Context: an optimization exercise on an open-source flow, tuned for small area, a short achievable clock period and few clock cycles. The choices shown serve that exercise and are no tape-out recipe. RTL that was checked went through simulation tests only; none was proved equivalent to the original. The series may have gaps, and a smaller design here may also do less where the tests do not look. Only the layout flow was run in runs 1, 7 to 10 and 14 to 19; the RTL was not checked for function there.

Run 1, met1 routing:
Supply wires on this layer in gray.
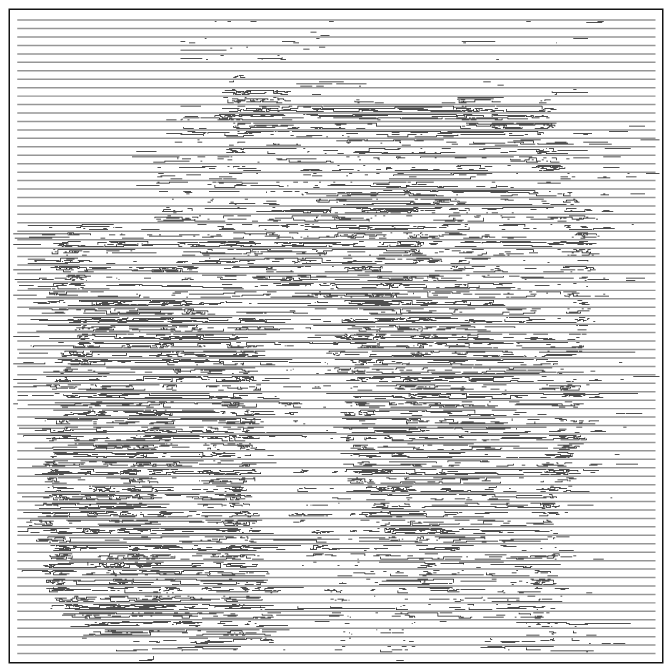
Run 1, met2 routing:
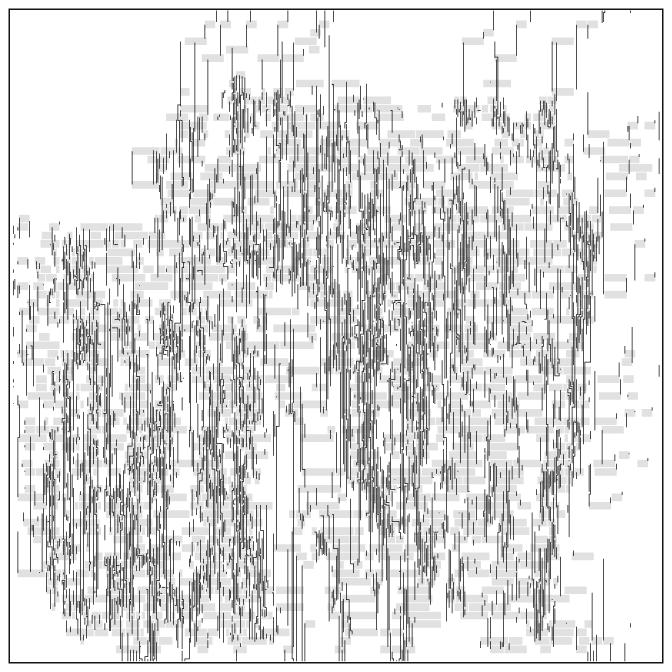
Run 1, M3 wires:
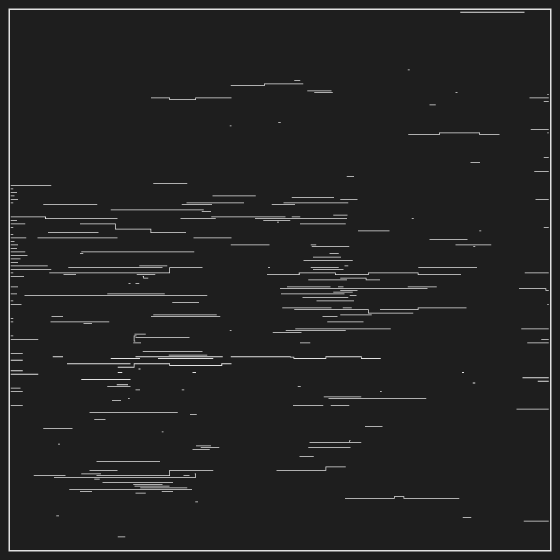
<file path="run.sh">
#!/bin/bash
# synth_recipe.tcl (not shown) runs the flow's synth.tcl, then flattens the netlist and writes it again
# the make line also repeats each setting of config.mk as NAME=value (left out here)
make -C /OpenROAD-flow-scripts/flow DESIGN_CONFIG=/design/flow/config.mk WORK_HOME=/design/flow/orfs CLKGATE_MAP_FILE= SYNTH_SCRIPT=/design/flow/synth_recipe.tcl finish
</file>
<file path="config.mk">
export PLATFORM = sky130hd
export DESIGN_NAME = sparse_mac_top
export DESIGN_NICKNAME = sparse_mac_top
export VERILOG_FILES = /design/flow/design.v
export SDC_FILE = /design/flow/constraint.sdc
export NUM_CORES = 4
export LEC_CHECK = 0
export CAP_MARGIN = 20
export CORE_MARGIN = 2
export CORE_UTILIZATION = 40
export SETUP_SLACK_MARGIN = 3.0
export SLEW_MARGIN = 20
export SYNTH_HIERARCHICAL = 1
</file>
<file path="constraint.sdc">
create_clock -name core_clock -period 7.0 [get_ports {mac_clk}]
set_input_delay 1.4000 -clock core_clock [delete_from_list [all_inputs] [get_ports {mac_clk}]]
set_output_delay 1.4000 -clock core_clock [all_outputs]
set_load 0.01 [all_outputs]
</file>
<file path="design.v">
module booth_gate (
    input        en,
    input  [7:0] one,
    input  [7:0] two,
    input  [7:0] neg,
    input        top,
    output [7:0] g_one,
    output [7:0] g_two,
    output [7:0] g_neg,
    output       g_top
);
assign g_one = one & {8{en}};
assign g_two = two & {8{en}};
assign g_neg = neg & {8{en}};
assign g_top = top & en;
endmodule
module csa_fa (
    input  a,
    input  b,
    input  c,
    output s,
    output co
);
assign s  = a ^ b ^ c;
assign co = (a & b) | (a & c) | (b & c);
endmodule
module csa_ha (
    input  a,
    input  b,
    output s,
    output co
);
assign s  = a ^ b;
assign co = a & b;
endmodule
module sparse_mac_top
#(
    parameter int NUM_DECODERS = 2,
    parameter int VALUE_W = 16,
    parameter int INDEX_W = 16,
    parameter int DECODER_FIFO_DEPTH = 16,
    parameter int ACCUM_W = 32
)
(
    input mac_clk,
    input mac_rst,
    input [NUM_DECODERS-1:0] sram_valid_i,
    output [NUM_DECODERS-1:0] sram_ready_o,
    input [NUM_DECODERS*(1+VALUE_W+INDEX_W)-1:0] sram_data_i,
    output mac_valid_o,
    output [ACCUM_W-1:0] mac_data_o
);
localparam int DATA_W = 1 + VALUE_W + INDEX_W;
logic [INDEX_W-1:0] skip0, skip1;
logic [VALUE_W-1:0] val0, val1;
logic in_done0, in_done1;
assign {in_done0, val0, skip0} = sram_data_i[0 +: DATA_W];
assign {in_done1, val1, skip1} = sram_data_i[DATA_W +: DATA_W];
logic hv0, hv1;               
logic zq;                     
logic mat;                    
logic hd0, hd1;               
logic [VALUE_W-1:0] hval0;
logic [7:0] b_one, b_two, b_neg;    
logic b_top;                        
logic [INDEX_W:0] diff;       
logic [31:0] acc_s, acc_c;    
logic [31:0] res;             
logic mq;                     
logic fin, both, d_zero, d_neg, pop0, pop1, match, take0, take1;
assign fin    = (hv0 & hd0) | (hv1 & hd1);
assign both   = hv0 & hv1 & ~fin;
assign d_zero = zq;
assign d_neg  = diff[INDEX_W];
assign pop0   = both & ~d_neg;
assign pop1   = both & (d_neg | d_zero);
assign match  = mat;
assign sram_ready_o[0] = ~fin & (~hv0 | pop0);
assign sram_ready_o[1] = ~fin & (~hv1 | pop1);
assign take0 = sram_valid_i[0] & sram_ready_o[0];
assign take1 = sram_valid_i[1] & sram_ready_o[1];
logic [INDEX_W:0] s1x, n0x, c10, c01, c11, x11, y11;
assign s1x = {1'b0, skip1};
assign n0x = ~{1'b0, skip0};                  
assign c10 = diff + s1x + 1'b1;
assign c01 = diff + n0x;
assign x11 = diff ^ s1x ^ n0x;
assign y11 = {(diff[INDEX_W-1:0] & s1x[INDEX_W-1:0]) | (diff[INDEX_W-1:0] & n0x[INDEX_W-1:0])
              | (s1x[INDEX_W-1:0] & n0x[INDEX_W-1:0]), 1'b1};
assign c11 = x11 + y11;
function automatic sum_zero(input [INDEX_W:0] a, input [INDEX_W:0] b, input cin);
    sum_zero = ((a[0] ^ b[0]) == cin);
    for (int i = 1; i <= INDEX_W; i++)
        sum_zero = sum_zero & ((a[i] ^ b[i]) == (a[i-1] | b[i-1]));
endfunction
logic z10, z01, z11, zn;
assign z10 = sum_zero(diff, s1x, 1'b1);
assign z01 = sum_zero(diff, n0x, 1'b0);
assign z11 = sum_zero(x11, y11, 1'b0);
always_comb begin
    case ({take1, take0})
        2'b00: zn = zq;
        2'b01: zn = z01;
        2'b10: zn = z10;
        default: zn = z11;
    endcase
end
logic hv0n, hv1n, hd0n, hd1n, finn;
assign hv0n = take0 | (hv0 & ~pop0);
assign hv1n = take1 | (hv1 & ~pop1);
assign hd0n = take0 ? in_done0 : hd0;
assign hd1n = take1 ? in_done1 : hd1;
assign finn = (hv0n & hd0n) | (hv1n & hd1n);
logic [7:0] e_one, e_two, e_neg;
always_comb begin
    for (int j = 0; j < 8; j++) begin
        logic hi, mid, lo;
        hi  = val1[2*j+1];
        mid = val1[2*j];
        lo  = (j == 0) ? 1'b0 : val1[2*j-1];
        e_one[j] = mid ^ lo;
        e_two[j] = (hi & ~mid & ~lo) | (~hi & mid & lo);
        e_neg[j] = hi;
    end
end
logic [7:0] g_one, g_two, g_neg;
logic g_top;
booth_gate u_gate (
    .en(mat), .one(b_one), .two(b_two), .neg(b_neg), .top(b_top),
    .g_one(g_one), .g_two(g_two), .g_neg(g_neg), .g_top(g_top)
);
logic [16:0] bpp [8];
logic [15:0] bpp8;
always_comb begin
    for (int j = 0; j < 8; j++)
        for (int i = 0; i < 17; i++)
            bpp[j][i] = ((g_one[j] & ((i < 16) ? hval0[i] : 1'b0))
                       | (g_two[j] & ((i > 0) ? hval0[i-1] : 1'b0))) ^ g_neg[j];
    for (int i = 0; i < 16; i++)
        bpp8[i] = g_top & hval0[i];
end
logic [31:0] tree_s, tree_c;
logic mt_0, mt_1, mt_2, mt_3, mt_4, mt_5, mt_6, mt_7, mt_8, mt_9, mt_10, mt_11;
logic mt_12, mt_13, mt_14, mt_15, mt_16, mt_17, mt_18, mt_19, mt_20, mt_21, mt_22, mt_23;
logic mt_24, mt_25, mt_26, mt_27, mt_28, mt_29, mt_30, mt_31, mt_32, mt_33, mt_34, mt_35;
logic mt_36, mt_37, mt_38, mt_39, mt_40, mt_41, mt_42, mt_43, mt_44, mt_45, mt_46, mt_47;
logic mt_48, mt_49, mt_50, mt_51, mt_52, mt_53, mt_54, mt_55, mt_56, mt_57, mt_58, mt_59;
logic mt_60, mt_61, mt_62, mt_63, mt_64, mt_65, mt_66, mt_67, mt_68, mt_69, mt_70, mt_71;
logic mt_72, mt_73, mt_74, mt_75, mt_76, mt_77, mt_78, mt_79, mt_80, mt_81, mt_82, mt_83;
logic mt_84, mt_85, mt_86, mt_87, mt_88, mt_89, mt_90, mt_91, mt_92, mt_93, mt_94, mt_95;
logic mt_96, mt_97, mt_98, mt_99, mt_100, mt_101, mt_102, mt_103, mt_104, mt_105, mt_106, mt_107;
logic mt_108, mt_109, mt_110, mt_111, mt_112, mt_113, mt_114, mt_115, mt_116, mt_117, mt_118, mt_119;
logic mt_120, mt_121, mt_122, mt_123, mt_124, mt_125, mt_126, mt_127, mt_128, mt_129, mt_130, mt_131;
logic mt_132, mt_133, mt_134, mt_135, mt_136, mt_137, mt_138, mt_139, mt_140, mt_141, mt_142, mt_143;
logic mt_144, mt_145, mt_146, mt_147, mt_148, mt_149, mt_150, mt_151, mt_152, mt_153, mt_154, mt_155;
logic mt_156, mt_157, mt_158, mt_159, mt_160, mt_161, mt_162, mt_163, mt_164, mt_165, mt_166, mt_167;
logic mt_168, mt_169, mt_170, mt_171, mt_172, mt_173, mt_174, mt_175, mt_176, mt_177, mt_178, mt_179;
logic mt_180, mt_181, mt_182, mt_183, mt_184, mt_185, mt_186, mt_187, mt_188, mt_189, mt_190, mt_191;
logic mt_192, mt_193, mt_194, mt_195, mt_196, mt_197, mt_198, mt_199, mt_200, mt_201, mt_202, mt_203;
logic mt_204, mt_205, mt_206, mt_207, mt_208, mt_209, mt_210, mt_211, mt_212, mt_213, mt_214, mt_215;
logic mt_216, mt_217, mt_218, mt_219, mt_220, mt_221, mt_222, mt_223, mt_224, mt_225, mt_226, mt_227;
logic mt_228, mt_229, mt_230, mt_231, mt_232, mt_233, mt_234, mt_235, mt_236, mt_237, mt_238, mt_239;
logic mt_240, mt_241, mt_242, mt_243, mt_244, mt_245, mt_246, mt_247, mt_248, mt_249, mt_250, mt_251;
logic mt_252, mt_253, mt_254, mt_255, mt_256, mt_257, mt_258, mt_259, mt_260, mt_261, mt_262, mt_263;
logic mt_264, mt_265, mt_266, mt_267, mt_268, mt_269, mt_270, mt_271, mt_272, mt_273, mt_274, mt_275;
logic mt_276, mt_277, mt_278, mt_279, mt_280, mt_281, mt_282, mt_283, mt_284, mt_285, mt_286, mt_287;
logic mt_288, mt_289, mt_290, mt_291, mt_292, mt_293, mt_294, mt_295, mt_296, mt_297, mt_298, mt_299;
logic mt_300, mt_301, mt_302, mt_303, mt_304, mt_305, mt_306, mt_307, mt_308, mt_309, mt_310, mt_311;
logic mt_312, mt_313, mt_314, mt_315, mt_316, mt_317, mt_318, mt_319, mt_320, mt_321, mt_322, mt_323;
logic mt_324, mt_325, mt_326, mt_327, mt_328, mt_329, mt_330, mt_331, mt_332, mt_333, mt_334, mt_335;
logic mt_336, mt_337, mt_338, mt_339, mt_340, mt_341, mt_342, mt_343, mt_344, mt_345, mt_346, mt_347;
logic mt_348, mt_349, mt_350, mt_351, mt_352, mt_353, mt_354, mt_355, mt_356, mt_357, mt_358, mt_359;
logic mt_360, mt_361, mt_362, mt_363, mt_364, mt_365, mt_366, mt_367, mt_368, mt_369, mt_370, mt_371;
logic mt_372, mt_373, mt_374, mt_375, mt_376, mt_377, mt_378, mt_379, mt_380, mt_381, mt_382, mt_383;
logic mt_384, mt_385, mt_386, mt_387, mt_388, mt_389, mt_390, mt_391;
csa_ha u_mt_0 (.a(acc_s[12]), .b(acc_c[12]), .s(mt_0), .co(mt_1));
csa_ha u_mt_2 (.a(acc_s[13]), .b(acc_c[13]), .s(mt_2), .co(mt_3));
csa_fa u_mt_4 (.a(acc_s[14]), .b(acc_c[14]), .c(bpp[0][14]), .s(mt_4), .co(mt_5));
csa_ha u_mt_6 (.a(bpp[1][12]), .b(bpp[2][10]), .s(mt_6), .co(mt_7));
csa_fa u_mt_8 (.a(acc_s[15]), .b(acc_c[15]), .c(bpp[0][15]), .s(mt_8), .co(mt_9));
csa_ha u_mt_10 (.a(bpp[1][13]), .b(bpp[2][11]), .s(mt_10), .co(mt_11));
csa_fa u_mt_12 (.a(acc_s[16]), .b(acc_c[16]), .c(bpp[0][16]), .s(mt_12), .co(mt_13));
csa_fa u_mt_14 (.a(bpp[1][14]), .b(bpp[2][12]), .c(bpp[3][10]), .s(mt_14), .co(mt_15));
csa_fa u_mt_16 (.a(acc_s[17]), .b(acc_c[17]), .c(g_neg[0]), .s(mt_16), .co(mt_17));
csa_fa u_mt_18 (.a(bpp[1][15]), .b(bpp[2][13]), .c(bpp[3][11]), .s(mt_18), .co(mt_19));
csa_fa u_mt_20 (.a(acc_s[18]), .b(acc_c[18]), .c(g_neg[0]), .s(mt_20), .co(mt_21));
csa_fa u_mt_22 (.a(bpp[1][16]), .b(bpp[2][14]), .c(bpp[3][12]), .s(mt_22), .co(mt_23));
csa_fa u_mt_24 (.a(acc_s[19]), .b(acc_c[19]), .c(~g_neg[0]), .s(mt_24), .co(mt_25));
csa_fa u_mt_26 (.a(~g_neg[1]), .b(bpp[2][15]), .c(bpp[3][13]), .s(mt_26), .co(mt_27));
csa_fa u_mt_28 (.a(acc_s[20]), .b(acc_c[20]), .c(1'b1), .s(mt_28), .co(mt_29));
csa_ha u_mt_30 (.a(bpp[2][16]), .b(bpp[3][14]), .s(mt_30), .co(mt_31));
csa_fa u_mt_32 (.a(acc_s[21]), .b(acc_c[21]), .c(~g_neg[2]), .s(mt_32), .co(mt_33));
csa_ha u_mt_34 (.a(acc_s[22]), .b(acc_c[22]), .s(mt_34), .co(mt_35));
csa_ha u_mt_36 (.a(acc_s[6]), .b(acc_c[6]), .s(mt_36), .co(mt_37));
csa_ha u_mt_38 (.a(acc_s[7]), .b(acc_c[7]), .s(mt_38), .co(mt_39));
csa_fa u_mt_40 (.a(acc_s[8]), .b(acc_c[8]), .c(bpp[0][8]), .s(mt_40), .co(mt_41));
csa_ha u_mt_42 (.a(bpp[1][6]), .b(bpp[2][4]), .s(mt_42), .co(mt_43));
csa_fa u_mt_44 (.a(acc_s[9]), .b(acc_c[9]), .c(bpp[0][9]), .s(mt_44), .co(mt_45));
csa_ha u_mt_46 (.a(bpp[1][7]), .b(bpp[2][5]), .s(mt_46), .co(mt_47));
csa_fa u_mt_48 (.a(acc_s[10]), .b(acc_c[10]), .c(bpp[0][10]), .s(mt_48), .co(mt_49));
csa_fa u_mt_50 (.a(bpp[1][8]), .b(bpp[2][6]), .c(bpp[3][4]), .s(mt_50), .co(mt_51));
csa_ha u_mt_52 (.a(bpp[4][2]), .b(bpp[5][0]), .s(mt_52), .co(mt_53));
csa_fa u_mt_54 (.a(acc_s[11]), .b(acc_c[11]), .c(bpp[0][11]), .s(mt_54), .co(mt_55));
csa_fa u_mt_56 (.a(bpp[1][9]), .b(bpp[2][7]), .c(bpp[3][5]), .s(mt_56), .co(mt_57));
csa_ha u_mt_58 (.a(bpp[4][3]), .b(bpp[5][1]), .s(mt_58), .co(mt_59));
csa_fa u_mt_60 (.a(bpp[0][12]), .b(bpp[1][10]), .c(bpp[2][8]), .s(mt_60), .co(mt_61));
csa_fa u_mt_62 (.a(bpp[3][6]), .b(bpp[4][4]), .c(bpp[5][2]), .s(mt_62), .co(mt_63));
csa_fa u_mt_64 (.a(bpp[6][0]), .b(g_neg[6]), .c(mt_0), .s(mt_64), .co(mt_65));
csa_fa u_mt_66 (.a(bpp[0][13]), .b(bpp[1][11]), .c(bpp[2][9]), .s(mt_66), .co(mt_67));
csa_fa u_mt_68 (.a(bpp[3][7]), .b(bpp[4][5]), .c(bpp[5][3]), .s(mt_68), .co(mt_69));
csa_fa u_mt_70 (.a(bpp[6][1]), .b(mt_2), .c(mt_1), .s(mt_70), .co(mt_71));
csa_fa u_mt_72 (.a(bpp[3][8]), .b(bpp[4][6]), .c(bpp[5][4]), .s(mt_72), .co(mt_73));
csa_fa u_mt_74 (.a(bpp[6][2]), .b(bpp[7][0]), .c(g_neg[7]), .s(mt_74), .co(mt_75));
csa_fa u_mt_76 (.a(mt_4), .b(mt_6), .c(mt_3), .s(mt_76), .co(mt_77));
csa_fa u_mt_78 (.a(bpp[3][9]), .b(bpp[4][7]), .c(bpp[5][5]), .s(mt_78), .co(mt_79));
csa_fa u_mt_80 (.a(bpp[6][3]), .b(bpp[7][1]), .c(mt_8), .s(mt_80), .co(mt_81));
csa_fa u_mt_82 (.a(mt_10), .b(mt_5), .c(mt_7), .s(mt_82), .co(mt_83));
csa_fa u_mt_84 (.a(bpp[4][8]), .b(bpp[5][6]), .c(bpp[6][4]), .s(mt_84), .co(mt_85));
csa_fa u_mt_86 (.a(bpp[7][2]), .b(bpp8[0]), .c(mt_12), .s(mt_86), .co(mt_87));
csa_fa u_mt_88 (.a(mt_14), .b(mt_9), .c(mt_11), .s(mt_88), .co(mt_89));
csa_fa u_mt_90 (.a(bpp[4][9]), .b(bpp[5][7]), .c(bpp[6][5]), .s(mt_90), .co(mt_91));
csa_fa u_mt_92 (.a(bpp[7][3]), .b(bpp8[1]), .c(mt_16), .s(mt_92), .co(mt_93));
csa_fa u_mt_94 (.a(mt_18), .b(mt_13), .c(mt_15), .s(mt_94), .co(mt_95));
csa_fa u_mt_96 (.a(bpp[4][10]), .b(bpp[5][8]), .c(bpp[6][6]), .s(mt_96), .co(mt_97));
csa_fa u_mt_98 (.a(bpp[7][4]), .b(bpp8[2]), .c(mt_20), .s(mt_98), .co(mt_99));
csa_fa u_mt_100 (.a(mt_22), .b(mt_17), .c(mt_19), .s(mt_100), .co(mt_101));
csa_fa u_mt_102 (.a(bpp[4][11]), .b(bpp[5][9]), .c(bpp[6][7]), .s(mt_102), .co(mt_103));
csa_fa u_mt_104 (.a(bpp[7][5]), .b(bpp8[3]), .c(mt_24), .s(mt_104), .co(mt_105));
csa_fa u_mt_106 (.a(mt_26), .b(mt_21), .c(mt_23), .s(mt_106), .co(mt_107));
csa_fa u_mt_108 (.a(bpp[4][12]), .b(bpp[5][10]), .c(bpp[6][8]), .s(mt_108), .co(mt_109));
csa_fa u_mt_110 (.a(bpp[7][6]), .b(bpp8[4]), .c(mt_28), .s(mt_110), .co(mt_111));
csa_fa u_mt_112 (.a(mt_30), .b(mt_25), .c(mt_27), .s(mt_112), .co(mt_113));
csa_fa u_mt_114 (.a(bpp[3][15]), .b(bpp[4][13]), .c(bpp[5][11]), .s(mt_114), .co(mt_115));
csa_fa u_mt_116 (.a(bpp[6][9]), .b(bpp[7][7]), .c(bpp8[5]), .s(mt_116), .co(mt_117));
csa_fa u_mt_118 (.a(mt_32), .b(mt_29), .c(mt_31), .s(mt_118), .co(mt_119));
csa_fa u_mt_120 (.a(1'b1), .b(bpp[3][16]), .c(bpp[4][14]), .s(mt_120), .co(mt_121));
csa_fa u_mt_122 (.a(bpp[5][12]), .b(bpp[6][10]), .c(bpp[7][8]), .s(mt_122), .co(mt_123));
csa_fa u_mt_124 (.a(bpp8[6]), .b(mt_34), .c(mt_33), .s(mt_124), .co(mt_125));
csa_fa u_mt_126 (.a(acc_s[23]), .b(acc_c[23]), .c(~g_neg[3]), .s(mt_126), .co(mt_127));
csa_fa u_mt_128 (.a(bpp[4][15]), .b(bpp[5][13]), .c(bpp[6][11]), .s(mt_128), .co(mt_129));
csa_fa u_mt_130 (.a(bpp[7][9]), .b(bpp8[7]), .c(mt_35), .s(mt_130), .co(mt_131));
csa_fa u_mt_132 (.a(acc_s[24]), .b(acc_c[24]), .c(1'b1), .s(mt_132), .co(mt_133));
csa_fa u_mt_134 (.a(bpp[4][16]), .b(bpp[5][14]), .c(bpp[6][12]), .s(mt_134), .co(mt_135));
csa_ha u_mt_136 (.a(bpp[7][10]), .b(bpp8[8]), .s(mt_136), .co(mt_137));
csa_fa u_mt_138 (.a(acc_s[25]), .b(acc_c[25]), .c(~g_neg[4]), .s(mt_138), .co(mt_139));
csa_fa u_mt_140 (.a(bpp[5][15]), .b(bpp[6][13]), .c(bpp[7][11]), .s(mt_140), .co(mt_141));
csa_fa u_mt_142 (.a(acc_s[26]), .b(acc_c[26]), .c(1'b1), .s(mt_142), .co(mt_143));
csa_ha u_mt_144 (.a(bpp[5][16]), .b(bpp[6][14]), .s(mt_144), .co(mt_145));
csa_fa u_mt_146 (.a(acc_s[27]), .b(acc_c[27]), .c(~g_neg[5]), .s(mt_146), .co(mt_147));
csa_ha u_mt_148 (.a(acc_s[28]), .b(acc_c[28]), .s(mt_148), .co(mt_149));
csa_ha u_mt_150 (.a(acc_s[2]), .b(acc_c[2]), .s(mt_150), .co(mt_151));
csa_ha u_mt_152 (.a(acc_s[3]), .b(acc_c[3]), .s(mt_152), .co(mt_153));
csa_fa u_mt_154 (.a(acc_s[4]), .b(acc_c[4]), .c(bpp[0][4]), .s(mt_154), .co(mt_155));
csa_ha u_mt_156 (.a(bpp[1][2]), .b(bpp[2][0]), .s(mt_156), .co(mt_157));
csa_fa u_mt_158 (.a(acc_s[5]), .b(acc_c[5]), .c(bpp[0][5]), .s(mt_158), .co(mt_159));
csa_ha u_mt_160 (.a(bpp[1][3]), .b(bpp[2][1]), .s(mt_160), .co(mt_161));
csa_fa u_mt_162 (.a(bpp[0][6]), .b(bpp[1][4]), .c(bpp[2][2]), .s(mt_162), .co(mt_163));
csa_fa u_mt_164 (.a(bpp[3][0]), .b(g_neg[3]), .c(mt_36), .s(mt_164), .co(mt_165));
csa_fa u_mt_166 (.a(bpp[0][7]), .b(bpp[1][5]), .c(bpp[2][3]), .s(mt_166), .co(mt_167));
csa_fa u_mt_168 (.a(bpp[3][1]), .b(mt_38), .c(mt_37), .s(mt_168), .co(mt_169));
csa_fa u_mt_170 (.a(bpp[3][2]), .b(bpp[4][0]), .c(g_neg[4]), .s(mt_170), .co(mt_171));
csa_fa u_mt_172 (.a(mt_40), .b(mt_42), .c(mt_39), .s(mt_172), .co(mt_173));
csa_fa u_mt_174 (.a(bpp[3][3]), .b(bpp[4][1]), .c(mt_44), .s(mt_174), .co(mt_175));
csa_fa u_mt_176 (.a(mt_46), .b(mt_41), .c(mt_43), .s(mt_176), .co(mt_177));
csa_fa u_mt_178 (.a(g_neg[5]), .b(mt_48), .c(mt_50), .s(mt_178), .co(mt_179));
csa_fa u_mt_180 (.a(mt_52), .b(mt_45), .c(mt_47), .s(mt_180), .co(mt_181));
csa_fa u_mt_182 (.a(mt_54), .b(mt_56), .c(mt_58), .s(mt_182), .co(mt_183));
csa_fa u_mt_184 (.a(mt_49), .b(mt_51), .c(mt_53), .s(mt_184), .co(mt_185));
csa_fa u_mt_186 (.a(mt_60), .b(mt_62), .c(mt_64), .s(mt_186), .co(mt_187));
csa_fa u_mt_188 (.a(mt_55), .b(mt_57), .c(mt_59), .s(mt_188), .co(mt_189));
csa_fa u_mt_190 (.a(mt_66), .b(mt_68), .c(mt_70), .s(mt_190), .co(mt_191));
csa_fa u_mt_192 (.a(mt_61), .b(mt_63), .c(mt_65), .s(mt_192), .co(mt_193));
csa_fa u_mt_194 (.a(mt_72), .b(mt_74), .c(mt_76), .s(mt_194), .co(mt_195));
csa_fa u_mt_196 (.a(mt_67), .b(mt_69), .c(mt_71), .s(mt_196), .co(mt_197));
csa_fa u_mt_198 (.a(mt_78), .b(mt_80), .c(mt_82), .s(mt_198), .co(mt_199));
csa_fa u_mt_200 (.a(mt_73), .b(mt_75), .c(mt_77), .s(mt_200), .co(mt_201));
csa_fa u_mt_202 (.a(mt_84), .b(mt_86), .c(mt_88), .s(mt_202), .co(mt_203));
csa_fa u_mt_204 (.a(mt_79), .b(mt_81), .c(mt_83), .s(mt_204), .co(mt_205));
csa_fa u_mt_206 (.a(mt_90), .b(mt_92), .c(mt_94), .s(mt_206), .co(mt_207));
csa_fa u_mt_208 (.a(mt_85), .b(mt_87), .c(mt_89), .s(mt_208), .co(mt_209));
csa_fa u_mt_210 (.a(mt_96), .b(mt_98), .c(mt_100), .s(mt_210), .co(mt_211));
csa_fa u_mt_212 (.a(mt_91), .b(mt_93), .c(mt_95), .s(mt_212), .co(mt_213));
csa_fa u_mt_214 (.a(mt_102), .b(mt_104), .c(mt_106), .s(mt_214), .co(mt_215));
csa_fa u_mt_216 (.a(mt_97), .b(mt_99), .c(mt_101), .s(mt_216), .co(mt_217));
csa_fa u_mt_218 (.a(mt_108), .b(mt_110), .c(mt_112), .s(mt_218), .co(mt_219));
csa_fa u_mt_220 (.a(mt_103), .b(mt_105), .c(mt_107), .s(mt_220), .co(mt_221));
csa_fa u_mt_222 (.a(mt_114), .b(mt_116), .c(mt_118), .s(mt_222), .co(mt_223));
csa_fa u_mt_224 (.a(mt_109), .b(mt_111), .c(mt_113), .s(mt_224), .co(mt_225));
csa_fa u_mt_226 (.a(mt_120), .b(mt_122), .c(mt_124), .s(mt_226), .co(mt_227));
csa_fa u_mt_228 (.a(mt_115), .b(mt_117), .c(mt_119), .s(mt_228), .co(mt_229));
csa_fa u_mt_230 (.a(mt_126), .b(mt_128), .c(mt_130), .s(mt_230), .co(mt_231));
csa_fa u_mt_232 (.a(mt_121), .b(mt_123), .c(mt_125), .s(mt_232), .co(mt_233));
csa_fa u_mt_234 (.a(mt_132), .b(mt_134), .c(mt_136), .s(mt_234), .co(mt_235));
csa_fa u_mt_236 (.a(mt_127), .b(mt_129), .c(mt_131), .s(mt_236), .co(mt_237));
csa_fa u_mt_238 (.a(bpp8[9]), .b(mt_138), .c(mt_140), .s(mt_238), .co(mt_239));
csa_fa u_mt_240 (.a(mt_133), .b(mt_135), .c(mt_137), .s(mt_240), .co(mt_241));
csa_fa u_mt_242 (.a(bpp[7][12]), .b(bpp8[10]), .c(mt_142), .s(mt_242), .co(mt_243));
csa_fa u_mt_244 (.a(mt_144), .b(mt_139), .c(mt_141), .s(mt_244), .co(mt_245));
csa_fa u_mt_246 (.a(bpp[6][15]), .b(bpp[7][13]), .c(bpp8[11]), .s(mt_246), .co(mt_247));
csa_fa u_mt_248 (.a(mt_146), .b(mt_143), .c(mt_145), .s(mt_248), .co(mt_249));
csa_fa u_mt_250 (.a(1'b1), .b(bpp[6][16]), .c(bpp[7][14]), .s(mt_250), .co(mt_251));
csa_fa u_mt_252 (.a(bpp8[12]), .b(mt_148), .c(mt_147), .s(mt_252), .co(mt_253));
csa_fa u_mt_254 (.a(acc_s[29]), .b(acc_c[29]), .c(~g_neg[6]), .s(mt_254), .co(mt_255));
csa_fa u_mt_256 (.a(bpp[7][15]), .b(bpp8[13]), .c(mt_149), .s(mt_256), .co(mt_257));
csa_fa u_mt_258 (.a(acc_s[30]), .b(acc_c[30]), .c(1'b1), .s(mt_258), .co(mt_259));
csa_ha u_mt_260 (.a(bpp[7][16]), .b(bpp8[14]), .s(mt_260), .co(mt_261));
csa_fa u_mt_262 (.a(acc_s[31]), .b(acc_c[31]), .c(~g_neg[7]), .s(mt_262), .co(mt_263));
csa_ha u_mt_264 (.a(acc_s[0]), .b(acc_c[0]), .s(mt_264), .co(mt_265));
csa_ha u_mt_266 (.a(acc_s[1]), .b(acc_c[1]), .s(mt_266), .co(mt_267));
csa_fa u_mt_268 (.a(bpp[0][2]), .b(bpp[1][0]), .c(g_neg[1]), .s(mt_268), .co(mt_269));
csa_fa u_mt_270 (.a(bpp[0][3]), .b(bpp[1][1]), .c(mt_152), .s(mt_270), .co(mt_271));
csa_fa u_mt_272 (.a(g_neg[2]), .b(mt_154), .c(mt_156), .s(mt_272), .co(mt_273));
csa_fa u_mt_274 (.a(mt_158), .b(mt_160), .c(mt_155), .s(mt_274), .co(mt_275));
csa_fa u_mt_276 (.a(mt_162), .b(mt_164), .c(mt_159), .s(mt_276), .co(mt_277));
csa_fa u_mt_278 (.a(mt_166), .b(mt_168), .c(mt_163), .s(mt_278), .co(mt_279));
csa_fa u_mt_280 (.a(mt_170), .b(mt_172), .c(mt_167), .s(mt_280), .co(mt_281));
csa_fa u_mt_282 (.a(mt_174), .b(mt_176), .c(mt_171), .s(mt_282), .co(mt_283));
csa_fa u_mt_284 (.a(mt_178), .b(mt_180), .c(mt_175), .s(mt_284), .co(mt_285));
csa_fa u_mt_286 (.a(mt_182), .b(mt_184), .c(mt_179), .s(mt_286), .co(mt_287));
csa_fa u_mt_288 (.a(mt_186), .b(mt_188), .c(mt_183), .s(mt_288), .co(mt_289));
csa_fa u_mt_290 (.a(mt_190), .b(mt_192), .c(mt_187), .s(mt_290), .co(mt_291));
csa_fa u_mt_292 (.a(mt_194), .b(mt_196), .c(mt_191), .s(mt_292), .co(mt_293));
csa_fa u_mt_294 (.a(mt_198), .b(mt_200), .c(mt_195), .s(mt_294), .co(mt_295));
csa_fa u_mt_296 (.a(mt_202), .b(mt_204), .c(mt_199), .s(mt_296), .co(mt_297));
csa_fa u_mt_298 (.a(mt_206), .b(mt_208), .c(mt_203), .s(mt_298), .co(mt_299));
csa_fa u_mt_300 (.a(mt_210), .b(mt_212), .c(mt_207), .s(mt_300), .co(mt_301));
csa_fa u_mt_302 (.a(mt_214), .b(mt_216), .c(mt_211), .s(mt_302), .co(mt_303));
csa_fa u_mt_304 (.a(mt_218), .b(mt_220), .c(mt_215), .s(mt_304), .co(mt_305));
csa_fa u_mt_306 (.a(mt_222), .b(mt_224), .c(mt_219), .s(mt_306), .co(mt_307));
csa_fa u_mt_308 (.a(mt_226), .b(mt_228), .c(mt_223), .s(mt_308), .co(mt_309));
csa_fa u_mt_310 (.a(mt_230), .b(mt_232), .c(mt_227), .s(mt_310), .co(mt_311));
csa_fa u_mt_312 (.a(mt_234), .b(mt_236), .c(mt_231), .s(mt_312), .co(mt_313));
csa_fa u_mt_314 (.a(mt_238), .b(mt_240), .c(mt_235), .s(mt_314), .co(mt_315));
csa_fa u_mt_316 (.a(mt_242), .b(mt_244), .c(mt_239), .s(mt_316), .co(mt_317));
csa_fa u_mt_318 (.a(mt_246), .b(mt_248), .c(mt_243), .s(mt_318), .co(mt_319));
csa_fa u_mt_320 (.a(mt_250), .b(mt_252), .c(mt_247), .s(mt_320), .co(mt_321));
csa_fa u_mt_322 (.a(mt_254), .b(mt_256), .c(mt_251), .s(mt_322), .co(mt_323));
csa_fa u_mt_324 (.a(mt_258), .b(mt_260), .c(mt_255), .s(mt_324), .co(mt_325));
csa_fa u_mt_326 (.a(bpp8[15]), .b(mt_262), .c(mt_259), .s(mt_326), .co(mt_327));
csa_ha u_mt_328 (.a(bpp[0][0]), .b(g_neg[0]), .s(mt_328), .co(mt_329));
csa_fa u_mt_330 (.a(bpp[0][1]), .b(mt_266), .c(mt_265), .s(mt_330), .co(mt_331));
csa_fa u_mt_332 (.a(mt_150), .b(mt_268), .c(mt_267), .s(mt_332), .co(mt_333));
csa_fa u_mt_334 (.a(mt_151), .b(mt_270), .c(mt_269), .s(mt_334), .co(mt_335));
csa_fa u_mt_336 (.a(mt_153), .b(mt_272), .c(mt_271), .s(mt_336), .co(mt_337));
csa_fa u_mt_338 (.a(mt_157), .b(mt_274), .c(mt_273), .s(mt_338), .co(mt_339));
csa_fa u_mt_340 (.a(mt_161), .b(mt_276), .c(mt_275), .s(mt_340), .co(mt_341));
csa_fa u_mt_342 (.a(mt_165), .b(mt_278), .c(mt_277), .s(mt_342), .co(mt_343));
csa_fa u_mt_344 (.a(mt_169), .b(mt_280), .c(mt_279), .s(mt_344), .co(mt_345));
csa_fa u_mt_346 (.a(mt_173), .b(mt_282), .c(mt_281), .s(mt_346), .co(mt_347));
csa_fa u_mt_348 (.a(mt_177), .b(mt_284), .c(mt_283), .s(mt_348), .co(mt_349));
csa_fa u_mt_350 (.a(mt_181), .b(mt_286), .c(mt_285), .s(mt_350), .co(mt_351));
csa_fa u_mt_352 (.a(mt_185), .b(mt_288), .c(mt_287), .s(mt_352), .co(mt_353));
csa_fa u_mt_354 (.a(mt_189), .b(mt_290), .c(mt_289), .s(mt_354), .co(mt_355));
csa_fa u_mt_356 (.a(mt_193), .b(mt_292), .c(mt_291), .s(mt_356), .co(mt_357));
csa_fa u_mt_358 (.a(mt_197), .b(mt_294), .c(mt_293), .s(mt_358), .co(mt_359));
csa_fa u_mt_360 (.a(mt_201), .b(mt_296), .c(mt_295), .s(mt_360), .co(mt_361));
csa_fa u_mt_362 (.a(mt_205), .b(mt_298), .c(mt_297), .s(mt_362), .co(mt_363));
csa_fa u_mt_364 (.a(mt_209), .b(mt_300), .c(mt_299), .s(mt_364), .co(mt_365));
csa_fa u_mt_366 (.a(mt_213), .b(mt_302), .c(mt_301), .s(mt_366), .co(mt_367));
csa_fa u_mt_368 (.a(mt_217), .b(mt_304), .c(mt_303), .s(mt_368), .co(mt_369));
csa_fa u_mt_370 (.a(mt_221), .b(mt_306), .c(mt_305), .s(mt_370), .co(mt_371));
csa_fa u_mt_372 (.a(mt_225), .b(mt_308), .c(mt_307), .s(mt_372), .co(mt_373));
csa_fa u_mt_374 (.a(mt_229), .b(mt_310), .c(mt_309), .s(mt_374), .co(mt_375));
csa_fa u_mt_376 (.a(mt_233), .b(mt_312), .c(mt_311), .s(mt_376), .co(mt_377));
csa_fa u_mt_378 (.a(mt_237), .b(mt_314), .c(mt_313), .s(mt_378), .co(mt_379));
csa_fa u_mt_380 (.a(mt_241), .b(mt_316), .c(mt_315), .s(mt_380), .co(mt_381));
csa_fa u_mt_382 (.a(mt_245), .b(mt_318), .c(mt_317), .s(mt_382), .co(mt_383));
csa_fa u_mt_384 (.a(mt_249), .b(mt_320), .c(mt_319), .s(mt_384), .co(mt_385));
csa_fa u_mt_386 (.a(mt_253), .b(mt_322), .c(mt_321), .s(mt_386), .co(mt_387));
csa_fa u_mt_388 (.a(mt_257), .b(mt_324), .c(mt_323), .s(mt_388), .co(mt_389));
csa_fa u_mt_390 (.a(mt_261), .b(mt_326), .c(mt_325), .s(mt_390), .co(mt_391));
assign tree_s[0] = mt_264;
assign tree_c[0] = mt_328;
assign tree_s[1] = mt_330;
assign tree_c[1] = mt_329;
assign tree_s[2] = mt_332;
assign tree_c[2] = mt_331;
assign tree_s[3] = mt_334;
assign tree_c[3] = mt_333;
assign tree_s[4] = mt_336;
assign tree_c[4] = mt_335;
assign tree_s[5] = mt_338;
assign tree_c[5] = mt_337;
assign tree_s[6] = mt_340;
assign tree_c[6] = mt_339;
assign tree_s[7] = mt_342;
assign tree_c[7] = mt_341;
assign tree_s[8] = mt_344;
assign tree_c[8] = mt_343;
assign tree_s[9] = mt_346;
assign tree_c[9] = mt_345;
assign tree_s[10] = mt_348;
assign tree_c[10] = mt_347;
assign tree_s[11] = mt_350;
assign tree_c[11] = mt_349;
assign tree_s[12] = mt_352;
assign tree_c[12] = mt_351;
assign tree_s[13] = mt_354;
assign tree_c[13] = mt_353;
assign tree_s[14] = mt_356;
assign tree_c[14] = mt_355;
assign tree_s[15] = mt_358;
assign tree_c[15] = mt_357;
assign tree_s[16] = mt_360;
assign tree_c[16] = mt_359;
assign tree_s[17] = mt_362;
assign tree_c[17] = mt_361;
assign tree_s[18] = mt_364;
assign tree_c[18] = mt_363;
assign tree_s[19] = mt_366;
assign tree_c[19] = mt_365;
assign tree_s[20] = mt_368;
assign tree_c[20] = mt_367;
assign tree_s[21] = mt_370;
assign tree_c[21] = mt_369;
assign tree_s[22] = mt_372;
assign tree_c[22] = mt_371;
assign tree_s[23] = mt_374;
assign tree_c[23] = mt_373;
assign tree_s[24] = mt_376;
assign tree_c[24] = mt_375;
assign tree_s[25] = mt_378;
assign tree_c[25] = mt_377;
assign tree_s[26] = mt_380;
assign tree_c[26] = mt_379;
assign tree_s[27] = mt_382;
assign tree_c[27] = mt_381;
assign tree_s[28] = mt_384;
assign tree_c[28] = mt_383;
assign tree_s[29] = mt_386;
assign tree_c[29] = mt_385;
assign tree_s[30] = mt_388;
assign tree_c[30] = mt_387;
assign tree_s[31] = mt_390;
assign tree_c[31] = mt_389;
always_ff @(posedge mac_clk or negedge mac_rst) begin
    if (~mac_rst) begin
        hv0   <= 1'b0;
        hv1   <= 1'b0;
        diff  <= '0;
        acc_s <= '0;
        acc_c <= '0;
        mq    <= 1'b0;
        zq    <= 1'b1;
        mat   <= 1'b0;
    end else begin
        hv0 <= hv0n;
        hv1 <= hv1n;
        zq  <= zn;
        mat <= hv0n & hv1n & ~finn & zn;
        case ({take1, take0})
            2'b00: diff <= diff;
            2'b01: diff <= c01;
            2'b10: diff <= c10;
            2'b11: diff <= c11;
        endcase
        mq    <= match;
        acc_s <= tree_s;
        acc_c <= tree_c;
    end
end
always_ff @(posedge mac_clk) begin
    res <= acc_s + acc_c;
    if (take0) begin
        hval0 <= val0;
        hd0   <= in_done0;
    end
    if (take1) begin
        b_one <= e_one;
        b_two <= e_two;
        b_neg <= e_neg;
        b_top <= val1[15];
        hd1   <= in_done1;
    end
end
assign mac_valid_o = fin & ~mq;
assign mac_data_o  = res;
endmodule
</file>
==> results.toml, run 1 <==
[critical_path]
startpoint = "sram_data_i[43]"
worstSetupEndpointType = "flop"
r2r-start = "mat"
arrival_ns = 4.38
crit_path_end = "mat"
criticalPathCategory = "in -> reg"
cp_data_required_time_ns = 7.42
timing.critical_path.cells = "clkdlybuf4s50_1, inv_1, fa_1, inv_1, ha_1, xnor2_1, nor4_1, nand4_1, o41ai_2, a21oi_1, a31oi_1, and3_1"
critPathMaxFanout = 3
crit_family = "adder cells"
worstReg2RegEnd = "acc_s[19]"
worstSetupStartpointType = "input pin"
worst_path_most_repeated_cell = "inv_1"
reg2reg_depth = 8
rrSetupSlack_ns = 3.11
critPathSlowestCell = "fa_1"
number_of_buffers_and_inverters_on_the_critical_path = 3

[cells_and_area]
nets = 2097
area_overhead_of_the_layout_relative_to_synthesis_pct = 13.8
final_area_um2 = 19300
mostFrequentLayoutCell = "xnor2_1"
final_cell_mix = "xnor2_1 (202), fa_1 (191), ha_1 (143)"
drive_above_1_share = 0.0747

[clock_network]
clock_path_buffers = 2
cts_tree = "yes"
ctsResizeCount = 32
root_buffer = "clkbuf_16"
cts.sinks = 160
ctsHoldBuffers = 0
worst_skew_pair.late_latency_ns = 0.50
cts_made_buffers = 17
clkSlewWorstSetupHoldPaths_ns = 0.07

[floorplanning]
core_area_um2 = 41900
chipWidth_um = 210
core.rowCount = 75
floorplan_die_area_um2 = 44100
initial_utilization = 0.405
ioPinCount = 105

[logic_synthesis]
ys_top_cells_by_area = "fa_1 (23%), dfrtp_1 (13%), ha_1 (11%)"
yosysMostFrequentCell = "xnor2_1"
synth-compound-area-share = 0.150
synth.top_cells.by_count = "xnor2_1 (202), fa_1 (193), ha_1 (148)"
post_synth_inst_count = 1649
syn_avg_cell_area_um2 = 10.3
synth-adder-area-share = 0.337
synth-edff-count = 40
netlist_area_um2 = 17000
synth_flop_cell = "dfrtp_1"
synth.ff_latch_count = 160
ys_warn_count = 9
synthXorXnorAreaFrac = 0.122
netlist-cell-type-count = 79
post_synthesis_share_of_cell_area_spent_on_and_or_nand_and_nor_gates = 0.0973
synth.area.mux_share = 0.00627
post_synth_top_area_share = 0.228
synth_top_family_by_area = "adder cells"
yosys.area.top_type = "fa_1"
asyncSetResetFlopFracSynth = 0.538
share_of_the_yosys_chip_area_belonging_to_registers = 0.238

[placement]
buffer_ports.inserted = 104
place_congestion = 0.912
place_hpwl_um = 33500
placed_cell_area_um2 = 18300

[detailed_routing]
drt_pass1_iterations = 6
detail_route.wl_per_cell_um = 19.4
drt_iter0_drc = 801
drtAntennaViolNets = 0
detailroute.wirelength.met3_um = 2700
met1_length_um = 19900
met2WireLength_um = 19800
drc = 0
highest-signal-layer = "met4"
number_of_vias_per_cell_after_detailed_routing = 5.43

[timing]
rsz_0062_raised_after_global_routing = "yes"
hold_violations = 0
max_freq_ghz = 0.253
final-max-slew-violation-count = 0
setup_viol = 0
setup-tns-final_ns = 0
slew_headroom = 0.327
slew_at_the_pin_with_the_worst_max_slew_slack_ns = 0.983
clock_skew_ns = 0.0161
final.period_utilization = 0.565

[global_route]
grt.busiest_layer = "met2"
first_global_vias = 12800
grt_usage = 0.207
grtUsageMet3 = 0.0445
grt_antenna_before_repair = 1
grt_max_degree = 51
grt.overflow.total = 0
global_route_wire_length_before_repair_um = 70200

[hold_path]
hold_path_depth = 1
whs_endpoint = "res[0]"
min_from = "acc_c[0]"
hold_path_class = "reg -> reg"

[flow_run]
maxCapViolations = 0

[status]
run_status = "finished clean"
Back to the opening pictures, 'met1 routing':
share of all routed wire: 46%
nets with wire on the layer: 1869
wire length on this layer: 19900 µm
main direction: horizontal
longest straight run: 47.8 µm
total length of routed wires: 43500 µm
vias after detailed routing: 12200
Global Route met1 Usage: 0.281

Back to the opening pictures, 'met2 routing':
share of all routed wire: 45%
wire length on this layer: 19800 µm
nets with wire on the layer: 1723
longest straight run: 75.1 µm
met2 demand-to-capacity share in global routing: 0.326

Back to the opening pictures, 'M3 wires':
wire length on this layer: 2700 µm
main direction: horizontal

==> run 1: state kept, by name (all words and copies together), names as in the netlist, 7 cells and up <==
name / count
b_two: 8
res: 32
hval0: 16
b_one: 8
b_neg: 7
diff: 17
acc_c: 32
acc_s: 32
==> run 1: final cells by class <==
| cell class | count | area [µm²] |
|---|---|---|
| fill | 3829 | 22600 |
| inverter | 108 | 405 |
| sequential | 160 | 4040 |
| tap | 539 | 674 |
| clock inverter | 12 | 120 |
| antenna | 1 | 2.50 |
| multi-input combinational | 1276 | 12400 |
| clock buffer | 20 | 479 |
| timing repair buffer | 123 | 1240 |
==> run 1: stage by stage <==
stage / setup WS, ns / hold slack, ns / cells / utilization
4_1_cts: 3.00 / 0.507 / 2229 / 0.454
6_report: 3.05 / 0.508 / 2239 / 0.460
5_1_grt: 2.99 / 0.520 / 2239 / 0.460
2_1_floorplan: 2.96 / 0.463 / 1654 / -
3_3_place_gp: 2.13 / 0.483 / 2195 / 0.437
3_5_place_dp: 2.11 / 0.496 / 2195 / 0.437
==> run 2: changes to the inputs <==
--- a/design.v
+++ b/design.v
@@ -1,19 +1,3 @@
-module booth_gate (
-    input        en,
-    input  [7:0] one,
-    input  [7:0] two,
-    input  [7:0] neg,
-    input        top,
-    output [7:0] g_one,
-    output [7:0] g_two,
-    output [7:0] g_neg,
-    output       g_top
-);
-assign g_one = one & {8{en}};
-assign g_two = two & {8{en}};
-assign g_neg = neg & {8{en}};
-assign g_top = top & en;
-endmodule
 module csa_fa (
     input  a,
     input  b,
@@ -57,8 +41,6 @@
 assign {in_done0, val0, skip0} = sram_data_i[0 +: DATA_W];
 assign {in_done1, val1, skip1} = sram_data_i[DATA_W +: DATA_W];
 logic hv0, hv1;               
-logic zq;                     
-logic mat;                    
 logic hd0, hd1;               
 logic [VALUE_W-1:0] hval0;
 logic [7:0] b_one, b_two, b_neg;    
@@ -70,11 +52,11 @@
 logic fin, both, d_zero, d_neg, pop0, pop1, match, take0, take1;
 assign fin    = (hv0 & hd0) | (hv1 & hd1);
 assign both   = hv0 & hv1 & ~fin;
-assign d_zero = zq;
+assign d_zero = (diff == '0);
 assign d_neg  = diff[INDEX_W];
 assign pop0   = both & ~d_neg;
 assign pop1   = both & (d_neg | d_zero);
-assign match  = mat;
+assign match  = both & d_zero;
 assign sram_ready_o[0] = ~fin & (~hv0 | pop0);
 assign sram_ready_o[1] = ~fin & (~hv1 | pop1);
 assign take0 = sram_valid_i[0] & sram_ready_o[0];
@@ -88,29 +70,6 @@
 assign y11 = {(diff[INDEX_W-1:0] & s1x[INDEX_W-1:0]) | (diff[INDEX_W-1:0] & n0x[INDEX_W-1:0])
               | (s1x[INDEX_W-1:0] & n0x[INDEX_W-1:0]), 1'b1};
 assign c11 = x11 + y11;
-function automatic sum_zero(input [INDEX_W:0] a, input [INDEX_W:0] b, input cin);
-    sum_zero = ((a[0] ^ b[0]) == cin);
-    for (int i = 1; i <= INDEX_W; i++)
-        sum_zero = sum_zero & ((a[i] ^ b[i]) == (a[i-1] | b[i-1]));
-endfunction
-logic z10, z01, z11, zn;
-assign z10 = sum_zero(diff, s1x, 1'b1);
-assign z01 = sum_zero(diff, n0x, 1'b0);
-assign z11 = sum_zero(x11, y11, 1'b0);
-always_comb begin
-    case ({take1, take0})
-        2'b00: zn = zq;
-        2'b01: zn = z01;
-        2'b10: zn = z10;
-        default: zn = z11;
-    endcase
-end
-logic hv0n, hv1n, hd0n, hd1n, finn;
-assign hv0n = take0 | (hv0 & ~pop0);
-assign hv1n = take1 | (hv1 & ~pop1);
-assign hd0n = take0 ? in_done0 : hd0;
-assign hd1n = take1 ? in_done1 : hd1;
-assign finn = (hv0n & hd0n) | (hv1n & hd1n);
 logic [7:0] e_one, e_two, e_neg;
 always_comb begin
     for (int j = 0; j < 8; j++) begin
@@ -123,21 +82,15 @@
         e_neg[j] = hi;
     end
 end
-logic [7:0] g_one, g_two, g_neg;
-logic g_top;
-booth_gate u_gate (
-    .en(mat), .one(b_one), .two(b_two), .neg(b_neg), .top(b_top),
-    .g_one(g_one), .g_two(g_two), .g_neg(g_neg), .g_top(g_top)
-);
 logic [16:0] bpp [8];
 logic [15:0] bpp8;
 always_comb begin
     for (int j = 0; j < 8; j++)
         for (int i = 0; i < 17; i++)
-            bpp[j][i] = ((g_one[j] & ((i < 16) ? hval0[i] : 1'b0))
-                       | (g_two[j] & ((i > 0) ? hval0[i-1] : 1'b0))) ^ g_neg[j];
+            bpp[j][i] = ((b_one[j] & ((i < 16) ? hval0[i] : 1'b0))
+                       | (b_two[j] & ((i > 0) ? hval0[i-1] : 1'b0))) ^ b_neg[j];
     for (int i = 0; i < 16; i++)
-        bpp8[i] = g_top & hval0[i];
+        bpp8[i] = b_top & hval0[i];
 end
 logic [31:0] tree_s, tree_c;
 logic mt_0, mt_1, mt_2, mt_3, mt_4, mt_5, mt_6, mt_7, mt_8, mt_9, mt_10, mt_11;
@@ -181,15 +134,15 @@
 csa_ha u_mt_10 (.a(bpp[1][13]), .b(bpp[2][11]), .s(mt_10), .co(mt_11));
 csa_fa u_mt_12 (.a(acc_s[16]), .b(acc_c[16]), .c(bpp[0][16]), .s(mt_12), .co(mt_13));
 csa_fa u_mt_14 (.a(bpp[1][14]), .b(bpp[2][12]), .c(bpp[3][10]), .s(mt_14), .co(mt_15));
-csa_fa u_mt_16 (.a(acc_s[17]), .b(acc_c[17]), .c(g_neg[0]), .s(mt_16), .co(mt_17));
+csa_fa u_mt_16 (.a(acc_s[17]), .b(acc_c[17]), .c(b_neg[0]), .s(mt_16), .co(mt_17));
 csa_fa u_mt_18 (.a(bpp[1][15]), .b(bpp[2][13]), .c(bpp[3][11]), .s(mt_18), .co(mt_19));
-csa_fa u_mt_20 (.a(acc_s[18]), .b(acc_c[18]), .c(g_neg[0]), .s(mt_20), .co(mt_21));
+csa_fa u_mt_20 (.a(acc_s[18]), .b(acc_c[18]), .c(b_neg[0]), .s(mt_20), .co(mt_21));
 csa_fa u_mt_22 (.a(bpp[1][16]), .b(bpp[2][14]), .c(bpp[3][12]), .s(mt_22), .co(mt_23));
-csa_fa u_mt_24 (.a(acc_s[19]), .b(acc_c[19]), .c(~g_neg[0]), .s(mt_24), .co(mt_25));
-csa_fa u_mt_26 (.a(~g_neg[1]), .b(bpp[2][15]), .c(bpp[3][13]), .s(mt_26), .co(mt_27));
+csa_fa u_mt_24 (.a(acc_s[19]), .b(acc_c[19]), .c(~b_neg[0]), .s(mt_24), .co(mt_25));
+csa_fa u_mt_26 (.a(~b_neg[1]), .b(bpp[2][15]), .c(bpp[3][13]), .s(mt_26), .co(mt_27));
 csa_fa u_mt_28 (.a(acc_s[20]), .b(acc_c[20]), .c(1'b1), .s(mt_28), .co(mt_29));
 csa_ha u_mt_30 (.a(bpp[2][16]), .b(bpp[3][14]), .s(mt_30), .co(mt_31));
-csa_fa u_mt_32 (.a(acc_s[21]), .b(acc_c[21]), .c(~g_neg[2]), .s(mt_32), .co(mt_33));
+csa_fa u_mt_32 (.a(acc_s[21]), .b(acc_c[21]), .c(~b_neg[2]), .s(mt_32), .co(mt_33));
 csa_ha u_mt_34 (.a(acc_s[22]), .b(acc_c[22]), .s(mt_34), .co(mt_35));
 csa_ha u_mt_36 (.a(acc_s[6]), .b(acc_c[6]), .s(mt_36), .co(mt_37));
 csa_ha u_mt_38 (.a(acc_s[7]), .b(acc_c[7]), .s(mt_38), .co(mt_39));
@@ -205,12 +158,12 @@
 csa_ha u_mt_58 (.a(bpp[4][3]), .b(bpp[5][1]), .s(mt_58), .co(mt_59));
 csa_fa u_mt_60 (.a(bpp[0][12]), .b(bpp[1][10]), .c(bpp[2][8]), .s(mt_60), .co(mt_61));
 csa_fa u_mt_62 (.a(bpp[3][6]), .b(bpp[4][4]), .c(bpp[5][2]), .s(mt_62), .co(mt_63));
-csa_fa u_mt_64 (.a(bpp[6][0]), .b(g_neg[6]), .c(mt_0), .s(mt_64), .co(mt_65));
+csa_fa u_mt_64 (.a(bpp[6][0]), .b(b_neg[6]), .c(mt_0), .s(mt_64), .co(mt_65));
 csa_fa u_mt_66 (.a(bpp[0][13]), .b(bpp[1][11]), .c(bpp[2][9]), .s(mt_66), .co(mt_67));
 csa_fa u_mt_68 (.a(bpp[3][7]), .b(bpp[4][5]), .c(bpp[5][3]), .s(mt_68), .co(mt_69));
 csa_fa u_mt_70 (.a(bpp[6][1]), .b(mt_2), .c(mt_1), .s(mt_70), .co(mt_71));
 csa_fa u_mt_72 (.a(bpp[3][8]), .b(bpp[4][6]), .c(bpp[5][4]), .s(mt_72), .co(mt_73));
-csa_fa u_mt_74 (.a(bpp[6][2]), .b(bpp[7][0]), .c(g_neg[7]), .s(mt_74), .co(mt_75));
+csa_fa u_mt_74 (.a(bpp[6][2]), .b(bpp[7][0]), .c(b_neg[7]), .s(mt_74), .co(mt_75));
 csa_fa u_mt_76 (.a(mt_4), .b(mt_6), .c(mt_3), .s(mt_76), .co(mt_77));
 csa_fa u_mt_78 (.a(bpp[3][9]), .b(bpp[4][7]), .c(bpp[5][5]), .s(mt_78), .co(mt_79));
 csa_fa u_mt_80 (.a(bpp[6][3]), .b(bpp[7][1]), .c(mt_8), .s(mt_80), .co(mt_81));
@@ -236,17 +189,17 @@
 csa_fa u_mt_120 (.a(1'b1), .b(bpp[3][16]), .c(bpp[4][14]), .s(mt_120), .co(mt_121));
 csa_fa u_mt_122 (.a(bpp[5][12]), .b(bpp[6][10]), .c(bpp[7][8]), .s(mt_122), .co(mt_123));
 csa_fa u_mt_124 (.a(bpp8[6]), .b(mt_34), .c(mt_33), .s(mt_124), .co(mt_125));
-csa_fa u_mt_126 (.a(acc_s[23]), .b(acc_c[23]), .c(~g_neg[3]), .s(mt_126), .co(mt_127));
+csa_fa u_mt_126 (.a(acc_s[23]), .b(acc_c[23]), .c(~b_neg[3]), .s(mt_126), .co(mt_127));
 csa_fa u_mt_128 (.a(bpp[4][15]), .b(bpp[5][13]), .c(bpp[6][11]), .s(mt_128), .co(mt_129));
 csa_fa u_mt_130 (.a(bpp[7][9]), .b(bpp8[7]), .c(mt_35), .s(mt_130), .co(mt_131));
 csa_fa u_mt_132 (.a(acc_s[24]), .b(acc_c[24]), .c(1'b1), .s(mt_132), .co(mt_133));
 csa_fa u_mt_134 (.a(bpp[4][16]), .b(bpp[5][14]), .c(bpp[6][12]), .s(mt_134), .co(mt_135));
 csa_ha u_mt_136 (.a(bpp[7][10]), .b(bpp8[8]), .s(mt_136), .co(mt_137));
-csa_fa u_mt_138 (.a(acc_s[25]), .b(acc_c[25]), .c(~g_neg[4]), .s(mt_138), .co(mt_139));
+csa_fa u_mt_138 (.a(acc_s[25]), .b(acc_c[25]), .c(~b_neg[4]), .s(mt_138), .co(mt_139));
 csa_fa u_mt_140 (.a(bpp[5][15]), .b(bpp[6][13]), .c(bpp[7][11]), .s(mt_140), .co(mt_141));
 csa_fa u_mt_142 (.a(acc_s[26]), .b(acc_c[26]), .c(1'b1), .s(mt_142), .co(mt_143));
 csa_ha u_mt_144 (.a(bpp[5][16]), .b(bpp[6][14]), .s(mt_144), .co(mt_145));
-csa_fa u_mt_146 (.a(acc_s[27]), .b(acc_c[27]), .c(~g_neg[5]), .s(mt_146), .co(mt_147));
+csa_fa u_mt_146 (.a(acc_s[27]), .b(acc_c[27]), .c(~b_neg[5]), .s(mt_146), .co(mt_147));
 csa_ha u_mt_148 (.a(acc_s[28]), .b(acc_c[28]), .s(mt_148), .co(mt_149));
 csa_ha u_mt_150 (.a(acc_s[2]), .b(acc_c[2]), .s(mt_150), .co(mt_151));
 csa_ha u_mt_152 (.a(acc_s[3]), .b(acc_c[3]), .s(mt_152), .co(mt_153));
@@ -255,14 +208,14 @@
 csa_fa u_mt_158 (.a(acc_s[5]), .b(acc_c[5]), .c(bpp[0][5]), .s(mt_158), .co(mt_159));
 csa_ha u_mt_160 (.a(bpp[1][3]), .b(bpp[2][1]), .s(mt_160), .co(mt_161));
 csa_fa u_mt_162 (.a(bpp[0][6]), .b(bpp[1][4]), .c(bpp[2][2]), .s(mt_162), .co(mt_163));
-csa_fa u_mt_164 (.a(bpp[3][0]), .b(g_neg[3]), .c(mt_36), .s(mt_164), .co(mt_165));
+csa_fa u_mt_164 (.a(bpp[3][0]), .b(b_neg[3]), .c(mt_36), .s(mt_164), .co(mt_165));
 csa_fa u_mt_166 (.a(bpp[0][7]), .b(bpp[1][5]), .c(bpp[2][3]), .s(mt_166), .co(mt_167));
 csa_fa u_mt_168 (.a(bpp[3][1]), .b(mt_38), .c(mt_37), .s(mt_168), .co(mt_169));
-csa_fa u_mt_170 (.a(bpp[3][2]), .b(bpp[4][0]), .c(g_neg[4]), .s(mt_170), .co(mt_171));
+csa_fa u_mt_170 (.a(bpp[3][2]), .b(bpp[4][0]), .c(b_neg[4]), .s(mt_170), .co(mt_171));
 csa_fa u_mt_172 (.a(mt_40), .b(mt_42), .c(mt_39), .s(mt_172), .co(mt_173));
 csa_fa u_mt_174 (.a(bpp[3][3]), .b(bpp[4][1]), .c(mt_44), .s(mt_174), .co(mt_175));
 csa_fa u_mt_176 (.a(mt_46), .b(mt_41), .c(mt_43), .s(mt_176), .co(mt_177));
-csa_fa u_mt_178 (.a(g_neg[5]), .b(mt_48), .c(mt_50), .s(mt_178), .co(mt_179));
+csa_fa u_mt_178 (.a(b_neg[5]), .b(mt_48), .c(mt_50), .s(mt_178), .co(mt_179));
 csa_fa u_mt_180 (.a(mt_52), .b(mt_45), .c(mt_47), .s(mt_180), .co(mt_181));
 csa_fa u_mt_182 (.a(mt_54), .b(mt_56), .c(mt_58), .s(mt_182), .co(mt_183));
 csa_fa u_mt_184 (.a(mt_49), .b(mt_51), .c(mt_53), .s(mt_184), .co(mt_185));
@@ -300,16 +253,16 @@
 csa_fa u_mt_248 (.a(mt_146), .b(mt_143), .c(mt_145), .s(mt_248), .co(mt_249));
 csa_fa u_mt_250 (.a(1'b1), .b(bpp[6][16]), .c(bpp[7][14]), .s(mt_250), .co(mt_251));
 csa_fa u_mt_252 (.a(bpp8[12]), .b(mt_148), .c(mt_147), .s(mt_252), .co(mt_253));
-csa_fa u_mt_254 (.a(acc_s[29]), .b(acc_c[29]), .c(~g_neg[6]), .s(mt_254), .co(mt_255));
+csa_fa u_mt_254 (.a(acc_s[29]), .b(acc_c[29]), .c(~b_neg[6]), .s(mt_254), .co(mt_255));
 csa_fa u_mt_256 (.a(bpp[7][15]), .b(bpp8[13]), .c(mt_149), .s(mt_256), .co(mt_257));
 csa_fa u_mt_258 (.a(acc_s[30]), .b(acc_c[30]), .c(1'b1), .s(mt_258), .co(mt_259));
 csa_ha u_mt_260 (.a(bpp[7][16]), .b(bpp8[14]), .s(mt_260), .co(mt_261));
-csa_fa u_mt_262 (.a(acc_s[31]), .b(acc_c[31]), .c(~g_neg[7]), .s(mt_262), .co(mt_263));
+csa_fa u_mt_262 (.a(acc_s[31]), .b(acc_c[31]), .c(~b_neg[7]), .s(mt_262), .co(mt_263));
 csa_ha u_mt_264 (.a(acc_s[0]), .b(acc_c[0]), .s(mt_264), .co(mt_265));
 csa_ha u_mt_266 (.a(acc_s[1]), .b(acc_c[1]), .s(mt_266), .co(mt_267));
-csa_fa u_mt_268 (.a(bpp[0][2]), .b(bpp[1][0]), .c(g_neg[1]), .s(mt_268), .co(mt_269));
+csa_fa u_mt_268 (.a(bpp[0][2]), .b(bpp[1][0]), .c(b_neg[1]), .s(mt_268), .co(mt_269));
 csa_fa u_mt_270 (.a(bpp[0][3]), .b(bpp[1][1]), .c(mt_152), .s(mt_270), .co(mt_271));
-csa_fa u_mt_272 (.a(g_neg[2]), .b(mt_154), .c(mt_156), .s(mt_272), .co(mt_273));
+csa_fa u_mt_272 (.a(b_neg[2]), .b(mt_154), .c(mt_156), .s(mt_272), .co(mt_273));
 csa_fa u_mt_274 (.a(mt_158), .b(mt_160), .c(mt_155), .s(mt_274), .co(mt_275));
 csa_fa u_mt_276 (.a(mt_162), .b(mt_164), .c(mt_159), .s(mt_276), .co(mt_277));
 csa_fa u_mt_278 (.a(mt_166), .b(mt_168), .c(mt_163), .s(mt_278), .co(mt_279));
@@ -337,7 +290,7 @@
 csa_fa u_mt_322 (.a(mt_254), .b(mt_256), .c(mt_251), .s(mt_322), .co(mt_323));
 csa_fa u_mt_324 (.a(mt_258), .b(mt_260), .c(mt_255), .s(mt_324), .co(mt_325));
 csa_fa u_mt_326 (.a(bpp8[15]), .b(mt_262), .c(mt_259), .s(mt_326), .co(mt_327));
-csa_ha u_mt_328 (.a(bpp[0][0]), .b(g_neg[0]), .s(mt_328), .co(mt_329));
+csa_ha u_mt_328 (.a(bpp[0][0]), .b(b_neg[0]), .s(mt_328), .co(mt_329));
 csa_fa u_mt_330 (.a(bpp[0][1]), .b(mt_266), .c(mt_265), .s(mt_330), .co(mt_331));
 csa_fa u_mt_332 (.a(mt_150), .b(mt_268), .c(mt_267), .s(mt_332), .co(mt_333));
 csa_fa u_mt_334 (.a(mt_151), .b(mt_270), .c(mt_269), .s(mt_334), .co(mt_335));
@@ -441,22 +394,20 @@
         acc_s <= '0;
         acc_c <= '0;
         mq    <= 1'b0;
-        zq    <= 1'b1;
-        mat   <= 1'b0;
     end else begin
-        hv0 <= hv0n;
-        hv1 <= hv1n;
-        zq  <= zn;
-        mat <= hv0n & hv1n & ~finn & zn;
+        hv0 <= take0 | (hv0 & ~pop0);
+        hv1 <= take1 | (hv1 & ~pop1);
         case ({take1, take0})
             2'b00: diff <= diff;
             2'b01: diff <= c01;
             2'b10: diff <= c10;
             2'b11: diff <= c11;
         endcase
-        mq    <= match;
-        acc_s <= tree_s;
-        acc_c <= tree_c;
+        mq <= match;
+        if (match) begin
+            acc_s <= tree_s;
+            acc_c <= tree_c;
+        end
     end
 end
 always_ff @(posedge mac_clk) begin
--- a/config.mk
+++ b/config.mk
@@ -8,6 +8,6 @@
 export CAP_MARGIN = 20
 export CORE_MARGIN = 2
 export CORE_UTILIZATION = 40
-export SETUP_SLACK_MARGIN = 3.0
+export SETUP_SLACK_MARGIN = 3.5
 export SLEW_MARGIN = 20
 export SYNTH_HIERARCHICAL = 1
Run 2, met2 routing:
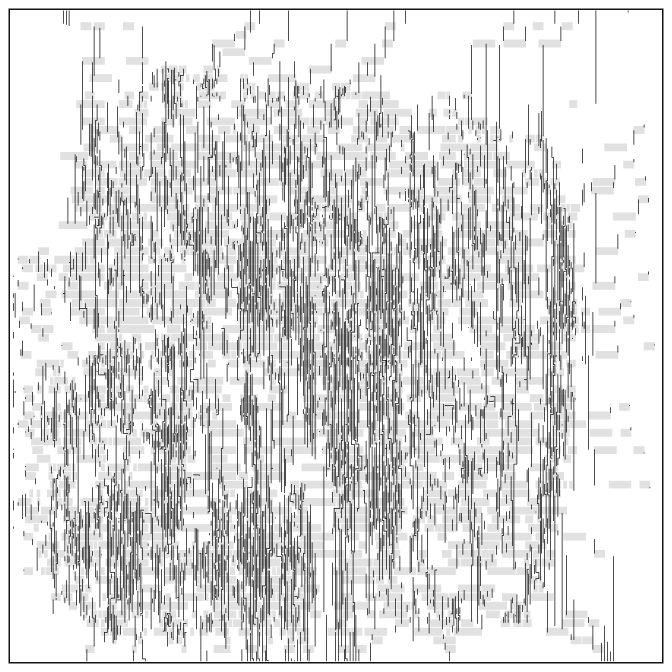
nets with wire on the layer: 1766
share of all routed wire: 48%
main direction: vertical
longest straight run: 89.1 µm

Run 2, signal wires on met4:
Scale bar: 50 µm. Supply wires on this layer in gray.
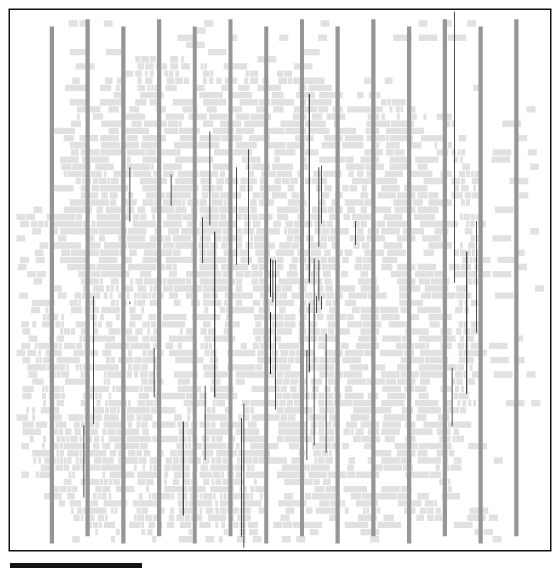
share of all routed wire: 2.7%
wire length on this layer: 1150 µm
nets with wire on the layer: 31

==> run 2 against run 1 <==
Still clean. Global-route usage rose by 0.70 points. Routed wire length fell by 2.7%. Sequential cell count decreased by 2. Synthesized area is 4.7% lower. Hold slack gained 0.010 ns. Sequential share of layout area decreased by 1.2 points. Non-clock buffer count is 125 higher. Design area increased by 5.3%. Synthesized cell count down 7.0%. Fmax rose by 2.3%. Count of clock-buffer cells in the layout up 4. Critical path type is now reg -> reg.
==> results.toml, run 2 <==
[flow_run]
maxCapViolations = 0

[hold_path]
min_from = "diff[16]"
whs_endpoint = "diff[16]"

[cells_and_area]
final_area_um2 = 20300
regArea_um2 = 4010
registers_with_the_highest_flip_flop_counts = "acc_c x32, acc_s x32, res x32"
mostFrequentLayoutCell = "xnor2_1"
nets = 2064
multi_input_logic_cell_count = 1164
non_cts_inverters = 111
drive_above_1_share = 0.249
antennaDiodeCount = 2
final-clk-cell-share = 0.0281

[global_route]
grt_usage = 0.214
global_route_wire_length_before_repair_um = 69600
grt_util_met1 = 0.285
grt.met2_usage = 0.351
grtUsageMet3 = 0.0383

[logic_synthesis]
yosysMostFrequentCell = "fa_1"
post_synth_top_area_share = 0.239
asyncSetResetFlopFracSynth = 0.532
synth-compound-area-share = 0.158
yosys.area.top_type = "fa_1"
ys_top_cells_by_area = "fa_1 (24%), dfrtp_1 (13%), xnor2_1 (9.7%)"
synth_flop_cell = "dfrtp_1"
post_synthesis_share_of_cell_area_spent_on_and_or_nand_and_nor_gates = 0.0687
synth.area.mux_share = 0.0464
share_of_the_yosys_chip_area_belonging_to_registers = 0.248
post_synth_inst_count = 1534

[critical_path]
number_of_buffers_and_inverters_on_the_critical_path = 2
r2r-start = "hval0[13]"
worst_path_most_repeated_cell = "fa_2"
rrSetupSlack_ns = 3.14
timing.critical_path.cells = "buf_12, buf_4, a22oi_2, xnor2_2, fa_2, fa_1, fa_2, fa_1, fa_2, mux2_2"
cp_data_required_time_ns = 7.33

[floorplanning]
ioPinCount = 105
core_area_um2 = 39800
core.rowCount = 73
chipWidth_um = 205
num_tap_cells = 525

[timing]
slew_at_the_pin_with_the_worst_max_slew_slack_ns = 0.689
clock_skew_ns = 0.0157
hold_violations = 0
max_freq_ghz = 0.259
setup_viol = 0
hold-worst-slack_ns = 0.518
slew_headroom = 0.538
rsz_0062_raised_after_global_routing = "yes"

[clock_network]
cts_made_buffers = 17
worst_skew_pair.late_latency_ns = 0.45
ctsResizeCount = 127
clkSlewWorstSetupHoldPaths_ns = 0.07

[status]
run_status = "finished clean"

[detailed_routing]
drt_iter0_drc = 702
detail_route.wl_per_cell_um = 18.9
detailroute.wirelength.met3_um = 2160

[placement]
dp.cells = 2069
Testbench counts for the RTL of run 2, summed over its fixed seeds: cycles 7,526.
## run 2: per-module statistics from Yosys, one instance, submodules excluded
module / flops+latches / cell area, µm² / copies in the design / cells inside
csa_fa: 0 / 20.0 / 173 / 1
csa_ha: 0 / 12.5 / 23 / 1
sparse_mac_top: 158 / 12400 / 1 / 1338
## run 2: kinds of logic (layout without fill, tap and decap cells)
family / count (synthesis) / in the layout
other: 1 / 8
buffers and inverters: 217 / 391
multiplexers: 66 / 66
AO/OA/AOI/OAI: 370 / 370
flip-flops: 158 / 158
adder cells (fa/ha/maj): 294 / 294
AND/OR/NAND/NOR: 224 / 224
XOR/XNOR: 204 / 204
## run 2: how the worst max path moves through the flow
| stage | slack [ns] | startpoint | to |
|---|---|---|---|
| 4_1_cts | 3.15 | hval0[13] | acc_s[18] |
| 3_5_place_dp | 2.48 | sram_data_i[1] | diff[7] |
| 6_report | 3.14 | hval0[13] | acc_s[17] |
| 3_3_place_gp | 2.54 | sram_data_i[1] | diff[7] |
| 5_1_grt | 3.06 | hval0[13] | acc_s[17] |
| 2_1_floorplan | 3.20 | hval0[14] | acc_s[14] |
==> run 3: changes to the inputs <==
--- a/config.mk
+++ b/config.mk
@@ -8,6 +8,6 @@
 export CAP_MARGIN = 20
 export CORE_MARGIN = 2
 export CORE_UTILIZATION = 40
-export SETUP_SLACK_MARGIN = 3.5
+export SETUP_SLACK_MARGIN = 4.0
 export SLEW_MARGIN = 20
 export SYNTH_HIERARCHICAL = 1
Run 3, M3 wires:
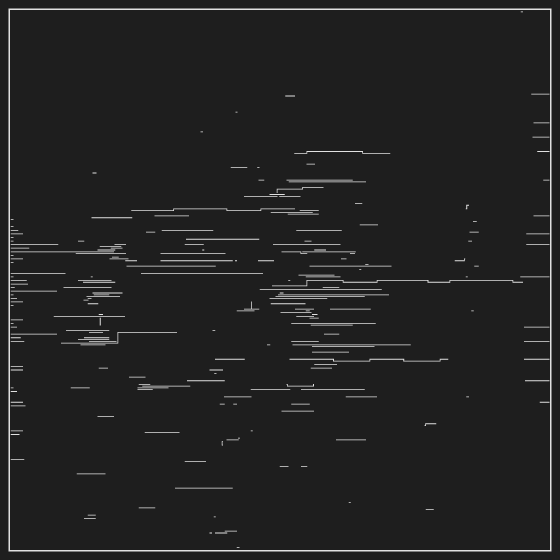
main direction: horizontal
wire length on this layer: 2060 µm

Run 3, signal wires on met4:
Scale bar: 50 µm. Supply wires on this layer in gray.
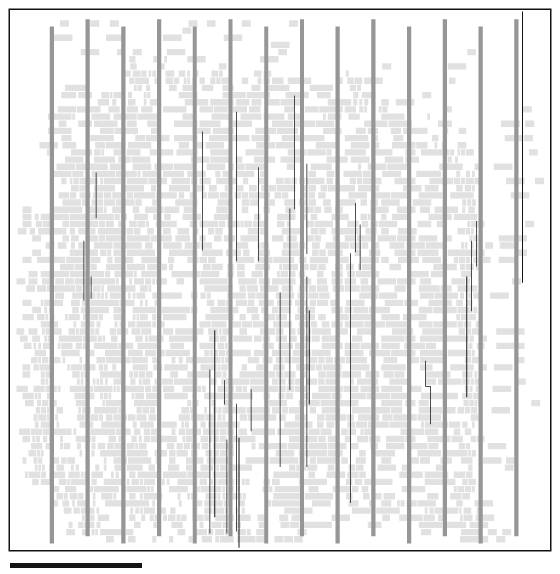
wire length on this layer: 1130 µm
share of all routed wire: 2.6%
longest straight run: 103 µm
total length of routed wires: 44200 µm
vias after detailed routing: 12400

==> run 3 against run 2 <==
Still clean on timing, DRC and antenna. Sequential cell count unchanged. Count of clock-buffer cells in the layout unchanged. Die area unchanged. Setup slack improved by 0.012 ns. Design area increased by 4.5%. Critical path depth decreased by 1. Synthesized area unchanged. Critical path type unchanged. Critical endpoint unchanged.
==> results.toml, run 3 <==
[cells_and_area]
final_area_um2 = 21200
antennaDiodeCount = 0
mostFrequentLayoutCell = "xnor2_1"
nets = 2078

[global_route]
grt.met2_usage = 0.364
global_route_wire_length_before_repair_um = 72000
grt_util_met1 = 0.298
grtUsageMet3 = 0.0307

[critical_path]
r2r-start = "hval0[12]"
worst_path_most_repeated_cell = "fa_2"
cp_data_required_time_ns = 7.34
startpoint = "hval0[12]"
timing.critical_path.cells = "buf_6, a22oi_2, xnor2_2, fa_2, fa_1, fa_2, fa_1, fa_2, mux2_4"

[hold_path]
whs_endpoint = "acc_c[3]"
min_from = "acc_c[3]"

[timing]
clock_skew_ns = 0.0129
setup_viol = 0
slew_headroom = 0.458
hold-worst-slack_ns = 0.553
rsz_0062_raised_after_global_routing = "yes"
max_freq_ghz = 0.260
slew_at_the_pin_with_the_worst_max_slew_slack_ns = 0.812

[placement]
dp.cells = 2073

[clock_network]
cts_made_buffers = 17
clkSlewWorstSetupHoldPaths_ns = 0.07

[logic_synthesis]
share_of_the_yosys_chip_area_belonging_to_registers = 0.248
post_synth_inst_count = 1534
post_synthesis_share_of_cell_area_spent_on_and_or_nand_and_nor_gates = 0.0687
synth-compound-area-share = 0.158
ys_top_cells_by_area = "fa_1 (24%), dfrtp_1 (13%), xnor2_1 (9.7%)"
synth_flop_cell = "dfrtp_1"
synth.area.mux_share = 0.0464
asyncSetResetFlopFracSynth = 0.532
yosysMostFrequentCell = "fa_1"

[floorplanning]
core.rowCount = 73
ioPinCount = 105
core_area_um2 = 39800

[detailed_routing]
drt_iter0_drc = 891
detailroute.wirelength.met3_um = 2060

[status]
run_status = "finished clean"

[flow_run]
maxCapViolations = 0
==> run 3: worst max path at each step <==
stage / end / slack, ns
2_1_floorplan: acc_s[14] / 3.20
3_3_place_gp: diff[7] / 2.61
3_5_place_dp: diff[15] / 2.55
4_1_cts: acc_s[17] / 3.16
5_1_grt: acc_s[16] / 3.07
6_report: acc_s[17] / 3.15
==> run 3: kinds of logic (layout without fill, tap and decap cells) <==
kind of cell    Yosys count  in the layout
compound gates          370            370
xor+xnor                204            204
fa+ha+maj               294            294
buf+inv                 217            405
flops                   158            158
mux                      66             66
other cells               1              6
simple gates            224            224
==> run 3: cell type report <==
| type | count | area, µm² | area share |
|---|---|---|---|
| Clock buffer | 24 | 508 | 0.0239 |
| Clock inverter | 8 | 55.1 | 0.00259 |
| Inverter | 110 | 429 | 0.0202 |
| Multi-Input combinational cell | 1164 | 12800 | 0.604 |
| Sequential cell | 158 | 4030 | 0.189 |
| Tap cell | 525 | 657 | 0.0309 |
| Timing Repair Buffer | 263 | 2740 | 0.129 |
==> run 3: worst max-delay path: cells and delay by family (launching register included) <==
kind,cells,cell delay [ns]
xor+xnor,1,0.14
fa+ha+maj,5,2.40
flops,1,0.55
buf+inv,1,0.21
compound gates,1,0.18
mux,1,0.26
==> run 4: changes to the inputs <==
--- a/config.mk
+++ b/config.mk
@@ -8,6 +8,6 @@
 export CAP_MARGIN = 20
 export CORE_MARGIN = 2
 export CORE_UTILIZATION = 40
-export SETUP_SLACK_MARGIN = 4.0
+export SETUP_SLACK_MARGIN = 3.0
 export SLEW_MARGIN = 20
 export SYNTH_HIERARCHICAL = 1
Run 4, met2 routing:
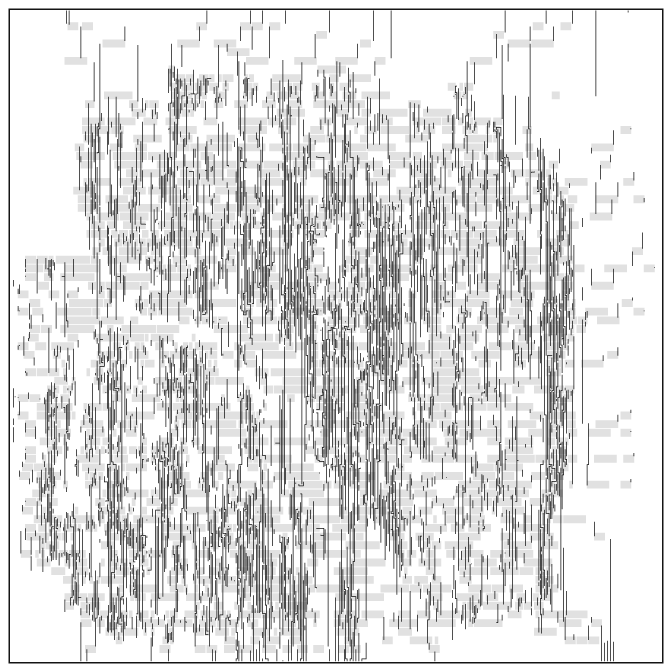
share of all routed wire: 47%
wire length on this layer: 18900 µm
met2 demand-to-capacity share in global routing: 0.328
total length of routed wires: 39900 µm

Run 4, routing view:
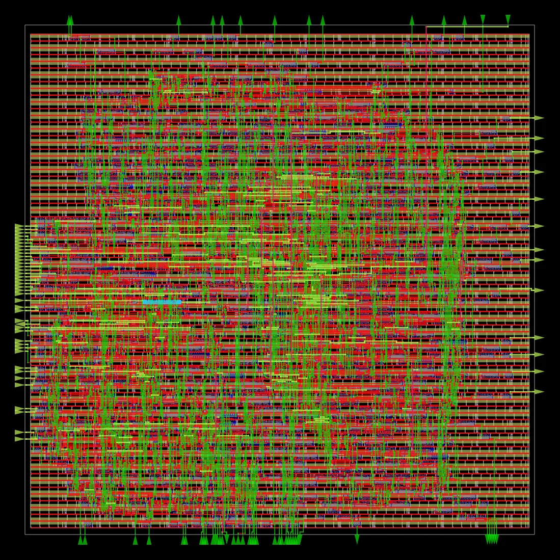
total routing usage reported by global routing: 0.201
met2 layer wire length in the routed design: 18900 µm
vias after detailed routing: 11700
total routed wire length on the met1 layer: 18300 µm

==> run 4 against run 3 <==
First-iteration DRC count down 3.1%. Synthesized area unchanged. Critical path type is now in -> reg. Sequential cell count unchanged. Via count down 6.1%. Still clean on timing, DRC and antenna. Highest routed layer is now met5.
==> results.toml, run 4 <==
[timing]
clock_skew_ns = 0.00874
final-max-slew-violation-count = 0
max_freq_ghz = 0.256
rsz_0062_raised_after_global_routing = "yes"
slew_headroom = 0.263
final.period_utilization = 0.558
setup-tns-final_ns = 0
setup_viol = 0
slew_at_the_pin_with_the_worst_max_slew_slack_ns = 1.10
min_period_ns = 3.91
hold-worst-slack_ns = 0.496

[cells_and_area]
non_clock_buffer_count = 150
antennaDiodeCount = 2
multi_input_area_share = 0.618
final_core_utilization = 0.465
seq-cell-share = 0.216
seq_cell_count = 158
regArea_um2 = 4000
clock_buffer_count = 23
layout.buffer.nonclock.area_share = 0.0774
nets = 1965
non_cts_inverters = 110
multi_input_comb_area_um2 = 11500
registers_with_the_highest_flip_flop_counts = "acc_c x32, acc_s x32, res x32"
layout.cells.largest_class = "multi-input combinational cells"
final-clk-cell-share = 0.0306
mostFrequentLayoutCell = "fa_1"
multi_input_logic_cell_count = 1164

[status]
run_status = "finished clean"

[floorplanning]
core_area_um2 = 39800
num_tap_cells = 525
core.rowCount = 73
ioPinCount = 105

[logic_synthesis]
synth.area.mux_share = 0.0464
yosysMostFrequentCell = "fa_1"
post_synth_inst_count = 1534
synth_flop_cell = "dfrtp_1"
synth-edff-count = 42
ys_top_cells_by_area = "fa_1 (24%), dfrtp_1 (13%), xnor2_1 (9.7%)"
share_of_the_yosys_chip_area_belonging_to_registers = 0.248
asyncSetResetFlopFracSynth = 0.532
post_synthesis_share_of_cell_area_spent_on_and_or_nand_and_nor_gates = 0.0687
yosys.area.top_type = "fa_1"
syn_avg_cell_area_um2 = 10.5
synth-compound-area-share = 0.158
post_synth_top_area_share = 0.239

[clock_network]
cts_made_buffers = 17
clock_path_buffers = 2
clkSlewWorstSetupHoldPaths_ns = 0.06

[critical_path]
startpoint = "sram_data_i[40]"
r2r-start = "hval0[11]"
crit_path_end = "diff[16]"
worstSetupEndpointType = "flop"
cp_data_required_time_ns = 7.37

[global_route]
first_global_vias = 12200
global_route_wire_length_before_repair_um = 65600

[detailed_routing]
detailroute.wirelength.met3_um = 2170
drt_iter0_drc = 863

[placement]
dp.cells = 2070
place_congestion = 0.861

[flow_run]
maxCapViolations = 0

[hold_path]
whs_endpoint = "diff[16]"
hold_path_depth = 1
-- run 4: cell counts after synthesis --
No cell type changed its count.
-- run 4: layer usage --
layer	GRT usage	vias up
met3	0.0345	43
met1	0.275	5828
met5	0	-
li1	-	5458
met4	0.0570	2
met2	0.328	341
-- run 4: metrics by stage --
step / cell area (µm²) / setup WS, ns
2_1_floorplan: 16200 / 3.00
3_3_place_gp: 17500 / 2.16
3_5_place_dp: 17500 / 2.15
4_1_cts: 18400 / 3.00
5_1_grt: 18500 / 2.92
6_report: 18500 / 3.09
-- run 4: worst max-delay path, cell delays in order --
cell and delay (ns):
clkdlybuf4s50_1 0.49, inv_1 0.06, fa_1 0.50, inv_1 0.05, ha_1 0.37, nand3_1 0.19
a21boi_0 0.28, nand2_1 0.14, a21oi_2 0.23, mux2i_1 0.10, o31ai_1 0.30, xor2_1 0.17
==> run 5: changes to the inputs <==
==> flow/run.sh (new file) <==
#!/bin/bash
set -euo pipefail
export BUFFER_PORTS_ARGS="-buffer_cell sky130_fd_sc_hd__buf_2"
bash standard.sh finish > flow_make.log 2>&1
==> standard.sh (new file) <==
#!/bin/bash
# synth_recipe.tcl (not shown) runs the flow's synth.tcl, then flattens the netlist and writes it again
# the make line also repeats each setting of config.mk as NAME=value (left out here)
make -C /OpenROAD-flow-scripts/flow DESIGN_CONFIG=/design/flow/config.mk WORK_HOME=/design/flow/orfs CLKGATE_MAP_FILE= SYNTH_SCRIPT=/design/flow/synth_recipe.tcl "${@:-finish}"
removed: run.sh
Run 5, met1 routing:
Supply wires on this layer in gray.
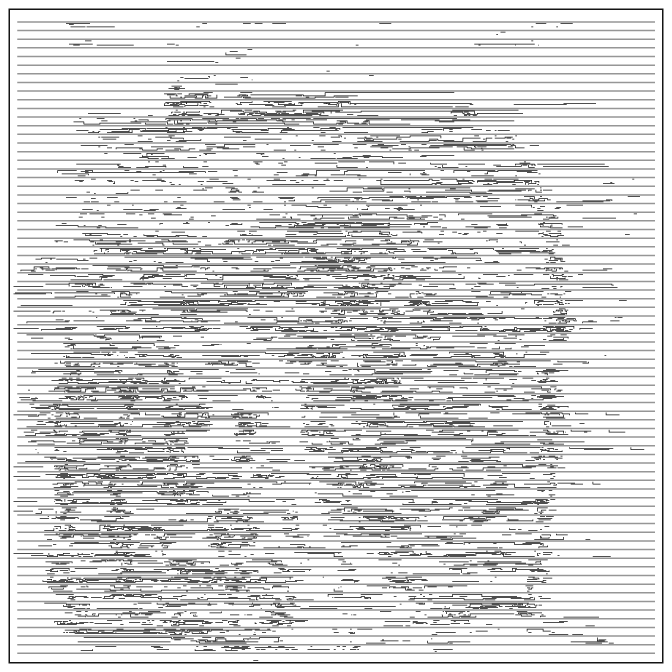
wire length on this layer: 18300 µm
main direction: horizontal
nets with wire on the layer: 1803
Global Route met1 Usage: 0.275
vias after detailed routing: 11700
total length of routed wires: 40200 µm

Run 5, signal wires on met4:
Scale bar: 50 µm. Supply wires on this layer in gray.
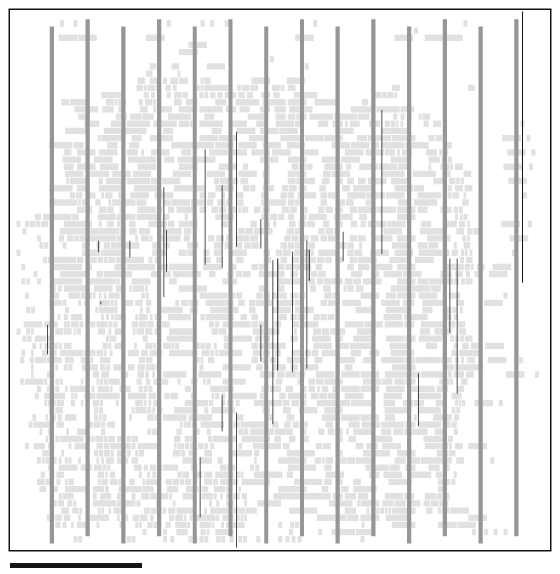
main direction: vertical
share of all routed wire: 2.0%
wire length on this layer: 785 µm
nets with wire on the layer: 21

==> run 5 against run 4 <==
Design area down 3.3%. Die area unchanged. Clock skew up 0.0039 ns. Critical path depth down 4. Critical path type is now reg -> reg. Setup slack better by 0.0044 ns. Register-to-register slack worse by 0.04 ns.
==> results.toml, run 5 <==
[timing]
final.period_utilization = 0.558
setup_viol = 0
max_freq_ghz = 0.256
final.setup.worst_slack_ns = 3.10
slew_at_the_pin_with_the_worst_max_slew_slack_ns = 1.15
final-max-slew-violation-count = 0
slew_headroom = 0.231
rsz_0062_raised_after_global_routing = "yes"
hold_violations = 0
setup-tns-final_ns = 0
clock_skew_ns = 0.0127
hold-worst-slack_ns = 0.503
min_period_ns = 3.90

[logic_synthesis]
asyncSetResetFlopFracSynth = 0.532
post_synth_top_area_share = 0.239
netlist-cell-type-count = 66
synth-edff-count = 42
netlist_area_um2 = 16200
synth.ff_latch_count = 158
share_of_the_yosys_chip_area_belonging_to_registers = 0.248
yosysMostFrequentCell = "fa_1"
ys_top_cells_by_area = "fa_1 (24%), dfrtp_1 (13%), xnor2_1 (9.7%)"
post_synth_inst_count = 1534
synth_flop_cell = "dfrtp_1"
yosys.area.top_type = "fa_1"
ys_warn_count = 9
syn_avg_cell_area_um2 = 10.5

[critical_path]
arrival_ns = 4.24
rrSetupSlack_ns = 3.10
worstSetupEndpointType = "flop"
startpoint = "hval0[12]"
worstSetupStartpointType = "flop"
critPathMaxFanout = 7
worstReg2RegEnd = "acc_s[16]"
criticalPathCategory = "reg -> reg"
cp_data_required_time_ns = 7.34
r2r-start = "hval0[12]"
crit_path_end = "acc_s[16]"

[placement]
place_congestion = 0.848
dp.cells = 2072
placed_cell_area_um2 = 17000
buffer_ports.inserted = 104
place_hpwl_um = 30400
place_worst_setup_slack_ns = 2.47

[global_route]
grt.met2_usage = 0.327
first_global_vias = 12300
grt.busiest_layer = "met2"
grt_usage = 0.203
grt.overflow.total = 0
grt_max_degree = 48
grtUsageMet3 = 0.0404
global_route_wire_length_before_repair_um = 66600

[cells_and_area]
non_clock_buffer_count = 145
final_area_um2 = 17900
non_cts_inverters = 110
seq-cell-share = 0.223
final-clk-cell-share = 0.0346
nets = 1960
layout.buffer.nonclock.area_share = 0.0482
multi_input_comb_area_um2 = 11400
antennaDiodeCount = 3
final_core_utilization = 0.450
mostFrequentLayoutCell = "fa_1"
multi_input_area_share = 0.634
registers_with_the_highest_flip_flop_counts = "acc_c x32, acc_s x32, res x32"
layout.cells.largest_class = "multi-input combinational cells"
multi_input_logic_cell_count = 1164
drive_above_1_share = 0.155
clock_buffer_count = 23
regArea_um2 = 4000
seq_cell_count = 158
area_overhead_of_the_layout_relative_to_synthesis_pct = 10.9

[floorplanning]
ioPinCount = 105
core.rowCount = 73
core_area_um2 = 39800
initial_utilization = 0.406
num_tap_cells = 525
floorplan_die_area_um2 = 42000

[detailed_routing]
number_of_vias_per_cell_after_detailed_routing = 5.48
drt_iter0_drc = 782
highest-signal-layer = "met5"
met1_length_um = 18300
drc = 0
met2WireLength_um = 18600
drtAntennaViolNets = 0
detailroute.wirelength.met3_um = 2410

[clock_network]
worst_skew_pair.late_latency_ns = 0.46
cts_made_buffers = 17
clock_path_buffers = 2
clkSlewWorstSetupHoldPaths_ns = 0.06
cts_max_level = 4

[flow_run]
maxCapViolations = 0

[status]
run_status = "finished clean"
## run 5: critical path, cell delays in order (launching register included)
cell,delay (ns)
edfxtp_1,0.54
a22oi_1,0.26
xnor2_1,0.19
fa_1,0.51
fa_1,0.58
fa_1,0.45
fa_1,0.58
fa_1,0.42
mux2_2,0.27
## run 5: timing repair
action                     4_1_cts  5_1_grt
setup buffers                   24        5
setup endpoints to repair       14        8
resized for setup                1        1
gates cloned                     0        0
## run 5: worst min-delay path by stage
| stage | end | start | depth (start not counted) |
|---|---|---|---|
| after floorplan | diff[16] | diff[16] | 1 |
| after global placement | diff[16] | diff[16] | 1 |
| after detailed placement | diff[16] | diff[16] | 1 |
| after CTS | diff[16] | diff[16] | 1 |
| after global routing | diff[16] | diff[16] | 1 |
| final | diff[16] | diff[16] | 1 |
## run 5: cells by family after synthesis
kind of cell,after synthesis,synth area share
flip-flops,158,0.248
buffers and inverters,217,0.0516
AND/OR/NAND/NOR,224,0.0687
XOR/XNOR,204,0.111
adder cells (fa/ha/maj),294,0.317
AO/OA/AOI/OAI,370,0.158
multiplexers,66,0.0464
other,1,0.000232
==> run 6: changes to the inputs <==
==> flow/run.sh (replaced) <==
#!/bin/bash
set -euo pipefail
export BUFFER_PORTS_ARGS="-buffer_cell sky130_fd_sc_hd__buf_2"
export RECOVER_POWER=100
bash standard.sh finish > flow_make.log 2>&1
Run 6, signal wires on met4:
Scale bar: 50 µm. Supply wires on this layer in gray.
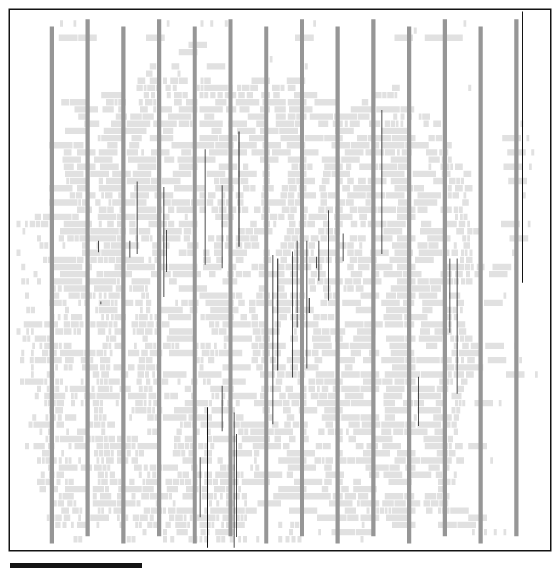
share of all routed wire: 2.4%
main direction: vertical

Run 6, M3 wires:
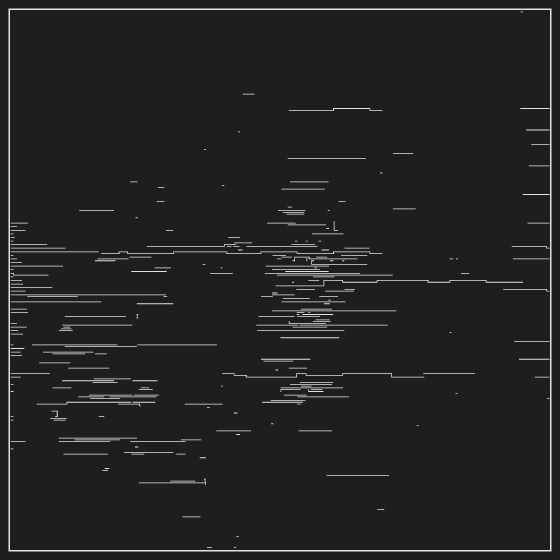
longest straight run: 58.6 µm
nets with wire on the layer: 171
main direction: horizontal
wire length on this layer: 2530 µm
share of all routed wire: 6.3%

==> run 6 against run 5 <==
Hold slack got worse by 0.00075 ns. Register-to-register slack lost 0.69 ns. Non-clock buffer count unchanged. Now fails the layout checks on max-capacitance violations, max-slew violations. Highest routed layer unchanged. Critical endpoint is now acc_s[21].
==> results.toml, run 6 <==
[logic_synthesis]
synth.area.mux_share = 0.0464
synth_top_family_by_area = "adder cells"
synth-edff-count = 42
yosysMostFrequentCell = "fa_1"
synth.ff_latch_count = 158
asyncSetResetFlopFracSynth = 0.532
post_synth_inst_count = 1534
synthXorXnorAreaFrac = 0.111
post_synthesis_share_of_cell_area_spent_on_and_or_nand_and_nor_gates = 0.0687
ys_warn_count = 9
synth-compound-area-share = 0.158
share_of_the_yosys_chip_area_belonging_to_registers = 0.248
ys_top_cells_by_area = "fa_1 (24%), dfrtp_1 (13%), xnor2_1 (9.7%)"
synth-adder-area-share = 0.317
syn_avg_cell_area_um2 = 10.5

[global_route]
grt.met2_usage = 0.327
grt_max_degree = 48
grt_usage = 0.203
grtUsageMet3 = 0.0404
grt.overflow.total = 0

[timing]
hold_violations = 0
min_period_ns = 4.59
clock_skew_ns = 0.0123
slew_at_the_pin_with_the_worst_max_slew_slack_ns = 2.55
setup-tns-final_ns = 0
final.period_utilization = 0.656
final-max-slew-violation-count = 123

[critical_path]
critPathSlowestCell = "clkbuf_1"
critPathMaxFanout = 47
slowest_cell_delay_on_critical_path_ns = 1.87
r2r-start = "diff[13]"
timing.critical_path.cells = "nor4_1, and4_1, and3_1, clkbuf_1, mux2_2"
cp_data_required_time_ns = 7.33
worstSetupStartpointType = "flop"
worstSetupEndpointType = "flop"
crit_family = "buffers and inverters"
number_of_buffers_and_inverters_on_the_critical_path = 1

[floorplanning]
core_area_um2 = 39800
floorplan_die_area_um2 = 42000

[detailed_routing]
met2WireLength_um = 18600
detailroute.wirelength.met3_um = 2530
finalWirelength_um = 40200
drtAntennaViolNets = 0

[clock_network]
worst_skew_pair.late_latency_ns = 0.46

[placement]
dp.cells = 2072
place_congestion = 0.848
buffer_ports.inserted = 104
place_hpwl_um = 30400

[cells_and_area]
drive_above_1_share = 0.120
final_area_um2 = 17800
registers_with_the_highest_flip_flop_counts = "acc_c x32, acc_s x32, res x32"
area_overhead_of_the_layout_relative_to_synthesis_pct = 10.4
nets = 1960

[status]
check_failures = "max-capacitance violations, max-slew violations"
run_status = "finished with violations"

[flow_run]
maxCapViolations = 3
==> run 6: cell counts after synthesis <==
No cell type changed its count.
==> run 6: final timing paths <==
path / cells past startpoint / slack, ns / end
max reg2reg: 5 / 2.41 / acc_s[21]
max: 5 / 2.41 / acc_s[21]
min reg2reg: 1 / 0.50 / diff[16]
min: 1 / 0.50 / diff[16]
max in group asynchronous: 2 / 3.78 / diff[2]
min in group asynchronous: 1 / 1.56 / acc_s[18]
==> run 6: layout make-up <==
class                   count  area (µm²)  share of cell area
multi-input cells        1164       11300               0.636
inverters                 110         413              0.0231
repair buffers            145         787              0.0441
well taps                 525         657              0.0368
diodes                      3        7.51            0.000421
flip-flops and latches    158        4000               0.224
clock buffers              23         490              0.0275
clock inverters             9         130             0.00729
==> run 6: per-module statistics from Yosys (local to each module, per instance) <==
module | copies in the design | cells | flip-flops and latches
csa_ha | 23 | 1 | 0
csa_fa | 173 | 1 | 0
sparse_mac_top | 1 | 1338 | 158
==> run 6: what timing repair did <==
action                     4_1_cts  5_1_grt
setup buffers                   24        5
setup endpoints to repair       14        8
resized for setup                1        1
==> run 7: changes to the inputs <==
--- a/design.v
+++ b/design.v
@@ -17,6 +17,18 @@
 assign s  = a ^ b;
 assign co = a & b;
 endmodule
+module csa_fax (
+    input  a,
+    input  b,
+    input  c,
+    output s,
+    output co
+);
+logic x;
+assign x  = a ^ b;
+assign s  = x ^ c;
+assign co = x ? c : a;
+endmodule
 module sparse_mac_top
 #(
     parameter int NUM_DECODERS = 2,
@@ -388,6 +400,11 @@
 assign tree_c[31] = mt_389;
 always_ff @(posedge mac_clk or negedge mac_rst) begin
     if (~mac_rst) begin
+        hval0 <= '0;
+        b_one <= '0;
+        b_two <= '0;
+        b_neg <= '0;
+        b_top <= 1'b0;
         hv0   <= 1'b0;
         hv1   <= 1'b0;
         diff  <= '0;
@@ -404,6 +421,13 @@
             2'b11: diff <= c11;
         endcase
         mq <= match;
+        if (take0) hval0 <= val0;
+        if (take1) begin
+            b_one <= e_one;
+            b_two <= e_two;
+            b_neg <= e_neg;
+            b_top <= val1[15];
+        end
         if (match) begin
             acc_s <= tree_s;
             acc_c <= tree_c;
@@ -412,17 +436,8 @@
 end
 always_ff @(posedge mac_clk) begin
     res <= acc_s + acc_c;
-    if (take0) begin
-        hval0 <= val0;
-        hd0   <= in_done0;
-    end
-    if (take1) begin
-        b_one <= e_one;
-        b_two <= e_two;
-        b_neg <= e_neg;
-        b_top <= val1[15];
-        hd1   <= in_done1;
-    end
+    if (take0) hd0 <= in_done0;
+    if (take1) hd1 <= in_done1;
 end
 assign mac_valid_o = fin & ~mq;
 assign mac_data_o  = res;
==> run.sh (new file) <==
#!/bin/bash
# synth_recipe.tcl (not shown) runs the flow's synth.tcl, then flattens the netlist and writes it again
# the make line also repeats each setting of config.mk as NAME=value (left out here)
make -C /OpenROAD-flow-scripts/flow DESIGN_CONFIG=/design/flow/config.mk WORK_HOME=/design/flow/orfs CLKGATE_MAP_FILE= SYNTH_SCRIPT=/design/flow/synth_recipe.tcl finish
removed: flow/run.sh
removed: standard.sh
Run 7, the whole layout, all layers:
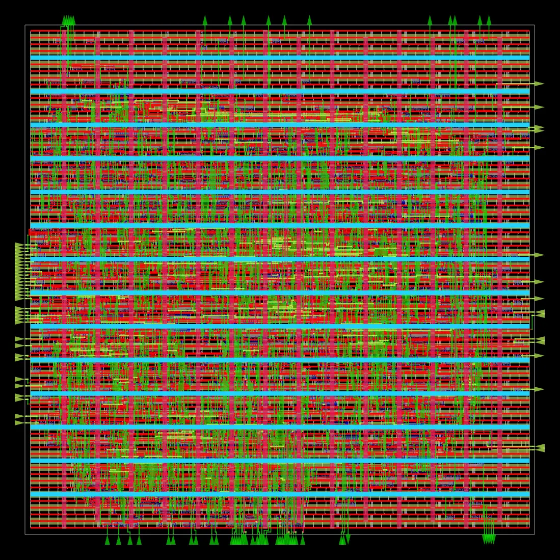
non-filler instance count after layout: 2271
number of I/O pins: 105
area of all placed cells without fillers: 19400 µm²
die height: 206 µm
core utilization of the finished layout: 0.477

Run 7, met2 routing:
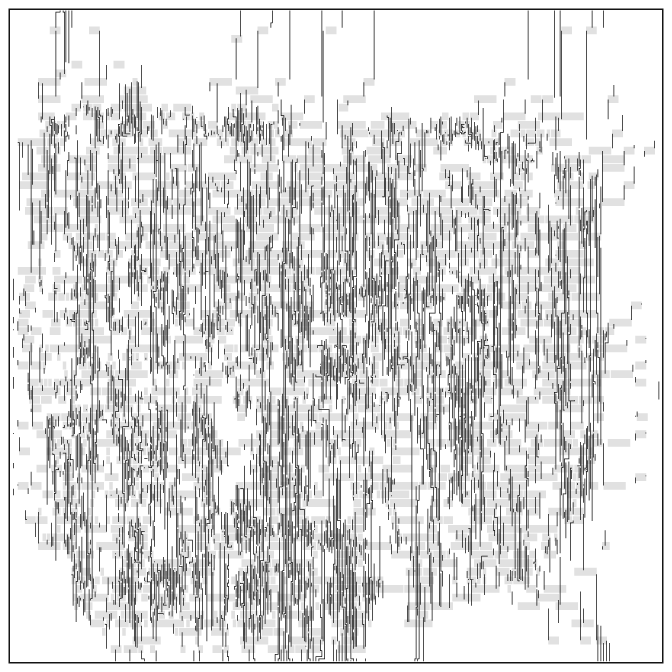
main direction: vertical
share of all routed wire: 48%
longest straight run: 86.5 µm
nets with wire on the layer: 1810
vias after detailed routing: 12500
total length of routed wires: 42900 µm

==> run 7 against run 6 <==
Now clean on timing, DRC and antenna. Critical path depth is 15 higher. Global-route usage is 0.39 points higher. Setup slack better by 0.62 ns. Clock skew is 0.0015 ns higher. Largest cell class unchanged.
==> results.toml, run 7 <==
[critical_path]
arrival_ns = 4.30
timing.critical_path.cells = "nor4_4, nand4_1, buf_4, buf_4, buf_4, buf_4, buf_4, buf_4, buf_4, buf_4, buf_4, buf_4, buf_4, buf_6, buf_6, buf_6, nor4_4, buf_6, clkbuf_16, mux2_4"
critPathSlowestCell = "dfrtp_2"
critPathMaxFanout = 8
crit_path_end = "acc_s[17]"
worstSetupEndpointType = "flop"
worstReg2RegEnd = "acc_s[17]"
r2r-start = "diff[8]"
reg2reg_depth = 20
rrSetupSlack_ns = 3.02
slowest_cell_delay_on_critical_path_ns = 0.46
worstSetupStartpointType = "flop"
cp_data_required_time_ns = 7.33

[global_route]
grt.overflow.total = 0
grt_max_degree = 65
grt_usage = 0.207
first_global_vias = 13000

[logic_synthesis]
ys_warn_count = 9
ys_top_cells_by_area = "fa_1 (24%), dfrtp_1 (19%), xnor2_1 (10%)"
post_synth_inst_count = 1622
synth-compound-area-share = 0.158
synth.ff_latch_count = 158
synthXorXnorAreaFrac = 0.108
asyncSetResetFlopFracSynth = 0.785
synth-edff-count = 2
synth.area.mux_share = 0.0519
synth-adder-area-share = 0.313
share_of_the_yosys_chip_area_belonging_to_registers = 0.232
synth.top_cells.by_count = "fa_1 (193), xnor2_1 (188), dfrtp_1 (124)"
yosysMostFrequentCell = "fa_1"
syn_avg_cell_area_um2 = 10.1
post_synthesis_share_of_cell_area_spent_on_and_or_nand_and_nor_gates = 0.0852
netlist-cell-type-count = 68
synth_top_family_by_area = "adder cells"

[floorplanning]
core_area_um2 = 40600
floorplan_die_area_um2 = 42600
initial_utilization = 0.403

[hold_path]
whs_endpoint = "res[0]"
hold_path_class = "reg -> reg"
hold_path_depth = 1

[detailed_routing]
met2WireLength_um = 20800
drc = 0
detailroute.wirelength.met3_um = 2120
drtAntennaViolNets = 0
drt_pass1_iterations = 5

[clock_network]
root_buffer = "clkbuf_16"
clkSlewWorstSetupHoldPaths_ns = 0.08
worst_skew_pair.late_latency_ns = 0.45

[placement]
buffer_ports.inserted = 104
place_congestion = 0.873
place_hpwl_um = 31300
dp.cells = 2162

[timing]
slew_at_the_pin_with_the_worst_max_slew_slack_ns = 1.08
hold_violations = 0
final-max-slew-violation-count = 0
final.period_utilization = 0.568
clock_skew_ns = 0.0138
setup-tns-final_ns = 0
setup_viol = 0
min_period_ns = 3.98
rsz_0062_raised_after_global_routing = "no"

[cells_and_area]
registers_with_the_highest_flip_flop_counts = "acc_c x32, acc_s x32, res x32"
drive_above_1_share = 0.144
area_overhead_of_the_layout_relative_to_synthesis_pct = 18.4
nets = 2086
final_cell_mix = "fa_1 (189), xnor2_1 (187), nand2_1 (123)"
mostFrequentLayoutCell = "fa_1"

[flow_run]
maxCapViolations = 0

[status]
run_status = "finished clean"
[run 7: metal layers]
layer  vias up  global-route usage
li1       5767                   -
met4         0              0.0579
met1      6314               0.275
met2       353               0.345
met3        50              0.0369
met5         -                   0
[run 7: cell type report]
cell class	instances	area, µm²
fillers	3747	21200
multi-input cells	1246	12100
flip-flops and latches	158	3860
repair buffers	185	1740
well taps	532	666
inverters	114	428
clock buffers	17	425
clock inverters	15	211
diodes	4	10.0
[run 7: worst max-delay path, delay by kind of cell (launching register included)]
family                 cells  cell delay [ns]
DFF                        1             0.46
muxes                      1             0.31
buffers and inverters     16             2.20
and+or+nand+nor            3             0.88
[run 7: repair_timing]
action / in CTS / in global routing
setup endpoints to repair: 28 / 73
hold buffers: 0 / 0
gates cloned: 0 / 6
hold endpoints to repair: 0 / 0
buffers inserted: 19 / 48
pin swaps: 9 / 32
gates resized for setup: 41 / 105
==> run 8: changes to the inputs <==
--- a/config.mk
+++ b/config.mk
@@ -8,6 +8,6 @@
 export CAP_MARGIN = 20
 export CORE_MARGIN = 2
 export CORE_UTILIZATION = 40
-export SETUP_SLACK_MARGIN = 3.0
+export SETUP_SLACK_MARGIN = 3.3
 export SLEW_MARGIN = 20
 export SYNTH_HIERARCHICAL = 1
Run 8, met1 routing:
Supply wires on this layer in gray.
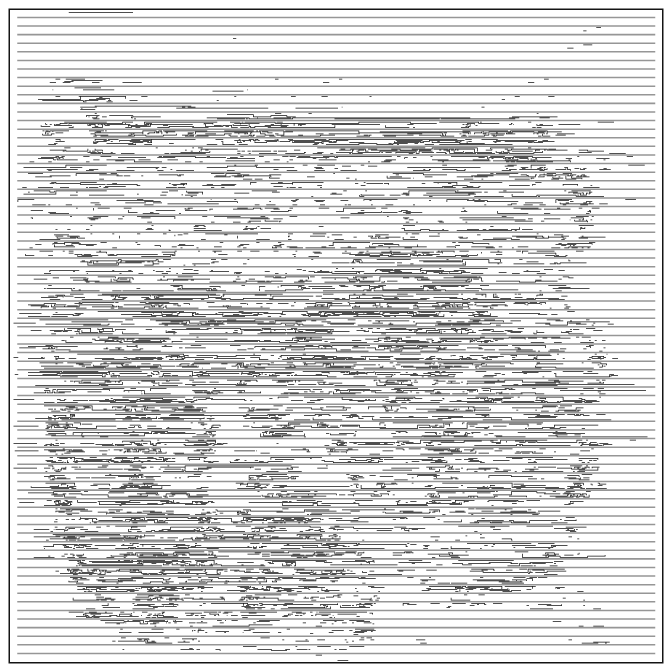
main direction: horizontal
nets with wire on the layer: 1852
share of all routed wire: 45%
wire length on this layer: 18600 µm
Global Route met1 Usage: 0.286
vias after detailed routing: 12500

Run 8, routing view:
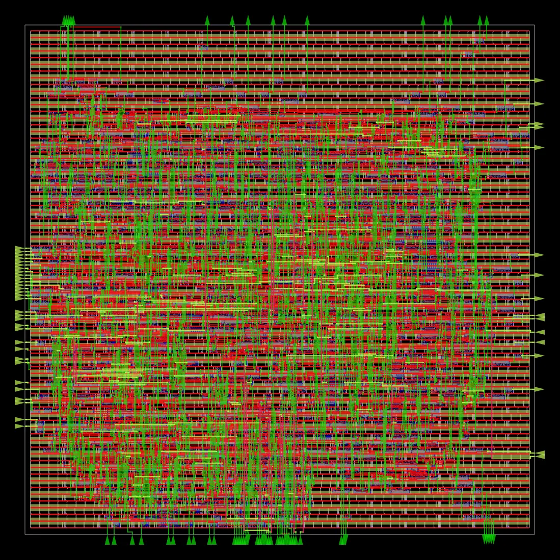
met2 layer wire length in the routed design: 20100 µm
total length of routed met3 wires: 1960 µm
total length of routed wires: 41500 µm
average wire per cell in the routed design: 18.4 µm

==> run 8 against run 7 <==
Setup slack improved by 0.17 ns. Via count about the same. Fmax increased by 4.4%.
==> results.toml, run 8 <==
[critical_path]
arrival_ns = 4.14
critPathMaxFanout = 4
number_of_buffers_and_inverters_on_the_critical_path = 1
reg2reg_depth = 9
crit_family = "adder cells"
crit_cells = 9
cp_data_required_time_ns = 7.33

[cells_and_area]
multi_input_comb_area_um2 = 12200
registers_with_the_highest_flip_flop_counts = "acc_c x32, acc_s x32, res x32"
layoutNonFillerInstCount = 2250
drive_above_1_share = 0.161
final.fill_count = 3707
final_cell_mix = "xnor2_1 (183), fa_1 (178), nand2_1 (123)"
mostFrequentLayoutCell = "xnor2_1"
nets = 2066
area_overhead_of_the_layout_relative_to_synthesis_pct = 18.1
regArea_um2 = 3880

[global_route]
grt_usage = 0.207
grt_max_degree = 71

[logic_synthesis]
synth.top_cells.by_count = "fa_1 (193), xnor2_1 (188), dfrtp_1 (124)"
syn_avg_cell_area_um2 = 10.1
synth-edff-count = 2
post_synth_inst_count = 1622
synth.ff_latch_count = 158
synthXorXnorAreaFrac = 0.108
synth_top_family_by_area = "adder cells"
ys_top_cells_by_area = "fa_1 (24%), dfrtp_1 (19%), xnor2_1 (10%)"
netlist-cell-type-count = 68

[status]
run_status = "finished clean"

[hold_path]
hold_path_depth = 2

[timing]
setup-tns-final_ns = 0
final.period_utilization = 0.544
slew_at_the_pin_with_the_worst_max_slew_slack_ns = 0.989
setup_viol = 0
clock_skew_ns = 0.0181
rsz_0062_raised_after_global_routing = "yes"

[placement]
place_hpwl_um = 31000
dp.cells = 2164

[detailed_routing]
drc = 0

[floorplanning]
die_h_um = 206
initial_utilization = 0.403
floorplan_die_area_um2 = 42600

[clock_network]
ctsHoldBuffers = 0
ctsResizeCount = 137
root_buffer = "clkbuf_16"
run 8: routing by layer:
layer / GRT usage / part of all wire
met4: 0.0551 / 0.022
met5: 0 / 0
met1: 0.286 / 0.45
met2: 0.340 / 0.48
met3: 0.0322 / 0.047
run 8: worst paths after layout:
kind,start,to,slack (ns)
min,hval0[11],hval0[11],0.51
max reg2reg,hval0[13],acc_s[19],3.19
max,hval0[13],acc_s[19],3.19
max in group asynchronous,mac_rst,b_one[2],4.51
min reg2reg,hval0[11],hval0[11],0.51
min in group asynchronous,mac_rst,acc_s[3],1.12
run 8: modules after synthesis (local to each module, per instance):
module          flops+latches  copies in the design
sparse_mac_top            158                     1
csa_fa                      0                   173
csa_ha                      0                    23
run 8: cell type report:
class	instances	share of cell area
inverters	114	0.0223
multi-input cells	1246	0.630
repair buffers	165	0.0785
clock inverters	11	0.00931
well taps	532	0.0344
diodes	4	0.000517
clock buffers	20	0.0241
flip-flops and latches	158	0.200
==> run 9: changes to the inputs <==
--- a/design.v
+++ b/design.v
@@ -59,8 +59,6 @@
 logic b_top;                        
 logic [INDEX_W:0] diff;       
 logic [31:0] acc_s, acc_c;    
-logic [31:0] res;             
-logic mq;                     
 logic fin, both, d_zero, d_neg, pop0, pop1, match, take0, take1;
 assign fin    = (hv0 & hd0) | (hv1 & hd1);
 assign both   = hv0 & hv1 & ~fin;
@@ -410,7 +408,6 @@
         diff  <= '0;
         acc_s <= '0;
         acc_c <= '0;
-        mq    <= 1'b0;
     end else begin
         hv0 <= take0 | (hv0 & ~pop0);
         hv1 <= take1 | (hv1 & ~pop1);
@@ -420,7 +417,6 @@
             2'b10: diff <= c10;
             2'b11: diff <= c11;
         endcase
-        mq <= match;
         if (take0) hval0 <= val0;
         if (take1) begin
             b_one <= e_one;
@@ -435,10 +431,9 @@
     end
 end
 always_ff @(posedge mac_clk) begin
-    res <= acc_s + acc_c;
     if (take0) hd0 <= in_done0;
     if (take1) hd1 <= in_done1;
 end
-assign mac_valid_o = fin & ~mq;
-assign mac_data_o  = res;
+assign mac_valid_o = fin;
+assign mac_data_o  = acc_s + acc_c;
 endmodule
--- a/config.mk
+++ b/config.mk
@@ -8,6 +8,6 @@
 export CAP_MARGIN = 20
 export CORE_MARGIN = 2
 export CORE_UTILIZATION = 40
-export SETUP_SLACK_MARGIN = 3.3
+export SETUP_SLACK_MARGIN = 3.0
 export SLEW_MARGIN = 20
 export SYNTH_HIERARCHICAL = 1
Run 9, met2 routing:
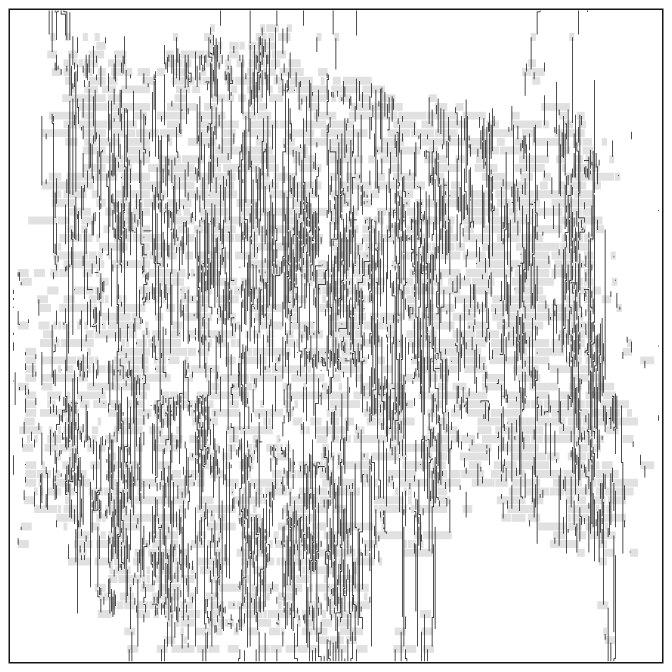
main direction: vertical
nets with wire on the layer: 1740
share of all routed wire: 48%

Run 9, signal wires on met4:
Scale bar: 50 µm. Supply wires on this layer in gray.
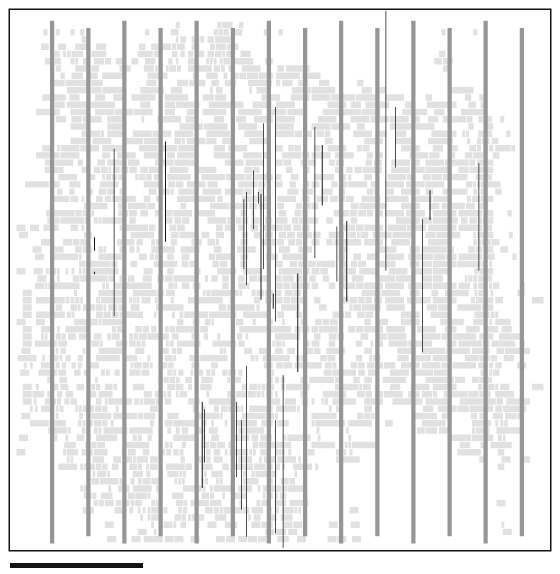
main direction: vertical
longest straight run: 97.2 µm
share of all routed wire: 2.5%
nets with wire on the layer: 25
wire length on this layer: 1030 µm

==> run 9 against run 8 <==
Still clean. First-iteration DRC count down 19%. Final cell count down 0.76%. Hold slack better by 0.013 ns. Synthesized cell count down 1.3%. Routed wire length up 1.2%. Critical path depth up 2. Highest routed layer is now met5.
==> results.toml, run 9 <==
[critical_path]
cp_data_required_time_ns = 5.60
crit_cells = 11
rrSetupSlack_ns = 3.08
worstReg2RegEnd = "acc_s[20]"
reg2reg_depth = 7
arrival_ns = 3.07
crit_path_end = "mac_data_o[28]"
critPathMaxFanout = 5
startpoint = "acc_s[9]"
number_of_buffers_and_inverters_on_the_critical_path = 2
criticalPathCategory = "reg -> out"
crit_family = "compound AO/OA/AOI/OAI gates"
r2r-start = "hval0[8]"

[logic_synthesis]
ys_warn_count = 9
synth.ff_latch_count = 125
synth-compound-area-share = 0.168
synthXorXnorAreaFrac = 0.108
post_synth_top_area_share = 0.244
netlist-cell-type-count = 73
syn_avg_cell_area_um2 = 9.88
synth_top_family_by_area = "adder cells"
synth-edff-count = 2
synth.top_cells.by_count = "fa_1 (193), xnor2_1 (175), nand2_1 (129)"
post_synth_inst_count = 1601
ys_top_cells_by_area = "fa_1 (24%), dfrtp_1 (19%), xnor2_1 (9.7%)"

[cells_and_area]
multi_input_comb_area_um2 = 12400
layoutNonFillerInstCount = 2233
area_overhead_of_the_layout_relative_to_synthesis_pct = 19.0
registers_with_the_highest_flip_flop_counts = "acc_c x32, acc_s x32, diff x17"
drive_above_1_share = 0.200
final_cell_mix = "fa_1 (190), xnor2_1 (173), nand2_1 (129)"
final.fill_count = 3554
nets = 2063
mostFrequentLayoutCell = "fa_1"
regArea_um2 = 3210

[timing]
setup_viol = 0
clock_skew_ns = 0.00830
final.period_utilization = 0.639
setup-tns-final_ns = 0
slew_headroom = 0.267
rsz_0062_raised_after_global_routing = "yes"
slew_at_the_pin_with_the_worst_max_slew_slack_ns = 1.10

[global_route]
grt.overflow.total = 0
grt_usage = 0.209
grt_max_degree = 68
grtUsageMet3 = 0.0358
grt_util_met1 = 0.280
grt.met2_usage = 0.346
grt.busiest_layer = "met2"

[detailed_routing]
drt_pass1_iterations = 6
detail_route.wl_per_cell_um = 18.8
finalWirelength_um = 42000
drc = 0
vias_after_detailed_routing = 12200
highest-signal-layer = "met5"
met1_length_um = 18700
met2WireLength_um = 20100
detailroute.wirelength.met3_um = 2070

[status]
run_status = "finished clean"

[placement]
place_hpwl_um = 30800
placed_cell_area_um2 = 17100
dp.cells = 2123
place_worst_setup_slack_ns = 2.17

[clock_network]
cts_tree = "yes"
clkSlewWorstSetupHoldPaths_ns = 0.06
root_buffer = "clkbuf_16"
cts.sinks = 125
ctsHoldBuffers = 0
cts_max_level = 4

[floorplanning]
core_area_um2 = 38800
initial_utilization = 0.407
floorplan_die_area_um2 = 41200
die_h_um = 203

[hold_path]
whs_endpoint = "diff[16]"
min_from = "diff[16]"
hold_path_depth = 1
hold_path_class = "reg -> reg"
[run 9: cell count changes after synthesis, moves of 10 or more]
cell,change
dfxtp_1,-32
mux2_1,-26
mux2_2,+25
o21ai_0,+24
xnor2_1,-13
buf_1,-10
nor2_1,-10
o21ai_1,-10
[run 9: what timing repair did]
item / in CTS / in global routing
buffers inserted: 29 / 46
gates resized for setup: 176 / 78
setup endpoints to repair: 50 / 41
pin swaps: 30 / 34
[run 9: layout make-up]
| cell class | count | area share |
|---|---|---|
| Antenna cell | 3 | 0.000399 |
| Sequential cell | 125 | 0.170 |
| Timing Repair Buffer | 186 | 0.0843 |
| Tap cell | 518 | 0.0344 |
| Inverter | 109 | 0.0221 |
| Clock inverter | 15 | 0.00778 |
| Clock buffer | 17 | 0.0226 |
| Multi-Input combinational cell | 1260 | 0.658 |
[run 9: per-module statistics from Yosys, one instance, submodules excluded]
module	cell area (µm²)	times used	flip-flops and latches
sparse_mac_top	12100	1	125
csa_ha	12.5	23	0
csa_fa	20.0	173	0
==> run 10: changes to the inputs <==
--- a/config.mk
+++ b/config.mk
@@ -7,7 +7,7 @@
 export LEC_CHECK = 0
 export CAP_MARGIN = 20
 export CORE_MARGIN = 2
-export CORE_UTILIZATION = 40
+export CORE_UTILIZATION = 60
 export SETUP_SLACK_MARGIN = 3.0
 export SLEW_MARGIN = 20
 export SYNTH_HIERARCHICAL = 1
Run 10, met2 routing:
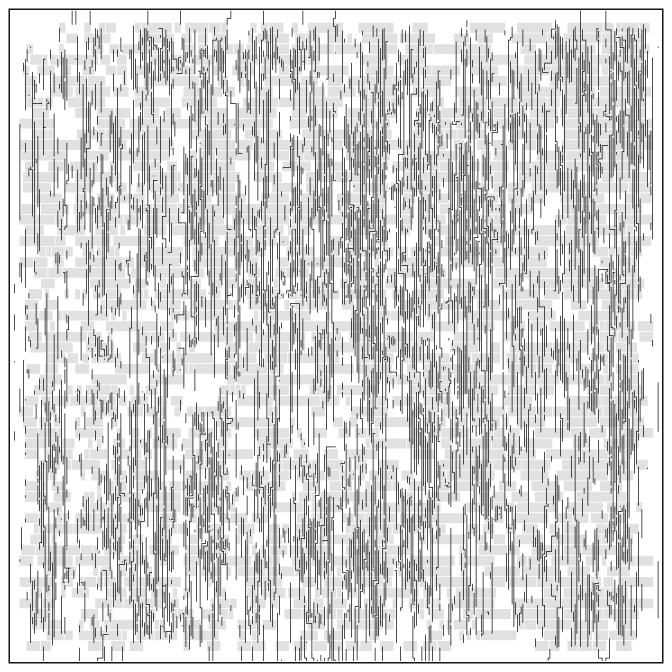
nets with wire on the layer: 1760
wire length on this layer: 20000 µm
longest straight run: 72.4 µm
main direction: vertical
share of all routed wire: 48%

Run 10, M3 wires:
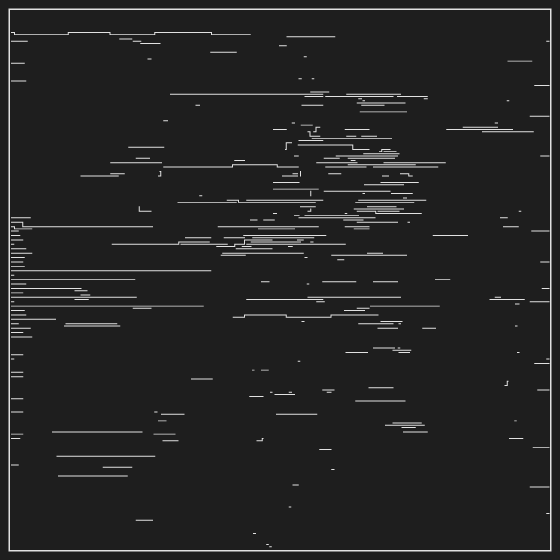
wire length on this layer: 2230 µm
longest straight run: 61.4 µm
vias after detailed routing: 12500
met3 track utilization from global routing: 0.0455

==> run 10 against run 9 <==
Sequential share of layout area is 0.21 points higher. Synthesized area unchanged. Highest routed layer is now met4. Non-clock buffer count shrank 11. Critical endpoint is now mac_data_o[30]. Global-route usage up 9.7 points. Still clean. Critical path depth is 2 higher. Largest cell class unchanged. First-iteration DRC count grew 34%. Routed wire length shrank 1.9%. Register-to-register slack about the same. Via count increased by 2.2%. Design area down 1.7%.
==> results.toml, run 10 <==
[global_route]
grt.overflow.total = 0
grt_usage = 0.306
global_route_wire_length_before_repair_um = 68200
grt_max_degree = 68
first_global_vias = 13000
grt_antenna_before_repair = 4

[clock_network]
clkSlewWorstSetupHoldPaths_ns = 0.06
clock_path_buffers = 2
postCtsSetupRepairBufs = 33
cts_tree = "yes"
root_buffer = "clkbuf_16"
cts_max_level = 4
ctsResizeCount = 168
worst_skew_pair.late_latency_ns = 0.43
ctsHoldBuffers = 0
cts.sinks = 125

[timing]
final.period_utilization = 0.657
slew_at_the_pin_with_the_worst_max_slew_slack_ns = 1.16
setup_viol = 0
slew_headroom = 0.227
final-max-slew-violation-count = 0
clock_skew_ns = 0.0173
setup-tns-final_ns = 0
rsz_0062_raised_after_global_routing = "yes"

[logic_synthesis]
ys_warn_count = 9
synth.top_cells.by_count = "fa_1 (193), xnor2_1 (175), nand2_1 (129)"
syn_avg_cell_area_um2 = 9.88
ys_top_cells_by_area = "fa_1 (24%), dfrtp_1 (19%), xnor2_1 (9.7%)"
post_synth_top_area_share = 0.244
synth-edff-count = 2
synth-compound-area-share = 0.168
yosys.area.top_type = "fa_1"
synth-adder-area-share = 0.324
synthXorXnorAreaFrac = 0.108
netlist_area_um2 = 15800
post_synth_inst_count = 1601
synth_top_family_by_area = "adder cells"
netlist-cell-type-count = 73
synth_flop_cell = "dfrtp_1"
synth.area.mux_share = 0.0497
synth.ff_latch_count = 125

[critical_path]
number_of_buffers_and_inverters_on_the_critical_path = 3
crit_family = "compound AO/OA/AOI/OAI gates"
critPathMaxFanout = 2
worstSetupStartpointType = "flop"
timing.critical_path.cells = "ha_2, inv_2, fa_2, nor2b_2, o31a_1, o21ai_2, a31oi_4, o221ai_4, buf_6, a21oi_4, a221oi_2, xnor2_1, buf_2"
cp_data_required_time_ns = 5.60
criticalPathCategory = "reg -> out"
arrival_ns = 3.20
slowest_cell_delay_on_critical_path_ns = 0.39

[detailed_routing]
drt_iter0_drc = 865
number_of_vias_per_cell_after_detailed_routing = 6.12
drtAntennaViolNets = 0
finalWirelength_um = 41200
detail_route.wl_per_cell_um = 20.2
drt_pass1_iterations = 6
drc = 0

[cells_and_area]
multi_input_comb_area_um2 = 12400
non_cts_inverters = 109
final.fill_count = 2025
seq_cell_count = 125
nets = 2052
antennaDiodeCount = 4
final_core_utilization = 0.712
clock_buffer_count = 19
area_overhead_of_the_layout_relative_to_synthesis_pct = 17.0
multi_input_area_share = 0.669
multi_input_logic_cell_count = 1260
drive_above_1_share = 0.189
layout.buffer.nonclock.area_share = 0.0814
seq-cell-share = 0.172
final-clk-cell-share = 0.0315
non_clock_buffer_count = 175
mostFrequentLayoutCell = "fa_1"
regArea_um2 = 3190
registers_with_the_highest_flip_flop_counts = "acc_c x32, acc_s x32, diff x17"
final_cell_mix = "fa_1 (191), xnor2_1 (173), nand2_1 (128)"
layout.cells.largest_class = "multi-input combinational cells"

[placement]
place_hpwl_um = 29500
place_worst_setup_slack_ns = 2.22
place_congestion = 0.876
buffer_ports.inserted = 104

[flow_run]
maxCapViolations = 0

[floorplanning]
initial_utilization = 0.609
num_tap_cells = 335
ioPinCount = 105
floorplan_die_area_um2 = 27700
core.rowCount = 59
chipWidth_um = 166
core_area_um2 = 26000
die_h_um = 166

[status]
run_status = "finished clean"

[hold_path]
hold_path_class = "reg -> reg"
## run 10: cell counts after synthesis
No cell type changed its count.
## run 10: cell families after synthesis
kind of cell    Yosys count
flops                   125
xor+xnor                195
buf+inv                 221
other cells               1
fa+ha+maj               294
simple gates            310
mux                      67
compound gates          388
## run 10: stage by stage
step	area (µm²)	std cells
after floorplan	15800	1606
after global placement	16900	1940
after detailed placement	16900	1940
after CTS	18000	2005
after global routing	18500	2038
final	18500	2040
## run 10: final timing paths
kind                                from             end  slack [ns]  depth (start not counted)
worst max-delay path            acc_c[0]  mac_data_o[30]        2.40                         13
worst min-delay path            diff[16]        diff[16]        0.50                          1
worst max register to register  b_one[0]       acc_s[15]        3.09                          8
worst min register to register  diff[16]        diff[16]        0.50                          1
max in group asynchronous        mac_rst        b_one[3]        4.46                          2
min in group asynchronous        mac_rst        diff[10]        1.08                          1
## run 10: per-layer routing
metal / global-route usage / up-vias / share of wire
met5: 0 / - / 0
met4: 0.0960 / 0 / 0.024
met3: 0.0455 / 68 / 0.054
met2: 0.499 / 431 / 0.48
met1: 0.427 / 6264 / 0.44
li1: - / 5714 / -
--- run 11 (changed files replaced; the others as in run 10) ---
removed: run.sh
==> design.v <==
module csa_fa (
    input  a,
    input  b,
    input  c,
    output s,
    output co
);
assign s  = a ^ b ^ c;
assign co = (a & b) | (a & c) | (b & c);
endmodule
module csa_ha (
    input  a,
    input  b,
    output s,
    output co
);
assign s  = a ^ b;
assign co = a & b;
endmodule
module csa_fx (
    input  a,
    input  b,
    input  c,
    output s,
    output co
);
logic x;
assign x  = a ^ b;
assign s  = x ^ c;
assign co = x ? c : a;
endmodule
module sparse_mac_top
#(
    parameter int NUM_DECODERS = 2,
    parameter int VALUE_W = 16,
    parameter int INDEX_W = 16,
    parameter int DECODER_FIFO_DEPTH = 16,
    parameter int ACCUM_W = 32
)
(
    input mac_clk,
    input mac_rst,
    input [NUM_DECODERS-1:0] sram_valid_i,
    output [NUM_DECODERS-1:0] sram_ready_o,
    input [NUM_DECODERS*(1+VALUE_W+INDEX_W)-1:0] sram_data_i,
    output mac_valid_o,
    output [ACCUM_W-1:0] mac_data_o
);
localparam int DATA_W = 1 + VALUE_W + INDEX_W;
logic [INDEX_W-1:0] skip0, skip1;
logic [VALUE_W-1:0] val0, val1;
logic in_done0, in_done1;
assign {in_done0, val0, skip0} = sram_data_i[0 +: DATA_W];
assign {in_done1, val1, skip1} = sram_data_i[DATA_W +: DATA_W];
logic hv0, hv1;               
logic hd0, hd1;               
logic [VALUE_W-1:0] hval0;
logic [7:0] b_one, b_two, b_neg;    
logic b_top;                        
logic [INDEX_W:0] diff;       
logic [31:0] acc_s, acc_c;    
logic [31:0] res;             
logic mq;                     
logic fin, both, d_zero, d_neg, pop0, pop1, match, take0, take1;
assign fin    = (hv0 & hd0) | (hv1 & hd1);
assign both   = hv0 & hv1 & ~fin;
assign d_zero = (diff == '0);
assign d_neg  = diff[INDEX_W];
assign pop0   = both & ~d_neg;
assign pop1   = both & (d_neg | d_zero);
assign match  = both & d_zero;
assign sram_ready_o[0] = ~fin & (~hv0 | pop0);
assign sram_ready_o[1] = ~fin & (~hv1 | pop1);
assign take0 = sram_valid_i[0] & sram_ready_o[0];
assign take1 = sram_valid_i[1] & sram_ready_o[1];
logic [INDEX_W:0] s1x, s0x, c10, c01, c11, diff_n;
assign s1x = {1'b0, skip1};
assign s0x = {1'b0, skip0};
assign c10 = diff + s1x + 1'b1;
assign c01 = diff - s0x - 1'b1;
assign c11 = s1x - s0x;
logic t00, t01, t10, t11;
assign t00 = ~take1 & ~take0;
assign t01 = ~take1 &  take0;
assign t10 =  take1 & ~take0;
assign t11 =  take1 &  take0;
assign diff_n = ({(INDEX_W+1){t00}} & diff) | ({(INDEX_W+1){t01}} & c01)
              | ({(INDEX_W+1){t10}} & c10) | ({(INDEX_W+1){t11}} & c11);
logic [7:0] e_one, e_two, e_neg;
always_comb begin
    for (int j = 0; j < 8; j++) begin
        logic hi, mid, lo;
        hi  = val1[2*j+1];
        mid = val1[2*j];
        lo  = (j == 0) ? 1'b0 : val1[2*j-1];
        e_one[j] = mid ^ lo;
        e_two[j] = (hi & ~mid & ~lo) | (~hi & mid & lo);
        e_neg[j] = hi;
    end
end
logic [16:0] bpp [8];
logic [15:0] bpp8;
always_comb begin
    for (int j = 0; j < 8; j++)
        for (int i = 0; i < 17; i++)
            bpp[j][i] = ((b_one[j] & ((i < 16) ? hval0[i] : 1'b0))
                       | (b_two[j] & ((i > 0) ? hval0[i-1] : 1'b0))) ^ b_neg[j];
    for (int i = 0; i < 16; i++)
        bpp8[i] = b_top & hval0[i];
end
logic [31:0] tree_s, tree_c;
logic mt_0, mt_1, mt_2, mt_3, mt_4, mt_5, mt_6, mt_7, mt_8, mt_9, mt_10, mt_11;
logic mt_12, mt_13, mt_14, mt_15, mt_16, mt_17, mt_18, mt_19, mt_20, mt_21, mt_22, mt_23;
logic mt_24, mt_25, mt_26, mt_27, mt_28, mt_29, mt_30, mt_31, mt_32, mt_33, mt_34, mt_35;
logic mt_36, mt_37, mt_38, mt_39, mt_40, mt_41, mt_42, mt_43, mt_44, mt_45, mt_46, mt_47;
logic mt_48, mt_49, mt_50, mt_51, mt_52, mt_53, mt_54, mt_55, mt_56, mt_57, mt_58, mt_59;
logic mt_60, mt_61, mt_62, mt_63, mt_64, mt_65, mt_66, mt_67, mt_68, mt_69, mt_70, mt_71;
logic mt_72, mt_73, mt_74, mt_75, mt_76, mt_77, mt_78, mt_79, mt_80, mt_81, mt_82, mt_83;
logic mt_84, mt_85, mt_86, mt_87, mt_88, mt_89, mt_90, mt_91, mt_92, mt_93, mt_94, mt_95;
logic mt_96, mt_97, mt_98, mt_99, mt_100, mt_101, mt_102, mt_103, mt_104, mt_105, mt_106, mt_107;
logic mt_108, mt_109, mt_110, mt_111, mt_112, mt_113, mt_114, mt_115, mt_116, mt_117, mt_118, mt_119;
logic mt_120, mt_121, mt_122, mt_123, mt_124, mt_125, mt_126, mt_127, mt_128, mt_129, mt_130, mt_131;
logic mt_132, mt_133, mt_134, mt_135, mt_136, mt_137, mt_138, mt_139, mt_140, mt_141, mt_142, mt_143;
logic mt_144, mt_145, mt_146, mt_147, mt_148, mt_149, mt_150, mt_151, mt_152, mt_153, mt_154, mt_155;
logic mt_156, mt_157, mt_158, mt_159, mt_160, mt_161, mt_162, mt_163, mt_164, mt_165, mt_166, mt_167;
logic mt_168, mt_169, mt_170, mt_171, mt_172, mt_173, mt_174, mt_175, mt_176, mt_177, mt_178, mt_179;
logic mt_180, mt_181, mt_182, mt_183, mt_184, mt_185, mt_186, mt_187, mt_188, mt_189, mt_190, mt_191;
logic mt_192, mt_193, mt_194, mt_195, mt_196, mt_197, mt_198, mt_199, mt_200, mt_201, mt_202, mt_203;
logic mt_204, mt_205, mt_206, mt_207, mt_208, mt_209, mt_210, mt_211, mt_212, mt_213, mt_214, mt_215;
logic mt_216, mt_217, mt_218, mt_219, mt_220, mt_221, mt_222, mt_223, mt_224, mt_225, mt_226, mt_227;
logic mt_228, mt_229, mt_230, mt_231, mt_232, mt_233, mt_234, mt_235, mt_236, mt_237, mt_238, mt_239;
logic mt_240, mt_241, mt_242, mt_243, mt_244, mt_245, mt_246, mt_247, mt_248, mt_249, mt_250, mt_251;
logic mt_252, mt_253, mt_254, mt_255, mt_256, mt_257, mt_258, mt_259, mt_260, mt_261, mt_262, mt_263;
logic mt_264, mt_265, mt_266, mt_267, mt_268, mt_269, mt_270, mt_271, mt_272, mt_273, mt_274, mt_275;
logic mt_276, mt_277, mt_278, mt_279, mt_280, mt_281, mt_282, mt_283, mt_284, mt_285, mt_286, mt_287;
logic mt_288, mt_289, mt_290, mt_291, mt_292, mt_293, mt_294, mt_295, mt_296, mt_297, mt_298, mt_299;
logic mt_300, mt_301, mt_302, mt_303, mt_304, mt_305, mt_306, mt_307, mt_308, mt_309, mt_310, mt_311;
logic mt_312, mt_313, mt_314, mt_315, mt_316, mt_317, mt_318, mt_319, mt_320, mt_321, mt_322, mt_323;
logic mt_324, mt_325, mt_326, mt_327, mt_328, mt_329, mt_330, mt_331, mt_332, mt_333, mt_334, mt_335;
logic mt_336, mt_337, mt_338, mt_339, mt_340, mt_341, mt_342, mt_343, mt_344, mt_345, mt_346, mt_347;
logic mt_348, mt_349, mt_350, mt_351, mt_352, mt_353, mt_354, mt_355, mt_356, mt_357, mt_358, mt_359;
logic mt_360, mt_361, mt_362, mt_363, mt_364, mt_365, mt_366, mt_367, mt_368, mt_369, mt_370, mt_371;
logic mt_372, mt_373, mt_374, mt_375, mt_376, mt_377, mt_378, mt_379, mt_380, mt_381, mt_382, mt_383;
logic mt_384, mt_385, mt_386, mt_387, mt_388, mt_389, mt_390, mt_391;
csa_ha u_mt_0 (.a(acc_s[12]), .b(acc_c[12]), .s(mt_0), .co(mt_1));
csa_ha u_mt_2 (.a(acc_s[13]), .b(acc_c[13]), .s(mt_2), .co(mt_3));
csa_fa u_mt_4 (.a(acc_s[14]), .b(acc_c[14]), .c(b_neg[7]), .s(mt_4), .co(mt_5));
csa_ha u_mt_6 (.a(bpp[0][14]), .b(bpp[1][12]), .s(mt_6), .co(mt_7));
csa_fx u_mt_8 (.a(acc_s[15]), .b(acc_c[15]), .c(bpp[0][15]), .s(mt_8), .co(mt_9));
csa_ha u_mt_10 (.a(bpp[1][13]), .b(bpp[2][11]), .s(mt_10), .co(mt_11));
csa_fa u_mt_12 (.a(acc_s[16]), .b(acc_c[16]), .c(bpp8[0]), .s(mt_12), .co(mt_13));
csa_fx u_mt_14 (.a(bpp[0][16]), .b(bpp[1][14]), .c(bpp[2][12]), .s(mt_14), .co(mt_15));
csa_fa u_mt_16 (.a(acc_s[17]), .b(acc_c[17]), .c(b_neg[0]), .s(mt_16), .co(mt_17));
csa_fa u_mt_18 (.a(bpp8[1]), .b(bpp[1][15]), .c(bpp[2][13]), .s(mt_18), .co(mt_19));
csa_fa u_mt_20 (.a(acc_s[18]), .b(acc_c[18]), .c(b_neg[0]), .s(mt_20), .co(mt_21));
csa_fa u_mt_22 (.a(bpp8[2]), .b(bpp[1][16]), .c(bpp[2][14]), .s(mt_22), .co(mt_23));
csa_fa u_mt_24 (.a(acc_s[19]), .b(acc_c[19]), .c(~b_neg[0]), .s(mt_24), .co(mt_25));
csa_fx u_mt_26 (.a(~b_neg[1]), .b(bpp8[3]), .c(bpp[2][15]), .s(mt_26), .co(mt_27));
csa_fa u_mt_28 (.a(1'b1), .b(acc_s[20]), .c(acc_c[20]), .s(mt_28), .co(mt_29));
csa_ha u_mt_30 (.a(bpp8[4]), .b(bpp[2][16]), .s(mt_30), .co(mt_31));
csa_fa u_mt_32 (.a(acc_s[21]), .b(acc_c[21]), .c(~b_neg[2]), .s(mt_32), .co(mt_33));
csa_ha u_mt_34 (.a(1'b1), .b(acc_s[22]), .s(mt_34), .co(mt_35));
csa_ha u_mt_36 (.a(acc_s[6]), .b(acc_c[6]), .s(mt_36), .co(mt_37));
csa_ha u_mt_38 (.a(acc_s[7]), .b(acc_c[7]), .s(mt_38), .co(mt_39));
csa_fa u_mt_40 (.a(acc_s[8]), .b(acc_c[8]), .c(b_neg[4]), .s(mt_40), .co(mt_41));
csa_ha u_mt_42 (.a(bpp[0][8]), .b(bpp[1][6]), .s(mt_42), .co(mt_43));
csa_fa u_mt_44 (.a(acc_s[9]), .b(acc_c[9]), .c(bpp[0][9]), .s(mt_44), .co(mt_45));
csa_ha u_mt_46 (.a(bpp[1][7]), .b(bpp[2][5]), .s(mt_46), .co(mt_47));
csa_fa u_mt_48 (.a(acc_s[10]), .b(acc_c[10]), .c(b_neg[5]), .s(mt_48), .co(mt_49));
csa_fa u_mt_50 (.a(bpp[0][10]), .b(bpp[1][8]), .c(bpp[2][6]), .s(mt_50), .co(mt_51));
csa_ha u_mt_52 (.a(bpp[3][4]), .b(bpp[4][2]), .s(mt_52), .co(mt_53));
csa_fa u_mt_54 (.a(acc_s[11]), .b(acc_c[11]), .c(bpp[0][11]), .s(mt_54), .co(mt_55));
csa_fa u_mt_56 (.a(bpp[1][9]), .b(bpp[2][7]), .c(bpp[3][5]), .s(mt_56), .co(mt_57));
csa_ha u_mt_58 (.a(bpp[4][3]), .b(bpp[5][1]), .s(mt_58), .co(mt_59));
csa_fa u_mt_60 (.a(b_neg[6]), .b(mt_0), .c(bpp[0][12]), .s(mt_60), .co(mt_61));
csa_fa u_mt_62 (.a(bpp[1][10]), .b(bpp[2][8]), .c(bpp[3][6]), .s(mt_62), .co(mt_63));
csa_fa u_mt_64 (.a(bpp[4][4]), .b(bpp[5][2]), .c(bpp[6][0]), .s(mt_64), .co(mt_65));
csa_fa u_mt_66 (.a(mt_1), .b(mt_2), .c(bpp[0][13]), .s(mt_66), .co(mt_67));
csa_fa u_mt_68 (.a(bpp[1][11]), .b(bpp[2][9]), .c(bpp[3][7]), .s(mt_68), .co(mt_69));
csa_fa u_mt_70 (.a(bpp[4][5]), .b(bpp[5][3]), .c(bpp[6][1]), .s(mt_70), .co(mt_71));
csa_fa u_mt_72 (.a(mt_3), .b(mt_4), .c(bpp[2][10]), .s(mt_72), .co(mt_73));
csa_fa u_mt_74 (.a(bpp[3][8]), .b(bpp[4][6]), .c(bpp[5][4]), .s(mt_74), .co(mt_75));
csa_fx u_mt_76 (.a(bpp[6][2]), .b(bpp[7][0]), .c(mt_6), .s(mt_76), .co(mt_77));
csa_fa u_mt_78 (.a(mt_5), .b(bpp[3][9]), .c(bpp[4][7]), .s(mt_78), .co(mt_79));
csa_fa u_mt_80 (.a(bpp[5][5]), .b(bpp[6][3]), .c(bpp[7][1]), .s(mt_80), .co(mt_81));
csa_fx u_mt_82 (.a(mt_8), .b(mt_7), .c(mt_10), .s(mt_82), .co(mt_83));
csa_fa u_mt_84 (.a(mt_12), .b(bpp[3][10]), .c(bpp[4][8]), .s(mt_84), .co(mt_85));
csa_fa u_mt_86 (.a(bpp[5][6]), .b(bpp[6][4]), .c(bpp[7][2]), .s(mt_86), .co(mt_87));
csa_fx u_mt_88 (.a(mt_11), .b(mt_9), .c(mt_14), .s(mt_88), .co(mt_89));
csa_fa u_mt_90 (.a(mt_16), .b(bpp[3][11]), .c(bpp[4][9]), .s(mt_90), .co(mt_91));
csa_fa u_mt_92 (.a(bpp[5][7]), .b(bpp[6][5]), .c(bpp[7][3]), .s(mt_92), .co(mt_93));
csa_fx u_mt_94 (.a(mt_13), .b(mt_15), .c(mt_18), .s(mt_94), .co(mt_95));
csa_fa u_mt_96 (.a(mt_20), .b(mt_17), .c(bpp[3][12]), .s(mt_96), .co(mt_97));
csa_fa u_mt_98 (.a(bpp[4][10]), .b(bpp[5][8]), .c(bpp[6][6]), .s(mt_98), .co(mt_99));
csa_fx u_mt_100 (.a(bpp[7][4]), .b(mt_19), .c(mt_22), .s(mt_100), .co(mt_101));
csa_fa u_mt_102 (.a(mt_24), .b(mt_21), .c(bpp[3][13]), .s(mt_102), .co(mt_103));
csa_fa u_mt_104 (.a(bpp[4][11]), .b(bpp[5][9]), .c(bpp[6][7]), .s(mt_104), .co(mt_105));
csa_fx u_mt_106 (.a(bpp[7][5]), .b(mt_26), .c(mt_23), .s(mt_106), .co(mt_107));
csa_fa u_mt_108 (.a(mt_28), .b(mt_25), .c(bpp[3][14]), .s(mt_108), .co(mt_109));
csa_fa u_mt_110 (.a(bpp[4][12]), .b(bpp[5][10]), .c(bpp[6][8]), .s(mt_110), .co(mt_111));
csa_fx u_mt_112 (.a(bpp[7][6]), .b(mt_30), .c(mt_27), .s(mt_112), .co(mt_113));
csa_fa u_mt_114 (.a(mt_29), .b(bpp8[5]), .c(mt_32), .s(mt_114), .co(mt_115));
csa_fa u_mt_116 (.a(bpp[3][15]), .b(bpp[4][13]), .c(bpp[5][11]), .s(mt_116), .co(mt_117));
csa_fx u_mt_118 (.a(bpp[6][9]), .b(bpp[7][7]), .c(mt_31), .s(mt_118), .co(mt_119));
csa_fa u_mt_120 (.a(acc_c[22]), .b(mt_34), .c(bpp8[6]), .s(mt_120), .co(mt_121));
csa_fa u_mt_122 (.a(mt_33), .b(bpp[3][16]), .c(bpp[4][14]), .s(mt_122), .co(mt_123));
csa_fa u_mt_124 (.a(bpp[5][12]), .b(bpp[6][10]), .c(bpp[7][8]), .s(mt_124), .co(mt_125));
csa_fa u_mt_126 (.a(acc_s[23]), .b(acc_c[23]), .c(mt_35), .s(mt_126), .co(mt_127));
csa_fa u_mt_128 (.a(~b_neg[3]), .b(bpp8[7]), .c(bpp[4][15]), .s(mt_128), .co(mt_129));
csa_fa u_mt_130 (.a(bpp[5][13]), .b(bpp[6][11]), .c(bpp[7][9]), .s(mt_130), .co(mt_131));
csa_fa u_mt_132 (.a(1'b1), .b(acc_s[24]), .c(acc_c[24]), .s(mt_132), .co(mt_133));
csa_fa u_mt_134 (.a(bpp8[8]), .b(bpp[4][16]), .c(bpp[5][14]), .s(mt_134), .co(mt_135));
csa_ha u_mt_136 (.a(bpp[6][12]), .b(bpp[7][10]), .s(mt_136), .co(mt_137));
csa_fa u_mt_138 (.a(acc_s[25]), .b(acc_c[25]), .c(~b_neg[4]), .s(mt_138), .co(mt_139));
csa_fa u_mt_140 (.a(bpp8[9]), .b(bpp[5][15]), .c(bpp[6][13]), .s(mt_140), .co(mt_141));
csa_fa u_mt_142 (.a(1'b1), .b(acc_s[26]), .c(acc_c[26]), .s(mt_142), .co(mt_143));
csa_ha u_mt_144 (.a(bpp8[10]), .b(bpp[5][16]), .s(mt_144), .co(mt_145));
csa_fa u_mt_146 (.a(acc_s[27]), .b(acc_c[27]), .c(~b_neg[5]), .s(mt_146), .co(mt_147));
csa_ha u_mt_148 (.a(1'b1), .b(acc_s[28]), .s(mt_148), .co(mt_149));
csa_ha u_mt_150 (.a(acc_s[2]), .b(acc_c[2]), .s(mt_150), .co(mt_151));
csa_ha u_mt_152 (.a(acc_s[3]), .b(acc_c[3]), .s(mt_152), .co(mt_153));
csa_fa u_mt_154 (.a(acc_s[4]), .b(acc_c[4]), .c(b_neg[2]), .s(mt_154), .co(mt_155));
csa_ha u_mt_156 (.a(bpp[0][4]), .b(bpp[1][2]), .s(mt_156), .co(mt_157));
csa_fa u_mt_158 (.a(acc_s[5]), .b(acc_c[5]), .c(bpp[0][5]), .s(mt_158), .co(mt_159));
csa_ha u_mt_160 (.a(bpp[1][3]), .b(bpp[2][1]), .s(mt_160), .co(mt_161));
csa_fa u_mt_162 (.a(b_neg[3]), .b(mt_36), .c(bpp[0][6]), .s(mt_162), .co(mt_163));
csa_fa u_mt_164 (.a(bpp[1][4]), .b(bpp[2][2]), .c(bpp[3][0]), .s(mt_164), .co(mt_165));
csa_fa u_mt_166 (.a(mt_37), .b(mt_38), .c(bpp[0][7]), .s(mt_166), .co(mt_167));
csa_fa u_mt_168 (.a(bpp[1][5]), .b(bpp[2][3]), .c(bpp[3][1]), .s(mt_168), .co(mt_169));
csa_fa u_mt_170 (.a(mt_39), .b(mt_40), .c(bpp[2][4]), .s(mt_170), .co(mt_171));
csa_fa u_mt_172 (.a(bpp[3][2]), .b(bpp[4][0]), .c(mt_42), .s(mt_172), .co(mt_173));
csa_fa u_mt_174 (.a(mt_41), .b(bpp[3][3]), .c(bpp[4][1]), .s(mt_174), .co(mt_175));
csa_fa u_mt_176 (.a(mt_44), .b(mt_43), .c(mt_46), .s(mt_176), .co(mt_177));
csa_fa u_mt_178 (.a(mt_48), .b(bpp[5][0]), .c(mt_47), .s(mt_178), .co(mt_179));
csa_fa u_mt_180 (.a(mt_52), .b(mt_45), .c(mt_50), .s(mt_180), .co(mt_181));
csa_fa u_mt_182 (.a(mt_49), .b(mt_54), .c(mt_53), .s(mt_182), .co(mt_183));
csa_fa u_mt_184 (.a(mt_58), .b(mt_51), .c(mt_56), .s(mt_184), .co(mt_185));
csa_fa u_mt_186 (.a(mt_60), .b(mt_59), .c(mt_55), .s(mt_186), .co(mt_187));
csa_fa u_mt_188 (.a(mt_57), .b(mt_62), .c(mt_64), .s(mt_188), .co(mt_189));
csa_fa u_mt_190 (.a(mt_66), .b(mt_61), .c(mt_63), .s(mt_190), .co(mt_191));
csa_fa u_mt_192 (.a(mt_65), .b(mt_68), .c(mt_70), .s(mt_192), .co(mt_193));
csa_fa u_mt_194 (.a(mt_72), .b(mt_67), .c(mt_69), .s(mt_194), .co(mt_195));
csa_fa u_mt_196 (.a(mt_71), .b(mt_74), .c(mt_76), .s(mt_196), .co(mt_197));
csa_fa u_mt_198 (.a(mt_73), .b(mt_75), .c(mt_78), .s(mt_198), .co(mt_199));
csa_fa u_mt_200 (.a(mt_80), .b(mt_82), .c(mt_77), .s(mt_200), .co(mt_201));
csa_fx u_mt_202 (.a(mt_79), .b(mt_81), .c(mt_84), .s(mt_202), .co(mt_203));
csa_fx u_mt_204 (.a(mt_86), .b(mt_83), .c(mt_88), .s(mt_204), .co(mt_205));
csa_fx u_mt_206 (.a(mt_85), .b(mt_87), .c(mt_90), .s(mt_206), .co(mt_207));
csa_fx u_mt_208 (.a(mt_92), .b(mt_94), .c(mt_89), .s(mt_208), .co(mt_209));
csa_fa u_mt_210 (.a(mt_96), .b(mt_91), .c(mt_93), .s(mt_210), .co(mt_211));
csa_fa u_mt_212 (.a(mt_98), .b(mt_100), .c(mt_95), .s(mt_212), .co(mt_213));
csa_fa u_mt_214 (.a(mt_102), .b(mt_97), .c(mt_99), .s(mt_214), .co(mt_215));
csa_fx u_mt_216 (.a(mt_104), .b(mt_106), .c(mt_101), .s(mt_216), .co(mt_217));
csa_fa u_mt_218 (.a(mt_108), .b(mt_103), .c(mt_105), .s(mt_218), .co(mt_219));
csa_fx u_mt_220 (.a(mt_110), .b(mt_112), .c(mt_107), .s(mt_220), .co(mt_221));
csa_fa u_mt_222 (.a(mt_114), .b(mt_109), .c(mt_111), .s(mt_222), .co(mt_223));
csa_fx u_mt_224 (.a(mt_116), .b(mt_118), .c(mt_113), .s(mt_224), .co(mt_225));
csa_fa u_mt_226 (.a(mt_120), .b(mt_115), .c(mt_117), .s(mt_226), .co(mt_227));
csa_fa u_mt_228 (.a(mt_122), .b(mt_124), .c(mt_119), .s(mt_228), .co(mt_229));
csa_fa u_mt_230 (.a(mt_126), .b(mt_121), .c(mt_128), .s(mt_230), .co(mt_231));
csa_fa u_mt_232 (.a(mt_123), .b(mt_125), .c(mt_130), .s(mt_232), .co(mt_233));
csa_fa u_mt_234 (.a(mt_132), .b(mt_127), .c(mt_136), .s(mt_234), .co(mt_235));
csa_fa u_mt_236 (.a(mt_129), .b(mt_131), .c(mt_134), .s(mt_236), .co(mt_237));
csa_fa u_mt_238 (.a(mt_133), .b(mt_138), .c(bpp[7][11]), .s(mt_238), .co(mt_239));
csa_fa u_mt_240 (.a(mt_137), .b(mt_135), .c(mt_140), .s(mt_240), .co(mt_241));
csa_fa u_mt_242 (.a(mt_142), .b(mt_139), .c(bpp[6][14]), .s(mt_242), .co(mt_243));
csa_fa u_mt_244 (.a(bpp[7][12]), .b(mt_144), .c(mt_141), .s(mt_244), .co(mt_245));
csa_fa u_mt_246 (.a(mt_143), .b(bpp8[11]), .c(mt_146), .s(mt_246), .co(mt_247));
csa_fa u_mt_248 (.a(bpp[6][15]), .b(bpp[7][13]), .c(mt_145), .s(mt_248), .co(mt_249));
csa_fa u_mt_250 (.a(acc_c[28]), .b(mt_148), .c(bpp8[12]), .s(mt_250), .co(mt_251));
csa_fa u_mt_252 (.a(mt_147), .b(bpp[6][16]), .c(bpp[7][14]), .s(mt_252), .co(mt_253));
csa_fa u_mt_254 (.a(acc_s[29]), .b(acc_c[29]), .c(mt_149), .s(mt_254), .co(mt_255));
csa_fa u_mt_256 (.a(~b_neg[6]), .b(bpp8[13]), .c(bpp[7][15]), .s(mt_256), .co(mt_257));
csa_fa u_mt_258 (.a(1'b1), .b(acc_s[30]), .c(acc_c[30]), .s(mt_258), .co(mt_259));
csa_ha u_mt_260 (.a(bpp8[14]), .b(bpp[7][16]), .s(mt_260), .co(mt_261));
csa_fa u_mt_262 (.a(acc_s[31]), .b(acc_c[31]), .c(~b_neg[7]), .s(mt_262), .co(mt_263));
csa_ha u_mt_264 (.a(acc_s[0]), .b(acc_c[0]), .s(mt_264), .co(mt_265));
csa_ha u_mt_266 (.a(acc_s[1]), .b(acc_c[1]), .s(mt_266), .co(mt_267));
csa_fa u_mt_268 (.a(b_neg[1]), .b(mt_150), .c(bpp[0][2]), .s(mt_268), .co(mt_269));
csa_fa u_mt_270 (.a(mt_151), .b(mt_152), .c(bpp[0][3]), .s(mt_270), .co(mt_271));
csa_fa u_mt_272 (.a(mt_153), .b(mt_154), .c(bpp[2][0]), .s(mt_272), .co(mt_273));
csa_fa u_mt_274 (.a(mt_155), .b(mt_158), .c(mt_157), .s(mt_274), .co(mt_275));
csa_fa u_mt_276 (.a(mt_162), .b(mt_161), .c(mt_159), .s(mt_276), .co(mt_277));
csa_fa u_mt_278 (.a(mt_166), .b(mt_163), .c(mt_165), .s(mt_278), .co(mt_279));
csa_fa u_mt_280 (.a(mt_170), .b(mt_167), .c(mt_169), .s(mt_280), .co(mt_281));
csa_fa u_mt_282 (.a(mt_171), .b(mt_174), .c(mt_176), .s(mt_282), .co(mt_283));
csa_fa u_mt_284 (.a(mt_175), .b(mt_178), .c(mt_177), .s(mt_284), .co(mt_285));
csa_fx u_mt_286 (.a(mt_179), .b(mt_182), .c(mt_184), .s(mt_286), .co(mt_287));
csa_fx u_mt_288 (.a(mt_183), .b(mt_186), .c(mt_185), .s(mt_288), .co(mt_289));
csa_fa u_mt_290 (.a(mt_187), .b(mt_190), .c(mt_189), .s(mt_290), .co(mt_291));
csa_fx u_mt_292 (.a(mt_191), .b(mt_194), .c(mt_193), .s(mt_292), .co(mt_293));
csa_fa u_mt_294 (.a(mt_195), .b(mt_198), .c(mt_197), .s(mt_294), .co(mt_295));
csa_fx u_mt_296 (.a(mt_202), .b(mt_199), .c(mt_201), .s(mt_296), .co(mt_297));
csa_fx u_mt_298 (.a(mt_206), .b(mt_203), .c(mt_205), .s(mt_298), .co(mt_299));
csa_fx u_mt_300 (.a(mt_210), .b(mt_207), .c(mt_209), .s(mt_300), .co(mt_301));
csa_fx u_mt_302 (.a(mt_211), .b(mt_214), .c(mt_216), .s(mt_302), .co(mt_303));
csa_fx u_mt_304 (.a(mt_215), .b(mt_218), .c(mt_220), .s(mt_304), .co(mt_305));
csa_fx u_mt_306 (.a(mt_219), .b(mt_222), .c(mt_224), .s(mt_306), .co(mt_307));
csa_fx u_mt_308 (.a(mt_226), .b(mt_223), .c(mt_228), .s(mt_308), .co(mt_309));
csa_fx u_mt_310 (.a(mt_230), .b(mt_227), .c(mt_232), .s(mt_310), .co(mt_311));
csa_fx u_mt_312 (.a(mt_234), .b(mt_231), .c(mt_236), .s(mt_312), .co(mt_313));
csa_fx u_mt_314 (.a(mt_238), .b(mt_235), .c(mt_240), .s(mt_314), .co(mt_315));
csa_fa u_mt_316 (.a(mt_242), .b(mt_239), .c(mt_244), .s(mt_316), .co(mt_317));
csa_fa u_mt_318 (.a(mt_246), .b(mt_243), .c(mt_248), .s(mt_318), .co(mt_319));
csa_fa u_mt_320 (.a(mt_250), .b(mt_247), .c(mt_252), .s(mt_320), .co(mt_321));
csa_fa u_mt_322 (.a(mt_254), .b(mt_251), .c(mt_256), .s(mt_322), .co(mt_323));
csa_fa u_mt_324 (.a(mt_258), .b(mt_255), .c(mt_260), .s(mt_324), .co(mt_325));
csa_fa u_mt_326 (.a(mt_259), .b(bpp8[15]), .c(mt_262), .s(mt_326), .co(mt_327));
csa_ha u_mt_328 (.a(b_neg[0]), .b(mt_264), .s(mt_328), .co(mt_329));
csa_fa u_mt_330 (.a(mt_265), .b(mt_266), .c(bpp[0][1]), .s(mt_330), .co(mt_331));
csa_fa u_mt_332 (.a(mt_267), .b(bpp[1][0]), .c(mt_268), .s(mt_332), .co(mt_333));
csa_fa u_mt_334 (.a(bpp[1][1]), .b(mt_270), .c(mt_269), .s(mt_334), .co(mt_335));
csa_fa u_mt_336 (.a(mt_272), .b(mt_156), .c(mt_271), .s(mt_336), .co(mt_337));
csa_fa u_mt_338 (.a(mt_160), .b(mt_273), .c(mt_274), .s(mt_338), .co(mt_339));
csa_fa u_mt_340 (.a(mt_164), .b(mt_275), .c(mt_276), .s(mt_340), .co(mt_341));
csa_fa u_mt_342 (.a(mt_168), .b(mt_277), .c(mt_278), .s(mt_342), .co(mt_343));
csa_fa u_mt_344 (.a(mt_172), .b(mt_279), .c(mt_280), .s(mt_344), .co(mt_345));
csa_fx u_mt_346 (.a(mt_173), .b(mt_281), .c(mt_282), .s(mt_346), .co(mt_347));
csa_fx u_mt_348 (.a(mt_180), .b(mt_284), .c(mt_283), .s(mt_348), .co(mt_349));
csa_fx u_mt_350 (.a(mt_181), .b(mt_286), .c(mt_285), .s(mt_350), .co(mt_351));
csa_fx u_mt_352 (.a(mt_188), .b(mt_288), .c(mt_287), .s(mt_352), .co(mt_353));
csa_fx u_mt_354 (.a(mt_192), .b(mt_289), .c(mt_290), .s(mt_354), .co(mt_355));
csa_fx u_mt_356 (.a(mt_196), .b(mt_291), .c(mt_292), .s(mt_356), .co(mt_357));
csa_fx u_mt_358 (.a(mt_200), .b(mt_293), .c(mt_294), .s(mt_358), .co(mt_359));
csa_fx u_mt_360 (.a(mt_204), .b(mt_296), .c(mt_295), .s(mt_360), .co(mt_361));
csa_fx u_mt_362 (.a(mt_208), .b(mt_298), .c(mt_297), .s(mt_362), .co(mt_363));
csa_fx u_mt_364 (.a(mt_212), .b(mt_300), .c(mt_299), .s(mt_364), .co(mt_365));
csa_fx u_mt_366 (.a(mt_213), .b(mt_302), .c(mt_301), .s(mt_366), .co(mt_367));
csa_fx u_mt_368 (.a(mt_217), .b(mt_304), .c(mt_303), .s(mt_368), .co(mt_369));
csa_fx u_mt_370 (.a(mt_221), .b(mt_306), .c(mt_305), .s(mt_370), .co(mt_371));
csa_fx u_mt_372 (.a(mt_225), .b(mt_308), .c(mt_307), .s(mt_372), .co(mt_373));
csa_fx u_mt_374 (.a(mt_229), .b(mt_310), .c(mt_309), .s(mt_374), .co(mt_375));
csa_fa u_mt_376 (.a(mt_233), .b(mt_312), .c(mt_311), .s(mt_376), .co(mt_377));
csa_fa u_mt_378 (.a(mt_237), .b(mt_314), .c(mt_313), .s(mt_378), .co(mt_379));
csa_fx u_mt_380 (.a(mt_241), .b(mt_316), .c(mt_315), .s(mt_380), .co(mt_381));
csa_fx u_mt_382 (.a(mt_245), .b(mt_318), .c(mt_317), .s(mt_382), .co(mt_383));
csa_fa u_mt_384 (.a(mt_249), .b(mt_320), .c(mt_319), .s(mt_384), .co(mt_385));
csa_fa u_mt_386 (.a(mt_253), .b(mt_322), .c(mt_321), .s(mt_386), .co(mt_387));
csa_fa u_mt_388 (.a(mt_257), .b(mt_324), .c(mt_323), .s(mt_388), .co(mt_389));
csa_fa u_mt_390 (.a(mt_326), .b(mt_261), .c(mt_325), .s(mt_390), .co(mt_391));
assign tree_s[0] = bpp[0][0];
assign tree_c[0] = mt_328;
assign tree_s[1] = mt_330;
assign tree_c[1] = mt_329;
assign tree_s[2] = mt_332;
assign tree_c[2] = mt_331;
assign tree_s[3] = mt_334;
assign tree_c[3] = mt_333;
assign tree_s[4] = mt_336;
assign tree_c[4] = mt_335;
assign tree_s[5] = mt_338;
assign tree_c[5] = mt_337;
assign tree_s[6] = mt_340;
assign tree_c[6] = mt_339;
assign tree_s[7] = mt_342;
assign tree_c[7] = mt_341;
assign tree_s[8] = mt_344;
assign tree_c[8] = mt_343;
assign tree_s[9] = mt_346;
assign tree_c[9] = mt_345;
assign tree_s[10] = mt_348;
assign tree_c[10] = mt_347;
assign tree_s[11] = mt_350;
assign tree_c[11] = mt_349;
assign tree_s[12] = mt_352;
assign tree_c[12] = mt_351;
assign tree_s[13] = mt_354;
assign tree_c[13] = mt_353;
assign tree_s[14] = mt_356;
assign tree_c[14] = mt_355;
assign tree_s[15] = mt_358;
assign tree_c[15] = mt_357;
assign tree_s[16] = mt_360;
assign tree_c[16] = mt_359;
assign tree_s[17] = mt_362;
assign tree_c[17] = mt_361;
assign tree_s[18] = mt_364;
assign tree_c[18] = mt_363;
assign tree_s[19] = mt_366;
assign tree_c[19] = mt_365;
assign tree_s[20] = mt_368;
assign tree_c[20] = mt_367;
assign tree_s[21] = mt_370;
assign tree_c[21] = mt_369;
assign tree_s[22] = mt_372;
assign tree_c[22] = mt_371;
assign tree_s[23] = mt_374;
assign tree_c[23] = mt_373;
assign tree_s[24] = mt_376;
assign tree_c[24] = mt_375;
assign tree_s[25] = mt_378;
assign tree_c[25] = mt_377;
assign tree_s[26] = mt_380;
assign tree_c[26] = mt_379;
assign tree_s[27] = mt_382;
assign tree_c[27] = mt_381;
assign tree_s[28] = mt_384;
assign tree_c[28] = mt_383;
assign tree_s[29] = mt_386;
assign tree_c[29] = mt_385;
assign tree_s[30] = mt_388;
assign tree_c[30] = mt_387;
assign tree_s[31] = mt_390;
assign tree_c[31] = mt_389;
always_ff @(posedge mac_clk or negedge mac_rst) begin
    if (~mac_rst) begin
        hv0   <= 1'b0;
        hv1   <= 1'b0;
        diff  <= '0;
        acc_s <= '0;
        acc_c <= '0;
        mq    <= 1'b0;
    end else begin
        hv0 <= take0 | (hv0 & ~pop0);
        hv1 <= take1 | (hv1 & ~pop1);
        diff <= diff_n;
        mq <= match;
        if (match) begin
            acc_s <= tree_s;
            acc_c <= tree_c;
        end
    end
end
always_ff @(posedge mac_clk) begin
    res <= acc_s + acc_c;
    if (take0) begin
        hval0 <= val0;
        hd0   <= in_done0;
    end
    if (take1) begin
        b_one <= e_one;
        b_two <= e_two;
        b_neg <= e_neg;
        b_top <= val1[15];
        hd1   <= in_done1;
    end
end
assign mac_valid_o = fin & ~mq;
assign mac_data_o  = res;
endmodule
==> flow/run.sh <==
#!/bin/bash
set -euo pipefail
export BUFFER_PORTS_ARGS="-buffer_cell sky130_fd_sc_hd__buf_2"
bash standard.sh finish > flow_make.log 2>&1
==> standard.sh <==
#!/bin/bash
# synth_recipe.tcl (not shown) runs the flow's synth.tcl, then flattens the netlist and writes it again
# the make line also repeats each setting of config.mk as NAME=value (left out here)
make -C /OpenROAD-flow-scripts/flow DESIGN_CONFIG=/design/flow/config.mk WORK_HOME=/design/flow/orfs CLKGATE_MAP_FILE= SYNTH_SCRIPT=/design/flow/synth_recipe.tcl "${@:-finish}"
==> config.mk <==
export PLATFORM = sky130hd
export DESIGN_NAME = sparse_mac_top
export DESIGN_NICKNAME = sparse_mac_top
export VERILOG_FILES = /design/flow/design.v
export SDC_FILE = /design/flow/constraint.sdc
export NUM_CORES = 4
export LEC_CHECK = 0
export CAP_MARGIN = 20
export CORE_MARGIN = 2
export CORE_UTILIZATION = 40
export SETUP_SLACK_MARGIN = 3.6
export SLEW_MARGIN = 20
export SYNTH_HIERARCHICAL = 1
Run 11, met1 routing:
Supply wires on this layer in gray.
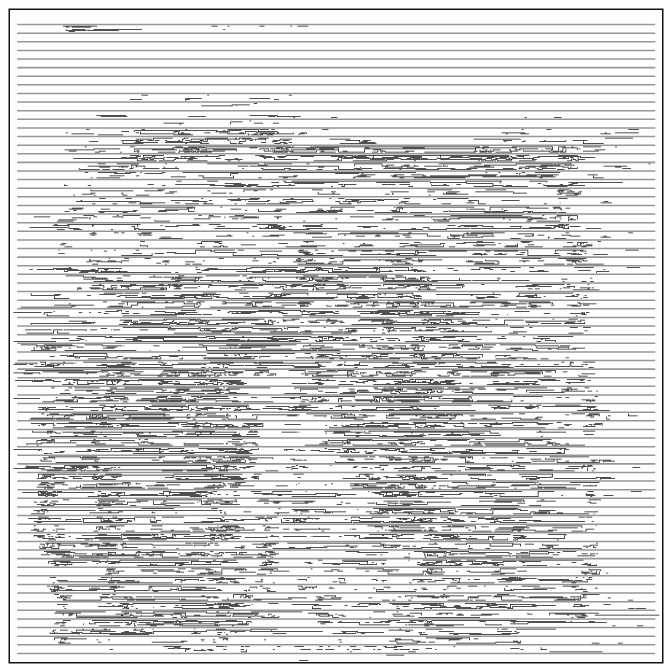
share of all routed wire: 45%
nets with wire on the layer: 1799
longest straight run: 73.6 µm
wire length on this layer: 20000 µm
Global Route met1 Usage: 0.301
total length of routed wires: 44300 µm
vias after detailed routing: 12400

Run 11, signal wires on met4:
Scale bar: 50 µm. Supply wires on this layer in gray.
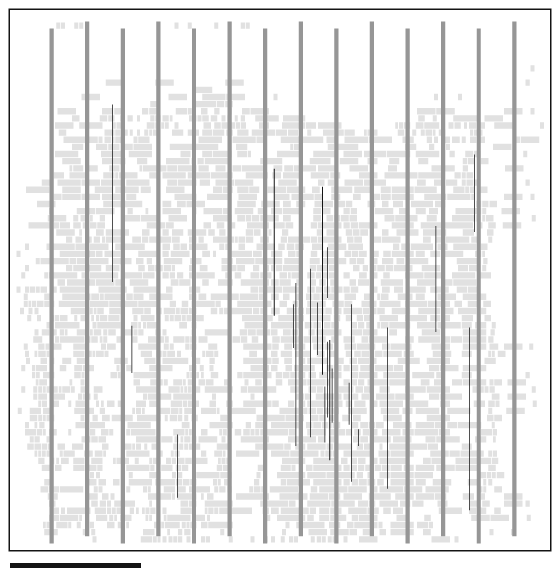
wire length on this layer: 821 µm
share of all routed wire: 1.8%

==> run 11 against run 10 <==
Routed wire length rose by 7.4%. Still clean. Via count decreased by 0.99%. Synthesized area is 3.1% higher. Sequential share of layout area increased by 3.1 points. Design area increased by 6.6%.
==> results.toml, run 11 <==
[cells_and_area]
final.fill_count = 3614
clock_buffer_count = 17
regArea_um2 = 4010
seq-cell-share = 0.203
multi_input_comb_area_um2 = 12200
layout.buffer.nonclock.area_share = 0.102
layout.cells.largest_class = "multi-input combinational cells"
registers_with_the_highest_flip_flop_counts = "acc_c x32, acc_s x32, res x32"
final_core_utilization = 0.493
layoutNonFillerInstCount = 2207
mostFrequentLayoutCell = "xnor2_1"
nets = 1970
antennaDiodeCount = 0
seq_cell_count = 158

[clock_network]
cts_max_level = 4
cts_tree = "yes"
cts.sinks = 158
ctsHoldBuffers = 0

[critical_path]
cp_data_required_time_ns = 5.60
timing.critical_path.cells = "nor4_4, a41oi_2, o31ai_2, and2_1, buf_2"
reg2reg_depth = 10
critPathMaxFanout = 4
arrival_ns = 2.06
criticalPathCategory = "reg -> out"
crit_cells = 5

[detailed_routing]
drt_iter0_drc = 875
met2WireLength_um = 20900
number_of_vias_per_cell_after_detailed_routing = 5.60
drt_pass1_iterations = 5
drtAntennaViolNets = 0
drc = 0
detail_route.wl_per_cell_um = 20.1
highest-signal-layer = "met4"

[placement]
buffer_ports.inserted = 104
place_worst_setup_slack_ns = 3.09
dp.cells = 2046

[status]
run_status = "finished clean"

[floorplanning]
floorplan_die_area_um2 = 42400
core_area_um2 = 40000
initial_utilization = 0.407

[global_route]
grtUsageMet3 = 0.0396
grt.overflow.total = 0
grt_usage = 0.217
global_route_wire_length_before_repair_um = 70700
grt_antenna_before_repair = 0

[timing]
slew_headroom = 0.411
slew_at_the_pin_with_the_worst_max_slew_slack_ns = 0.882
setup-tns-final_ns = 0

[logic_synthesis]
synth-edff-count = 42
synth_flop_cell = "dfrtp_1"
synth.ff_latch_count = 158
post_synth_inst_count = 1502
yosys.area.top_type = "fa_1"
Testbench counts for the RTL of run 11, summed over its fixed seeds: cycles 7,526.
[run 11: cell count changes in the layout (fill, tap and decap cells not counted), sizes merged, moves of 58 or more]
cell	delta
fa	-64
buf	+152
nand2	-58
clkdlybuf4s50	-73
inv	-60
[run 11: final timing paths]
check / startpoint / endpoint / slack, ns
max: diff[11] / sram_ready_o[1] / 3.54
min: acc_c[0] / res[0] / 0.51
max reg2reg: b_one[1] / acc_c[19] / 3.59
min reg2reg: acc_c[0] / res[0] / 0.51
max in group asynchronous: mac_rst / diff[15] / 4.96
min in group asynchronous: mac_rst / acc_c[3] / 0.94
[run 11: what timing repair did]
| action | CTS | global route |
|---|---|---|
| pin swaps | 10 | 72 |
| cloned | 1 | 0 |
| resized for setup | 28 | 91 |
| setup endpoints to repair | 44 | 40 |
| setup buffers | 105 | 23 |
[run 11: logic make-up (layout without fill, tap and decap cells)]
kind of cell	after synthesis	count (layout)	synth area share
compound gates	362	362	0.155
fa+ha+maj	279	279	0.266
xor+xnor	251	251	0.179
simple gates	239	239	0.0729
flops	158	158	0.246
buf+inv	145	320	0.0342
mux	67	67	0.0467
other cells	1	6	0.000230
==> run 12: changes to the inputs <==
--- a/config.mk
+++ b/config.mk
@@ -8,6 +8,6 @@
 export CAP_MARGIN = 20
 export CORE_MARGIN = 2
 export CORE_UTILIZATION = 40
-export SETUP_SLACK_MARGIN = 3.6
+export SETUP_SLACK_MARGIN = 3.3
 export SLEW_MARGIN = 20
 export SYNTH_HIERARCHICAL = 1
Run 12, M3 wires:
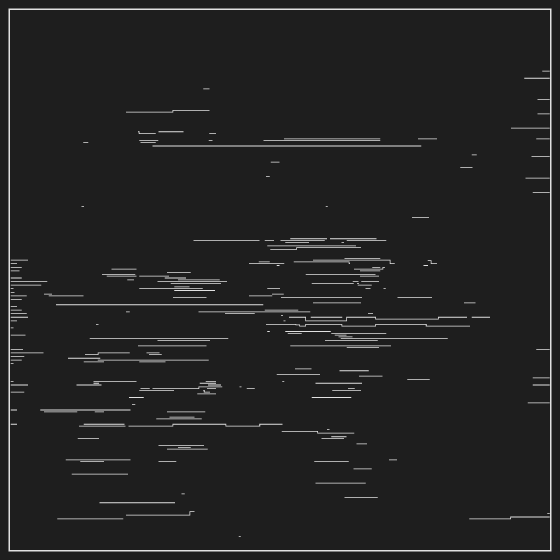
share of all routed wire: 5.9%
nets with wire on the layer: 150
longest straight run: 102 µm
met3 track utilization from global routing: 0.0355
vias after detailed routing: 11900

Run 12, the whole layout, all layers:
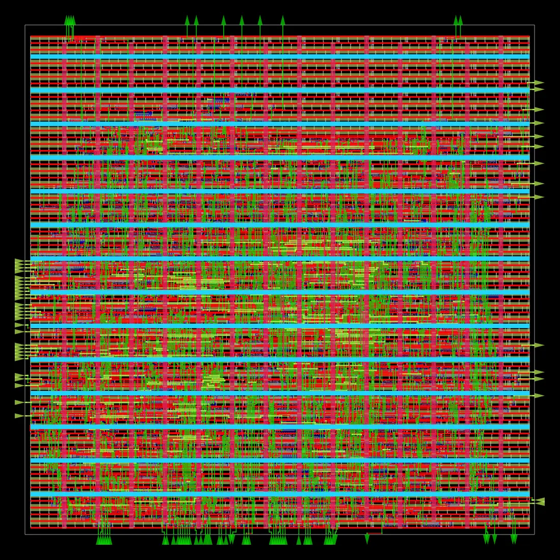
x dimension of the die: 206 µm
die height: 206 µm
Cell Rows: 73
non-filler instance count after layout: 2115

==> run 12 against run 11 <==
Synthesized area unchanged. Sequential share of layout area rose by 1.5 points. Routed wire length shrank 3.9%. First-iteration DRC count decreased by 15%. Die area stayed put. Non-clock buffer count fell by 92. Via count fell by 3.6%. Setup slack got worse by 0.16 ns.
==> results.toml, run 12 <==
[global_route]
global_route_wire_length_before_repair_um = 68900
grt_usage = 0.211
first_global_vias = 12200
grt_antenna_before_repair = 0
grt.overflow.total = 0
grt_util_met1 = 0.303

[clock_network]
ctsResizeCount = 3
cts.sinks = 158
ctsHoldBuffers = 0
cts_max_level = 4
cts_made_buffers = 17
postCtsSetupRepairBufs = 7
cts_tree = "yes"

[cells_and_area]
final.fill_count = 3709
multi_input_comb_area_um2 = 11800
regArea_um2 = 4000
registers_with_the_highest_flip_flop_counts = "acc_c x32, acc_s x32, res x32"
mostFrequentLayoutCell = "xnor2_1"
antennaDiodeCount = 0
nets = 1878

[critical_path]
critPathMaxFanout = 6
cp_data_required_time_ns = 5.60
crit_path_end = "sram_ready_o[1]"
rrSetupSlack_ns = 3.41
r2r-start = "b_neg[2]"
startpoint = "diff[1]"
worstReg2RegEnd = "acc_c[22]"
timing.critical_path.cells = "nor4_2, a41oi_1, o31ai_2, and2_1, buf_2"
arrival_ns = 2.23
worstSetupStartpointType = "flop"
criticalPathCategory = "reg -> out"
reg2reg_depth = 8

[placement]
place_hpwl_um = 31300
place_congestion = 0.860
buffer_ports.inserted = 104

[timing]
max_freq_ghz = 0.276
setup-tns-final_ns = 0
slew_at_the_pin_with_the_worst_max_slew_slack_ns = 0.902
slew_headroom = 0.399
final-max-slew-violation-count = 0

[logic_synthesis]
netlist_area_um2 = 16300
synth-edff-count = 42
synth_flop_cell = "dfrtp_1"
synth.area.mux_share = 0.0467
synth_top_family_by_area = "adder cells"
synth.ff_latch_count = 158
synth-adder-area-share = 0.266
synthXorXnorAreaFrac = 0.179
post_synth_top_area_share = 0.158
post_synth_inst_count = 1502
post_synthesis_share_of_cell_area_spent_on_and_or_nand_and_nor_gates = 0.0729
yosys.area.top_type = "fa_1"
synth-compound-area-share = 0.155

[detailed_routing]
detail_route.wl_per_cell_um = 20.1
drtAntennaViolNets = 0
finalWirelength_um = 42600
number_of_vias_per_cell_after_detailed_routing = 5.63
drt_iter0_drc = 741
drt_pass1_iterations = 5
highest-signal-layer = "met4"
met2WireLength_um = 19500
drc = 0

[floorplanning]
ioPinCount = 105
core_area_um2 = 40000
floorplan_die_area_um2 = 42400
initial_utilization = 0.407

[flow_run]
maxCapViolations = 0

[hold_path]
whs_endpoint = "res[0]"
min_from = "acc_c[0]"

[status]
run_status = "finished clean"
==> run 12: cell counts after synthesis <==
No cell type changed its count.
==> run 12: area by class of cell <==
| cell class | count | area share |
|---|---|---|
| multi-input cells | 1204 | 0.644 |
| clock buffers | 17 | 0.0232 |
| inverters | 43 | 0.00893 |
| repair buffers | 153 | 0.0576 |
| well taps | 525 | 0.0358 |
| flip-flops and latches | 158 | 0.218 |
| clock inverters | 15 | 0.0120 |
==> run 12: metrics by stage <==
step | setup WS [ns] | std cells | utilization | cell area, µm²
floorplan | 3.31 | 1507 | - | 16300
global placement | 3.04 | 2046 | 0.430 | 17200
detailed placement | 3.00 | 2047 | 0.431 | 17200
CTS | 3.31 | 2086 | 0.449 | 17900
global route | 3.25 | 2115 | 0.459 | 18300
finish | 3.37 | 2115 | 0.459 | 18300
==> run 12: worst max-delay path: cells and delay by family, from the launching register on <==
kind | cells | cell delay (ns)
buffers and inverters | 1 | 0.14
and+or+nand+nor | 2 | 0.61
AOI/OAI and AO/OA | 2 | 0.51
DFF | 1 | 0.50
==> run 13: changes to the inputs <==
--- a/config.mk
+++ b/config.mk
@@ -7,7 +7,7 @@
 export LEC_CHECK = 0
 export CAP_MARGIN = 20
 export CORE_MARGIN = 2
-export CORE_UTILIZATION = 40
+export CORE_UTILIZATION = 60
 export SETUP_SLACK_MARGIN = 3.3
 export SLEW_MARGIN = 20
 export SYNTH_HIERARCHICAL = 1
Run 13, met1 routing:
Supply wires on this layer in gray.
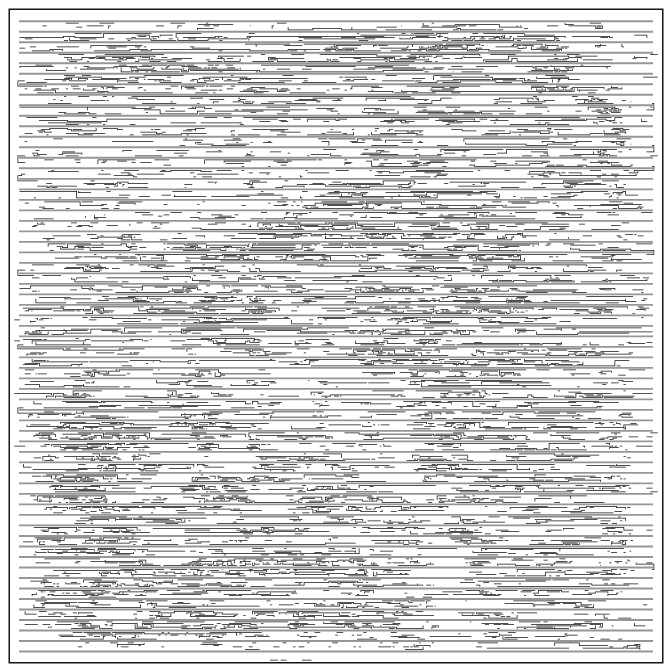
wire length on this layer: 17200 µm
main direction: horizontal
total length of routed wires: 39900 µm
Global Route met1 Usage: 0.392
vias after detailed routing: 11900

Run 13, routing view:
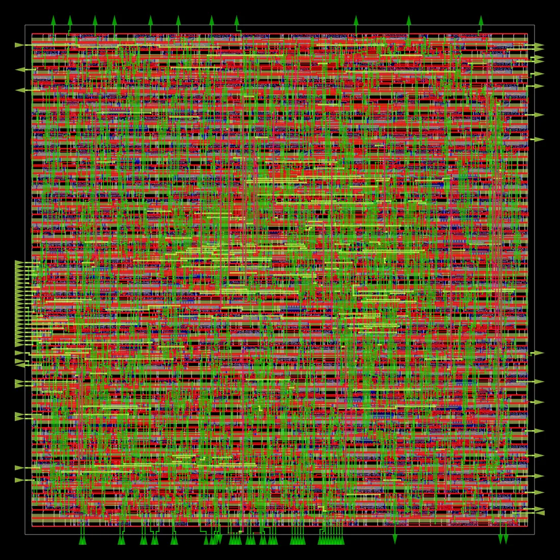
met2 layer wire length in the routed design: 19600 µm
total length of routed met3 wires: 1960 µm

==> run 13 against run 12 <==
Utilization increased by 22 points. Sequential cell count unchanged. First-iteration DRC count increased by 9.2%. Clock skew decreased by 0.0018 ns. Synthesized area unchanged. Register-to-register slack got worse by 0.02 ns. Critical path type is now reg -> reg. Setup slack improved by 0.013 ns. Largest cell class unchanged. Synthesized cell count unchanged.
==> results.toml, run 13 <==
[critical_path]
number_of_buffers_and_inverters_on_the_critical_path = 0
criticalPathCategory = "reg -> reg"
cp_data_required_time_ns = 7.33
worstSetupStartpointType = "flop"
critPathMaxFanout = 17
slowest_cell_delay_on_critical_path_ns = 0.84
arrival_ns = 3.94
startpoint = "hval0[3]"
worstSetupEndpointType = "flop"
crit_family = "XOR/XNOR gates"
crit_cells = 7
reg2reg_depth = 7
rrSetupSlack_ns = 3.39
crit_path_end = "acc_c[21]"
timing.critical_path.cells = "and2_1, xor3_1, xor3_1, xor3_1, maj3_1, maj3_1, mux2_2"
r2r-start = "hval0[3]"
worstReg2RegEnd = "acc_c[21]"

[cells_and_area]
multi_input_area_share = 0.650
layout.cells.largest_class = "multi-input combinational cells"
registers_with_the_highest_flip_flop_counts = "acc_c x32, acc_s x32, res x32"
nets = 1883
seq-cell-share = 0.220
multi_input_logic_cell_count = 1204
final.fill_count = 2125
mostFrequentLayoutCell = "xnor2_1"
multi_input_comb_area_um2 = 11800
layout.buffer.nonclock.area_share = 0.0610
seq_cell_count = 158
clock_buffer_count = 22
regArea_um2 = 4000
antennaDiodeCount = 1
layoutNonFillerInstCount = 1937
non_clock_buffer_count = 158
final-clk-cell-share = 0.0355
final_core_utilization = 0.678
non_cts_inverters = 43
final_area_um2 = 18200

[placement]
dp.cells = 1861
place_congestion = 0.910
placed_cell_area_um2 = 17000
buffer_ports.inserted = 104
place_hpwl_um = 29000
place_worst_setup_slack_ns = 2.92

[floorplanning]
die_h_um = 169
floorplan_die_area_um2 = 28500
chipWidth_um = 169
core_area_um2 = 26800
core.rowCount = 60
ioPinCount = 105
num_tap_cells = 341
initial_utilization = 0.608

[timing]
hold_violations = 0
slew_at_the_pin_with_the_worst_max_slew_slack_ns = 0.951
setup_viol = 0
final-max-slew-violation-count = 0
max_freq_ghz = 0.277
slew_headroom = 0.366
final.period_utilization = 0.516
final.setup.worst_slack_ns = 3.39
setup-tns-final_ns = 0

[logic_synthesis]
synth-edff-count = 42
synth_flop_cell = "dfrtp_1"
post_synth_inst_count = 1502
netlist_area_um2 = 16300
yosys.area.top_type = "fa_1"
syn_avg_cell_area_um2 = 10.9
synth.ff_latch_count = 158
post_synth_top_area_share = 0.158

[global_route]
grt_usage = 0.293
first_global_vias = 12100
global_route_wire_length_before_repair_um = 65200
grt.busiest_layer = "met2"
grt.overflow.total = 0
grt_antenna_before_repair = 2
grtUsageMet3 = 0.0404

[flow_run]
maxCapViolations = 0

[detailed_routing]
drtAntennaViolNets = 0
highest-signal-layer = "met4"
drt_pass1_iterations = 7
drt_iter0_drc = 809
number_of_vias_per_cell_after_detailed_routing = 6.15
drc = 0
detail_route.wl_per_cell_um = 20.6

[clock_network]
cts_tree = "yes"
ctsHoldBuffers = 0
postCtsSetupRepairBufs = 7
cts.sinks = 158
cts_max_level = 4
ctsResizeCount = 2
cts_made_buffers = 17

[hold_path]
min_from = "acc_c[0]"
whs_endpoint = "res[0]"

[status]
run_status = "finished clean"
==> run 13: changes by cell type in the layout (fill, tap and decap cells not counted), moves of 2 or more <==
cell,previous run,this run
clkinv_8,5,0
inv_8,4,1
buf_6,0,2
buf_8,1,3
clkbuf_16,17,19
clkinv_4,1,3
==> run 13: logic make-up after synthesis <==
| family | Yosys count | synth area share |
|---|---|---|
| AND/OR/NAND/NOR | 239 | 0.0729 |
| AO/OA/AOI/OAI | 362 | 0.155 |
| XOR/XNOR | 251 | 0.179 |
| multiplexers | 67 | 0.0467 |
| buffers and inverters | 145 | 0.0342 |
| other | 1 | 0.000230 |
| flip-flops | 158 | 0.246 |
| adder cells (fa/ha/maj) | 279 | 0.266 |
==> run 13: Yosys stat by module (local to each module, per instance) <==
module          flip-flops and latches  cells  cell area, µm²  times used
sparse_mac_top                     158   1258           11900           1
csa_fx                               0      2            33.8          48
csa_ha                               0      1            12.5          23
csa_fa                               0      1            20.0         125
==> run 13: worst register-to-register path: cells and delay by family (launching register included) <==
family	cells	cell delay, ns
adders and majority gates	2	0.78
and+or+nand+nor	1	0.26
DFF	1	0.84
muxes	1	0.27
xor gates and xnor gates	3	1.36
==> run 14: changes to the inputs <==
--- a/design.v
+++ b/design.v
@@ -57,28 +57,33 @@
 logic [VALUE_W-1:0] hval0;
 logic [7:0] b_one, b_two, b_neg;    
 logic b_top;                        
+logic [7:0] g_one, g_two, g_neg;    
+logic g_top;
 logic [INDEX_W:0] diff;       
+logic zq;                     
+logic mat;                    
 logic [31:0] acc_s, acc_c;    
 logic [31:0] res;             
 logic mq;                     
-logic fin, both, d_zero, d_neg, pop0, pop1, match, take0, take1;
-assign fin    = (hv0 & hd0) | (hv1 & hd1);
-assign both   = hv0 & hv1 & ~fin;
-assign d_zero = (diff == '0);
-assign d_neg  = diff[INDEX_W];
-assign pop0   = both & ~d_neg;
-assign pop1   = both & (d_neg | d_zero);
-assign match  = both & d_zero;
+logic fin, both, d_neg, pop0, pop1, take0, take1;
+assign fin   = (hv0 & hd0) | (hv1 & hd1);
+assign both  = hv0 & hv1 & ~fin;
+assign d_neg = diff[INDEX_W];
+assign pop0  = both & ~d_neg;
+assign pop1  = both & (d_neg | zq);
 assign sram_ready_o[0] = ~fin & (~hv0 | pop0);
 assign sram_ready_o[1] = ~fin & (~hv1 | pop1);
 assign take0 = sram_valid_i[0] & sram_ready_o[0];
 assign take1 = sram_valid_i[1] & sram_ready_o[1];
 logic [INDEX_W:0] s1x, s0x, c10, c01, c11, diff_n;
-assign s1x = {1'b0, skip1};
-assign s0x = {1'b0, skip0};
-assign c10 = diff + s1x + 1'b1;
-assign c01 = diff - s0x - 1'b1;
-assign c11 = s1x - s0x;
+logic [INDEX_W+1:0] c10_w, c11_w;
+assign s1x   = {1'b0, skip1};
+assign s0x   = {1'b0, skip0};
+assign c10_w = {diff, 1'b1} + {s1x, 1'b1};           
+assign c10   = c10_w[INDEX_W+1:1];
+assign c01   = diff + ~s0x;                           
+assign c11_w = {s1x, 1'b1} + {~s0x, 1'b1};           
+assign c11   = c11_w[INDEX_W+1:1];
 logic t00, t01, t10, t11;
 assign t00 = ~take1 & ~take0;
 assign t01 = ~take1 &  take0;
@@ -86,6 +91,20 @@
 assign t11 =  take1 &  take0;
 assign diff_n = ({(INDEX_W+1){t00}} & diff) | ({(INDEX_W+1){t01}} & c01)
               | ({(INDEX_W+1){t10}} & c10) | ({(INDEX_W+1){t11}} & c11);
+logic [INDEX_W:0] diff_m1;
+logic z10, z01, z11, zn;
+assign diff_m1 = diff - 1'b1;
+assign z10 = (s1x == ~diff);
+assign z01 = (s0x == diff_m1);
+assign z11 = (skip1 == skip0);
+assign zn  = (t00 & zq) | (t01 & z01) | (t10 & z10) | (t11 & z11);
+logic hv0n, hv1n, hd0n, hd1n, finn, matn;
+assign hv0n = take0 | (hv0 & ~pop0);
+assign hv1n = take1 | (hv1 & ~pop1);
+assign hd0n = take0 ? in_done0 : hd0;
+assign hd1n = take1 ? in_done1 : hd1;
+assign finn = (hv0n & hd0n) | (hv1n & hd1n);
+assign matn = hv0n & hv1n & ~finn & zn;
 logic [7:0] e_one, e_two, e_neg;
 always_comb begin
     for (int j = 0; j < 8; j++) begin
@@ -98,15 +117,21 @@
         e_neg[j] = hi;
     end
 end
+logic [7:0] n_one, n_two, n_neg;    
+logic n_top;
+assign n_one = take1 ? e_one : b_one;
+assign n_two = take1 ? e_two : b_two;
+assign n_neg = take1 ? e_neg : b_neg;
+assign n_top = take1 ? val1[15] : b_top;
 logic [16:0] bpp [8];
 logic [15:0] bpp8;
 always_comb begin
     for (int j = 0; j < 8; j++)
         for (int i = 0; i < 17; i++)
-            bpp[j][i] = ((b_one[j] & ((i < 16) ? hval0[i] : 1'b0))
-                       | (b_two[j] & ((i > 0) ? hval0[i-1] : 1'b0))) ^ b_neg[j];
+            bpp[j][i] = ((g_one[j] & ((i < 16) ? hval0[i] : 1'b0))
+                       | (g_two[j] & ((i > 0) ? hval0[i-1] : 1'b0))) ^ g_neg[j];
     for (int i = 0; i < 16; i++)
-        bpp8[i] = b_top & hval0[i];
+        bpp8[i] = g_top & hval0[i];
 end
 logic [31:0] tree_s, tree_c;
 logic mt_0, mt_1, mt_2, mt_3, mt_4, mt_5, mt_6, mt_7, mt_8, mt_9, mt_10, mt_11;
@@ -144,35 +169,35 @@
 logic mt_384, mt_385, mt_386, mt_387, mt_388, mt_389, mt_390, mt_391;
 csa_ha u_mt_0 (.a(acc_s[12]), .b(acc_c[12]), .s(mt_0), .co(mt_1));
 csa_ha u_mt_2 (.a(acc_s[13]), .b(acc_c[13]), .s(mt_2), .co(mt_3));
-csa_fa u_mt_4 (.a(acc_s[14]), .b(acc_c[14]), .c(b_neg[7]), .s(mt_4), .co(mt_5));
+csa_fa u_mt_4 (.a(acc_s[14]), .b(acc_c[14]), .c(g_neg[7]), .s(mt_4), .co(mt_5));
 csa_ha u_mt_6 (.a(bpp[0][14]), .b(bpp[1][12]), .s(mt_6), .co(mt_7));
 csa_fx u_mt_8 (.a(acc_s[15]), .b(acc_c[15]), .c(bpp[0][15]), .s(mt_8), .co(mt_9));
 csa_ha u_mt_10 (.a(bpp[1][13]), .b(bpp[2][11]), .s(mt_10), .co(mt_11));
 csa_fa u_mt_12 (.a(acc_s[16]), .b(acc_c[16]), .c(bpp8[0]), .s(mt_12), .co(mt_13));
 csa_fx u_mt_14 (.a(bpp[0][16]), .b(bpp[1][14]), .c(bpp[2][12]), .s(mt_14), .co(mt_15));
-csa_fa u_mt_16 (.a(acc_s[17]), .b(acc_c[17]), .c(b_neg[0]), .s(mt_16), .co(mt_17));
+csa_fa u_mt_16 (.a(acc_s[17]), .b(acc_c[17]), .c(g_neg[0]), .s(mt_16), .co(mt_17));
 csa_fa u_mt_18 (.a(bpp8[1]), .b(bpp[1][15]), .c(bpp[2][13]), .s(mt_18), .co(mt_19));
-csa_fa u_mt_20 (.a(acc_s[18]), .b(acc_c[18]), .c(b_neg[0]), .s(mt_20), .co(mt_21));
+csa_fa u_mt_20 (.a(acc_s[18]), .b(acc_c[18]), .c(g_neg[0]), .s(mt_20), .co(mt_21));
 csa_fa u_mt_22 (.a(bpp8[2]), .b(bpp[1][16]), .c(bpp[2][14]), .s(mt_22), .co(mt_23));
-csa_fa u_mt_24 (.a(acc_s[19]), .b(acc_c[19]), .c(~b_neg[0]), .s(mt_24), .co(mt_25));
-csa_fx u_mt_26 (.a(~b_neg[1]), .b(bpp8[3]), .c(bpp[2][15]), .s(mt_26), .co(mt_27));
+csa_fa u_mt_24 (.a(acc_s[19]), .b(acc_c[19]), .c(~g_neg[0]), .s(mt_24), .co(mt_25));
+csa_fx u_mt_26 (.a(~g_neg[1]), .b(bpp8[3]), .c(bpp[2][15]), .s(mt_26), .co(mt_27));
 csa_fa u_mt_28 (.a(1'b1), .b(acc_s[20]), .c(acc_c[20]), .s(mt_28), .co(mt_29));
 csa_ha u_mt_30 (.a(bpp8[4]), .b(bpp[2][16]), .s(mt_30), .co(mt_31));
-csa_fa u_mt_32 (.a(acc_s[21]), .b(acc_c[21]), .c(~b_neg[2]), .s(mt_32), .co(mt_33));
+csa_fa u_mt_32 (.a(acc_s[21]), .b(acc_c[21]), .c(~g_neg[2]), .s(mt_32), .co(mt_33));
 csa_ha u_mt_34 (.a(1'b1), .b(acc_s[22]), .s(mt_34), .co(mt_35));
 csa_ha u_mt_36 (.a(acc_s[6]), .b(acc_c[6]), .s(mt_36), .co(mt_37));
 csa_ha u_mt_38 (.a(acc_s[7]), .b(acc_c[7]), .s(mt_38), .co(mt_39));
-csa_fa u_mt_40 (.a(acc_s[8]), .b(acc_c[8]), .c(b_neg[4]), .s(mt_40), .co(mt_41));
+csa_fa u_mt_40 (.a(acc_s[8]), .b(acc_c[8]), .c(g_neg[4]), .s(mt_40), .co(mt_41));
 csa_ha u_mt_42 (.a(bpp[0][8]), .b(bpp[1][6]), .s(mt_42), .co(mt_43));
 csa_fa u_mt_44 (.a(acc_s[9]), .b(acc_c[9]), .c(bpp[0][9]), .s(mt_44), .co(mt_45));
 csa_ha u_mt_46 (.a(bpp[1][7]), .b(bpp[2][5]), .s(mt_46), .co(mt_47));
-csa_fa u_mt_48 (.a(acc_s[10]), .b(acc_c[10]), .c(b_neg[5]), .s(mt_48), .co(mt_49));
+csa_fa u_mt_48 (.a(acc_s[10]), .b(acc_c[10]), .c(g_neg[5]), .s(mt_48), .co(mt_49));
 csa_fa u_mt_50 (.a(bpp[0][10]), .b(bpp[1][8]), .c(bpp[2][6]), .s(mt_50), .co(mt_51));
 csa_ha u_mt_52 (.a(bpp[3][4]), .b(bpp[4][2]), .s(mt_52), .co(mt_53));
 csa_fa u_mt_54 (.a(acc_s[11]), .b(acc_c[11]), .c(bpp[0][11]), .s(mt_54), .co(mt_55));
 csa_fa u_mt_56 (.a(bpp[1][9]), .b(bpp[2][7]), .c(bpp[3][5]), .s(mt_56), .co(mt_57));
 csa_ha u_mt_58 (.a(bpp[4][3]), .b(bpp[5][1]), .s(mt_58), .co(mt_59));
-csa_fa u_mt_60 (.a(b_neg[6]), .b(mt_0), .c(bpp[0][12]), .s(mt_60), .co(mt_61));
+csa_fa u_mt_60 (.a(g_neg[6]), .b(mt_0), .c(bpp[0][12]), .s(mt_60), .co(mt_61));
 csa_fa u_mt_62 (.a(bpp[1][10]), .b(bpp[2][8]), .c(bpp[3][6]), .s(mt_62), .co(mt_63));
 csa_fa u_mt_64 (.a(bpp[4][4]), .b(bpp[5][2]), .c(bpp[6][0]), .s(mt_64), .co(mt_65));
 csa_fa u_mt_66 (.a(mt_1), .b(mt_2), .c(bpp[0][13]), .s(mt_66), .co(mt_67));
@@ -206,24 +231,24 @@
 csa_fa u_mt_122 (.a(mt_33), .b(bpp[3][16]), .c(bpp[4][14]), .s(mt_122), .co(mt_123));
 csa_fa u_mt_124 (.a(bpp[5][12]), .b(bpp[6][10]), .c(bpp[7][8]), .s(mt_124), .co(mt_125));
 csa_fa u_mt_126 (.a(acc_s[23]), .b(acc_c[23]), .c(mt_35), .s(mt_126), .co(mt_127));
-csa_fa u_mt_128 (.a(~b_neg[3]), .b(bpp8[7]), .c(bpp[4][15]), .s(mt_128), .co(mt_129));
+csa_fa u_mt_128 (.a(~g_neg[3]), .b(bpp8[7]), .c(bpp[4][15]), .s(mt_128), .co(mt_129));
 csa_fa u_mt_130 (.a(bpp[5][13]), .b(bpp[6][11]), .c(bpp[7][9]), .s(mt_130), .co(mt_131));
 csa_fa u_mt_132 (.a(1'b1), .b(acc_s[24]), .c(acc_c[24]), .s(mt_132), .co(mt_133));
 csa_fa u_mt_134 (.a(bpp8[8]), .b(bpp[4][16]), .c(bpp[5][14]), .s(mt_134), .co(mt_135));
 csa_ha u_mt_136 (.a(bpp[6][12]), .b(bpp[7][10]), .s(mt_136), .co(mt_137));
-csa_fa u_mt_138 (.a(acc_s[25]), .b(acc_c[25]), .c(~b_neg[4]), .s(mt_138), .co(mt_139));
+csa_fa u_mt_138 (.a(acc_s[25]), .b(acc_c[25]), .c(~g_neg[4]), .s(mt_138), .co(mt_139));
 csa_fa u_mt_140 (.a(bpp8[9]), .b(bpp[5][15]), .c(bpp[6][13]), .s(mt_140), .co(mt_141));
 csa_fa u_mt_142 (.a(1'b1), .b(acc_s[26]), .c(acc_c[26]), .s(mt_142), .co(mt_143));
 csa_ha u_mt_144 (.a(bpp8[10]), .b(bpp[5][16]), .s(mt_144), .co(mt_145));
-csa_fa u_mt_146 (.a(acc_s[27]), .b(acc_c[27]), .c(~b_neg[5]), .s(mt_146), .co(mt_147));
+csa_fa u_mt_146 (.a(acc_s[27]), .b(acc_c[27]), .c(~g_neg[5]), .s(mt_146), .co(mt_147));
 csa_ha u_mt_148 (.a(1'b1), .b(acc_s[28]), .s(mt_148), .co(mt_149));
 csa_ha u_mt_150 (.a(acc_s[2]), .b(acc_c[2]), .s(mt_150), .co(mt_151));
 csa_ha u_mt_152 (.a(acc_s[3]), .b(acc_c[3]), .s(mt_152), .co(mt_153));
-csa_fa u_mt_154 (.a(acc_s[4]), .b(acc_c[4]), .c(b_neg[2]), .s(mt_154), .co(mt_155));
+csa_fa u_mt_154 (.a(acc_s[4]), .b(acc_c[4]), .c(g_neg[2]), .s(mt_154), .co(mt_155));
 csa_ha u_mt_156 (.a(bpp[0][4]), .b(bpp[1][2]), .s(mt_156), .co(mt_157));
 csa_fa u_mt_158 (.a(acc_s[5]), .b(acc_c[5]), .c(bpp[0][5]), .s(mt_158), .co(mt_159));
 csa_ha u_mt_160 (.a(bpp[1][3]), .b(bpp[2][1]), .s(mt_160), .co(mt_161));
-csa_fa u_mt_162 (.a(b_neg[3]), .b(mt_36), .c(bpp[0][6]), .s(mt_162), .co(mt_163));
+csa_fa u_mt_162 (.a(g_neg[3]), .b(mt_36), .c(bpp[0][6]), .s(mt_162), .co(mt_163));
 csa_fa u_mt_164 (.a(bpp[1][4]), .b(bpp[2][2]), .c(bpp[3][0]), .s(mt_164), .co(mt_165));
 csa_fa u_mt_166 (.a(mt_37), .b(mt_38), .c(bpp[0][7]), .s(mt_166), .co(mt_167));
 csa_fa u_mt_168 (.a(bpp[1][5]), .b(bpp[2][3]), .c(bpp[3][1]), .s(mt_168), .co(mt_169));
@@ -270,13 +295,13 @@
 csa_fa u_mt_250 (.a(acc_c[28]), .b(mt_148), .c(bpp8[12]), .s(mt_250), .co(mt_251));
 csa_fa u_mt_252 (.a(mt_147), .b(bpp[6][16]), .c(bpp[7][14]), .s(mt_252), .co(mt_253));
 csa_fa u_mt_254 (.a(acc_s[29]), .b(acc_c[29]), .c(mt_149), .s(mt_254), .co(mt_255));
-csa_fa u_mt_256 (.a(~b_neg[6]), .b(bpp8[13]), .c(bpp[7][15]), .s(mt_256), .co(mt_257));
+csa_fa u_mt_256 (.a(~g_neg[6]), .b(bpp8[13]), .c(bpp[7][15]), .s(mt_256), .co(mt_257));
 csa_fa u_mt_258 (.a(1'b1), .b(acc_s[30]), .c(acc_c[30]), .s(mt_258), .co(mt_259));
 csa_ha u_mt_260 (.a(bpp8[14]), .b(bpp[7][16]), .s(mt_260), .co(mt_261));
-csa_fa u_mt_262 (.a(acc_s[31]), .b(acc_c[31]), .c(~b_neg[7]), .s(mt_262), .co(mt_263));
+csa_fa u_mt_262 (.a(acc_s[31]), .b(acc_c[31]), .c(~g_neg[7]), .s(mt_262), .co(mt_263));
 csa_ha u_mt_264 (.a(acc_s[0]), .b(acc_c[0]), .s(mt_264), .co(mt_265));
 csa_ha u_mt_266 (.a(acc_s[1]), .b(acc_c[1]), .s(mt_266), .co(mt_267));
-csa_fa u_mt_268 (.a(b_neg[1]), .b(mt_150), .c(bpp[0][2]), .s(mt_268), .co(mt_269));
+csa_fa u_mt_268 (.a(g_neg[1]), .b(mt_150), .c(bpp[0][2]), .s(mt_268), .co(mt_269));
 csa_fa u_mt_270 (.a(mt_151), .b(mt_152), .c(bpp[0][3]), .s(mt_270), .co(mt_271));
 csa_fa u_mt_272 (.a(mt_153), .b(mt_154), .c(bpp[2][0]), .s(mt_272), .co(mt_273));
 csa_fa u_mt_274 (.a(mt_155), .b(mt_158), .c(mt_157), .s(mt_274), .co(mt_275));
@@ -306,7 +331,7 @@
 csa_fa u_mt_322 (.a(mt_254), .b(mt_251), .c(mt_256), .s(mt_322), .co(mt_323));
 csa_fa u_mt_324 (.a(mt_258), .b(mt_255), .c(mt_260), .s(mt_324), .co(mt_325));
 csa_fa u_mt_326 (.a(mt_259), .b(bpp8[15]), .c(mt_262), .s(mt_326), .co(mt_327));
-csa_ha u_mt_328 (.a(b_neg[0]), .b(mt_264), .s(mt_328), .co(mt_329));
+csa_ha u_mt_328 (.a(g_neg[0]), .b(mt_264), .s(mt_328), .co(mt_329));
 csa_fa u_mt_330 (.a(mt_265), .b(mt_266), .c(bpp[0][1]), .s(mt_330), .co(mt_331));
 csa_fa u_mt_332 (.a(mt_267), .b(bpp[1][0]), .c(mt_268), .s(mt_332), .co(mt_333));
 csa_fa u_mt_334 (.a(bpp[1][1]), .b(mt_270), .c(mt_269), .s(mt_334), .co(mt_335));
@@ -407,18 +432,28 @@
         hv0   <= 1'b0;
         hv1   <= 1'b0;
         diff  <= '0;
+        zq    <= 1'b1;
+        mat   <= 1'b0;
         acc_s <= '0;
         acc_c <= '0;
         mq    <= 1'b0;
+        g_one <= '0;
+        g_two <= '0;
+        g_neg <= '0;
+        g_top <= 1'b0;
     end else begin
-        hv0 <= take0 | (hv0 & ~pop0);
-        hv1 <= take1 | (hv1 & ~pop1);
-        diff <= diff_n;
-        mq <= match;
-        if (match) begin
-            acc_s <= tree_s;
-            acc_c <= tree_c;
-        end
+        hv0   <= hv0n;
+        hv1   <= hv1n;
+        diff  <= diff_n;
+        zq    <= zn;
+        mat   <= matn;
+        acc_s <= tree_s;
+        acc_c <= tree_c;
+        mq    <= mat;
+        g_one <= n_one & {8{matn}};
+        g_two <= n_two & {8{matn}};
+        g_neg <= n_neg & {8{matn}};
+        g_top <= n_top & matn;
     end
 end
 always_ff @(posedge mac_clk) begin
@@ -427,13 +462,11 @@
         hval0 <= val0;
         hd0   <= in_done0;
     end
-    if (take1) begin
-        b_one <= e_one;
-        b_two <= e_two;
-        b_neg <= e_neg;
-        b_top <= val1[15];
-        hd1   <= in_done1;
-    end
+    b_one <= n_one;
+    b_two <= n_two;
+    b_neg <= n_neg;
+    b_top <= n_top;
+    hd1   <= hd1n;
 end
 assign mac_valid_o = fin & ~mq;
 assign mac_data_o  = res;
--- a/config.mk
+++ b/config.mk
@@ -7,7 +7,7 @@
 export LEC_CHECK = 0
 export CAP_MARGIN = 20
 export CORE_MARGIN = 2
-export CORE_UTILIZATION = 60
+export CORE_UTILIZATION = 40
 export SETUP_SLACK_MARGIN = 3.3
 export SLEW_MARGIN = 20
 export SYNTH_HIERARCHICAL = 1
Run 14, the whole layout, all layers:
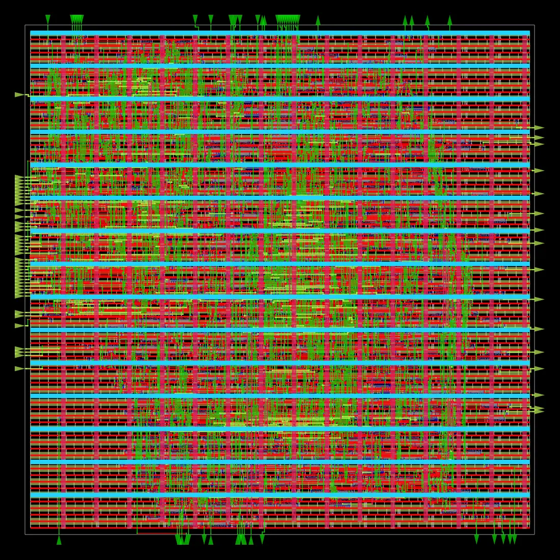
Cell Rows: 75
non-filler instance count after layout: 2222

Run 14, signal wires on met4:
Scale bar: 50 µm. Supply wires on this layer in gray.
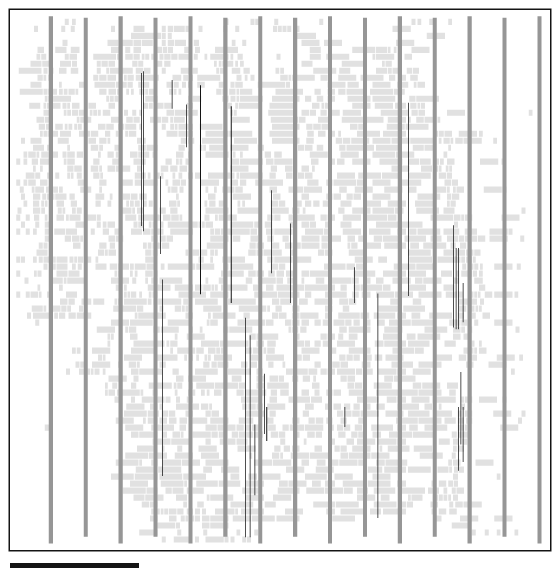
longest straight run: 87.0 µm
share of all routed wire: 2.4%
main direction: vertical

==> run 14 against run 13 <==
Routed wire length is 12% higher. Critical path depth is 6 higher. Die area is 55% higher. Synthesized area is 4.1% higher. Setup slack better by 0.071 ns. Non-clock buffer count is 36 lower. Sequential share of layout area is 2.0 points higher. Via count is 4.4% higher. Hold slack worse by 0.19 ns. Largest cell class unchanged. Highest routed layer unchanged.
==> results.toml, run 14 <==
[clock_network]
ctsHoldBuffers = 0
cts_tree = "yes"

[timing]
setup_viol = 0
final-max-slew-violation-count = 0
slew_headroom = 0.410
max_freq_ghz = 0.282
setup-tns-final_ns = 0
slew_at_the_pin_with_the_worst_max_slew_slack_ns = 0.879

[detailed_routing]
vias_after_detailed_routing = 12400
finalWirelength_um = 44900
detail_route.wl_per_cell_um = 20.2
drc = 0
drtAntennaViolNets = 0

[global_route]
first_global_vias = 13000
grt_usage = 0.212
grt_antenna_before_repair = 0

[critical_path]
crit_family = "compound AO/OA/AOI/OAI gates"
reg2reg_depth = 7
critPathMaxFanout = 3
crit_cells = 13
rrSetupSlack_ns = 3.47
startpoint = "sram_data_i[33]"
cp_data_required_time_ns = 7.34
worstReg2RegEnd = "acc_c[21]"
slowest_cell_delay_on_critical_path_ns = 0.40
criticalPathCategory = "in -> reg"
timing.critical_path.cells = "buf_2, inv_1, ha_1, inv_1, fa_1, a21oi_1, o211a_1, o21ai_0, a31o_2, a21oi_1, mux2i_1, o21ai_0, o211ai_1"
arrival_ns = 3.88

[cells_and_area]
registers_with_the_highest_flip_flop_counts = "acc_c x32, acc_s x32, res x32"
final_area_um2 = 18500

[status]
run_status = "finished clean"

[logic_synthesis]
synth_flop_cell = "dfrtp_1"
post_synthesis_share_of_cell_area_spent_on_and_or_nand_and_nor_gates = 0.0988
post_synth_top_area_share = 0.162
synth-compound-area-share = 0.160

[placement]
buffer_ports.inserted = 104
place_hpwl_um = 34100

[floorplanning]
floorplan_die_area_um2 = 44100
initial_utilization = 0.404
ioPinCount = 105

[hold_path]
whs_endpoint = "mq"
## run 14: cell count changes after synthesis, sizes merged, moves of 9 or more
cell and change:
nor2b +13, dfrtp +26, mux2 -63, xnor2 +23, a31oi +11, nor2 +35, nand2 +45, edfxtp -26
a21o -12, clkbuf +12, a21oi +11, dfxtp +27, o31ai -9
## run 14: final cells by class
type,instances,area [µm²],area share
Multi-Input combinational cell,1292,11900,0.645
Antenna cell,1,2.50,0.000135
Inverter,50,191,0.0103
Sequential cell,186,4440,0.240
Tap cell,539,674,0.0364
Clock buffer,18,439,0.0237
Clock inverter,14,155,0.00838
Timing Repair Buffer,122,662,0.0358
## run 14: per-layer routing
| layer | routed length, µm | vias up | track usage |
|---|---|---|---|
| met5 | 0 | - | 0 |
| met4 | 1070 | 0 | 0.0824 |
| met3 | 2640 | 62 | 0.0417 |
| met2 | 20900 | 383 | 0.338 |
| met1 | 20200 | 6145 | 0.285 |
| li1 | - | 5840 | - |
## run 14: timing repair
action,4_1_cts,5_1_grt
setup endpoints to repair,0,28
resized for setup,0,2
setup buffers,0,3
==> run 15: changes to the inputs <==
--- a/config.mk
+++ b/config.mk
@@ -8,6 +8,6 @@
 export CAP_MARGIN = 20
 export CORE_MARGIN = 2
 export CORE_UTILIZATION = 40
-export SETUP_SLACK_MARGIN = 3.3
+export SETUP_SLACK_MARGIN = 3.6
 export SLEW_MARGIN = 20
 export SYNTH_HIERARCHICAL = 1
Run 15, the whole layout, all layers:
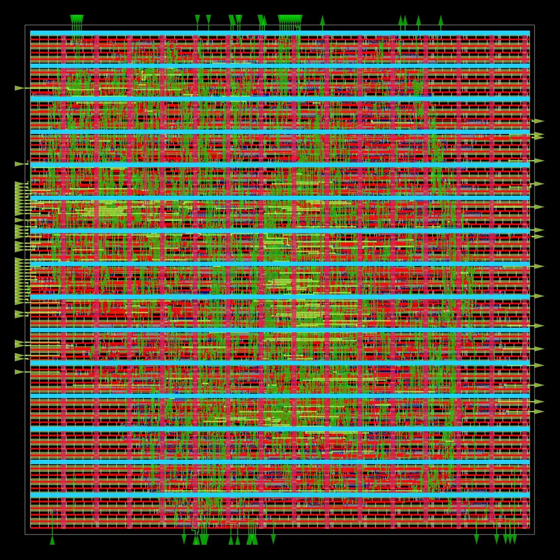
total length of routed wires: 45700 µm
non-filler instance count after layout: 2250

Run 15, M3 wires:
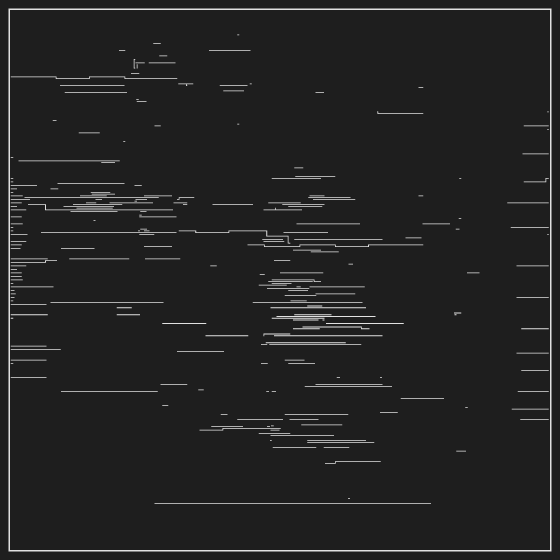
longest straight run: 107 µm
nets with wire on the layer: 160
wire length on this layer: 2630 µm
vias after detailed routing: 12700
met3 track utilization from global routing: 0.0381

==> run 15 against run 14 <==
Still clean. Die area did not move. Global-route usage barely moved. Fmax is 6.6% higher. Register-to-register slack better by 0.21 ns. Critical endpoint unchanged.
==> results.toml, run 15 <==
[floorplanning]
initial_utilization = 0.404
core.rowCount = 75
num_tap_cells = 539
floorplan_die_area_um2 = 44100

[hold_path]
whs_endpoint = "mq"

[global_route]
grt_usage = 0.212
grt_antenna_before_repair = 0
grt_util_met1 = 0.290
grt.met2_usage = 0.343
first_global_vias = 13000
grt.busiest_layer = "met2"

[logic_synthesis]
post_synth_top_area_share = 0.162
synth_flop_cell = "dfrtp_1"
post_synthesis_share_of_cell_area_spent_on_and_or_nand_and_nor_gates = 0.0988

[detailed_routing]
met2WireLength_um = 21700
drtAntennaViolNets = 0
met1_length_um = 20500
detailroute.wirelength.met3_um = 2630

[cells_and_area]
regArea_um2 = 4450
final-clk-cell-share = 0.0301
registers_with_the_highest_flip_flop_counts = "acc_c x32, acc_s x32, res x32"
antennaDiodeCount = 0
non_clock_buffer_count = 148
multi_input_logic_cell_count = 1295
multi_input_area_share = 0.640
layout.cells.largest_class = "multi-input combinational cells"
seq_cell_count = 186
non_cts_inverters = 50
multi_input_comb_area_um2 = 12100
clock_buffer_count = 18
seq-cell-share = 0.236
layout.buffer.nonclock.area_share = 0.0483

[critical_path]
slowest_cell_delay_on_critical_path_ns = 0.41
timing.critical_path.cells = "buf_2, inv_1, ha_1, inv_1, fa_1, a21oi_2, o211a_1, o21ai_1, a31o_2, a21oi_4, mux2i_1, o21ai_1, o211ai_1"
reg2reg_depth = 7
crit_family = "compound AO/OA/AOI/OAI gates"
arrival_ns = 3.70
worstReg2RegEnd = "acc_s[21]"
rrSetupSlack_ns = 3.68
criticalPathCategory = "in -> reg"

[timing]
slew_headroom = 0.261
setup_viol = 0
setup-tns-final_ns = 0
slew_at_the_pin_with_the_worst_max_slew_slack_ns = 1.11

[placement]
buffer_ports.inserted = 104

[clock_network]
ctsHoldBuffers = 0
cts_tree = "yes"

[status]
run_status = "finished clean"
## run 15: cell counts after synthesis
No cell type changed its count.
## run 15: repair_timing
action / in CTS / in global routing
pin swaps: 0 / 1
buffers inserted: 22 / 8
setup endpoints to repair: 37 / 48
cloned: 1 / 2
gates resized for setup: 11 / 26
## run 15: modules after synthesis (local to each module, per instance)
| module | flops+latches | cell area [µm²] | cells | copies in the design |
|---|---|---|---|---|
| csa_fa | 0 | 20.0 | 1 | 125 |
| sparse_mac_top | 186 | 12600 | 1385 | 1 |
| csa_ha | 0 | 12.5 | 1 | 23 |
| csa_fx | 0 | 33.8 | 2 | 48 |
## run 15: how the worst max path moves through the flow
stage               depth (start not counted)  slack, ns             from   endpoint
floorplan                                   8       3.59         g_neg[0]  acc_s[19]
global placement                           11       2.79  sram_valid_i[0]   g_two[7]
detailed placement                         11       2.74  sram_valid_i[0]   g_one[7]
CTS                                         7       3.60         g_one[1]  acc_c[20]
global route                               13       3.49   sram_data_i[0]   diff[16]
finish                                     13       3.68  sram_data_i[33]   diff[14]
## run 15: per-stage QoR
step,cell area [µm²],std cells
finish,18900,2250
global route,18900,2250
CTS,18700,2240
detailed placement,17900,2185
global placement,17900,2185
floorplan,17000,1634
==> run 16: changes to the inputs <==
--- a/config.mk
+++ b/config.mk
@@ -8,6 +8,6 @@
 export CAP_MARGIN = 20
 export CORE_MARGIN = 2
 export CORE_UTILIZATION = 40
-export SETUP_SLACK_MARGIN = 3.6
+export SETUP_SLACK_MARGIN = 4.2
 export SLEW_MARGIN = 20
 export SYNTH_HIERARCHICAL = 1
Run 16, M3 wires:
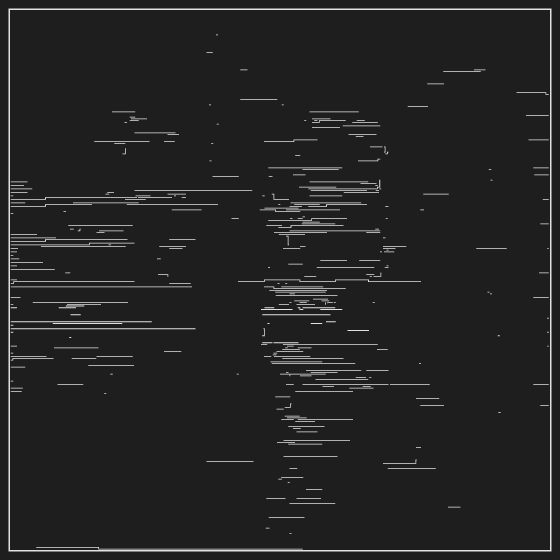
longest straight run: 79.1 µm
share of all routed wire: 5.9%
main direction: horizontal
nets with wire on the layer: 191
vias after detailed routing: 13500
total length of routed wires: 49900 µm
met3 track utilization from global routing: 0.0407

Run 16, signal wires on met4:
Scale bar: 50 µm. Supply wires on this layer in gray.
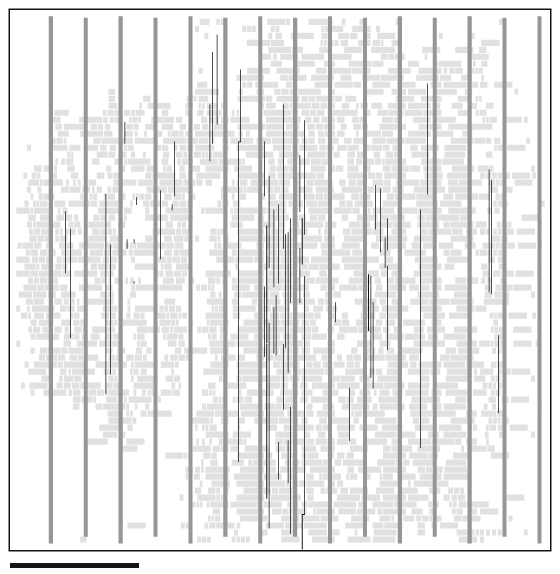
wire length on this layer: 1860 µm
main direction: vertical
longest straight run: 124 µm

==> run 16 against run 15 <==
Routed wire length up 9.2%. Highest routed layer is now met5. Fmax grew 6.8%. Largest cell class unchanged.
==> results.toml, run 16 <==
[status]
run_status = "finished clean"

[global_route]
grt_usage = 0.225
grt_antenna_before_repair = 8
grt_max_degree = 67
grt.met2_usage = 0.376
grt.busiest_layer = "met2"
first_global_vias = 13800
grt.overflow.total = 0
grt_util_met1 = 0.291

[critical_path]
rrSetupSlack_ns = 3.92
reg2reg_depth = 9
slowest_cell_delay_on_critical_path_ns = 0.53
r2r-start = "hval0[15]"
timing.critical_path.cells = "buf_8, ha_4, and3_4, nand4_1, or4_4, o21ai_2, a22o_1, a21oi_4, nand3b_4, nor2b_1"
worstSetupEndpointType = "flop"
startpoint = "sram_data_i[41]"
number_of_buffers_and_inverters_on_the_critical_path = 1
worstReg2RegEnd = "acc_c[19]"
arrival_ns = 3.48
worstSetupStartpointType = "input pin"
criticalPathCategory = "in -> reg"
cp_data_required_time_ns = 7.37
crit_family = "simple AND/OR/NAND/NOR gates"
critPathSlowestCell = "or4_4"

[hold_path]
min_from = "mat"
whs_endpoint = "mq"
hold_path_class = "reg -> reg"

[detailed_routing]
drc = 0
drtAntennaViolNets = 0
drt_iter0_drc = 690
detail_route.wl_per_cell_um = 20.8
met1_length_um = 21100
drt_pass1_iterations = 5
met2WireLength_um = 24000
number_of_vias_per_cell_after_detailed_routing = 5.63
detailroute.wirelength.met3_um = 2960

[cells_and_area]
final_cell_mix = "xnor2_1 (177), buf_4 (139), nand2_1 (111)"
final.fill_count = 3560
drive_above_1_share = 0.378
mostFrequentLayoutCell = "xnor2_1"
registers_with_the_highest_flip_flop_counts = "acc_c x32, acc_s x32, res x32"
layoutNonFillerInstCount = 2404
final_core_utilization = 0.529
area_overhead_of_the_layout_relative_to_synthesis_pct = 30.9
final_area_um2 = 22200

[logic_synthesis]
post_synth_inst_count = 1629
asyncSetResetFlopFracSynth = 0.597
netlist_area_um2 = 17000
synth_flop_cell = "dfrtp_1"
ys_top_cells_by_area = "dfrtp_1 (16%), fa_1 (15%), xnor2_1 (10%)"
ys_warn_count = 9
yosysMostFrequentCell = "xnor2_1"
syn_avg_cell_area_um2 = 10.4
share_of_the_yosys_chip_area_belonging_to_registers = 0.262
synth.top_cells.by_count = "xnor2_1 (202), fa_1 (129), a22oi_1 (123)"
netlist-cell-type-count = 73
post_synth_top_area_share = 0.162
synth-edff-count = 16
yosys.area.top_type = "dfrtp_1"
synth.ff_latch_count = 186

[floorplanning]
chipWidth_um = 210
initial_utilization = 0.404
floorplan_die_area_um2 = 44100
core_area_um2 = 41900
core.rowCount = 75

[clock_network]
cts_made_buffers = 17
cts.sinks = 186
cts_tree = "yes"
clkSlewWorstSetupHoldPaths_ns = 0.08
ctsHoldBuffers = 0
worst_skew_pair.late_latency_ns = 0.46
root_buffer = "clkbuf_16"
cts_max_level = 4

[timing]
clock_skew_ns = 0.0117
slew_at_the_pin_with_the_worst_max_slew_slack_ns = 1.05
rsz_0062_raised_after_global_routing = "yes"
setup-tns-final_ns = 0
final.period_utilization = 0.444
final-max-slew-violation-count = 0
slew_headroom = 0.298
setup_viol = 0
max_freq_ghz = 0.321
hold-worst-slack_ns = 0.370

[placement]
place_hpwl_um = 33800
buffer_ports.inserted = 104
place_worst_setup_slack_ns = 2.82
placed_cell_area_um2 = 18500
dp.cells = 2183
place_congestion = 0.854

[flow_run]
maxCapViolations = 0
==> run 16: how the worst max path moves through the flow <==
| stage | endpoint | slack (ns) | cells after the start |
|---|---|---|---|
| after detailed placement | g_one[7] | 2.82 | 10 |
| after global placement | g_one[7] | 2.95 | 10 |
| final | g_one[7] | 3.89 | 10 |
| after CTS | g_one[7] | 3.90 | 11 |
| after floorplan | diff[14] | 3.81 | 12 |
| after global routing | acc_s[19] | 3.85 | 9 |
==> run 16: cell families after synthesis <==
family,after synthesis,share of synthesized area
flops,186,0.262
mux,5,0.00369
other cells,1,0.000221
xor+xnor,274,0.184
fa+ha+maj,280,0.257
buf+inv,156,0.0355
compound gates,390,0.160
simple gates,337,0.0988
==> run 16: what timing repair did <==
item,in CTS,in global routing
pin swaps,140,141
gates resized for setup,213,143
gates cloned,6,2
setup endpoints to repair,125,101
setup buffers,127,51
==> run 16: final cells by class <==
class,count,area (µm²),share of cell area
antenna,3,7.51,0.000338
clock buffer,18,429,0.0193
timing repair buffer,298,2590,0.117
sequential,186,4500,0.203
inverter,50,251,0.0113
timing repair inverter,1,5.00,0.000225
tap,539,674,0.0304
clock inverter,14,138,0.00620
multi-input combinational,1295,13600,0.613
==> run 17: changes to the inputs <==
--- a/config.mk
+++ b/config.mk
@@ -8,6 +8,6 @@
 export CAP_MARGIN = 20
 export CORE_MARGIN = 2
 export CORE_UTILIZATION = 40
-export SETUP_SLACK_MARGIN = 4.2
+export SETUP_SLACK_MARGIN = 3.9
 export SLEW_MARGIN = 20
 export SYNTH_HIERARCHICAL = 1
Run 17, M3 wires:
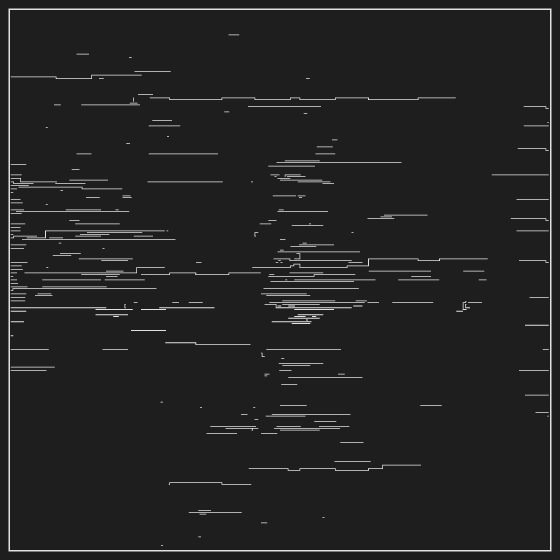
share of all routed wire: 5.9%
wire length on this layer: 2840 µm
longest straight run: 59.3 µm

Run 17, met1 routing:
Supply wires on this layer in gray.
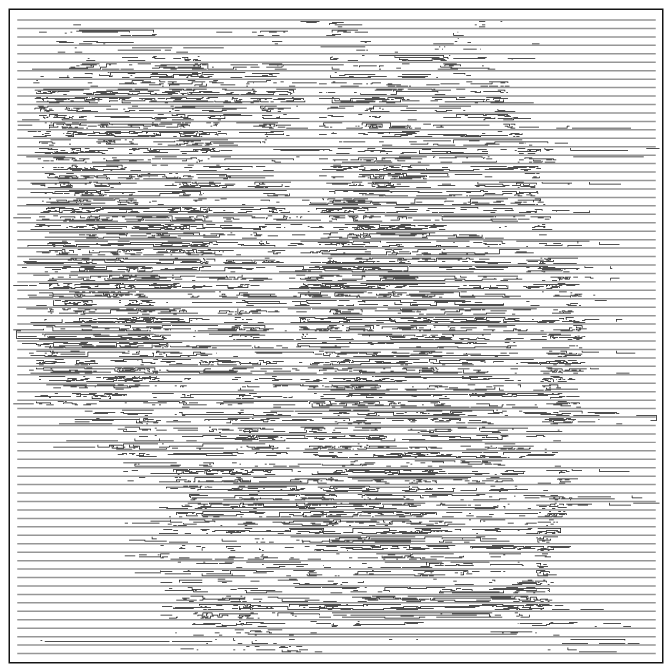
wire length on this layer: 20.8 mm
share of all routed wire: 43%
nets with wire on the layer: 1927

==> run 17 against run 16 <==
Design area decreased by 8.0%. Synthesized area unchanged. Critical path depth decreased by 3. Setup slack got worse by 0.037 ns. Fmax decreased by 1.2%. Clock skew increased by 0.0018 ns. Routed wire length decreased by 3.4%. Final cell count decreased by 3.1%. First-iteration DRC count increased by 11%.
==> results.toml, run 17 <==
[detailed_routing]
vias_after_detailed_routing = 13100
drt_pass1_iterations = 5
met2WireLength_um = 23500
finalWirelength_um = 48200
drtAntennaViolNets = 0
drc = 0
number_of_vias_per_cell_after_detailed_routing = 5.61
detail_route.wl_per_cell_um = 20.7
drt_iter0_drc = 767

[placement]
dp.cells = 2185
place_congestion = 0.880
place_worst_setup_slack_ns = 3.09
buffer_ports.inserted = 104

[cells_and_area]
drive_above_1_share = 0.250
regArea_um2 = 4480
final_area_um2 = 20400
mostFrequentLayoutCell = "xnor2_1"
layoutNonFillerInstCount = 2330
final_cell_mix = "xnor2_1 (196), fa_1 (117), nand2_1 (116)"
final.fill_count = 3765
area_overhead_of_the_layout_relative_to_synthesis_pct = 20.4
final_core_utilization = 0.487

[timing]
final.period_utilization = 0.450
setup_viol = 0
slew_at_the_pin_with_the_worst_max_slew_slack_ns = 1.03
clock_skew_ns = 0.0135
max_freq_ghz = 0.318
slew_headroom = 0.312
rsz_0062_raised_after_global_routing = "yes"
final-max-slew-violation-count = 0
setup-tns-final_ns = 0

[logic_synthesis]
share_of_the_yosys_chip_area_belonging_to_registers = 0.262
synth.ff_latch_count = 186
synth-edff-count = 16
syn_avg_cell_area_um2 = 10.4
post_synth_inst_count = 1629
synth-adder-area-share = 0.257
yosysMostFrequentCell = "xnor2_1"
ys_warn_count = 9
synthXorXnorAreaFrac = 0.184
yosys.area.top_type = "dfrtp_1"
synth_top_family_by_area = "adder cells"
post_synthesis_share_of_cell_area_spent_on_and_or_nand_and_nor_gates = 0.0988
synth.area.mux_share = 0.00369
synth_flop_cell = "dfrtp_1"
asyncSetResetFlopFracSynth = 0.597
netlist-cell-type-count = 73
synth.top_cells.by_count = "xnor2_1 (202), fa_1 (129), a22oi_1 (123)"

[floorplanning]
core_area_um2 = 41900
floorplan_die_area_um2 = 44100
core.rowCount = 75
initial_utilization = 0.404
chipWidth_um = 210

[critical_path]
crit_family = "adder cells"
criticalPathCategory = "reg -> reg"
slowest_cell_delay_on_critical_path_ns = 0.61
critPathSlowestCell = "fa_2"
startpoint = "hval0[15]"
arrival_ns = 3.57
r2r-start = "hval0[15]"
worstSetupEndpointType = "flop"
timing.critical_path.cells = "buf_4, a22oi_2, xnor2_2, fa_2, fa_2, xor3_1, fa_2"
worstSetupStartpointType = "flop"
cp_data_required_time_ns = 7.42

[clock_network]
cts_tree = "yes"
root_buffer = "clkbuf_16"
worst_skew_pair.late_latency_ns = 0.49
clkSlewWorstSetupHoldPaths_ns = 0.08
cts_max_level = 4
cts.sinks = 186
ctsHoldBuffers = 0

[hold_path]
hold_path_class = "reg -> reg"
min_from = "mat"

[global_route]
grt_max_degree = 64
grt.met2_usage = 0.366
grt.busiest_layer = "met2"
grt.overflow.total = 0
grt_usage = 0.222
grt_antenna_before_repair = 4

[status]
run_status = "finished clean"

[flow_run]
maxCapViolations = 0
-- run 17: area by class of cell --
type	count	area share
multi-input cells	1295	0.624
flip-flops and latches	186	0.219
repair buffers	225	0.0837
well taps	539	0.0330
clock buffers	18	0.0210
inverters	50	0.0112
clock inverters	14	0.00748
diodes	3	0.000368
-- run 17: final timing paths --
kind                       slack (ns)  cells past startpoint        end
setup / recovery                 3.85                      7  acc_s[25]
hold / removal                   0.37                      0         mq
setup reg to reg                 3.85                      7  acc_s[25]
hold reg to reg                  0.37                      0         mq
max in group asynchronous        4.68                      2   g_two[0]
min in group asynchronous        1.05                      1  acc_c[29]
-- run 17: repair_timing --
action,4_1_cts,5_1_grt
setup buffers,55,50
resized for setup,63,122
cloned,3,2
pin swaps,14,65
endpoints found under the setup margin,72,71
==> run 18: changes to the inputs <==
--- a/design.v
+++ b/design.v
@@ -456,8 +456,28 @@
         g_top <= n_top & matn;
     end
 end
+function automatic [31:0] bk_add(input [31:0] a, input [31:0] b);
+    logic [31:0] g, p, gg, pp;
+    g = a & b;
+    p = a ^ b;
+    gg = g;
+    pp = p;
+    for (int l = 0; l < 5; l++)
+        for (int i = 0; i < 32; i++)
+            if (((i + 1) % (2 << l)) == 0) begin
+                gg[i] = gg[i] | (pp[i] & gg[i - (1 << l)]);
+                pp[i] = pp[i] & pp[i - (1 << l)];
+            end
+    for (int l = 3; l >= 0; l--)
+        for (int i = 0; i < 32; i++)
+            if (((i + 1) % (2 << l)) == (1 << l) && i >= (2 << l)) begin
+                gg[i] = gg[i] | (pp[i] & gg[i - (1 << l)]);
+                pp[i] = pp[i] & pp[i - (1 << l)];
+            end
+    bk_add = p ^ {gg[30:0], 1'b0};
+endfunction
 always_ff @(posedge mac_clk) begin
-    res <= acc_s + acc_c;
+    res <= bk_add(acc_s, acc_c);
     if (take0) begin
         hval0 <= val0;
         hd0   <= in_done0;
--- a/config.mk
+++ b/config.mk
@@ -8,6 +8,6 @@
 export CAP_MARGIN = 20
 export CORE_MARGIN = 2
 export CORE_UTILIZATION = 40
-export SETUP_SLACK_MARGIN = 3.9
+export SETUP_SLACK_MARGIN = 3.6
 export SLEW_MARGIN = 20
 export SYNTH_HIERARCHICAL = 1
Run 18, M3 wires:
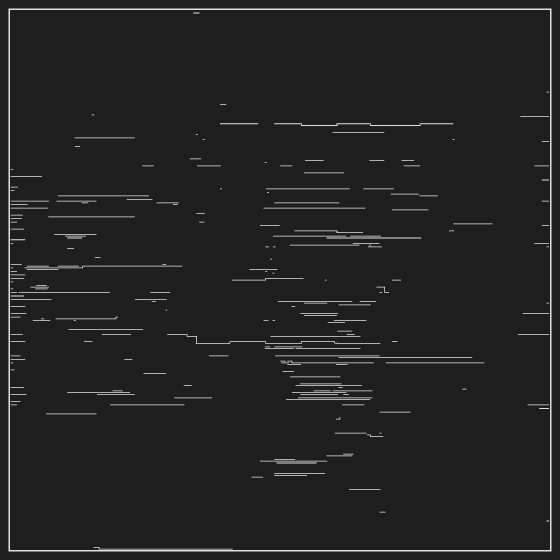
share of all routed wire: 4.9%
longest straight run: 51.5 µm
wire length on this layer: 2150 µm

Run 18, met2 routing:
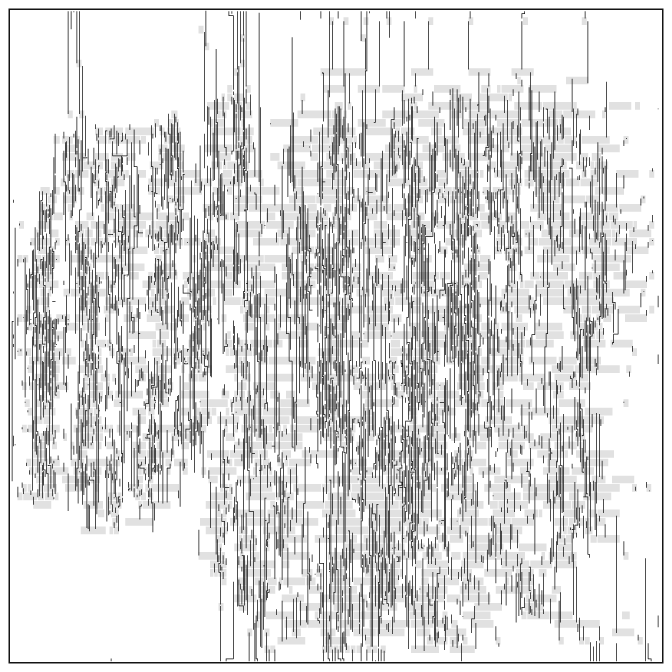
longest straight run: 66.6 µm
nets with wire on the layer: 1691
main direction: vertical
share of all routed wire: 49%

==> run 18 against run 17 <==
Sequential share of layout area up 1.5 points. Highest routed layer is now met4. Still clean. Hold slack worse by 0.015 ns. Final cell count down 5.0%. Count of clock-buffer cells in the layout down 1. Via count down 6.7%. Synthesized cell count down 3.4%. Synthesized area down 1.0%. Sequential cell count unchanged. Largest cell class unchanged. Setup slack worse by 0.21 ns. First-iteration DRC count down 1.3%.
==> results.toml, run 18 <==
[critical_path]
slowest_cell_delay_on_critical_path_ns = 0.42
timing.critical_path.cells = "buf_2, inv_1, ha_1, o21a_1, o31a_1, o41ai_4, a311o_1, o21ai_2, a31oi_1, mux2i_1, nor4_1"
crit_cells = 11
worstSetupEndpointType = "flop"
cp_data_required_time_ns = 7.35
critPathSlowestCell = "a311o_1"
crit_path_end = "diff[15]"
arrival_ns = 3.71
worstSetupStartpointType = "input pin"
worstReg2RegEnd = "res[15]"
crit_family = "compound AO/OA/AOI/OAI gates"
startpoint = "sram_data_i[2]"

[logic_synthesis]
syn_avg_cell_area_um2 = 10.7
yosys.area.top_type = "fa_1"
synth.ff_latch_count = 186

[detailed_routing]
drt_iter0_drc = 757
drc = 0
finalWirelength_um = 43800
detail_route.wl_per_cell_um = 19.8
drtAntennaViolNets = 0
vias_after_detailed_routing = 12200
drt_pass1_iterations = 5

[clock_network]
root_buffer = "clkbuf_16"
cts_max_level = 4
cts_tree = "yes"
cts.sinks = 186
ctsHoldBuffers = 0

[flow_run]
maxCapViolations = 0

[hold_path]
min_from = "mat"
hold_path_depth = 0
hold_path_class = "reg -> reg"

[cells_and_area]
final_cell_mix = "xnor2_1 (176), fa_1 (139), a22oi_1 (120)"
final.fill_count = 3932
mostFrequentLayoutCell = "xnor2_1"
final_area_um2 = 19000
final_core_utilization = 0.456
drive_above_1_share = 0.172

[status]
run_status = "finished clean"

[global_route]
grt.busiest_layer = "met2"
grt_max_degree = 62
grt_antenna_before_repair = 1
grt.overflow.total = 0

[timing]
clock_skew_ns = 0.0123
final.period_utilization = 0.480
slew_headroom = 0.457
slew_at_the_pin_with_the_worst_max_slew_slack_ns = 0.815
max_freq_ghz = 0.298

[floorplanning]
floorplan_die_area_um2 = 43600
core_area_um2 = 41700
chipWidth_um = 209
core.rowCount = 75

[placement]
place_congestion = 0.862
## run 18: kinds of logic (layout without fill, tap and decap cells)
logic type,after synthesis,count (layout),share of synthesized area
compound gates,343,344,0.144
xor+xnor,249,249,0.173
fa+ha+maj,293,293,0.276
buf+inv,169,263,0.0401
flops,186,186,0.264
mux,8,8,0.00492
other cells,1,8,0.000223
simple gates,324,324,0.0976
## run 18: modules after synthesis, one instance, submodules excluded
module | times used | flip-flops and latches | cell area [µm²] | cells
csa_fa | 125 | 0 | 20.0 | 1
csa_ha | 23 | 0 | 12.5 | 1
sparse_mac_top | 1 | 186 | 12400 | 1329
csa_fx | 48 | 0 | 33.8 | 2
## run 18: final cells by class
class                   instances  area, µm²  area share
clock buffers                  17        425      0.0224
multi-input cells            1224      11900       0.628
clock inverters                15        134     0.00705
well taps                     539        674      0.0355
flip-flops and latches        186       4450       0.234
repair buffers                165       1120      0.0590
inverters                      66        260      0.0137
diodes                          2       5.00    0.000263
## run 18: timing repair
action | 4_1_cts | 5_1_grt
buffers inserted | 16 | 32
pin swaps | 8 | 13
cloned | 1 | 0
setup endpoints to repair | 45 | 53
resized for setup | 21 | 29
==> run 19: changes to the inputs <==
--- a/config.mk
+++ b/config.mk
@@ -8,6 +8,6 @@
 export CAP_MARGIN = 20
 export CORE_MARGIN = 2
 export CORE_UTILIZATION = 40
-export SETUP_SLACK_MARGIN = 3.6
+export SETUP_SLACK_MARGIN = 3.75
 export SLEW_MARGIN = 20
 export SYNTH_HIERARCHICAL = 1
Run 19, M3 wires:
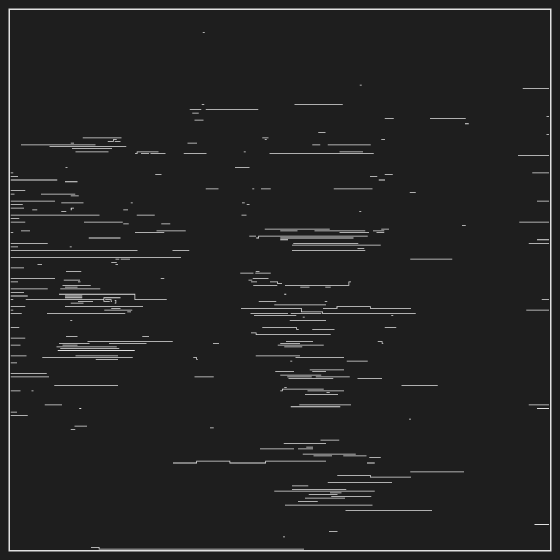
wire length on this layer: 2680 µm
main direction: horizontal

Run 19, routing view:
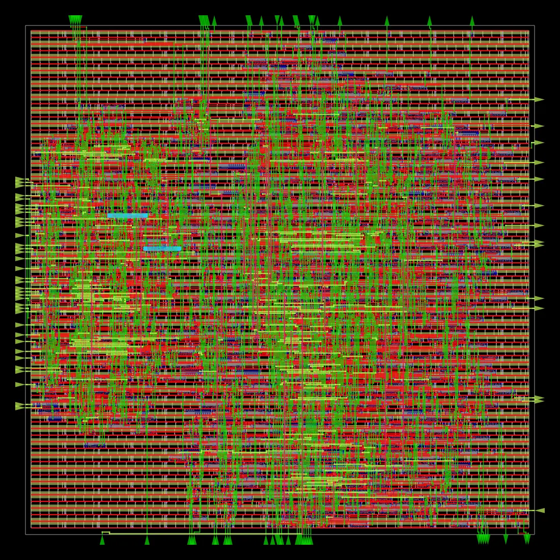
total routed wire length on the met1 layer: 19400 µm
total length of routed wires: 45800 µm
vias after detailed routing: 12600
total routing usage reported by global routing: 0.213
met2 layer wire length in the routed design: 22300 µm

==> run 19 against run 18 <==
Utilization is 1.6 points higher. Non-clock buffer count is 33 higher. Count of clock-buffer cells in the layout up 1. Sequential cell count stayed put. Routed wire length up 4.5%. Global-route usage grew 0.62 points. Fmax increased by 3.5%. Design area grew 3.6%. Still clean on timing, DRC and antenna. Critical path type unchanged. Critical path depth unchanged. Hold slack better by 0.0025 ns.
==> results.toml, run 19 <==
[hold_path]
hold_path_class = "reg -> reg"
min_from = "mat"

[clock_network]
cts_tree = "yes"
cts_max_level = 4
root_buffer = "clkbuf_16"

[cells_and_area]
regArea_um2 = 4470
final.fill_count = 3872
final_cell_mix = "xnor2_1 (176), fa_1 (136), a22oi_1 (118)"
non_cts_inverters = 66
mostFrequentLayoutCell = "xnor2_1"
final-clk-cell-share = 0.0327
multi_input_logic_cell_count = 1226
layout.cells.largest_class = "multi-input combinational cells"
final_area_um2 = 19700
multi_input_comb_area_um2 = 12100
non_clock_buffer_count = 198
final_core_utilization = 0.472
multi_input_area_share = 0.616
layout.buffer.nonclock.area_share = 0.0762
antennaDiodeCount = 1
drive_above_1_share = 0.212

[critical_path]
worstReg2RegEnd = "acc_c[18]"
arrival_ns = 3.58
worstSetupStartpointType = "input pin"
slowest_cell_delay_on_critical_path_ns = 0.38
worstSetupEndpointType = "flop"
timing.critical_path.cells = "clkbuf_4, inv_6, ha_4, nor2b_2, o31a_1, o41ai_4, a311o_1, xor2_1, nor2_1, a211oi_2, a21oi_1"
cp_data_required_time_ns = 7.34
critPathSlowestCell = "o41ai_4"

[floorplanning]
floorplan_die_area_um2 = 43600
core_area_um2 = 41700
chipWidth_um = 209
num_tap_cells = 539

[detailed_routing]
drt_pass1_iterations = 5
drtAntennaViolNets = 0
drt_iter0_drc = 928

[timing]
slew_at_the_pin_with_the_worst_max_slew_slack_ns = 0.800
max_freq_ghz = 0.308
clock_skew_ns = 0.0168
slew_headroom = 0.466
final.period_utilization = 0.464

[logic_synthesis]
synth_top_family_by_area = "adder cells"
synth.ff_latch_count = 186
synth.area.mux_share = 0.00492
synthXorXnorAreaFrac = 0.173
synth-compound-area-share = 0.144
synth-adder-area-share = 0.276
syn_avg_cell_area_um2 = 10.7

[global_route]
grt.busiest_layer = "met2"
grt.overflow.total = 0
grt_antenna_before_repair = 3
grt_max_degree = 59

[placement]
place_congestion = 0.872

[status]
run_status = "finished clean"
-- run 19: cell counts after synthesis --
No cell type changed its count.
-- run 19: how the worst max path moves through the flow --
| stage | start | cells after the start | endpoint |
|---|---|---|---|
| 4_1_cts | acc_s[0] | 13 | res[31] |
| 3_3_place_gp | acc_s[0] | 12 | res[31] |
| 2_1_floorplan | sram_data_i[0] | 12 | diff[16] |
| 3_5_place_dp | acc_s[0] | 12 | res[31] |
| 5_1_grt | acc_s[0] | 13 | res[29] |
| 6_report | sram_data_i[1] | 11 | diff[11] |
-- run 19: modules after synthesis (local to each module, per instance) --
| module | flops+latches | cells inside | times used | area, µm² |
|---|---|---|---|---|
| csa_fa | 0 | 1 | 125 | 20.0 |
| sparse_mac_top | 186 | 1329 | 1 | 12400 |
| csa_ha | 0 | 1 | 23 | 12.5 |
| csa_fx | 0 | 2 | 48 | 33.8 |
-- run 19: what timing repair did --
item,CTS,global route
pin swaps,10,28
setup endpoints to repair,82,64
endpoints found under the hold margin,0,0
cloned,1,3
setup buffers,58,22
resized for setup,36,50
==> run 20: changes to the inputs <==
--- a/design.v
+++ b/design.v
@@ -55,8 +55,7 @@
 logic hv0, hv1;               
 logic hd0, hd1;               
 logic [VALUE_W-1:0] hval0;
-logic [7:0] b_one, b_two, b_neg;    
-logic b_top;                        
+logic [VALUE_W-1:0] hval1;
 logic [7:0] g_one, g_two, g_neg;    
 logic g_top;
 logic [INDEX_W:0] diff;       
@@ -105,24 +104,22 @@
 assign hd1n = take1 ? in_done1 : hd1;
 assign finn = (hv0n & hd0n) | (hv1n & hd1n);
 assign matn = hv0n & hv1n & ~finn & zn;
-logic [7:0] e_one, e_two, e_neg;
+logic [VALUE_W-1:0] n_val1;
+logic [7:0] n_one, n_two, n_neg;
+logic n_top;
+assign n_val1 = take1 ? val1 : hval1;
 always_comb begin
     for (int j = 0; j < 8; j++) begin
         logic hi, mid, lo;
-        hi  = val1[2*j+1];
-        mid = val1[2*j];
-        lo  = (j == 0) ? 1'b0 : val1[2*j-1];
-        e_one[j] = mid ^ lo;
-        e_two[j] = (hi & ~mid & ~lo) | (~hi & mid & lo);
-        e_neg[j] = hi;
+        hi  = n_val1[2*j+1];
+        mid = n_val1[2*j];
+        lo  = (j == 0) ? 1'b0 : n_val1[2*j-1];
+        n_one[j] = mid ^ lo;
+        n_two[j] = (hi & ~mid & ~lo) | (~hi & mid & lo);
+        n_neg[j] = hi;
     end
 end
-logic [7:0] n_one, n_two, n_neg;    
-logic n_top;
-assign n_one = take1 ? e_one : b_one;
-assign n_two = take1 ? e_two : b_two;
-assign n_neg = take1 ? e_neg : b_neg;
-assign n_top = take1 ? val1[15] : b_top;
+assign n_top = n_val1[15];
 logic [16:0] bpp [8];
 logic [15:0] bpp8;
 always_comb begin
@@ -482,11 +479,10 @@
         hval0 <= val0;
         hd0   <= in_done0;
     end
-    b_one <= n_one;
-    b_two <= n_two;
-    b_neg <= n_neg;
-    b_top <= n_top;
-    hd1   <= hd1n;
+    if (take1) begin
+        hval1 <= val1;
+        hd1   <= in_done1;
+    end
 end
 assign mac_valid_o = fin & ~mq;
 assign mac_data_o  = res;
Run 20, routing view:
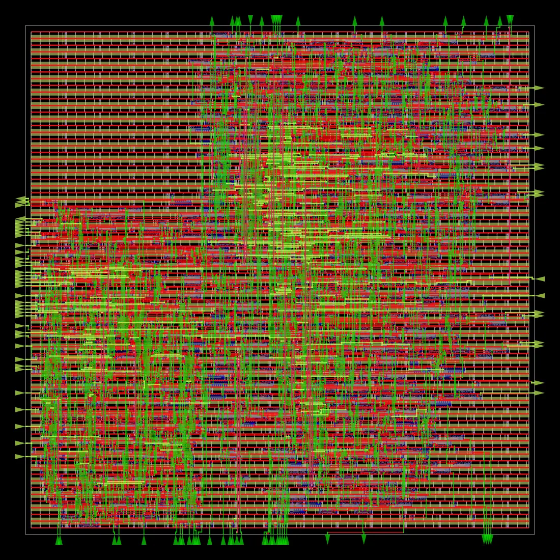
vias after detailed routing: 12100
total length of routed met3 wires: 2890 µm

Run 20, met2 routing:
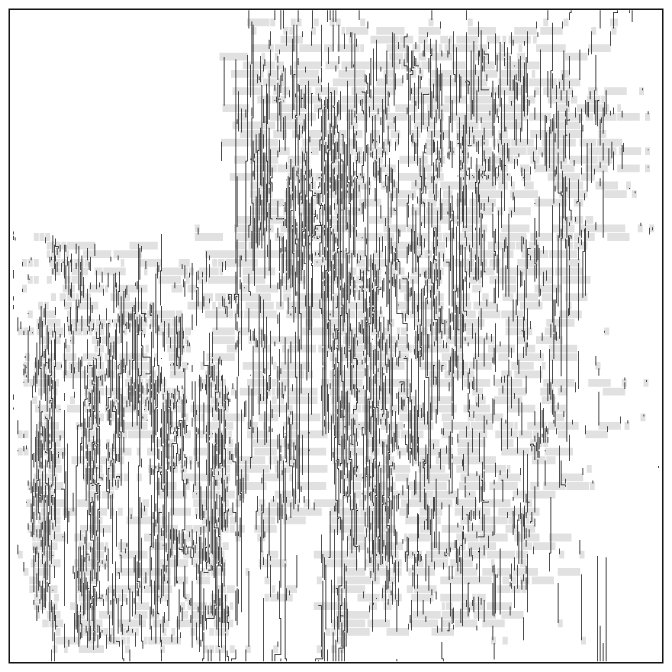
nets with wire on the layer: 1668
share of all routed wire: 45%
main direction: vertical
longest straight run: 64.6 µm

==> run 20 against run 19 <==
Final cell count down 2.3%. Critical path type unchanged. Die area down 2.2%. Synthesized area down 2.3%. Clock skew down 0.0023 ns. Synthesized cell count down 2.2%.
==> results.toml, run 20 <==
[floorplanning]
num_tap_cells = 532
core_area_um2 = 40600
floorplan_die_area_um2 = 42700
chipWidth_um = 207

[cells_and_area]
non_cts_inverters = 74
mostFrequentLayoutCell = "xnor2_1"
layout.cells.largest_class = "multi-input combinational cells"
multi_input_comb_area_um2 = 11800
antennaDiodeCount = 1
final.fill_count = 3720
final_cell_mix = "xnor2_1 (175), fa_1 (137), a22oi_1 (119)"
regArea_um2 = 4270
drive_above_1_share = 0.182
final_core_utilization = 0.466
multi_input_logic_cell_count = 1197
final-clk-cell-share = 0.0328

[global_route]
grt_usage = 0.209
grt_antenna_before_repair = 1
grt.overflow.total = 0
grt.busiest_layer = "met2"
grt_max_degree = 61

[hold_path]
hold_path_class = "reg -> reg"
min_from = "mat"

[critical_path]
cp_data_required_time_ns = 7.32
worstReg2RegEnd = "acc_c[16]"
arrival_ns = 3.59
slowest_cell_delay_on_critical_path_ns = 0.32
timing.critical_path.cells = "buf_2, inv_1, ha_1, fa_2, nor2b_1, o31a_1, o31a_1, o21ai_0, nand2b_1, a31oi_2, xor2_1, a211oi_1"
critPathSlowestCell = "o31a_1"
worstSetupEndpointType = "flop"
crit_path_end = "diff[10]"
startpoint = "sram_data_i[33]"

[placement]
place_congestion = 0.904

[timing]
clock_skew_ns = 0.0145
slew_at_the_pin_with_the_worst_max_slew_slack_ns = 0.842
slew_headroom = 0.439
final.period_utilization = 0.467

[detailed_routing]
drtAntennaViolNets = 0
drt_iter0_drc = 893
met1_length_um = 19300
met2WireLength_um = 19500

[logic_synthesis]
synth.ff_latch_count = 176
syn_avg_cell_area_um2 = 10.7

[status]
run_status = "finished clean"
Testbench counts for the RTL of run 20, summed over its fixed seeds: cycles 7,526.
## run 20: cell types whose count changed after synthesis, sizes merged, moves of 8 or more
cell / previous run / this run
a31oi: 19 / 11
dfxtp: 59 / 50
inv: 66 / 74
mux2i: 6 / 16
nand2: 113 / 80
nand3: 21 / 33
nor2b: 18 / 8
## run 20: cells by family (layout without fill, tap and decap cells)
logic type                 after synthesis  after routing  share of synthesized area
AOI/OAI and AO/OA                      348            348                      0.146
adders and majority gates              293            293                      0.282
and+or+nand+nor                        284            286                     0.0865
xor gates and xnor gates               248            248                      0.176
DFF                                    176            176                      0.258
buffers and inverters                  173            290                     0.0410
muxes                                   16             16                    0.00976
other                                    1              7                   0.000228
## run 20: Yosys stat by module, one instance, submodules excluded
module | area (µm²) | cells | times used
csa_fa | 20.0 | 1 | 125
csa_fx | 33.8 | 2 | 48
csa_ha | 12.5 | 1 | 23
sparse_mac_top | 12000 | 1295 | 1
==> run 21: changes to the inputs <==
--- a/config.mk
+++ b/config.mk
@@ -8,6 +8,6 @@
 export CAP_MARGIN = 20
 export CORE_MARGIN = 2
 export CORE_UTILIZATION = 40
-export SETUP_SLACK_MARGIN = 3.75
+export SETUP_SLACK_MARGIN = 3.5
 export SLEW_MARGIN = 20
 export SYNTH_HIERARCHICAL = 1
Run 21, the whole layout, all layers:
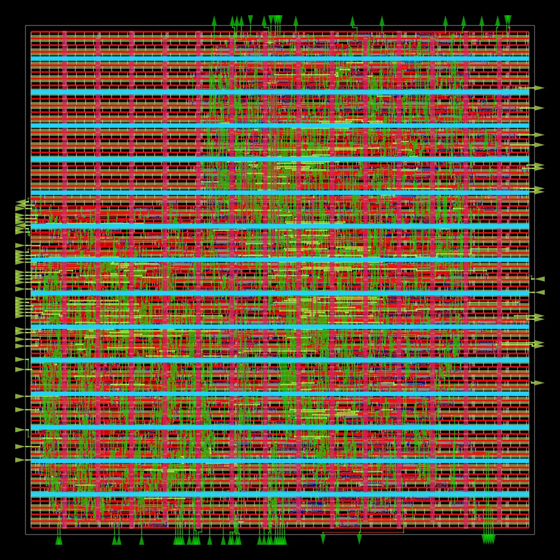
area of all placed cells without fillers: 18200 µm²
floorplan die area: 42700 µm²
x dimension of the die: 207 µm
core utilization of the finished layout: 0.447
die height: 207 µm

Run 21, signal wires on met4:
Scale bar: 50 µm. Supply wires on this layer in gray.
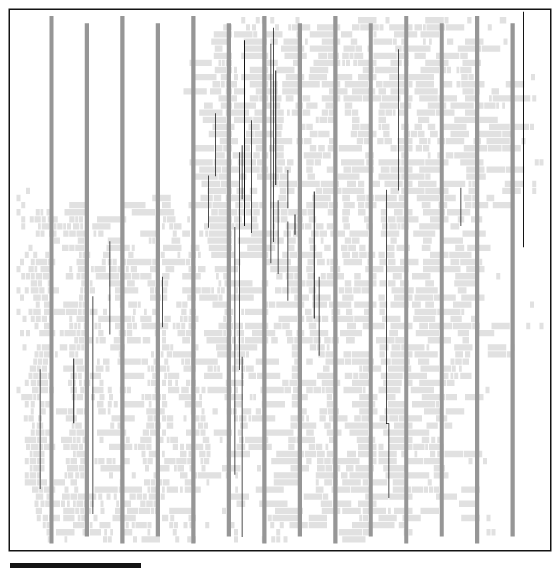
wire length on this layer: 1270 µm
longest straight run: 94.5 µm
nets with wire on the layer: 21
share of all routed wire: 3.0%

==> run 21 against run 20 <==
Utilization decreased by 1.9 points. Via count decreased by 1.5%. Clock skew decreased by 0.0011 ns. Non-clock buffer count decreased by 55. Setup slack got worse by 0.13 ns. Critical path depth decreased by 6. Synthesized area unchanged.
==> results.toml, run 21 <==
[global_route]
global_route_wire_length_before_repair_um = 68400
first_global_vias = 12400
grt_usage = 0.208
grt.overflow.total = 0
grt_max_degree = 68
grtUsageMet3 = 0.0287
grt.busiest_layer = "met2"
grt_antenna_before_repair = 0

[detailed_routing]
vias_after_detailed_routing = 11900
detailroute.wirelength.met3_um = 2350
met1_length_um = 19200
highest-signal-layer = "met4"
drt_iter0_drc = 729
drtAntennaViolNets = 0
met2WireLength_um = 19600

[logic_synthesis]
synth-adder-area-share = 0.282
post_synthesis_share_of_cell_area_spent_on_and_or_nand_and_nor_gates = 0.0865
synth.area.mux_share = 0.00976
synth_top_family_by_area = "adder cells"
synth.ff_latch_count = 176
syn_avg_cell_area_um2 = 10.7
asyncSetResetFlopFracSynth = 0.625
synth_flop_cell = "dfrtp_1"
synth-compound-area-share = 0.146
synthXorXnorAreaFrac = 0.176
netlist_area_um2 = 16400
post_synth_top_area_share = 0.176
post_synth_inst_count = 1539

[critical_path]
critPathSlowestCell = "edfxtp_1"
crit_family = "adder cells"
worstSetupEndpointType = "flop"
startpoint = "hval0[9]"
slowest_cell_delay_on_critical_path_ns = 0.86
timing.critical_path.cells = "a22oi_1, xnor2_1, fa_1, fa_1, fa_1, maj3_1"
cp_data_required_time_ns = 7.33
arrival_ns = 3.73

[cells_and_area]
drive_above_1_share = 0.125
final_cell_mix = "xnor2_1 (176), fa_1 (142), a22oi_1 (121)"
antennaDiodeCount = 0
mostFrequentLayoutCell = "xnor2_1"

[placement]
place_congestion = 0.881
place_hpwl_um = 31900

[floorplanning]
core_area_um2 = 40600
ioPinCount = 105
core.rowCount = 74

[clock_network]
ctsHoldBuffers = 0

[timing]
final.period_utilization = 0.485
slew_at_the_pin_with_the_worst_max_slew_slack_ns = 1.06
clock_skew_ns = 0.0134
slew_headroom = 0.295

[status]
run_status = "finished clean"

[hold_path]
hold_path_class = "reg -> reg"
min_from = "mat"

[flow_run]
maxCapViolations = 0
-- run 21: area by class of cell --
cell class	instances	area, µm²
Clock buffer	19	443
Fill cell	3800	22500
Inverter	74	280
Tap cell	532	666
Clock inverter	13	105
Timing Repair Buffer	129	786
Multi-Input combinational cell	1196	11600
Sequential cell	176	4240
-- run 21: worst paths after layout --
kind,end,slack (ns),cells after the start
min in group asynchronous,acc_s[4],0.93,1
worst max register to register,acc_c[10],3.60,6
worst min register to register,mq,0.36,0
max in group asynchronous,g_neg[6],4.68,2
worst min-delay path,mq,0.36,0
worst max-delay path,acc_c[10],3.60,6
-- run 21: through the flow --
stage	hold slack [ns]	instances
global placement	0.340	2092
floorplan	0.331	1544
finish	0.359	2139
global route	0.374	2139
CTS	0.359	2124
detailed placement	0.339	2092
==> run 22: changes to the inputs <==
--- a/config.mk
+++ b/config.mk
@@ -8,6 +8,6 @@
 export CAP_MARGIN = 20
 export CORE_MARGIN = 2
 export CORE_UTILIZATION = 40
-export SETUP_SLACK_MARGIN = 3.5
+export SETUP_SLACK_MARGIN = 3.6
 export SLEW_MARGIN = 20
 export SYNTH_HIERARCHICAL = 1
Run 22, M3 wires:
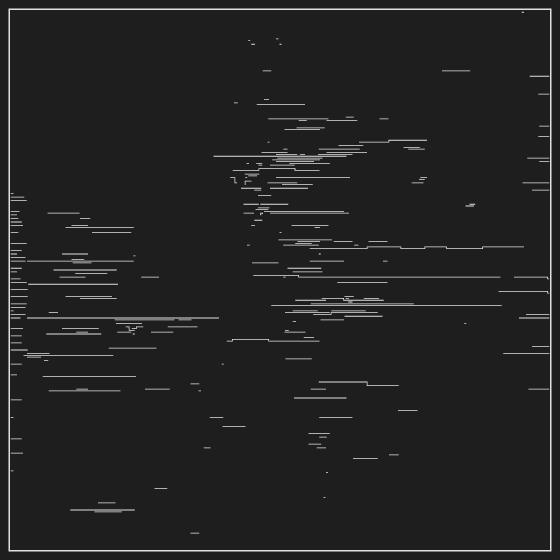
main direction: horizontal
share of all routed wire: 5.2%
wire length on this layer: 2240 µm
nets with wire on the layer: 154

Run 22, met1 routing:
Supply wires on this layer in gray.
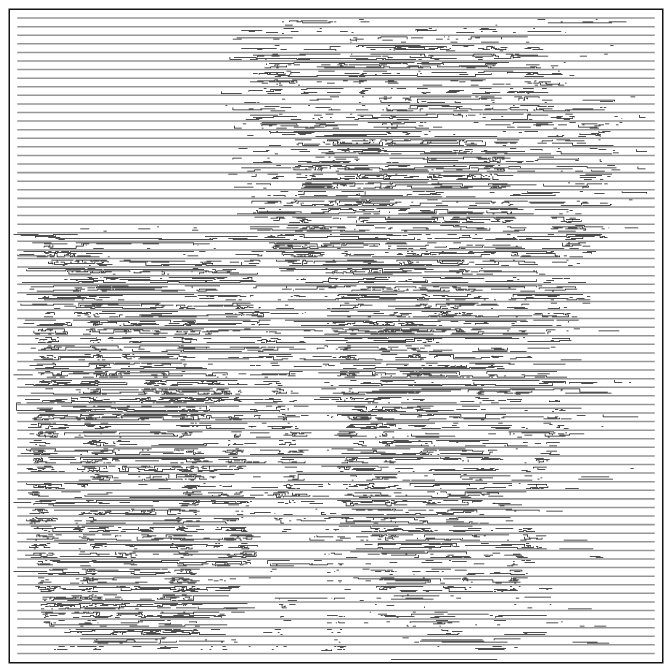
wire length on this layer: 19400 µm
main direction: horizontal
longest straight run: 61.2 µm
share of all routed wire: 45%
Global Route met1 Usage: 0.294
vias after detailed routing: 11900
total length of routed wires: 42800 µm

==> run 22 against run 21 <==
Die area unchanged. Setup slack gained 0.076 ns. Utilization rose by 0.49 points. Critical endpoint is now g_two[0]. Largest cell class unchanged.
==> results.toml, run 22 <==
[detailed_routing]
detail_route.wl_per_cell_um = 19.9
highest-signal-layer = "met4"
drt_iter0_drc = 775
drc = 0
met1_length_um = 19400
detailroute.wirelength.met3_um = 2240
drtAntennaViolNets = 0
number_of_vias_per_cell_after_detailed_routing = 5.55
met2WireLength_um = 20300

[global_route]
global_route_wire_length_before_repair_um = 68800
grt.busiest_layer = "met2"
grt_usage = 0.210
grtUsageMet3 = 0.0261
grt_max_degree = 68
first_global_vias = 12400
grt.overflow.total = 0
grt_antenna_before_repair = 0

[cells_and_area]
final_cell_mix = "xnor2_1 (176), fa_1 (141), a22oi_1 (121)"
mostFrequentLayoutCell = "xnor2_1"
final_area_um2 = 18400
antennaDiodeCount = 0
final.fill_count = 3764
drive_above_1_share = 0.138
final_core_utilization = 0.452
layoutNonFillerInstCount = 2151
registers_with_the_highest_flip_flop_counts = "acc_c x32, acc_s x32, res x32"

[logic_synthesis]
synth.ff_latch_count = 176
asyncSetResetFlopFracSynth = 0.625
netlist-cell-type-count = 72
netlist_area_um2 = 16400
yosys.area.top_type = "fa_1"
post_synth_top_area_share = 0.176
post_synth_inst_count = 1539
synth_flop_cell = "dfrtp_1"
syn_avg_cell_area_um2 = 10.7

[timing]
setup_viol = 0
slew_at_the_pin_with_the_worst_max_slew_slack_ns = 0.926
final-max-slew-violation-count = 0
hold-worst-slack_ns = 0.366
slew_headroom = 0.383
clock_skew_ns = 0.0119
final.period_utilization = 0.475
hold_violations = 0

[floorplanning]
core_area_um2 = 40600
chipWidth_um = 207
ioPinCount = 105
floorplan_die_area_um2 = 42700
die_h_um = 207
core.rowCount = 74

[placement]
place_congestion = 0.868
dp.cells = 2092
place_hpwl_um = 31700

[clock_network]
clock_path_buffers = 2
ctsHoldBuffers = 0

[critical_path]
cp_data_required_time_ns = 7.36
startpoint = "sram_data_i[10]"
worstSetupEndpointType = "flop"
worstReg2RegEnd = "acc_c[16]"
slowest_cell_delay_on_critical_path_ns = 0.40
timing.critical_path.cells = "buf_2, xor2_1, nor2_1, or3_1, a2111oi_2, o2111ai_1, o21ai_2, buf_4, nand3_4, nor3_1"
crit_path_end = "g_two[0]"
critPathSlowestCell = "or3_1"
arrival_ns = 3.68
rrSetupSlack_ns = 3.70
reg2reg_depth = 6

[status]
run_status = "finished clean"

[hold_path]
hold_path_depth = 0
min_from = "mat"
hold_path_class = "reg -> reg"
whs_endpoint = "mq"

[flow_run]
maxCapViolations = 0
run 22: critical path: cells and delay by family:
kind / cells / cell delay (ns)
and+or+nand+nor: 4 / 0.97
AOI/OAI and AO/OA: 3 / 0.78
buffers and inverters: 2 / 0.28
xor gates and xnor gates: 1 / 0.25
run 22: area by class of cell:
cell class / instances / area (µm²) / share of cell area
multi-input combinational: 1196 / 11700 / 0.635
sequential: 176 / 4250 / 0.231
timing repair buffer: 141 / 900 / 0.0490
tap: 532 / 666 / 0.0362
clock buffer: 22 / 475 / 0.0259
inverter: 74 / 283 / 0.0154
clock inverter: 10 / 128 / 0.00695
run 22: cells by family (layout without fill, tap and decap cells):
logic type	after synthesis	count (layout)	share of synthesized area
other	1	6	0.000228
XOR/XNOR	248	248	0.176
AO/OA/AOI/OAI	348	348	0.146
AND/OR/NAND/NOR	284	285	0.0865
multiplexers	16	16	0.00976
buffers and inverters	173	247	0.0410
flip-flops	176	176	0.258
adder cells (fa/ha/maj)	293	293	0.282
run 22: what timing repair did:
action,4_1_cts,5_1_grt
setup buffers,14,12
cloned,1,0
pin swaps,4,7
endpoints found under the setup margin,55,56
gates resized for setup,12,33

-- re-timing with driven ports --
The flow's constraints put no driver on any port. The routed layouts listed below were extracted and timed again, unchanged, in two steps.
Step 1 (the two cells are an assumption about what drives the block):
set clk [get_ports {mac_clk}]
set_driving_cell -lib_cell sky130_fd_sc_hd__clkbuf_16 $clk
set_driving_cell -lib_cell sky130_fd_sc_hd__buf_2 [delete_from_list [all_inputs] $clk]
Step 2 also shifts input and output timing later by t, the mid clock arrival at the registers, as if the neighbouring blocks saw the same clock.
Slacks: no drivers / after step 1 / after step 2; pairs: no drivers / after step 1.
run | t (ns) | setup WS [ns] | latest minus earliest clock arrival (ns) | worst slew at a driven data input, ns
run 1 | 0.548 | 3.045 / 3.079 / 2.531 | 0.016 / 0.016 | 0.05
run 2 | 0.501 | 3.135 / 3.135 / 2.892 | 0.018 / 0.018 | 0.08
run 3 | 0.504 | 3.147 / 3.147 / 3.003 | 0.013 / 0.013 | 0.08
run 4 | 0.497 | 3.091 / 3.120 / 2.622 | 0.008 / 0.009 | 0.07
run 5 | 0.506 | 3.096 / 3.096 / 2.795 | 0.014 / 0.013 | 0.08
run 6 | 0.506 | 2.408 / 2.408 / 2.306 | 0.013 / 0.013 | 0.08
run 7 | 0.499 | 3.025 / 3.025 / 2.596 | 0.014 / 0.014 | 0.09
run 8 | 0.492 | 3.191 / 3.191 / 2.704 | 0.018 / 0.018 | 0.09
run 9 | 0.478 | 2.530 / 2.479 / 2.651 | 0.008 / 0.008 | 0.08
run 10 | 0.468 | 2.400 / 2.352 / 2.632 | 0.018 / 0.018 | 0.09
run 11 | 0.507 | 3.537 / 3.482 / 3.126 | 0.011 / 0.010 | 0.06
run 12 | 0.516 | 3.374 / 3.318 / 2.927 | 0.015 / 0.014 | 0.06
run 13 | 0.484 | 3.387 / 3.387 / 2.986 | 0.012 / 0.012 | 0.08
run 14 | 0.518 | 3.458 / 3.470 / 2.977 | 0.013 / 0.013 | 0.07
run 15 | 0.518 | 3.679 / 3.682 / 3.199 | 0.021 / 0.020 | 0.06
run 16 | 0.511 | 3.890 / 3.897 / 3.386 | 0.012 / 0.012 | 0.09
run 17 | 0.538 | 3.852 / 3.852 / 3.355 | 0.014 / 0.015 | 0.08
run 18 | 0.508 | 3.640 / 3.656 / 3.163 | 0.012 / 0.013 | 0.10
run 19 | 0.510 | 3.754 / 3.768 / 3.258 | 0.017 / 0.017 | 0.11
run 20 | 0.503 | 3.730 / 3.764 / 3.261 | 0.015 / 0.014 | 0.09
run 21 | 0.504 | 3.602 / 3.602 / 3.157 | 0.015 / 0.015 | 0.05
run 22 | 0.492 | 3.677 / 3.660 / 3.214 | 0.016 / 0.015 | 0.05
For run 1, which loses most, drivers alone change the setup slack by +0.034 ns; drivers and shift together by -0.514 ns.
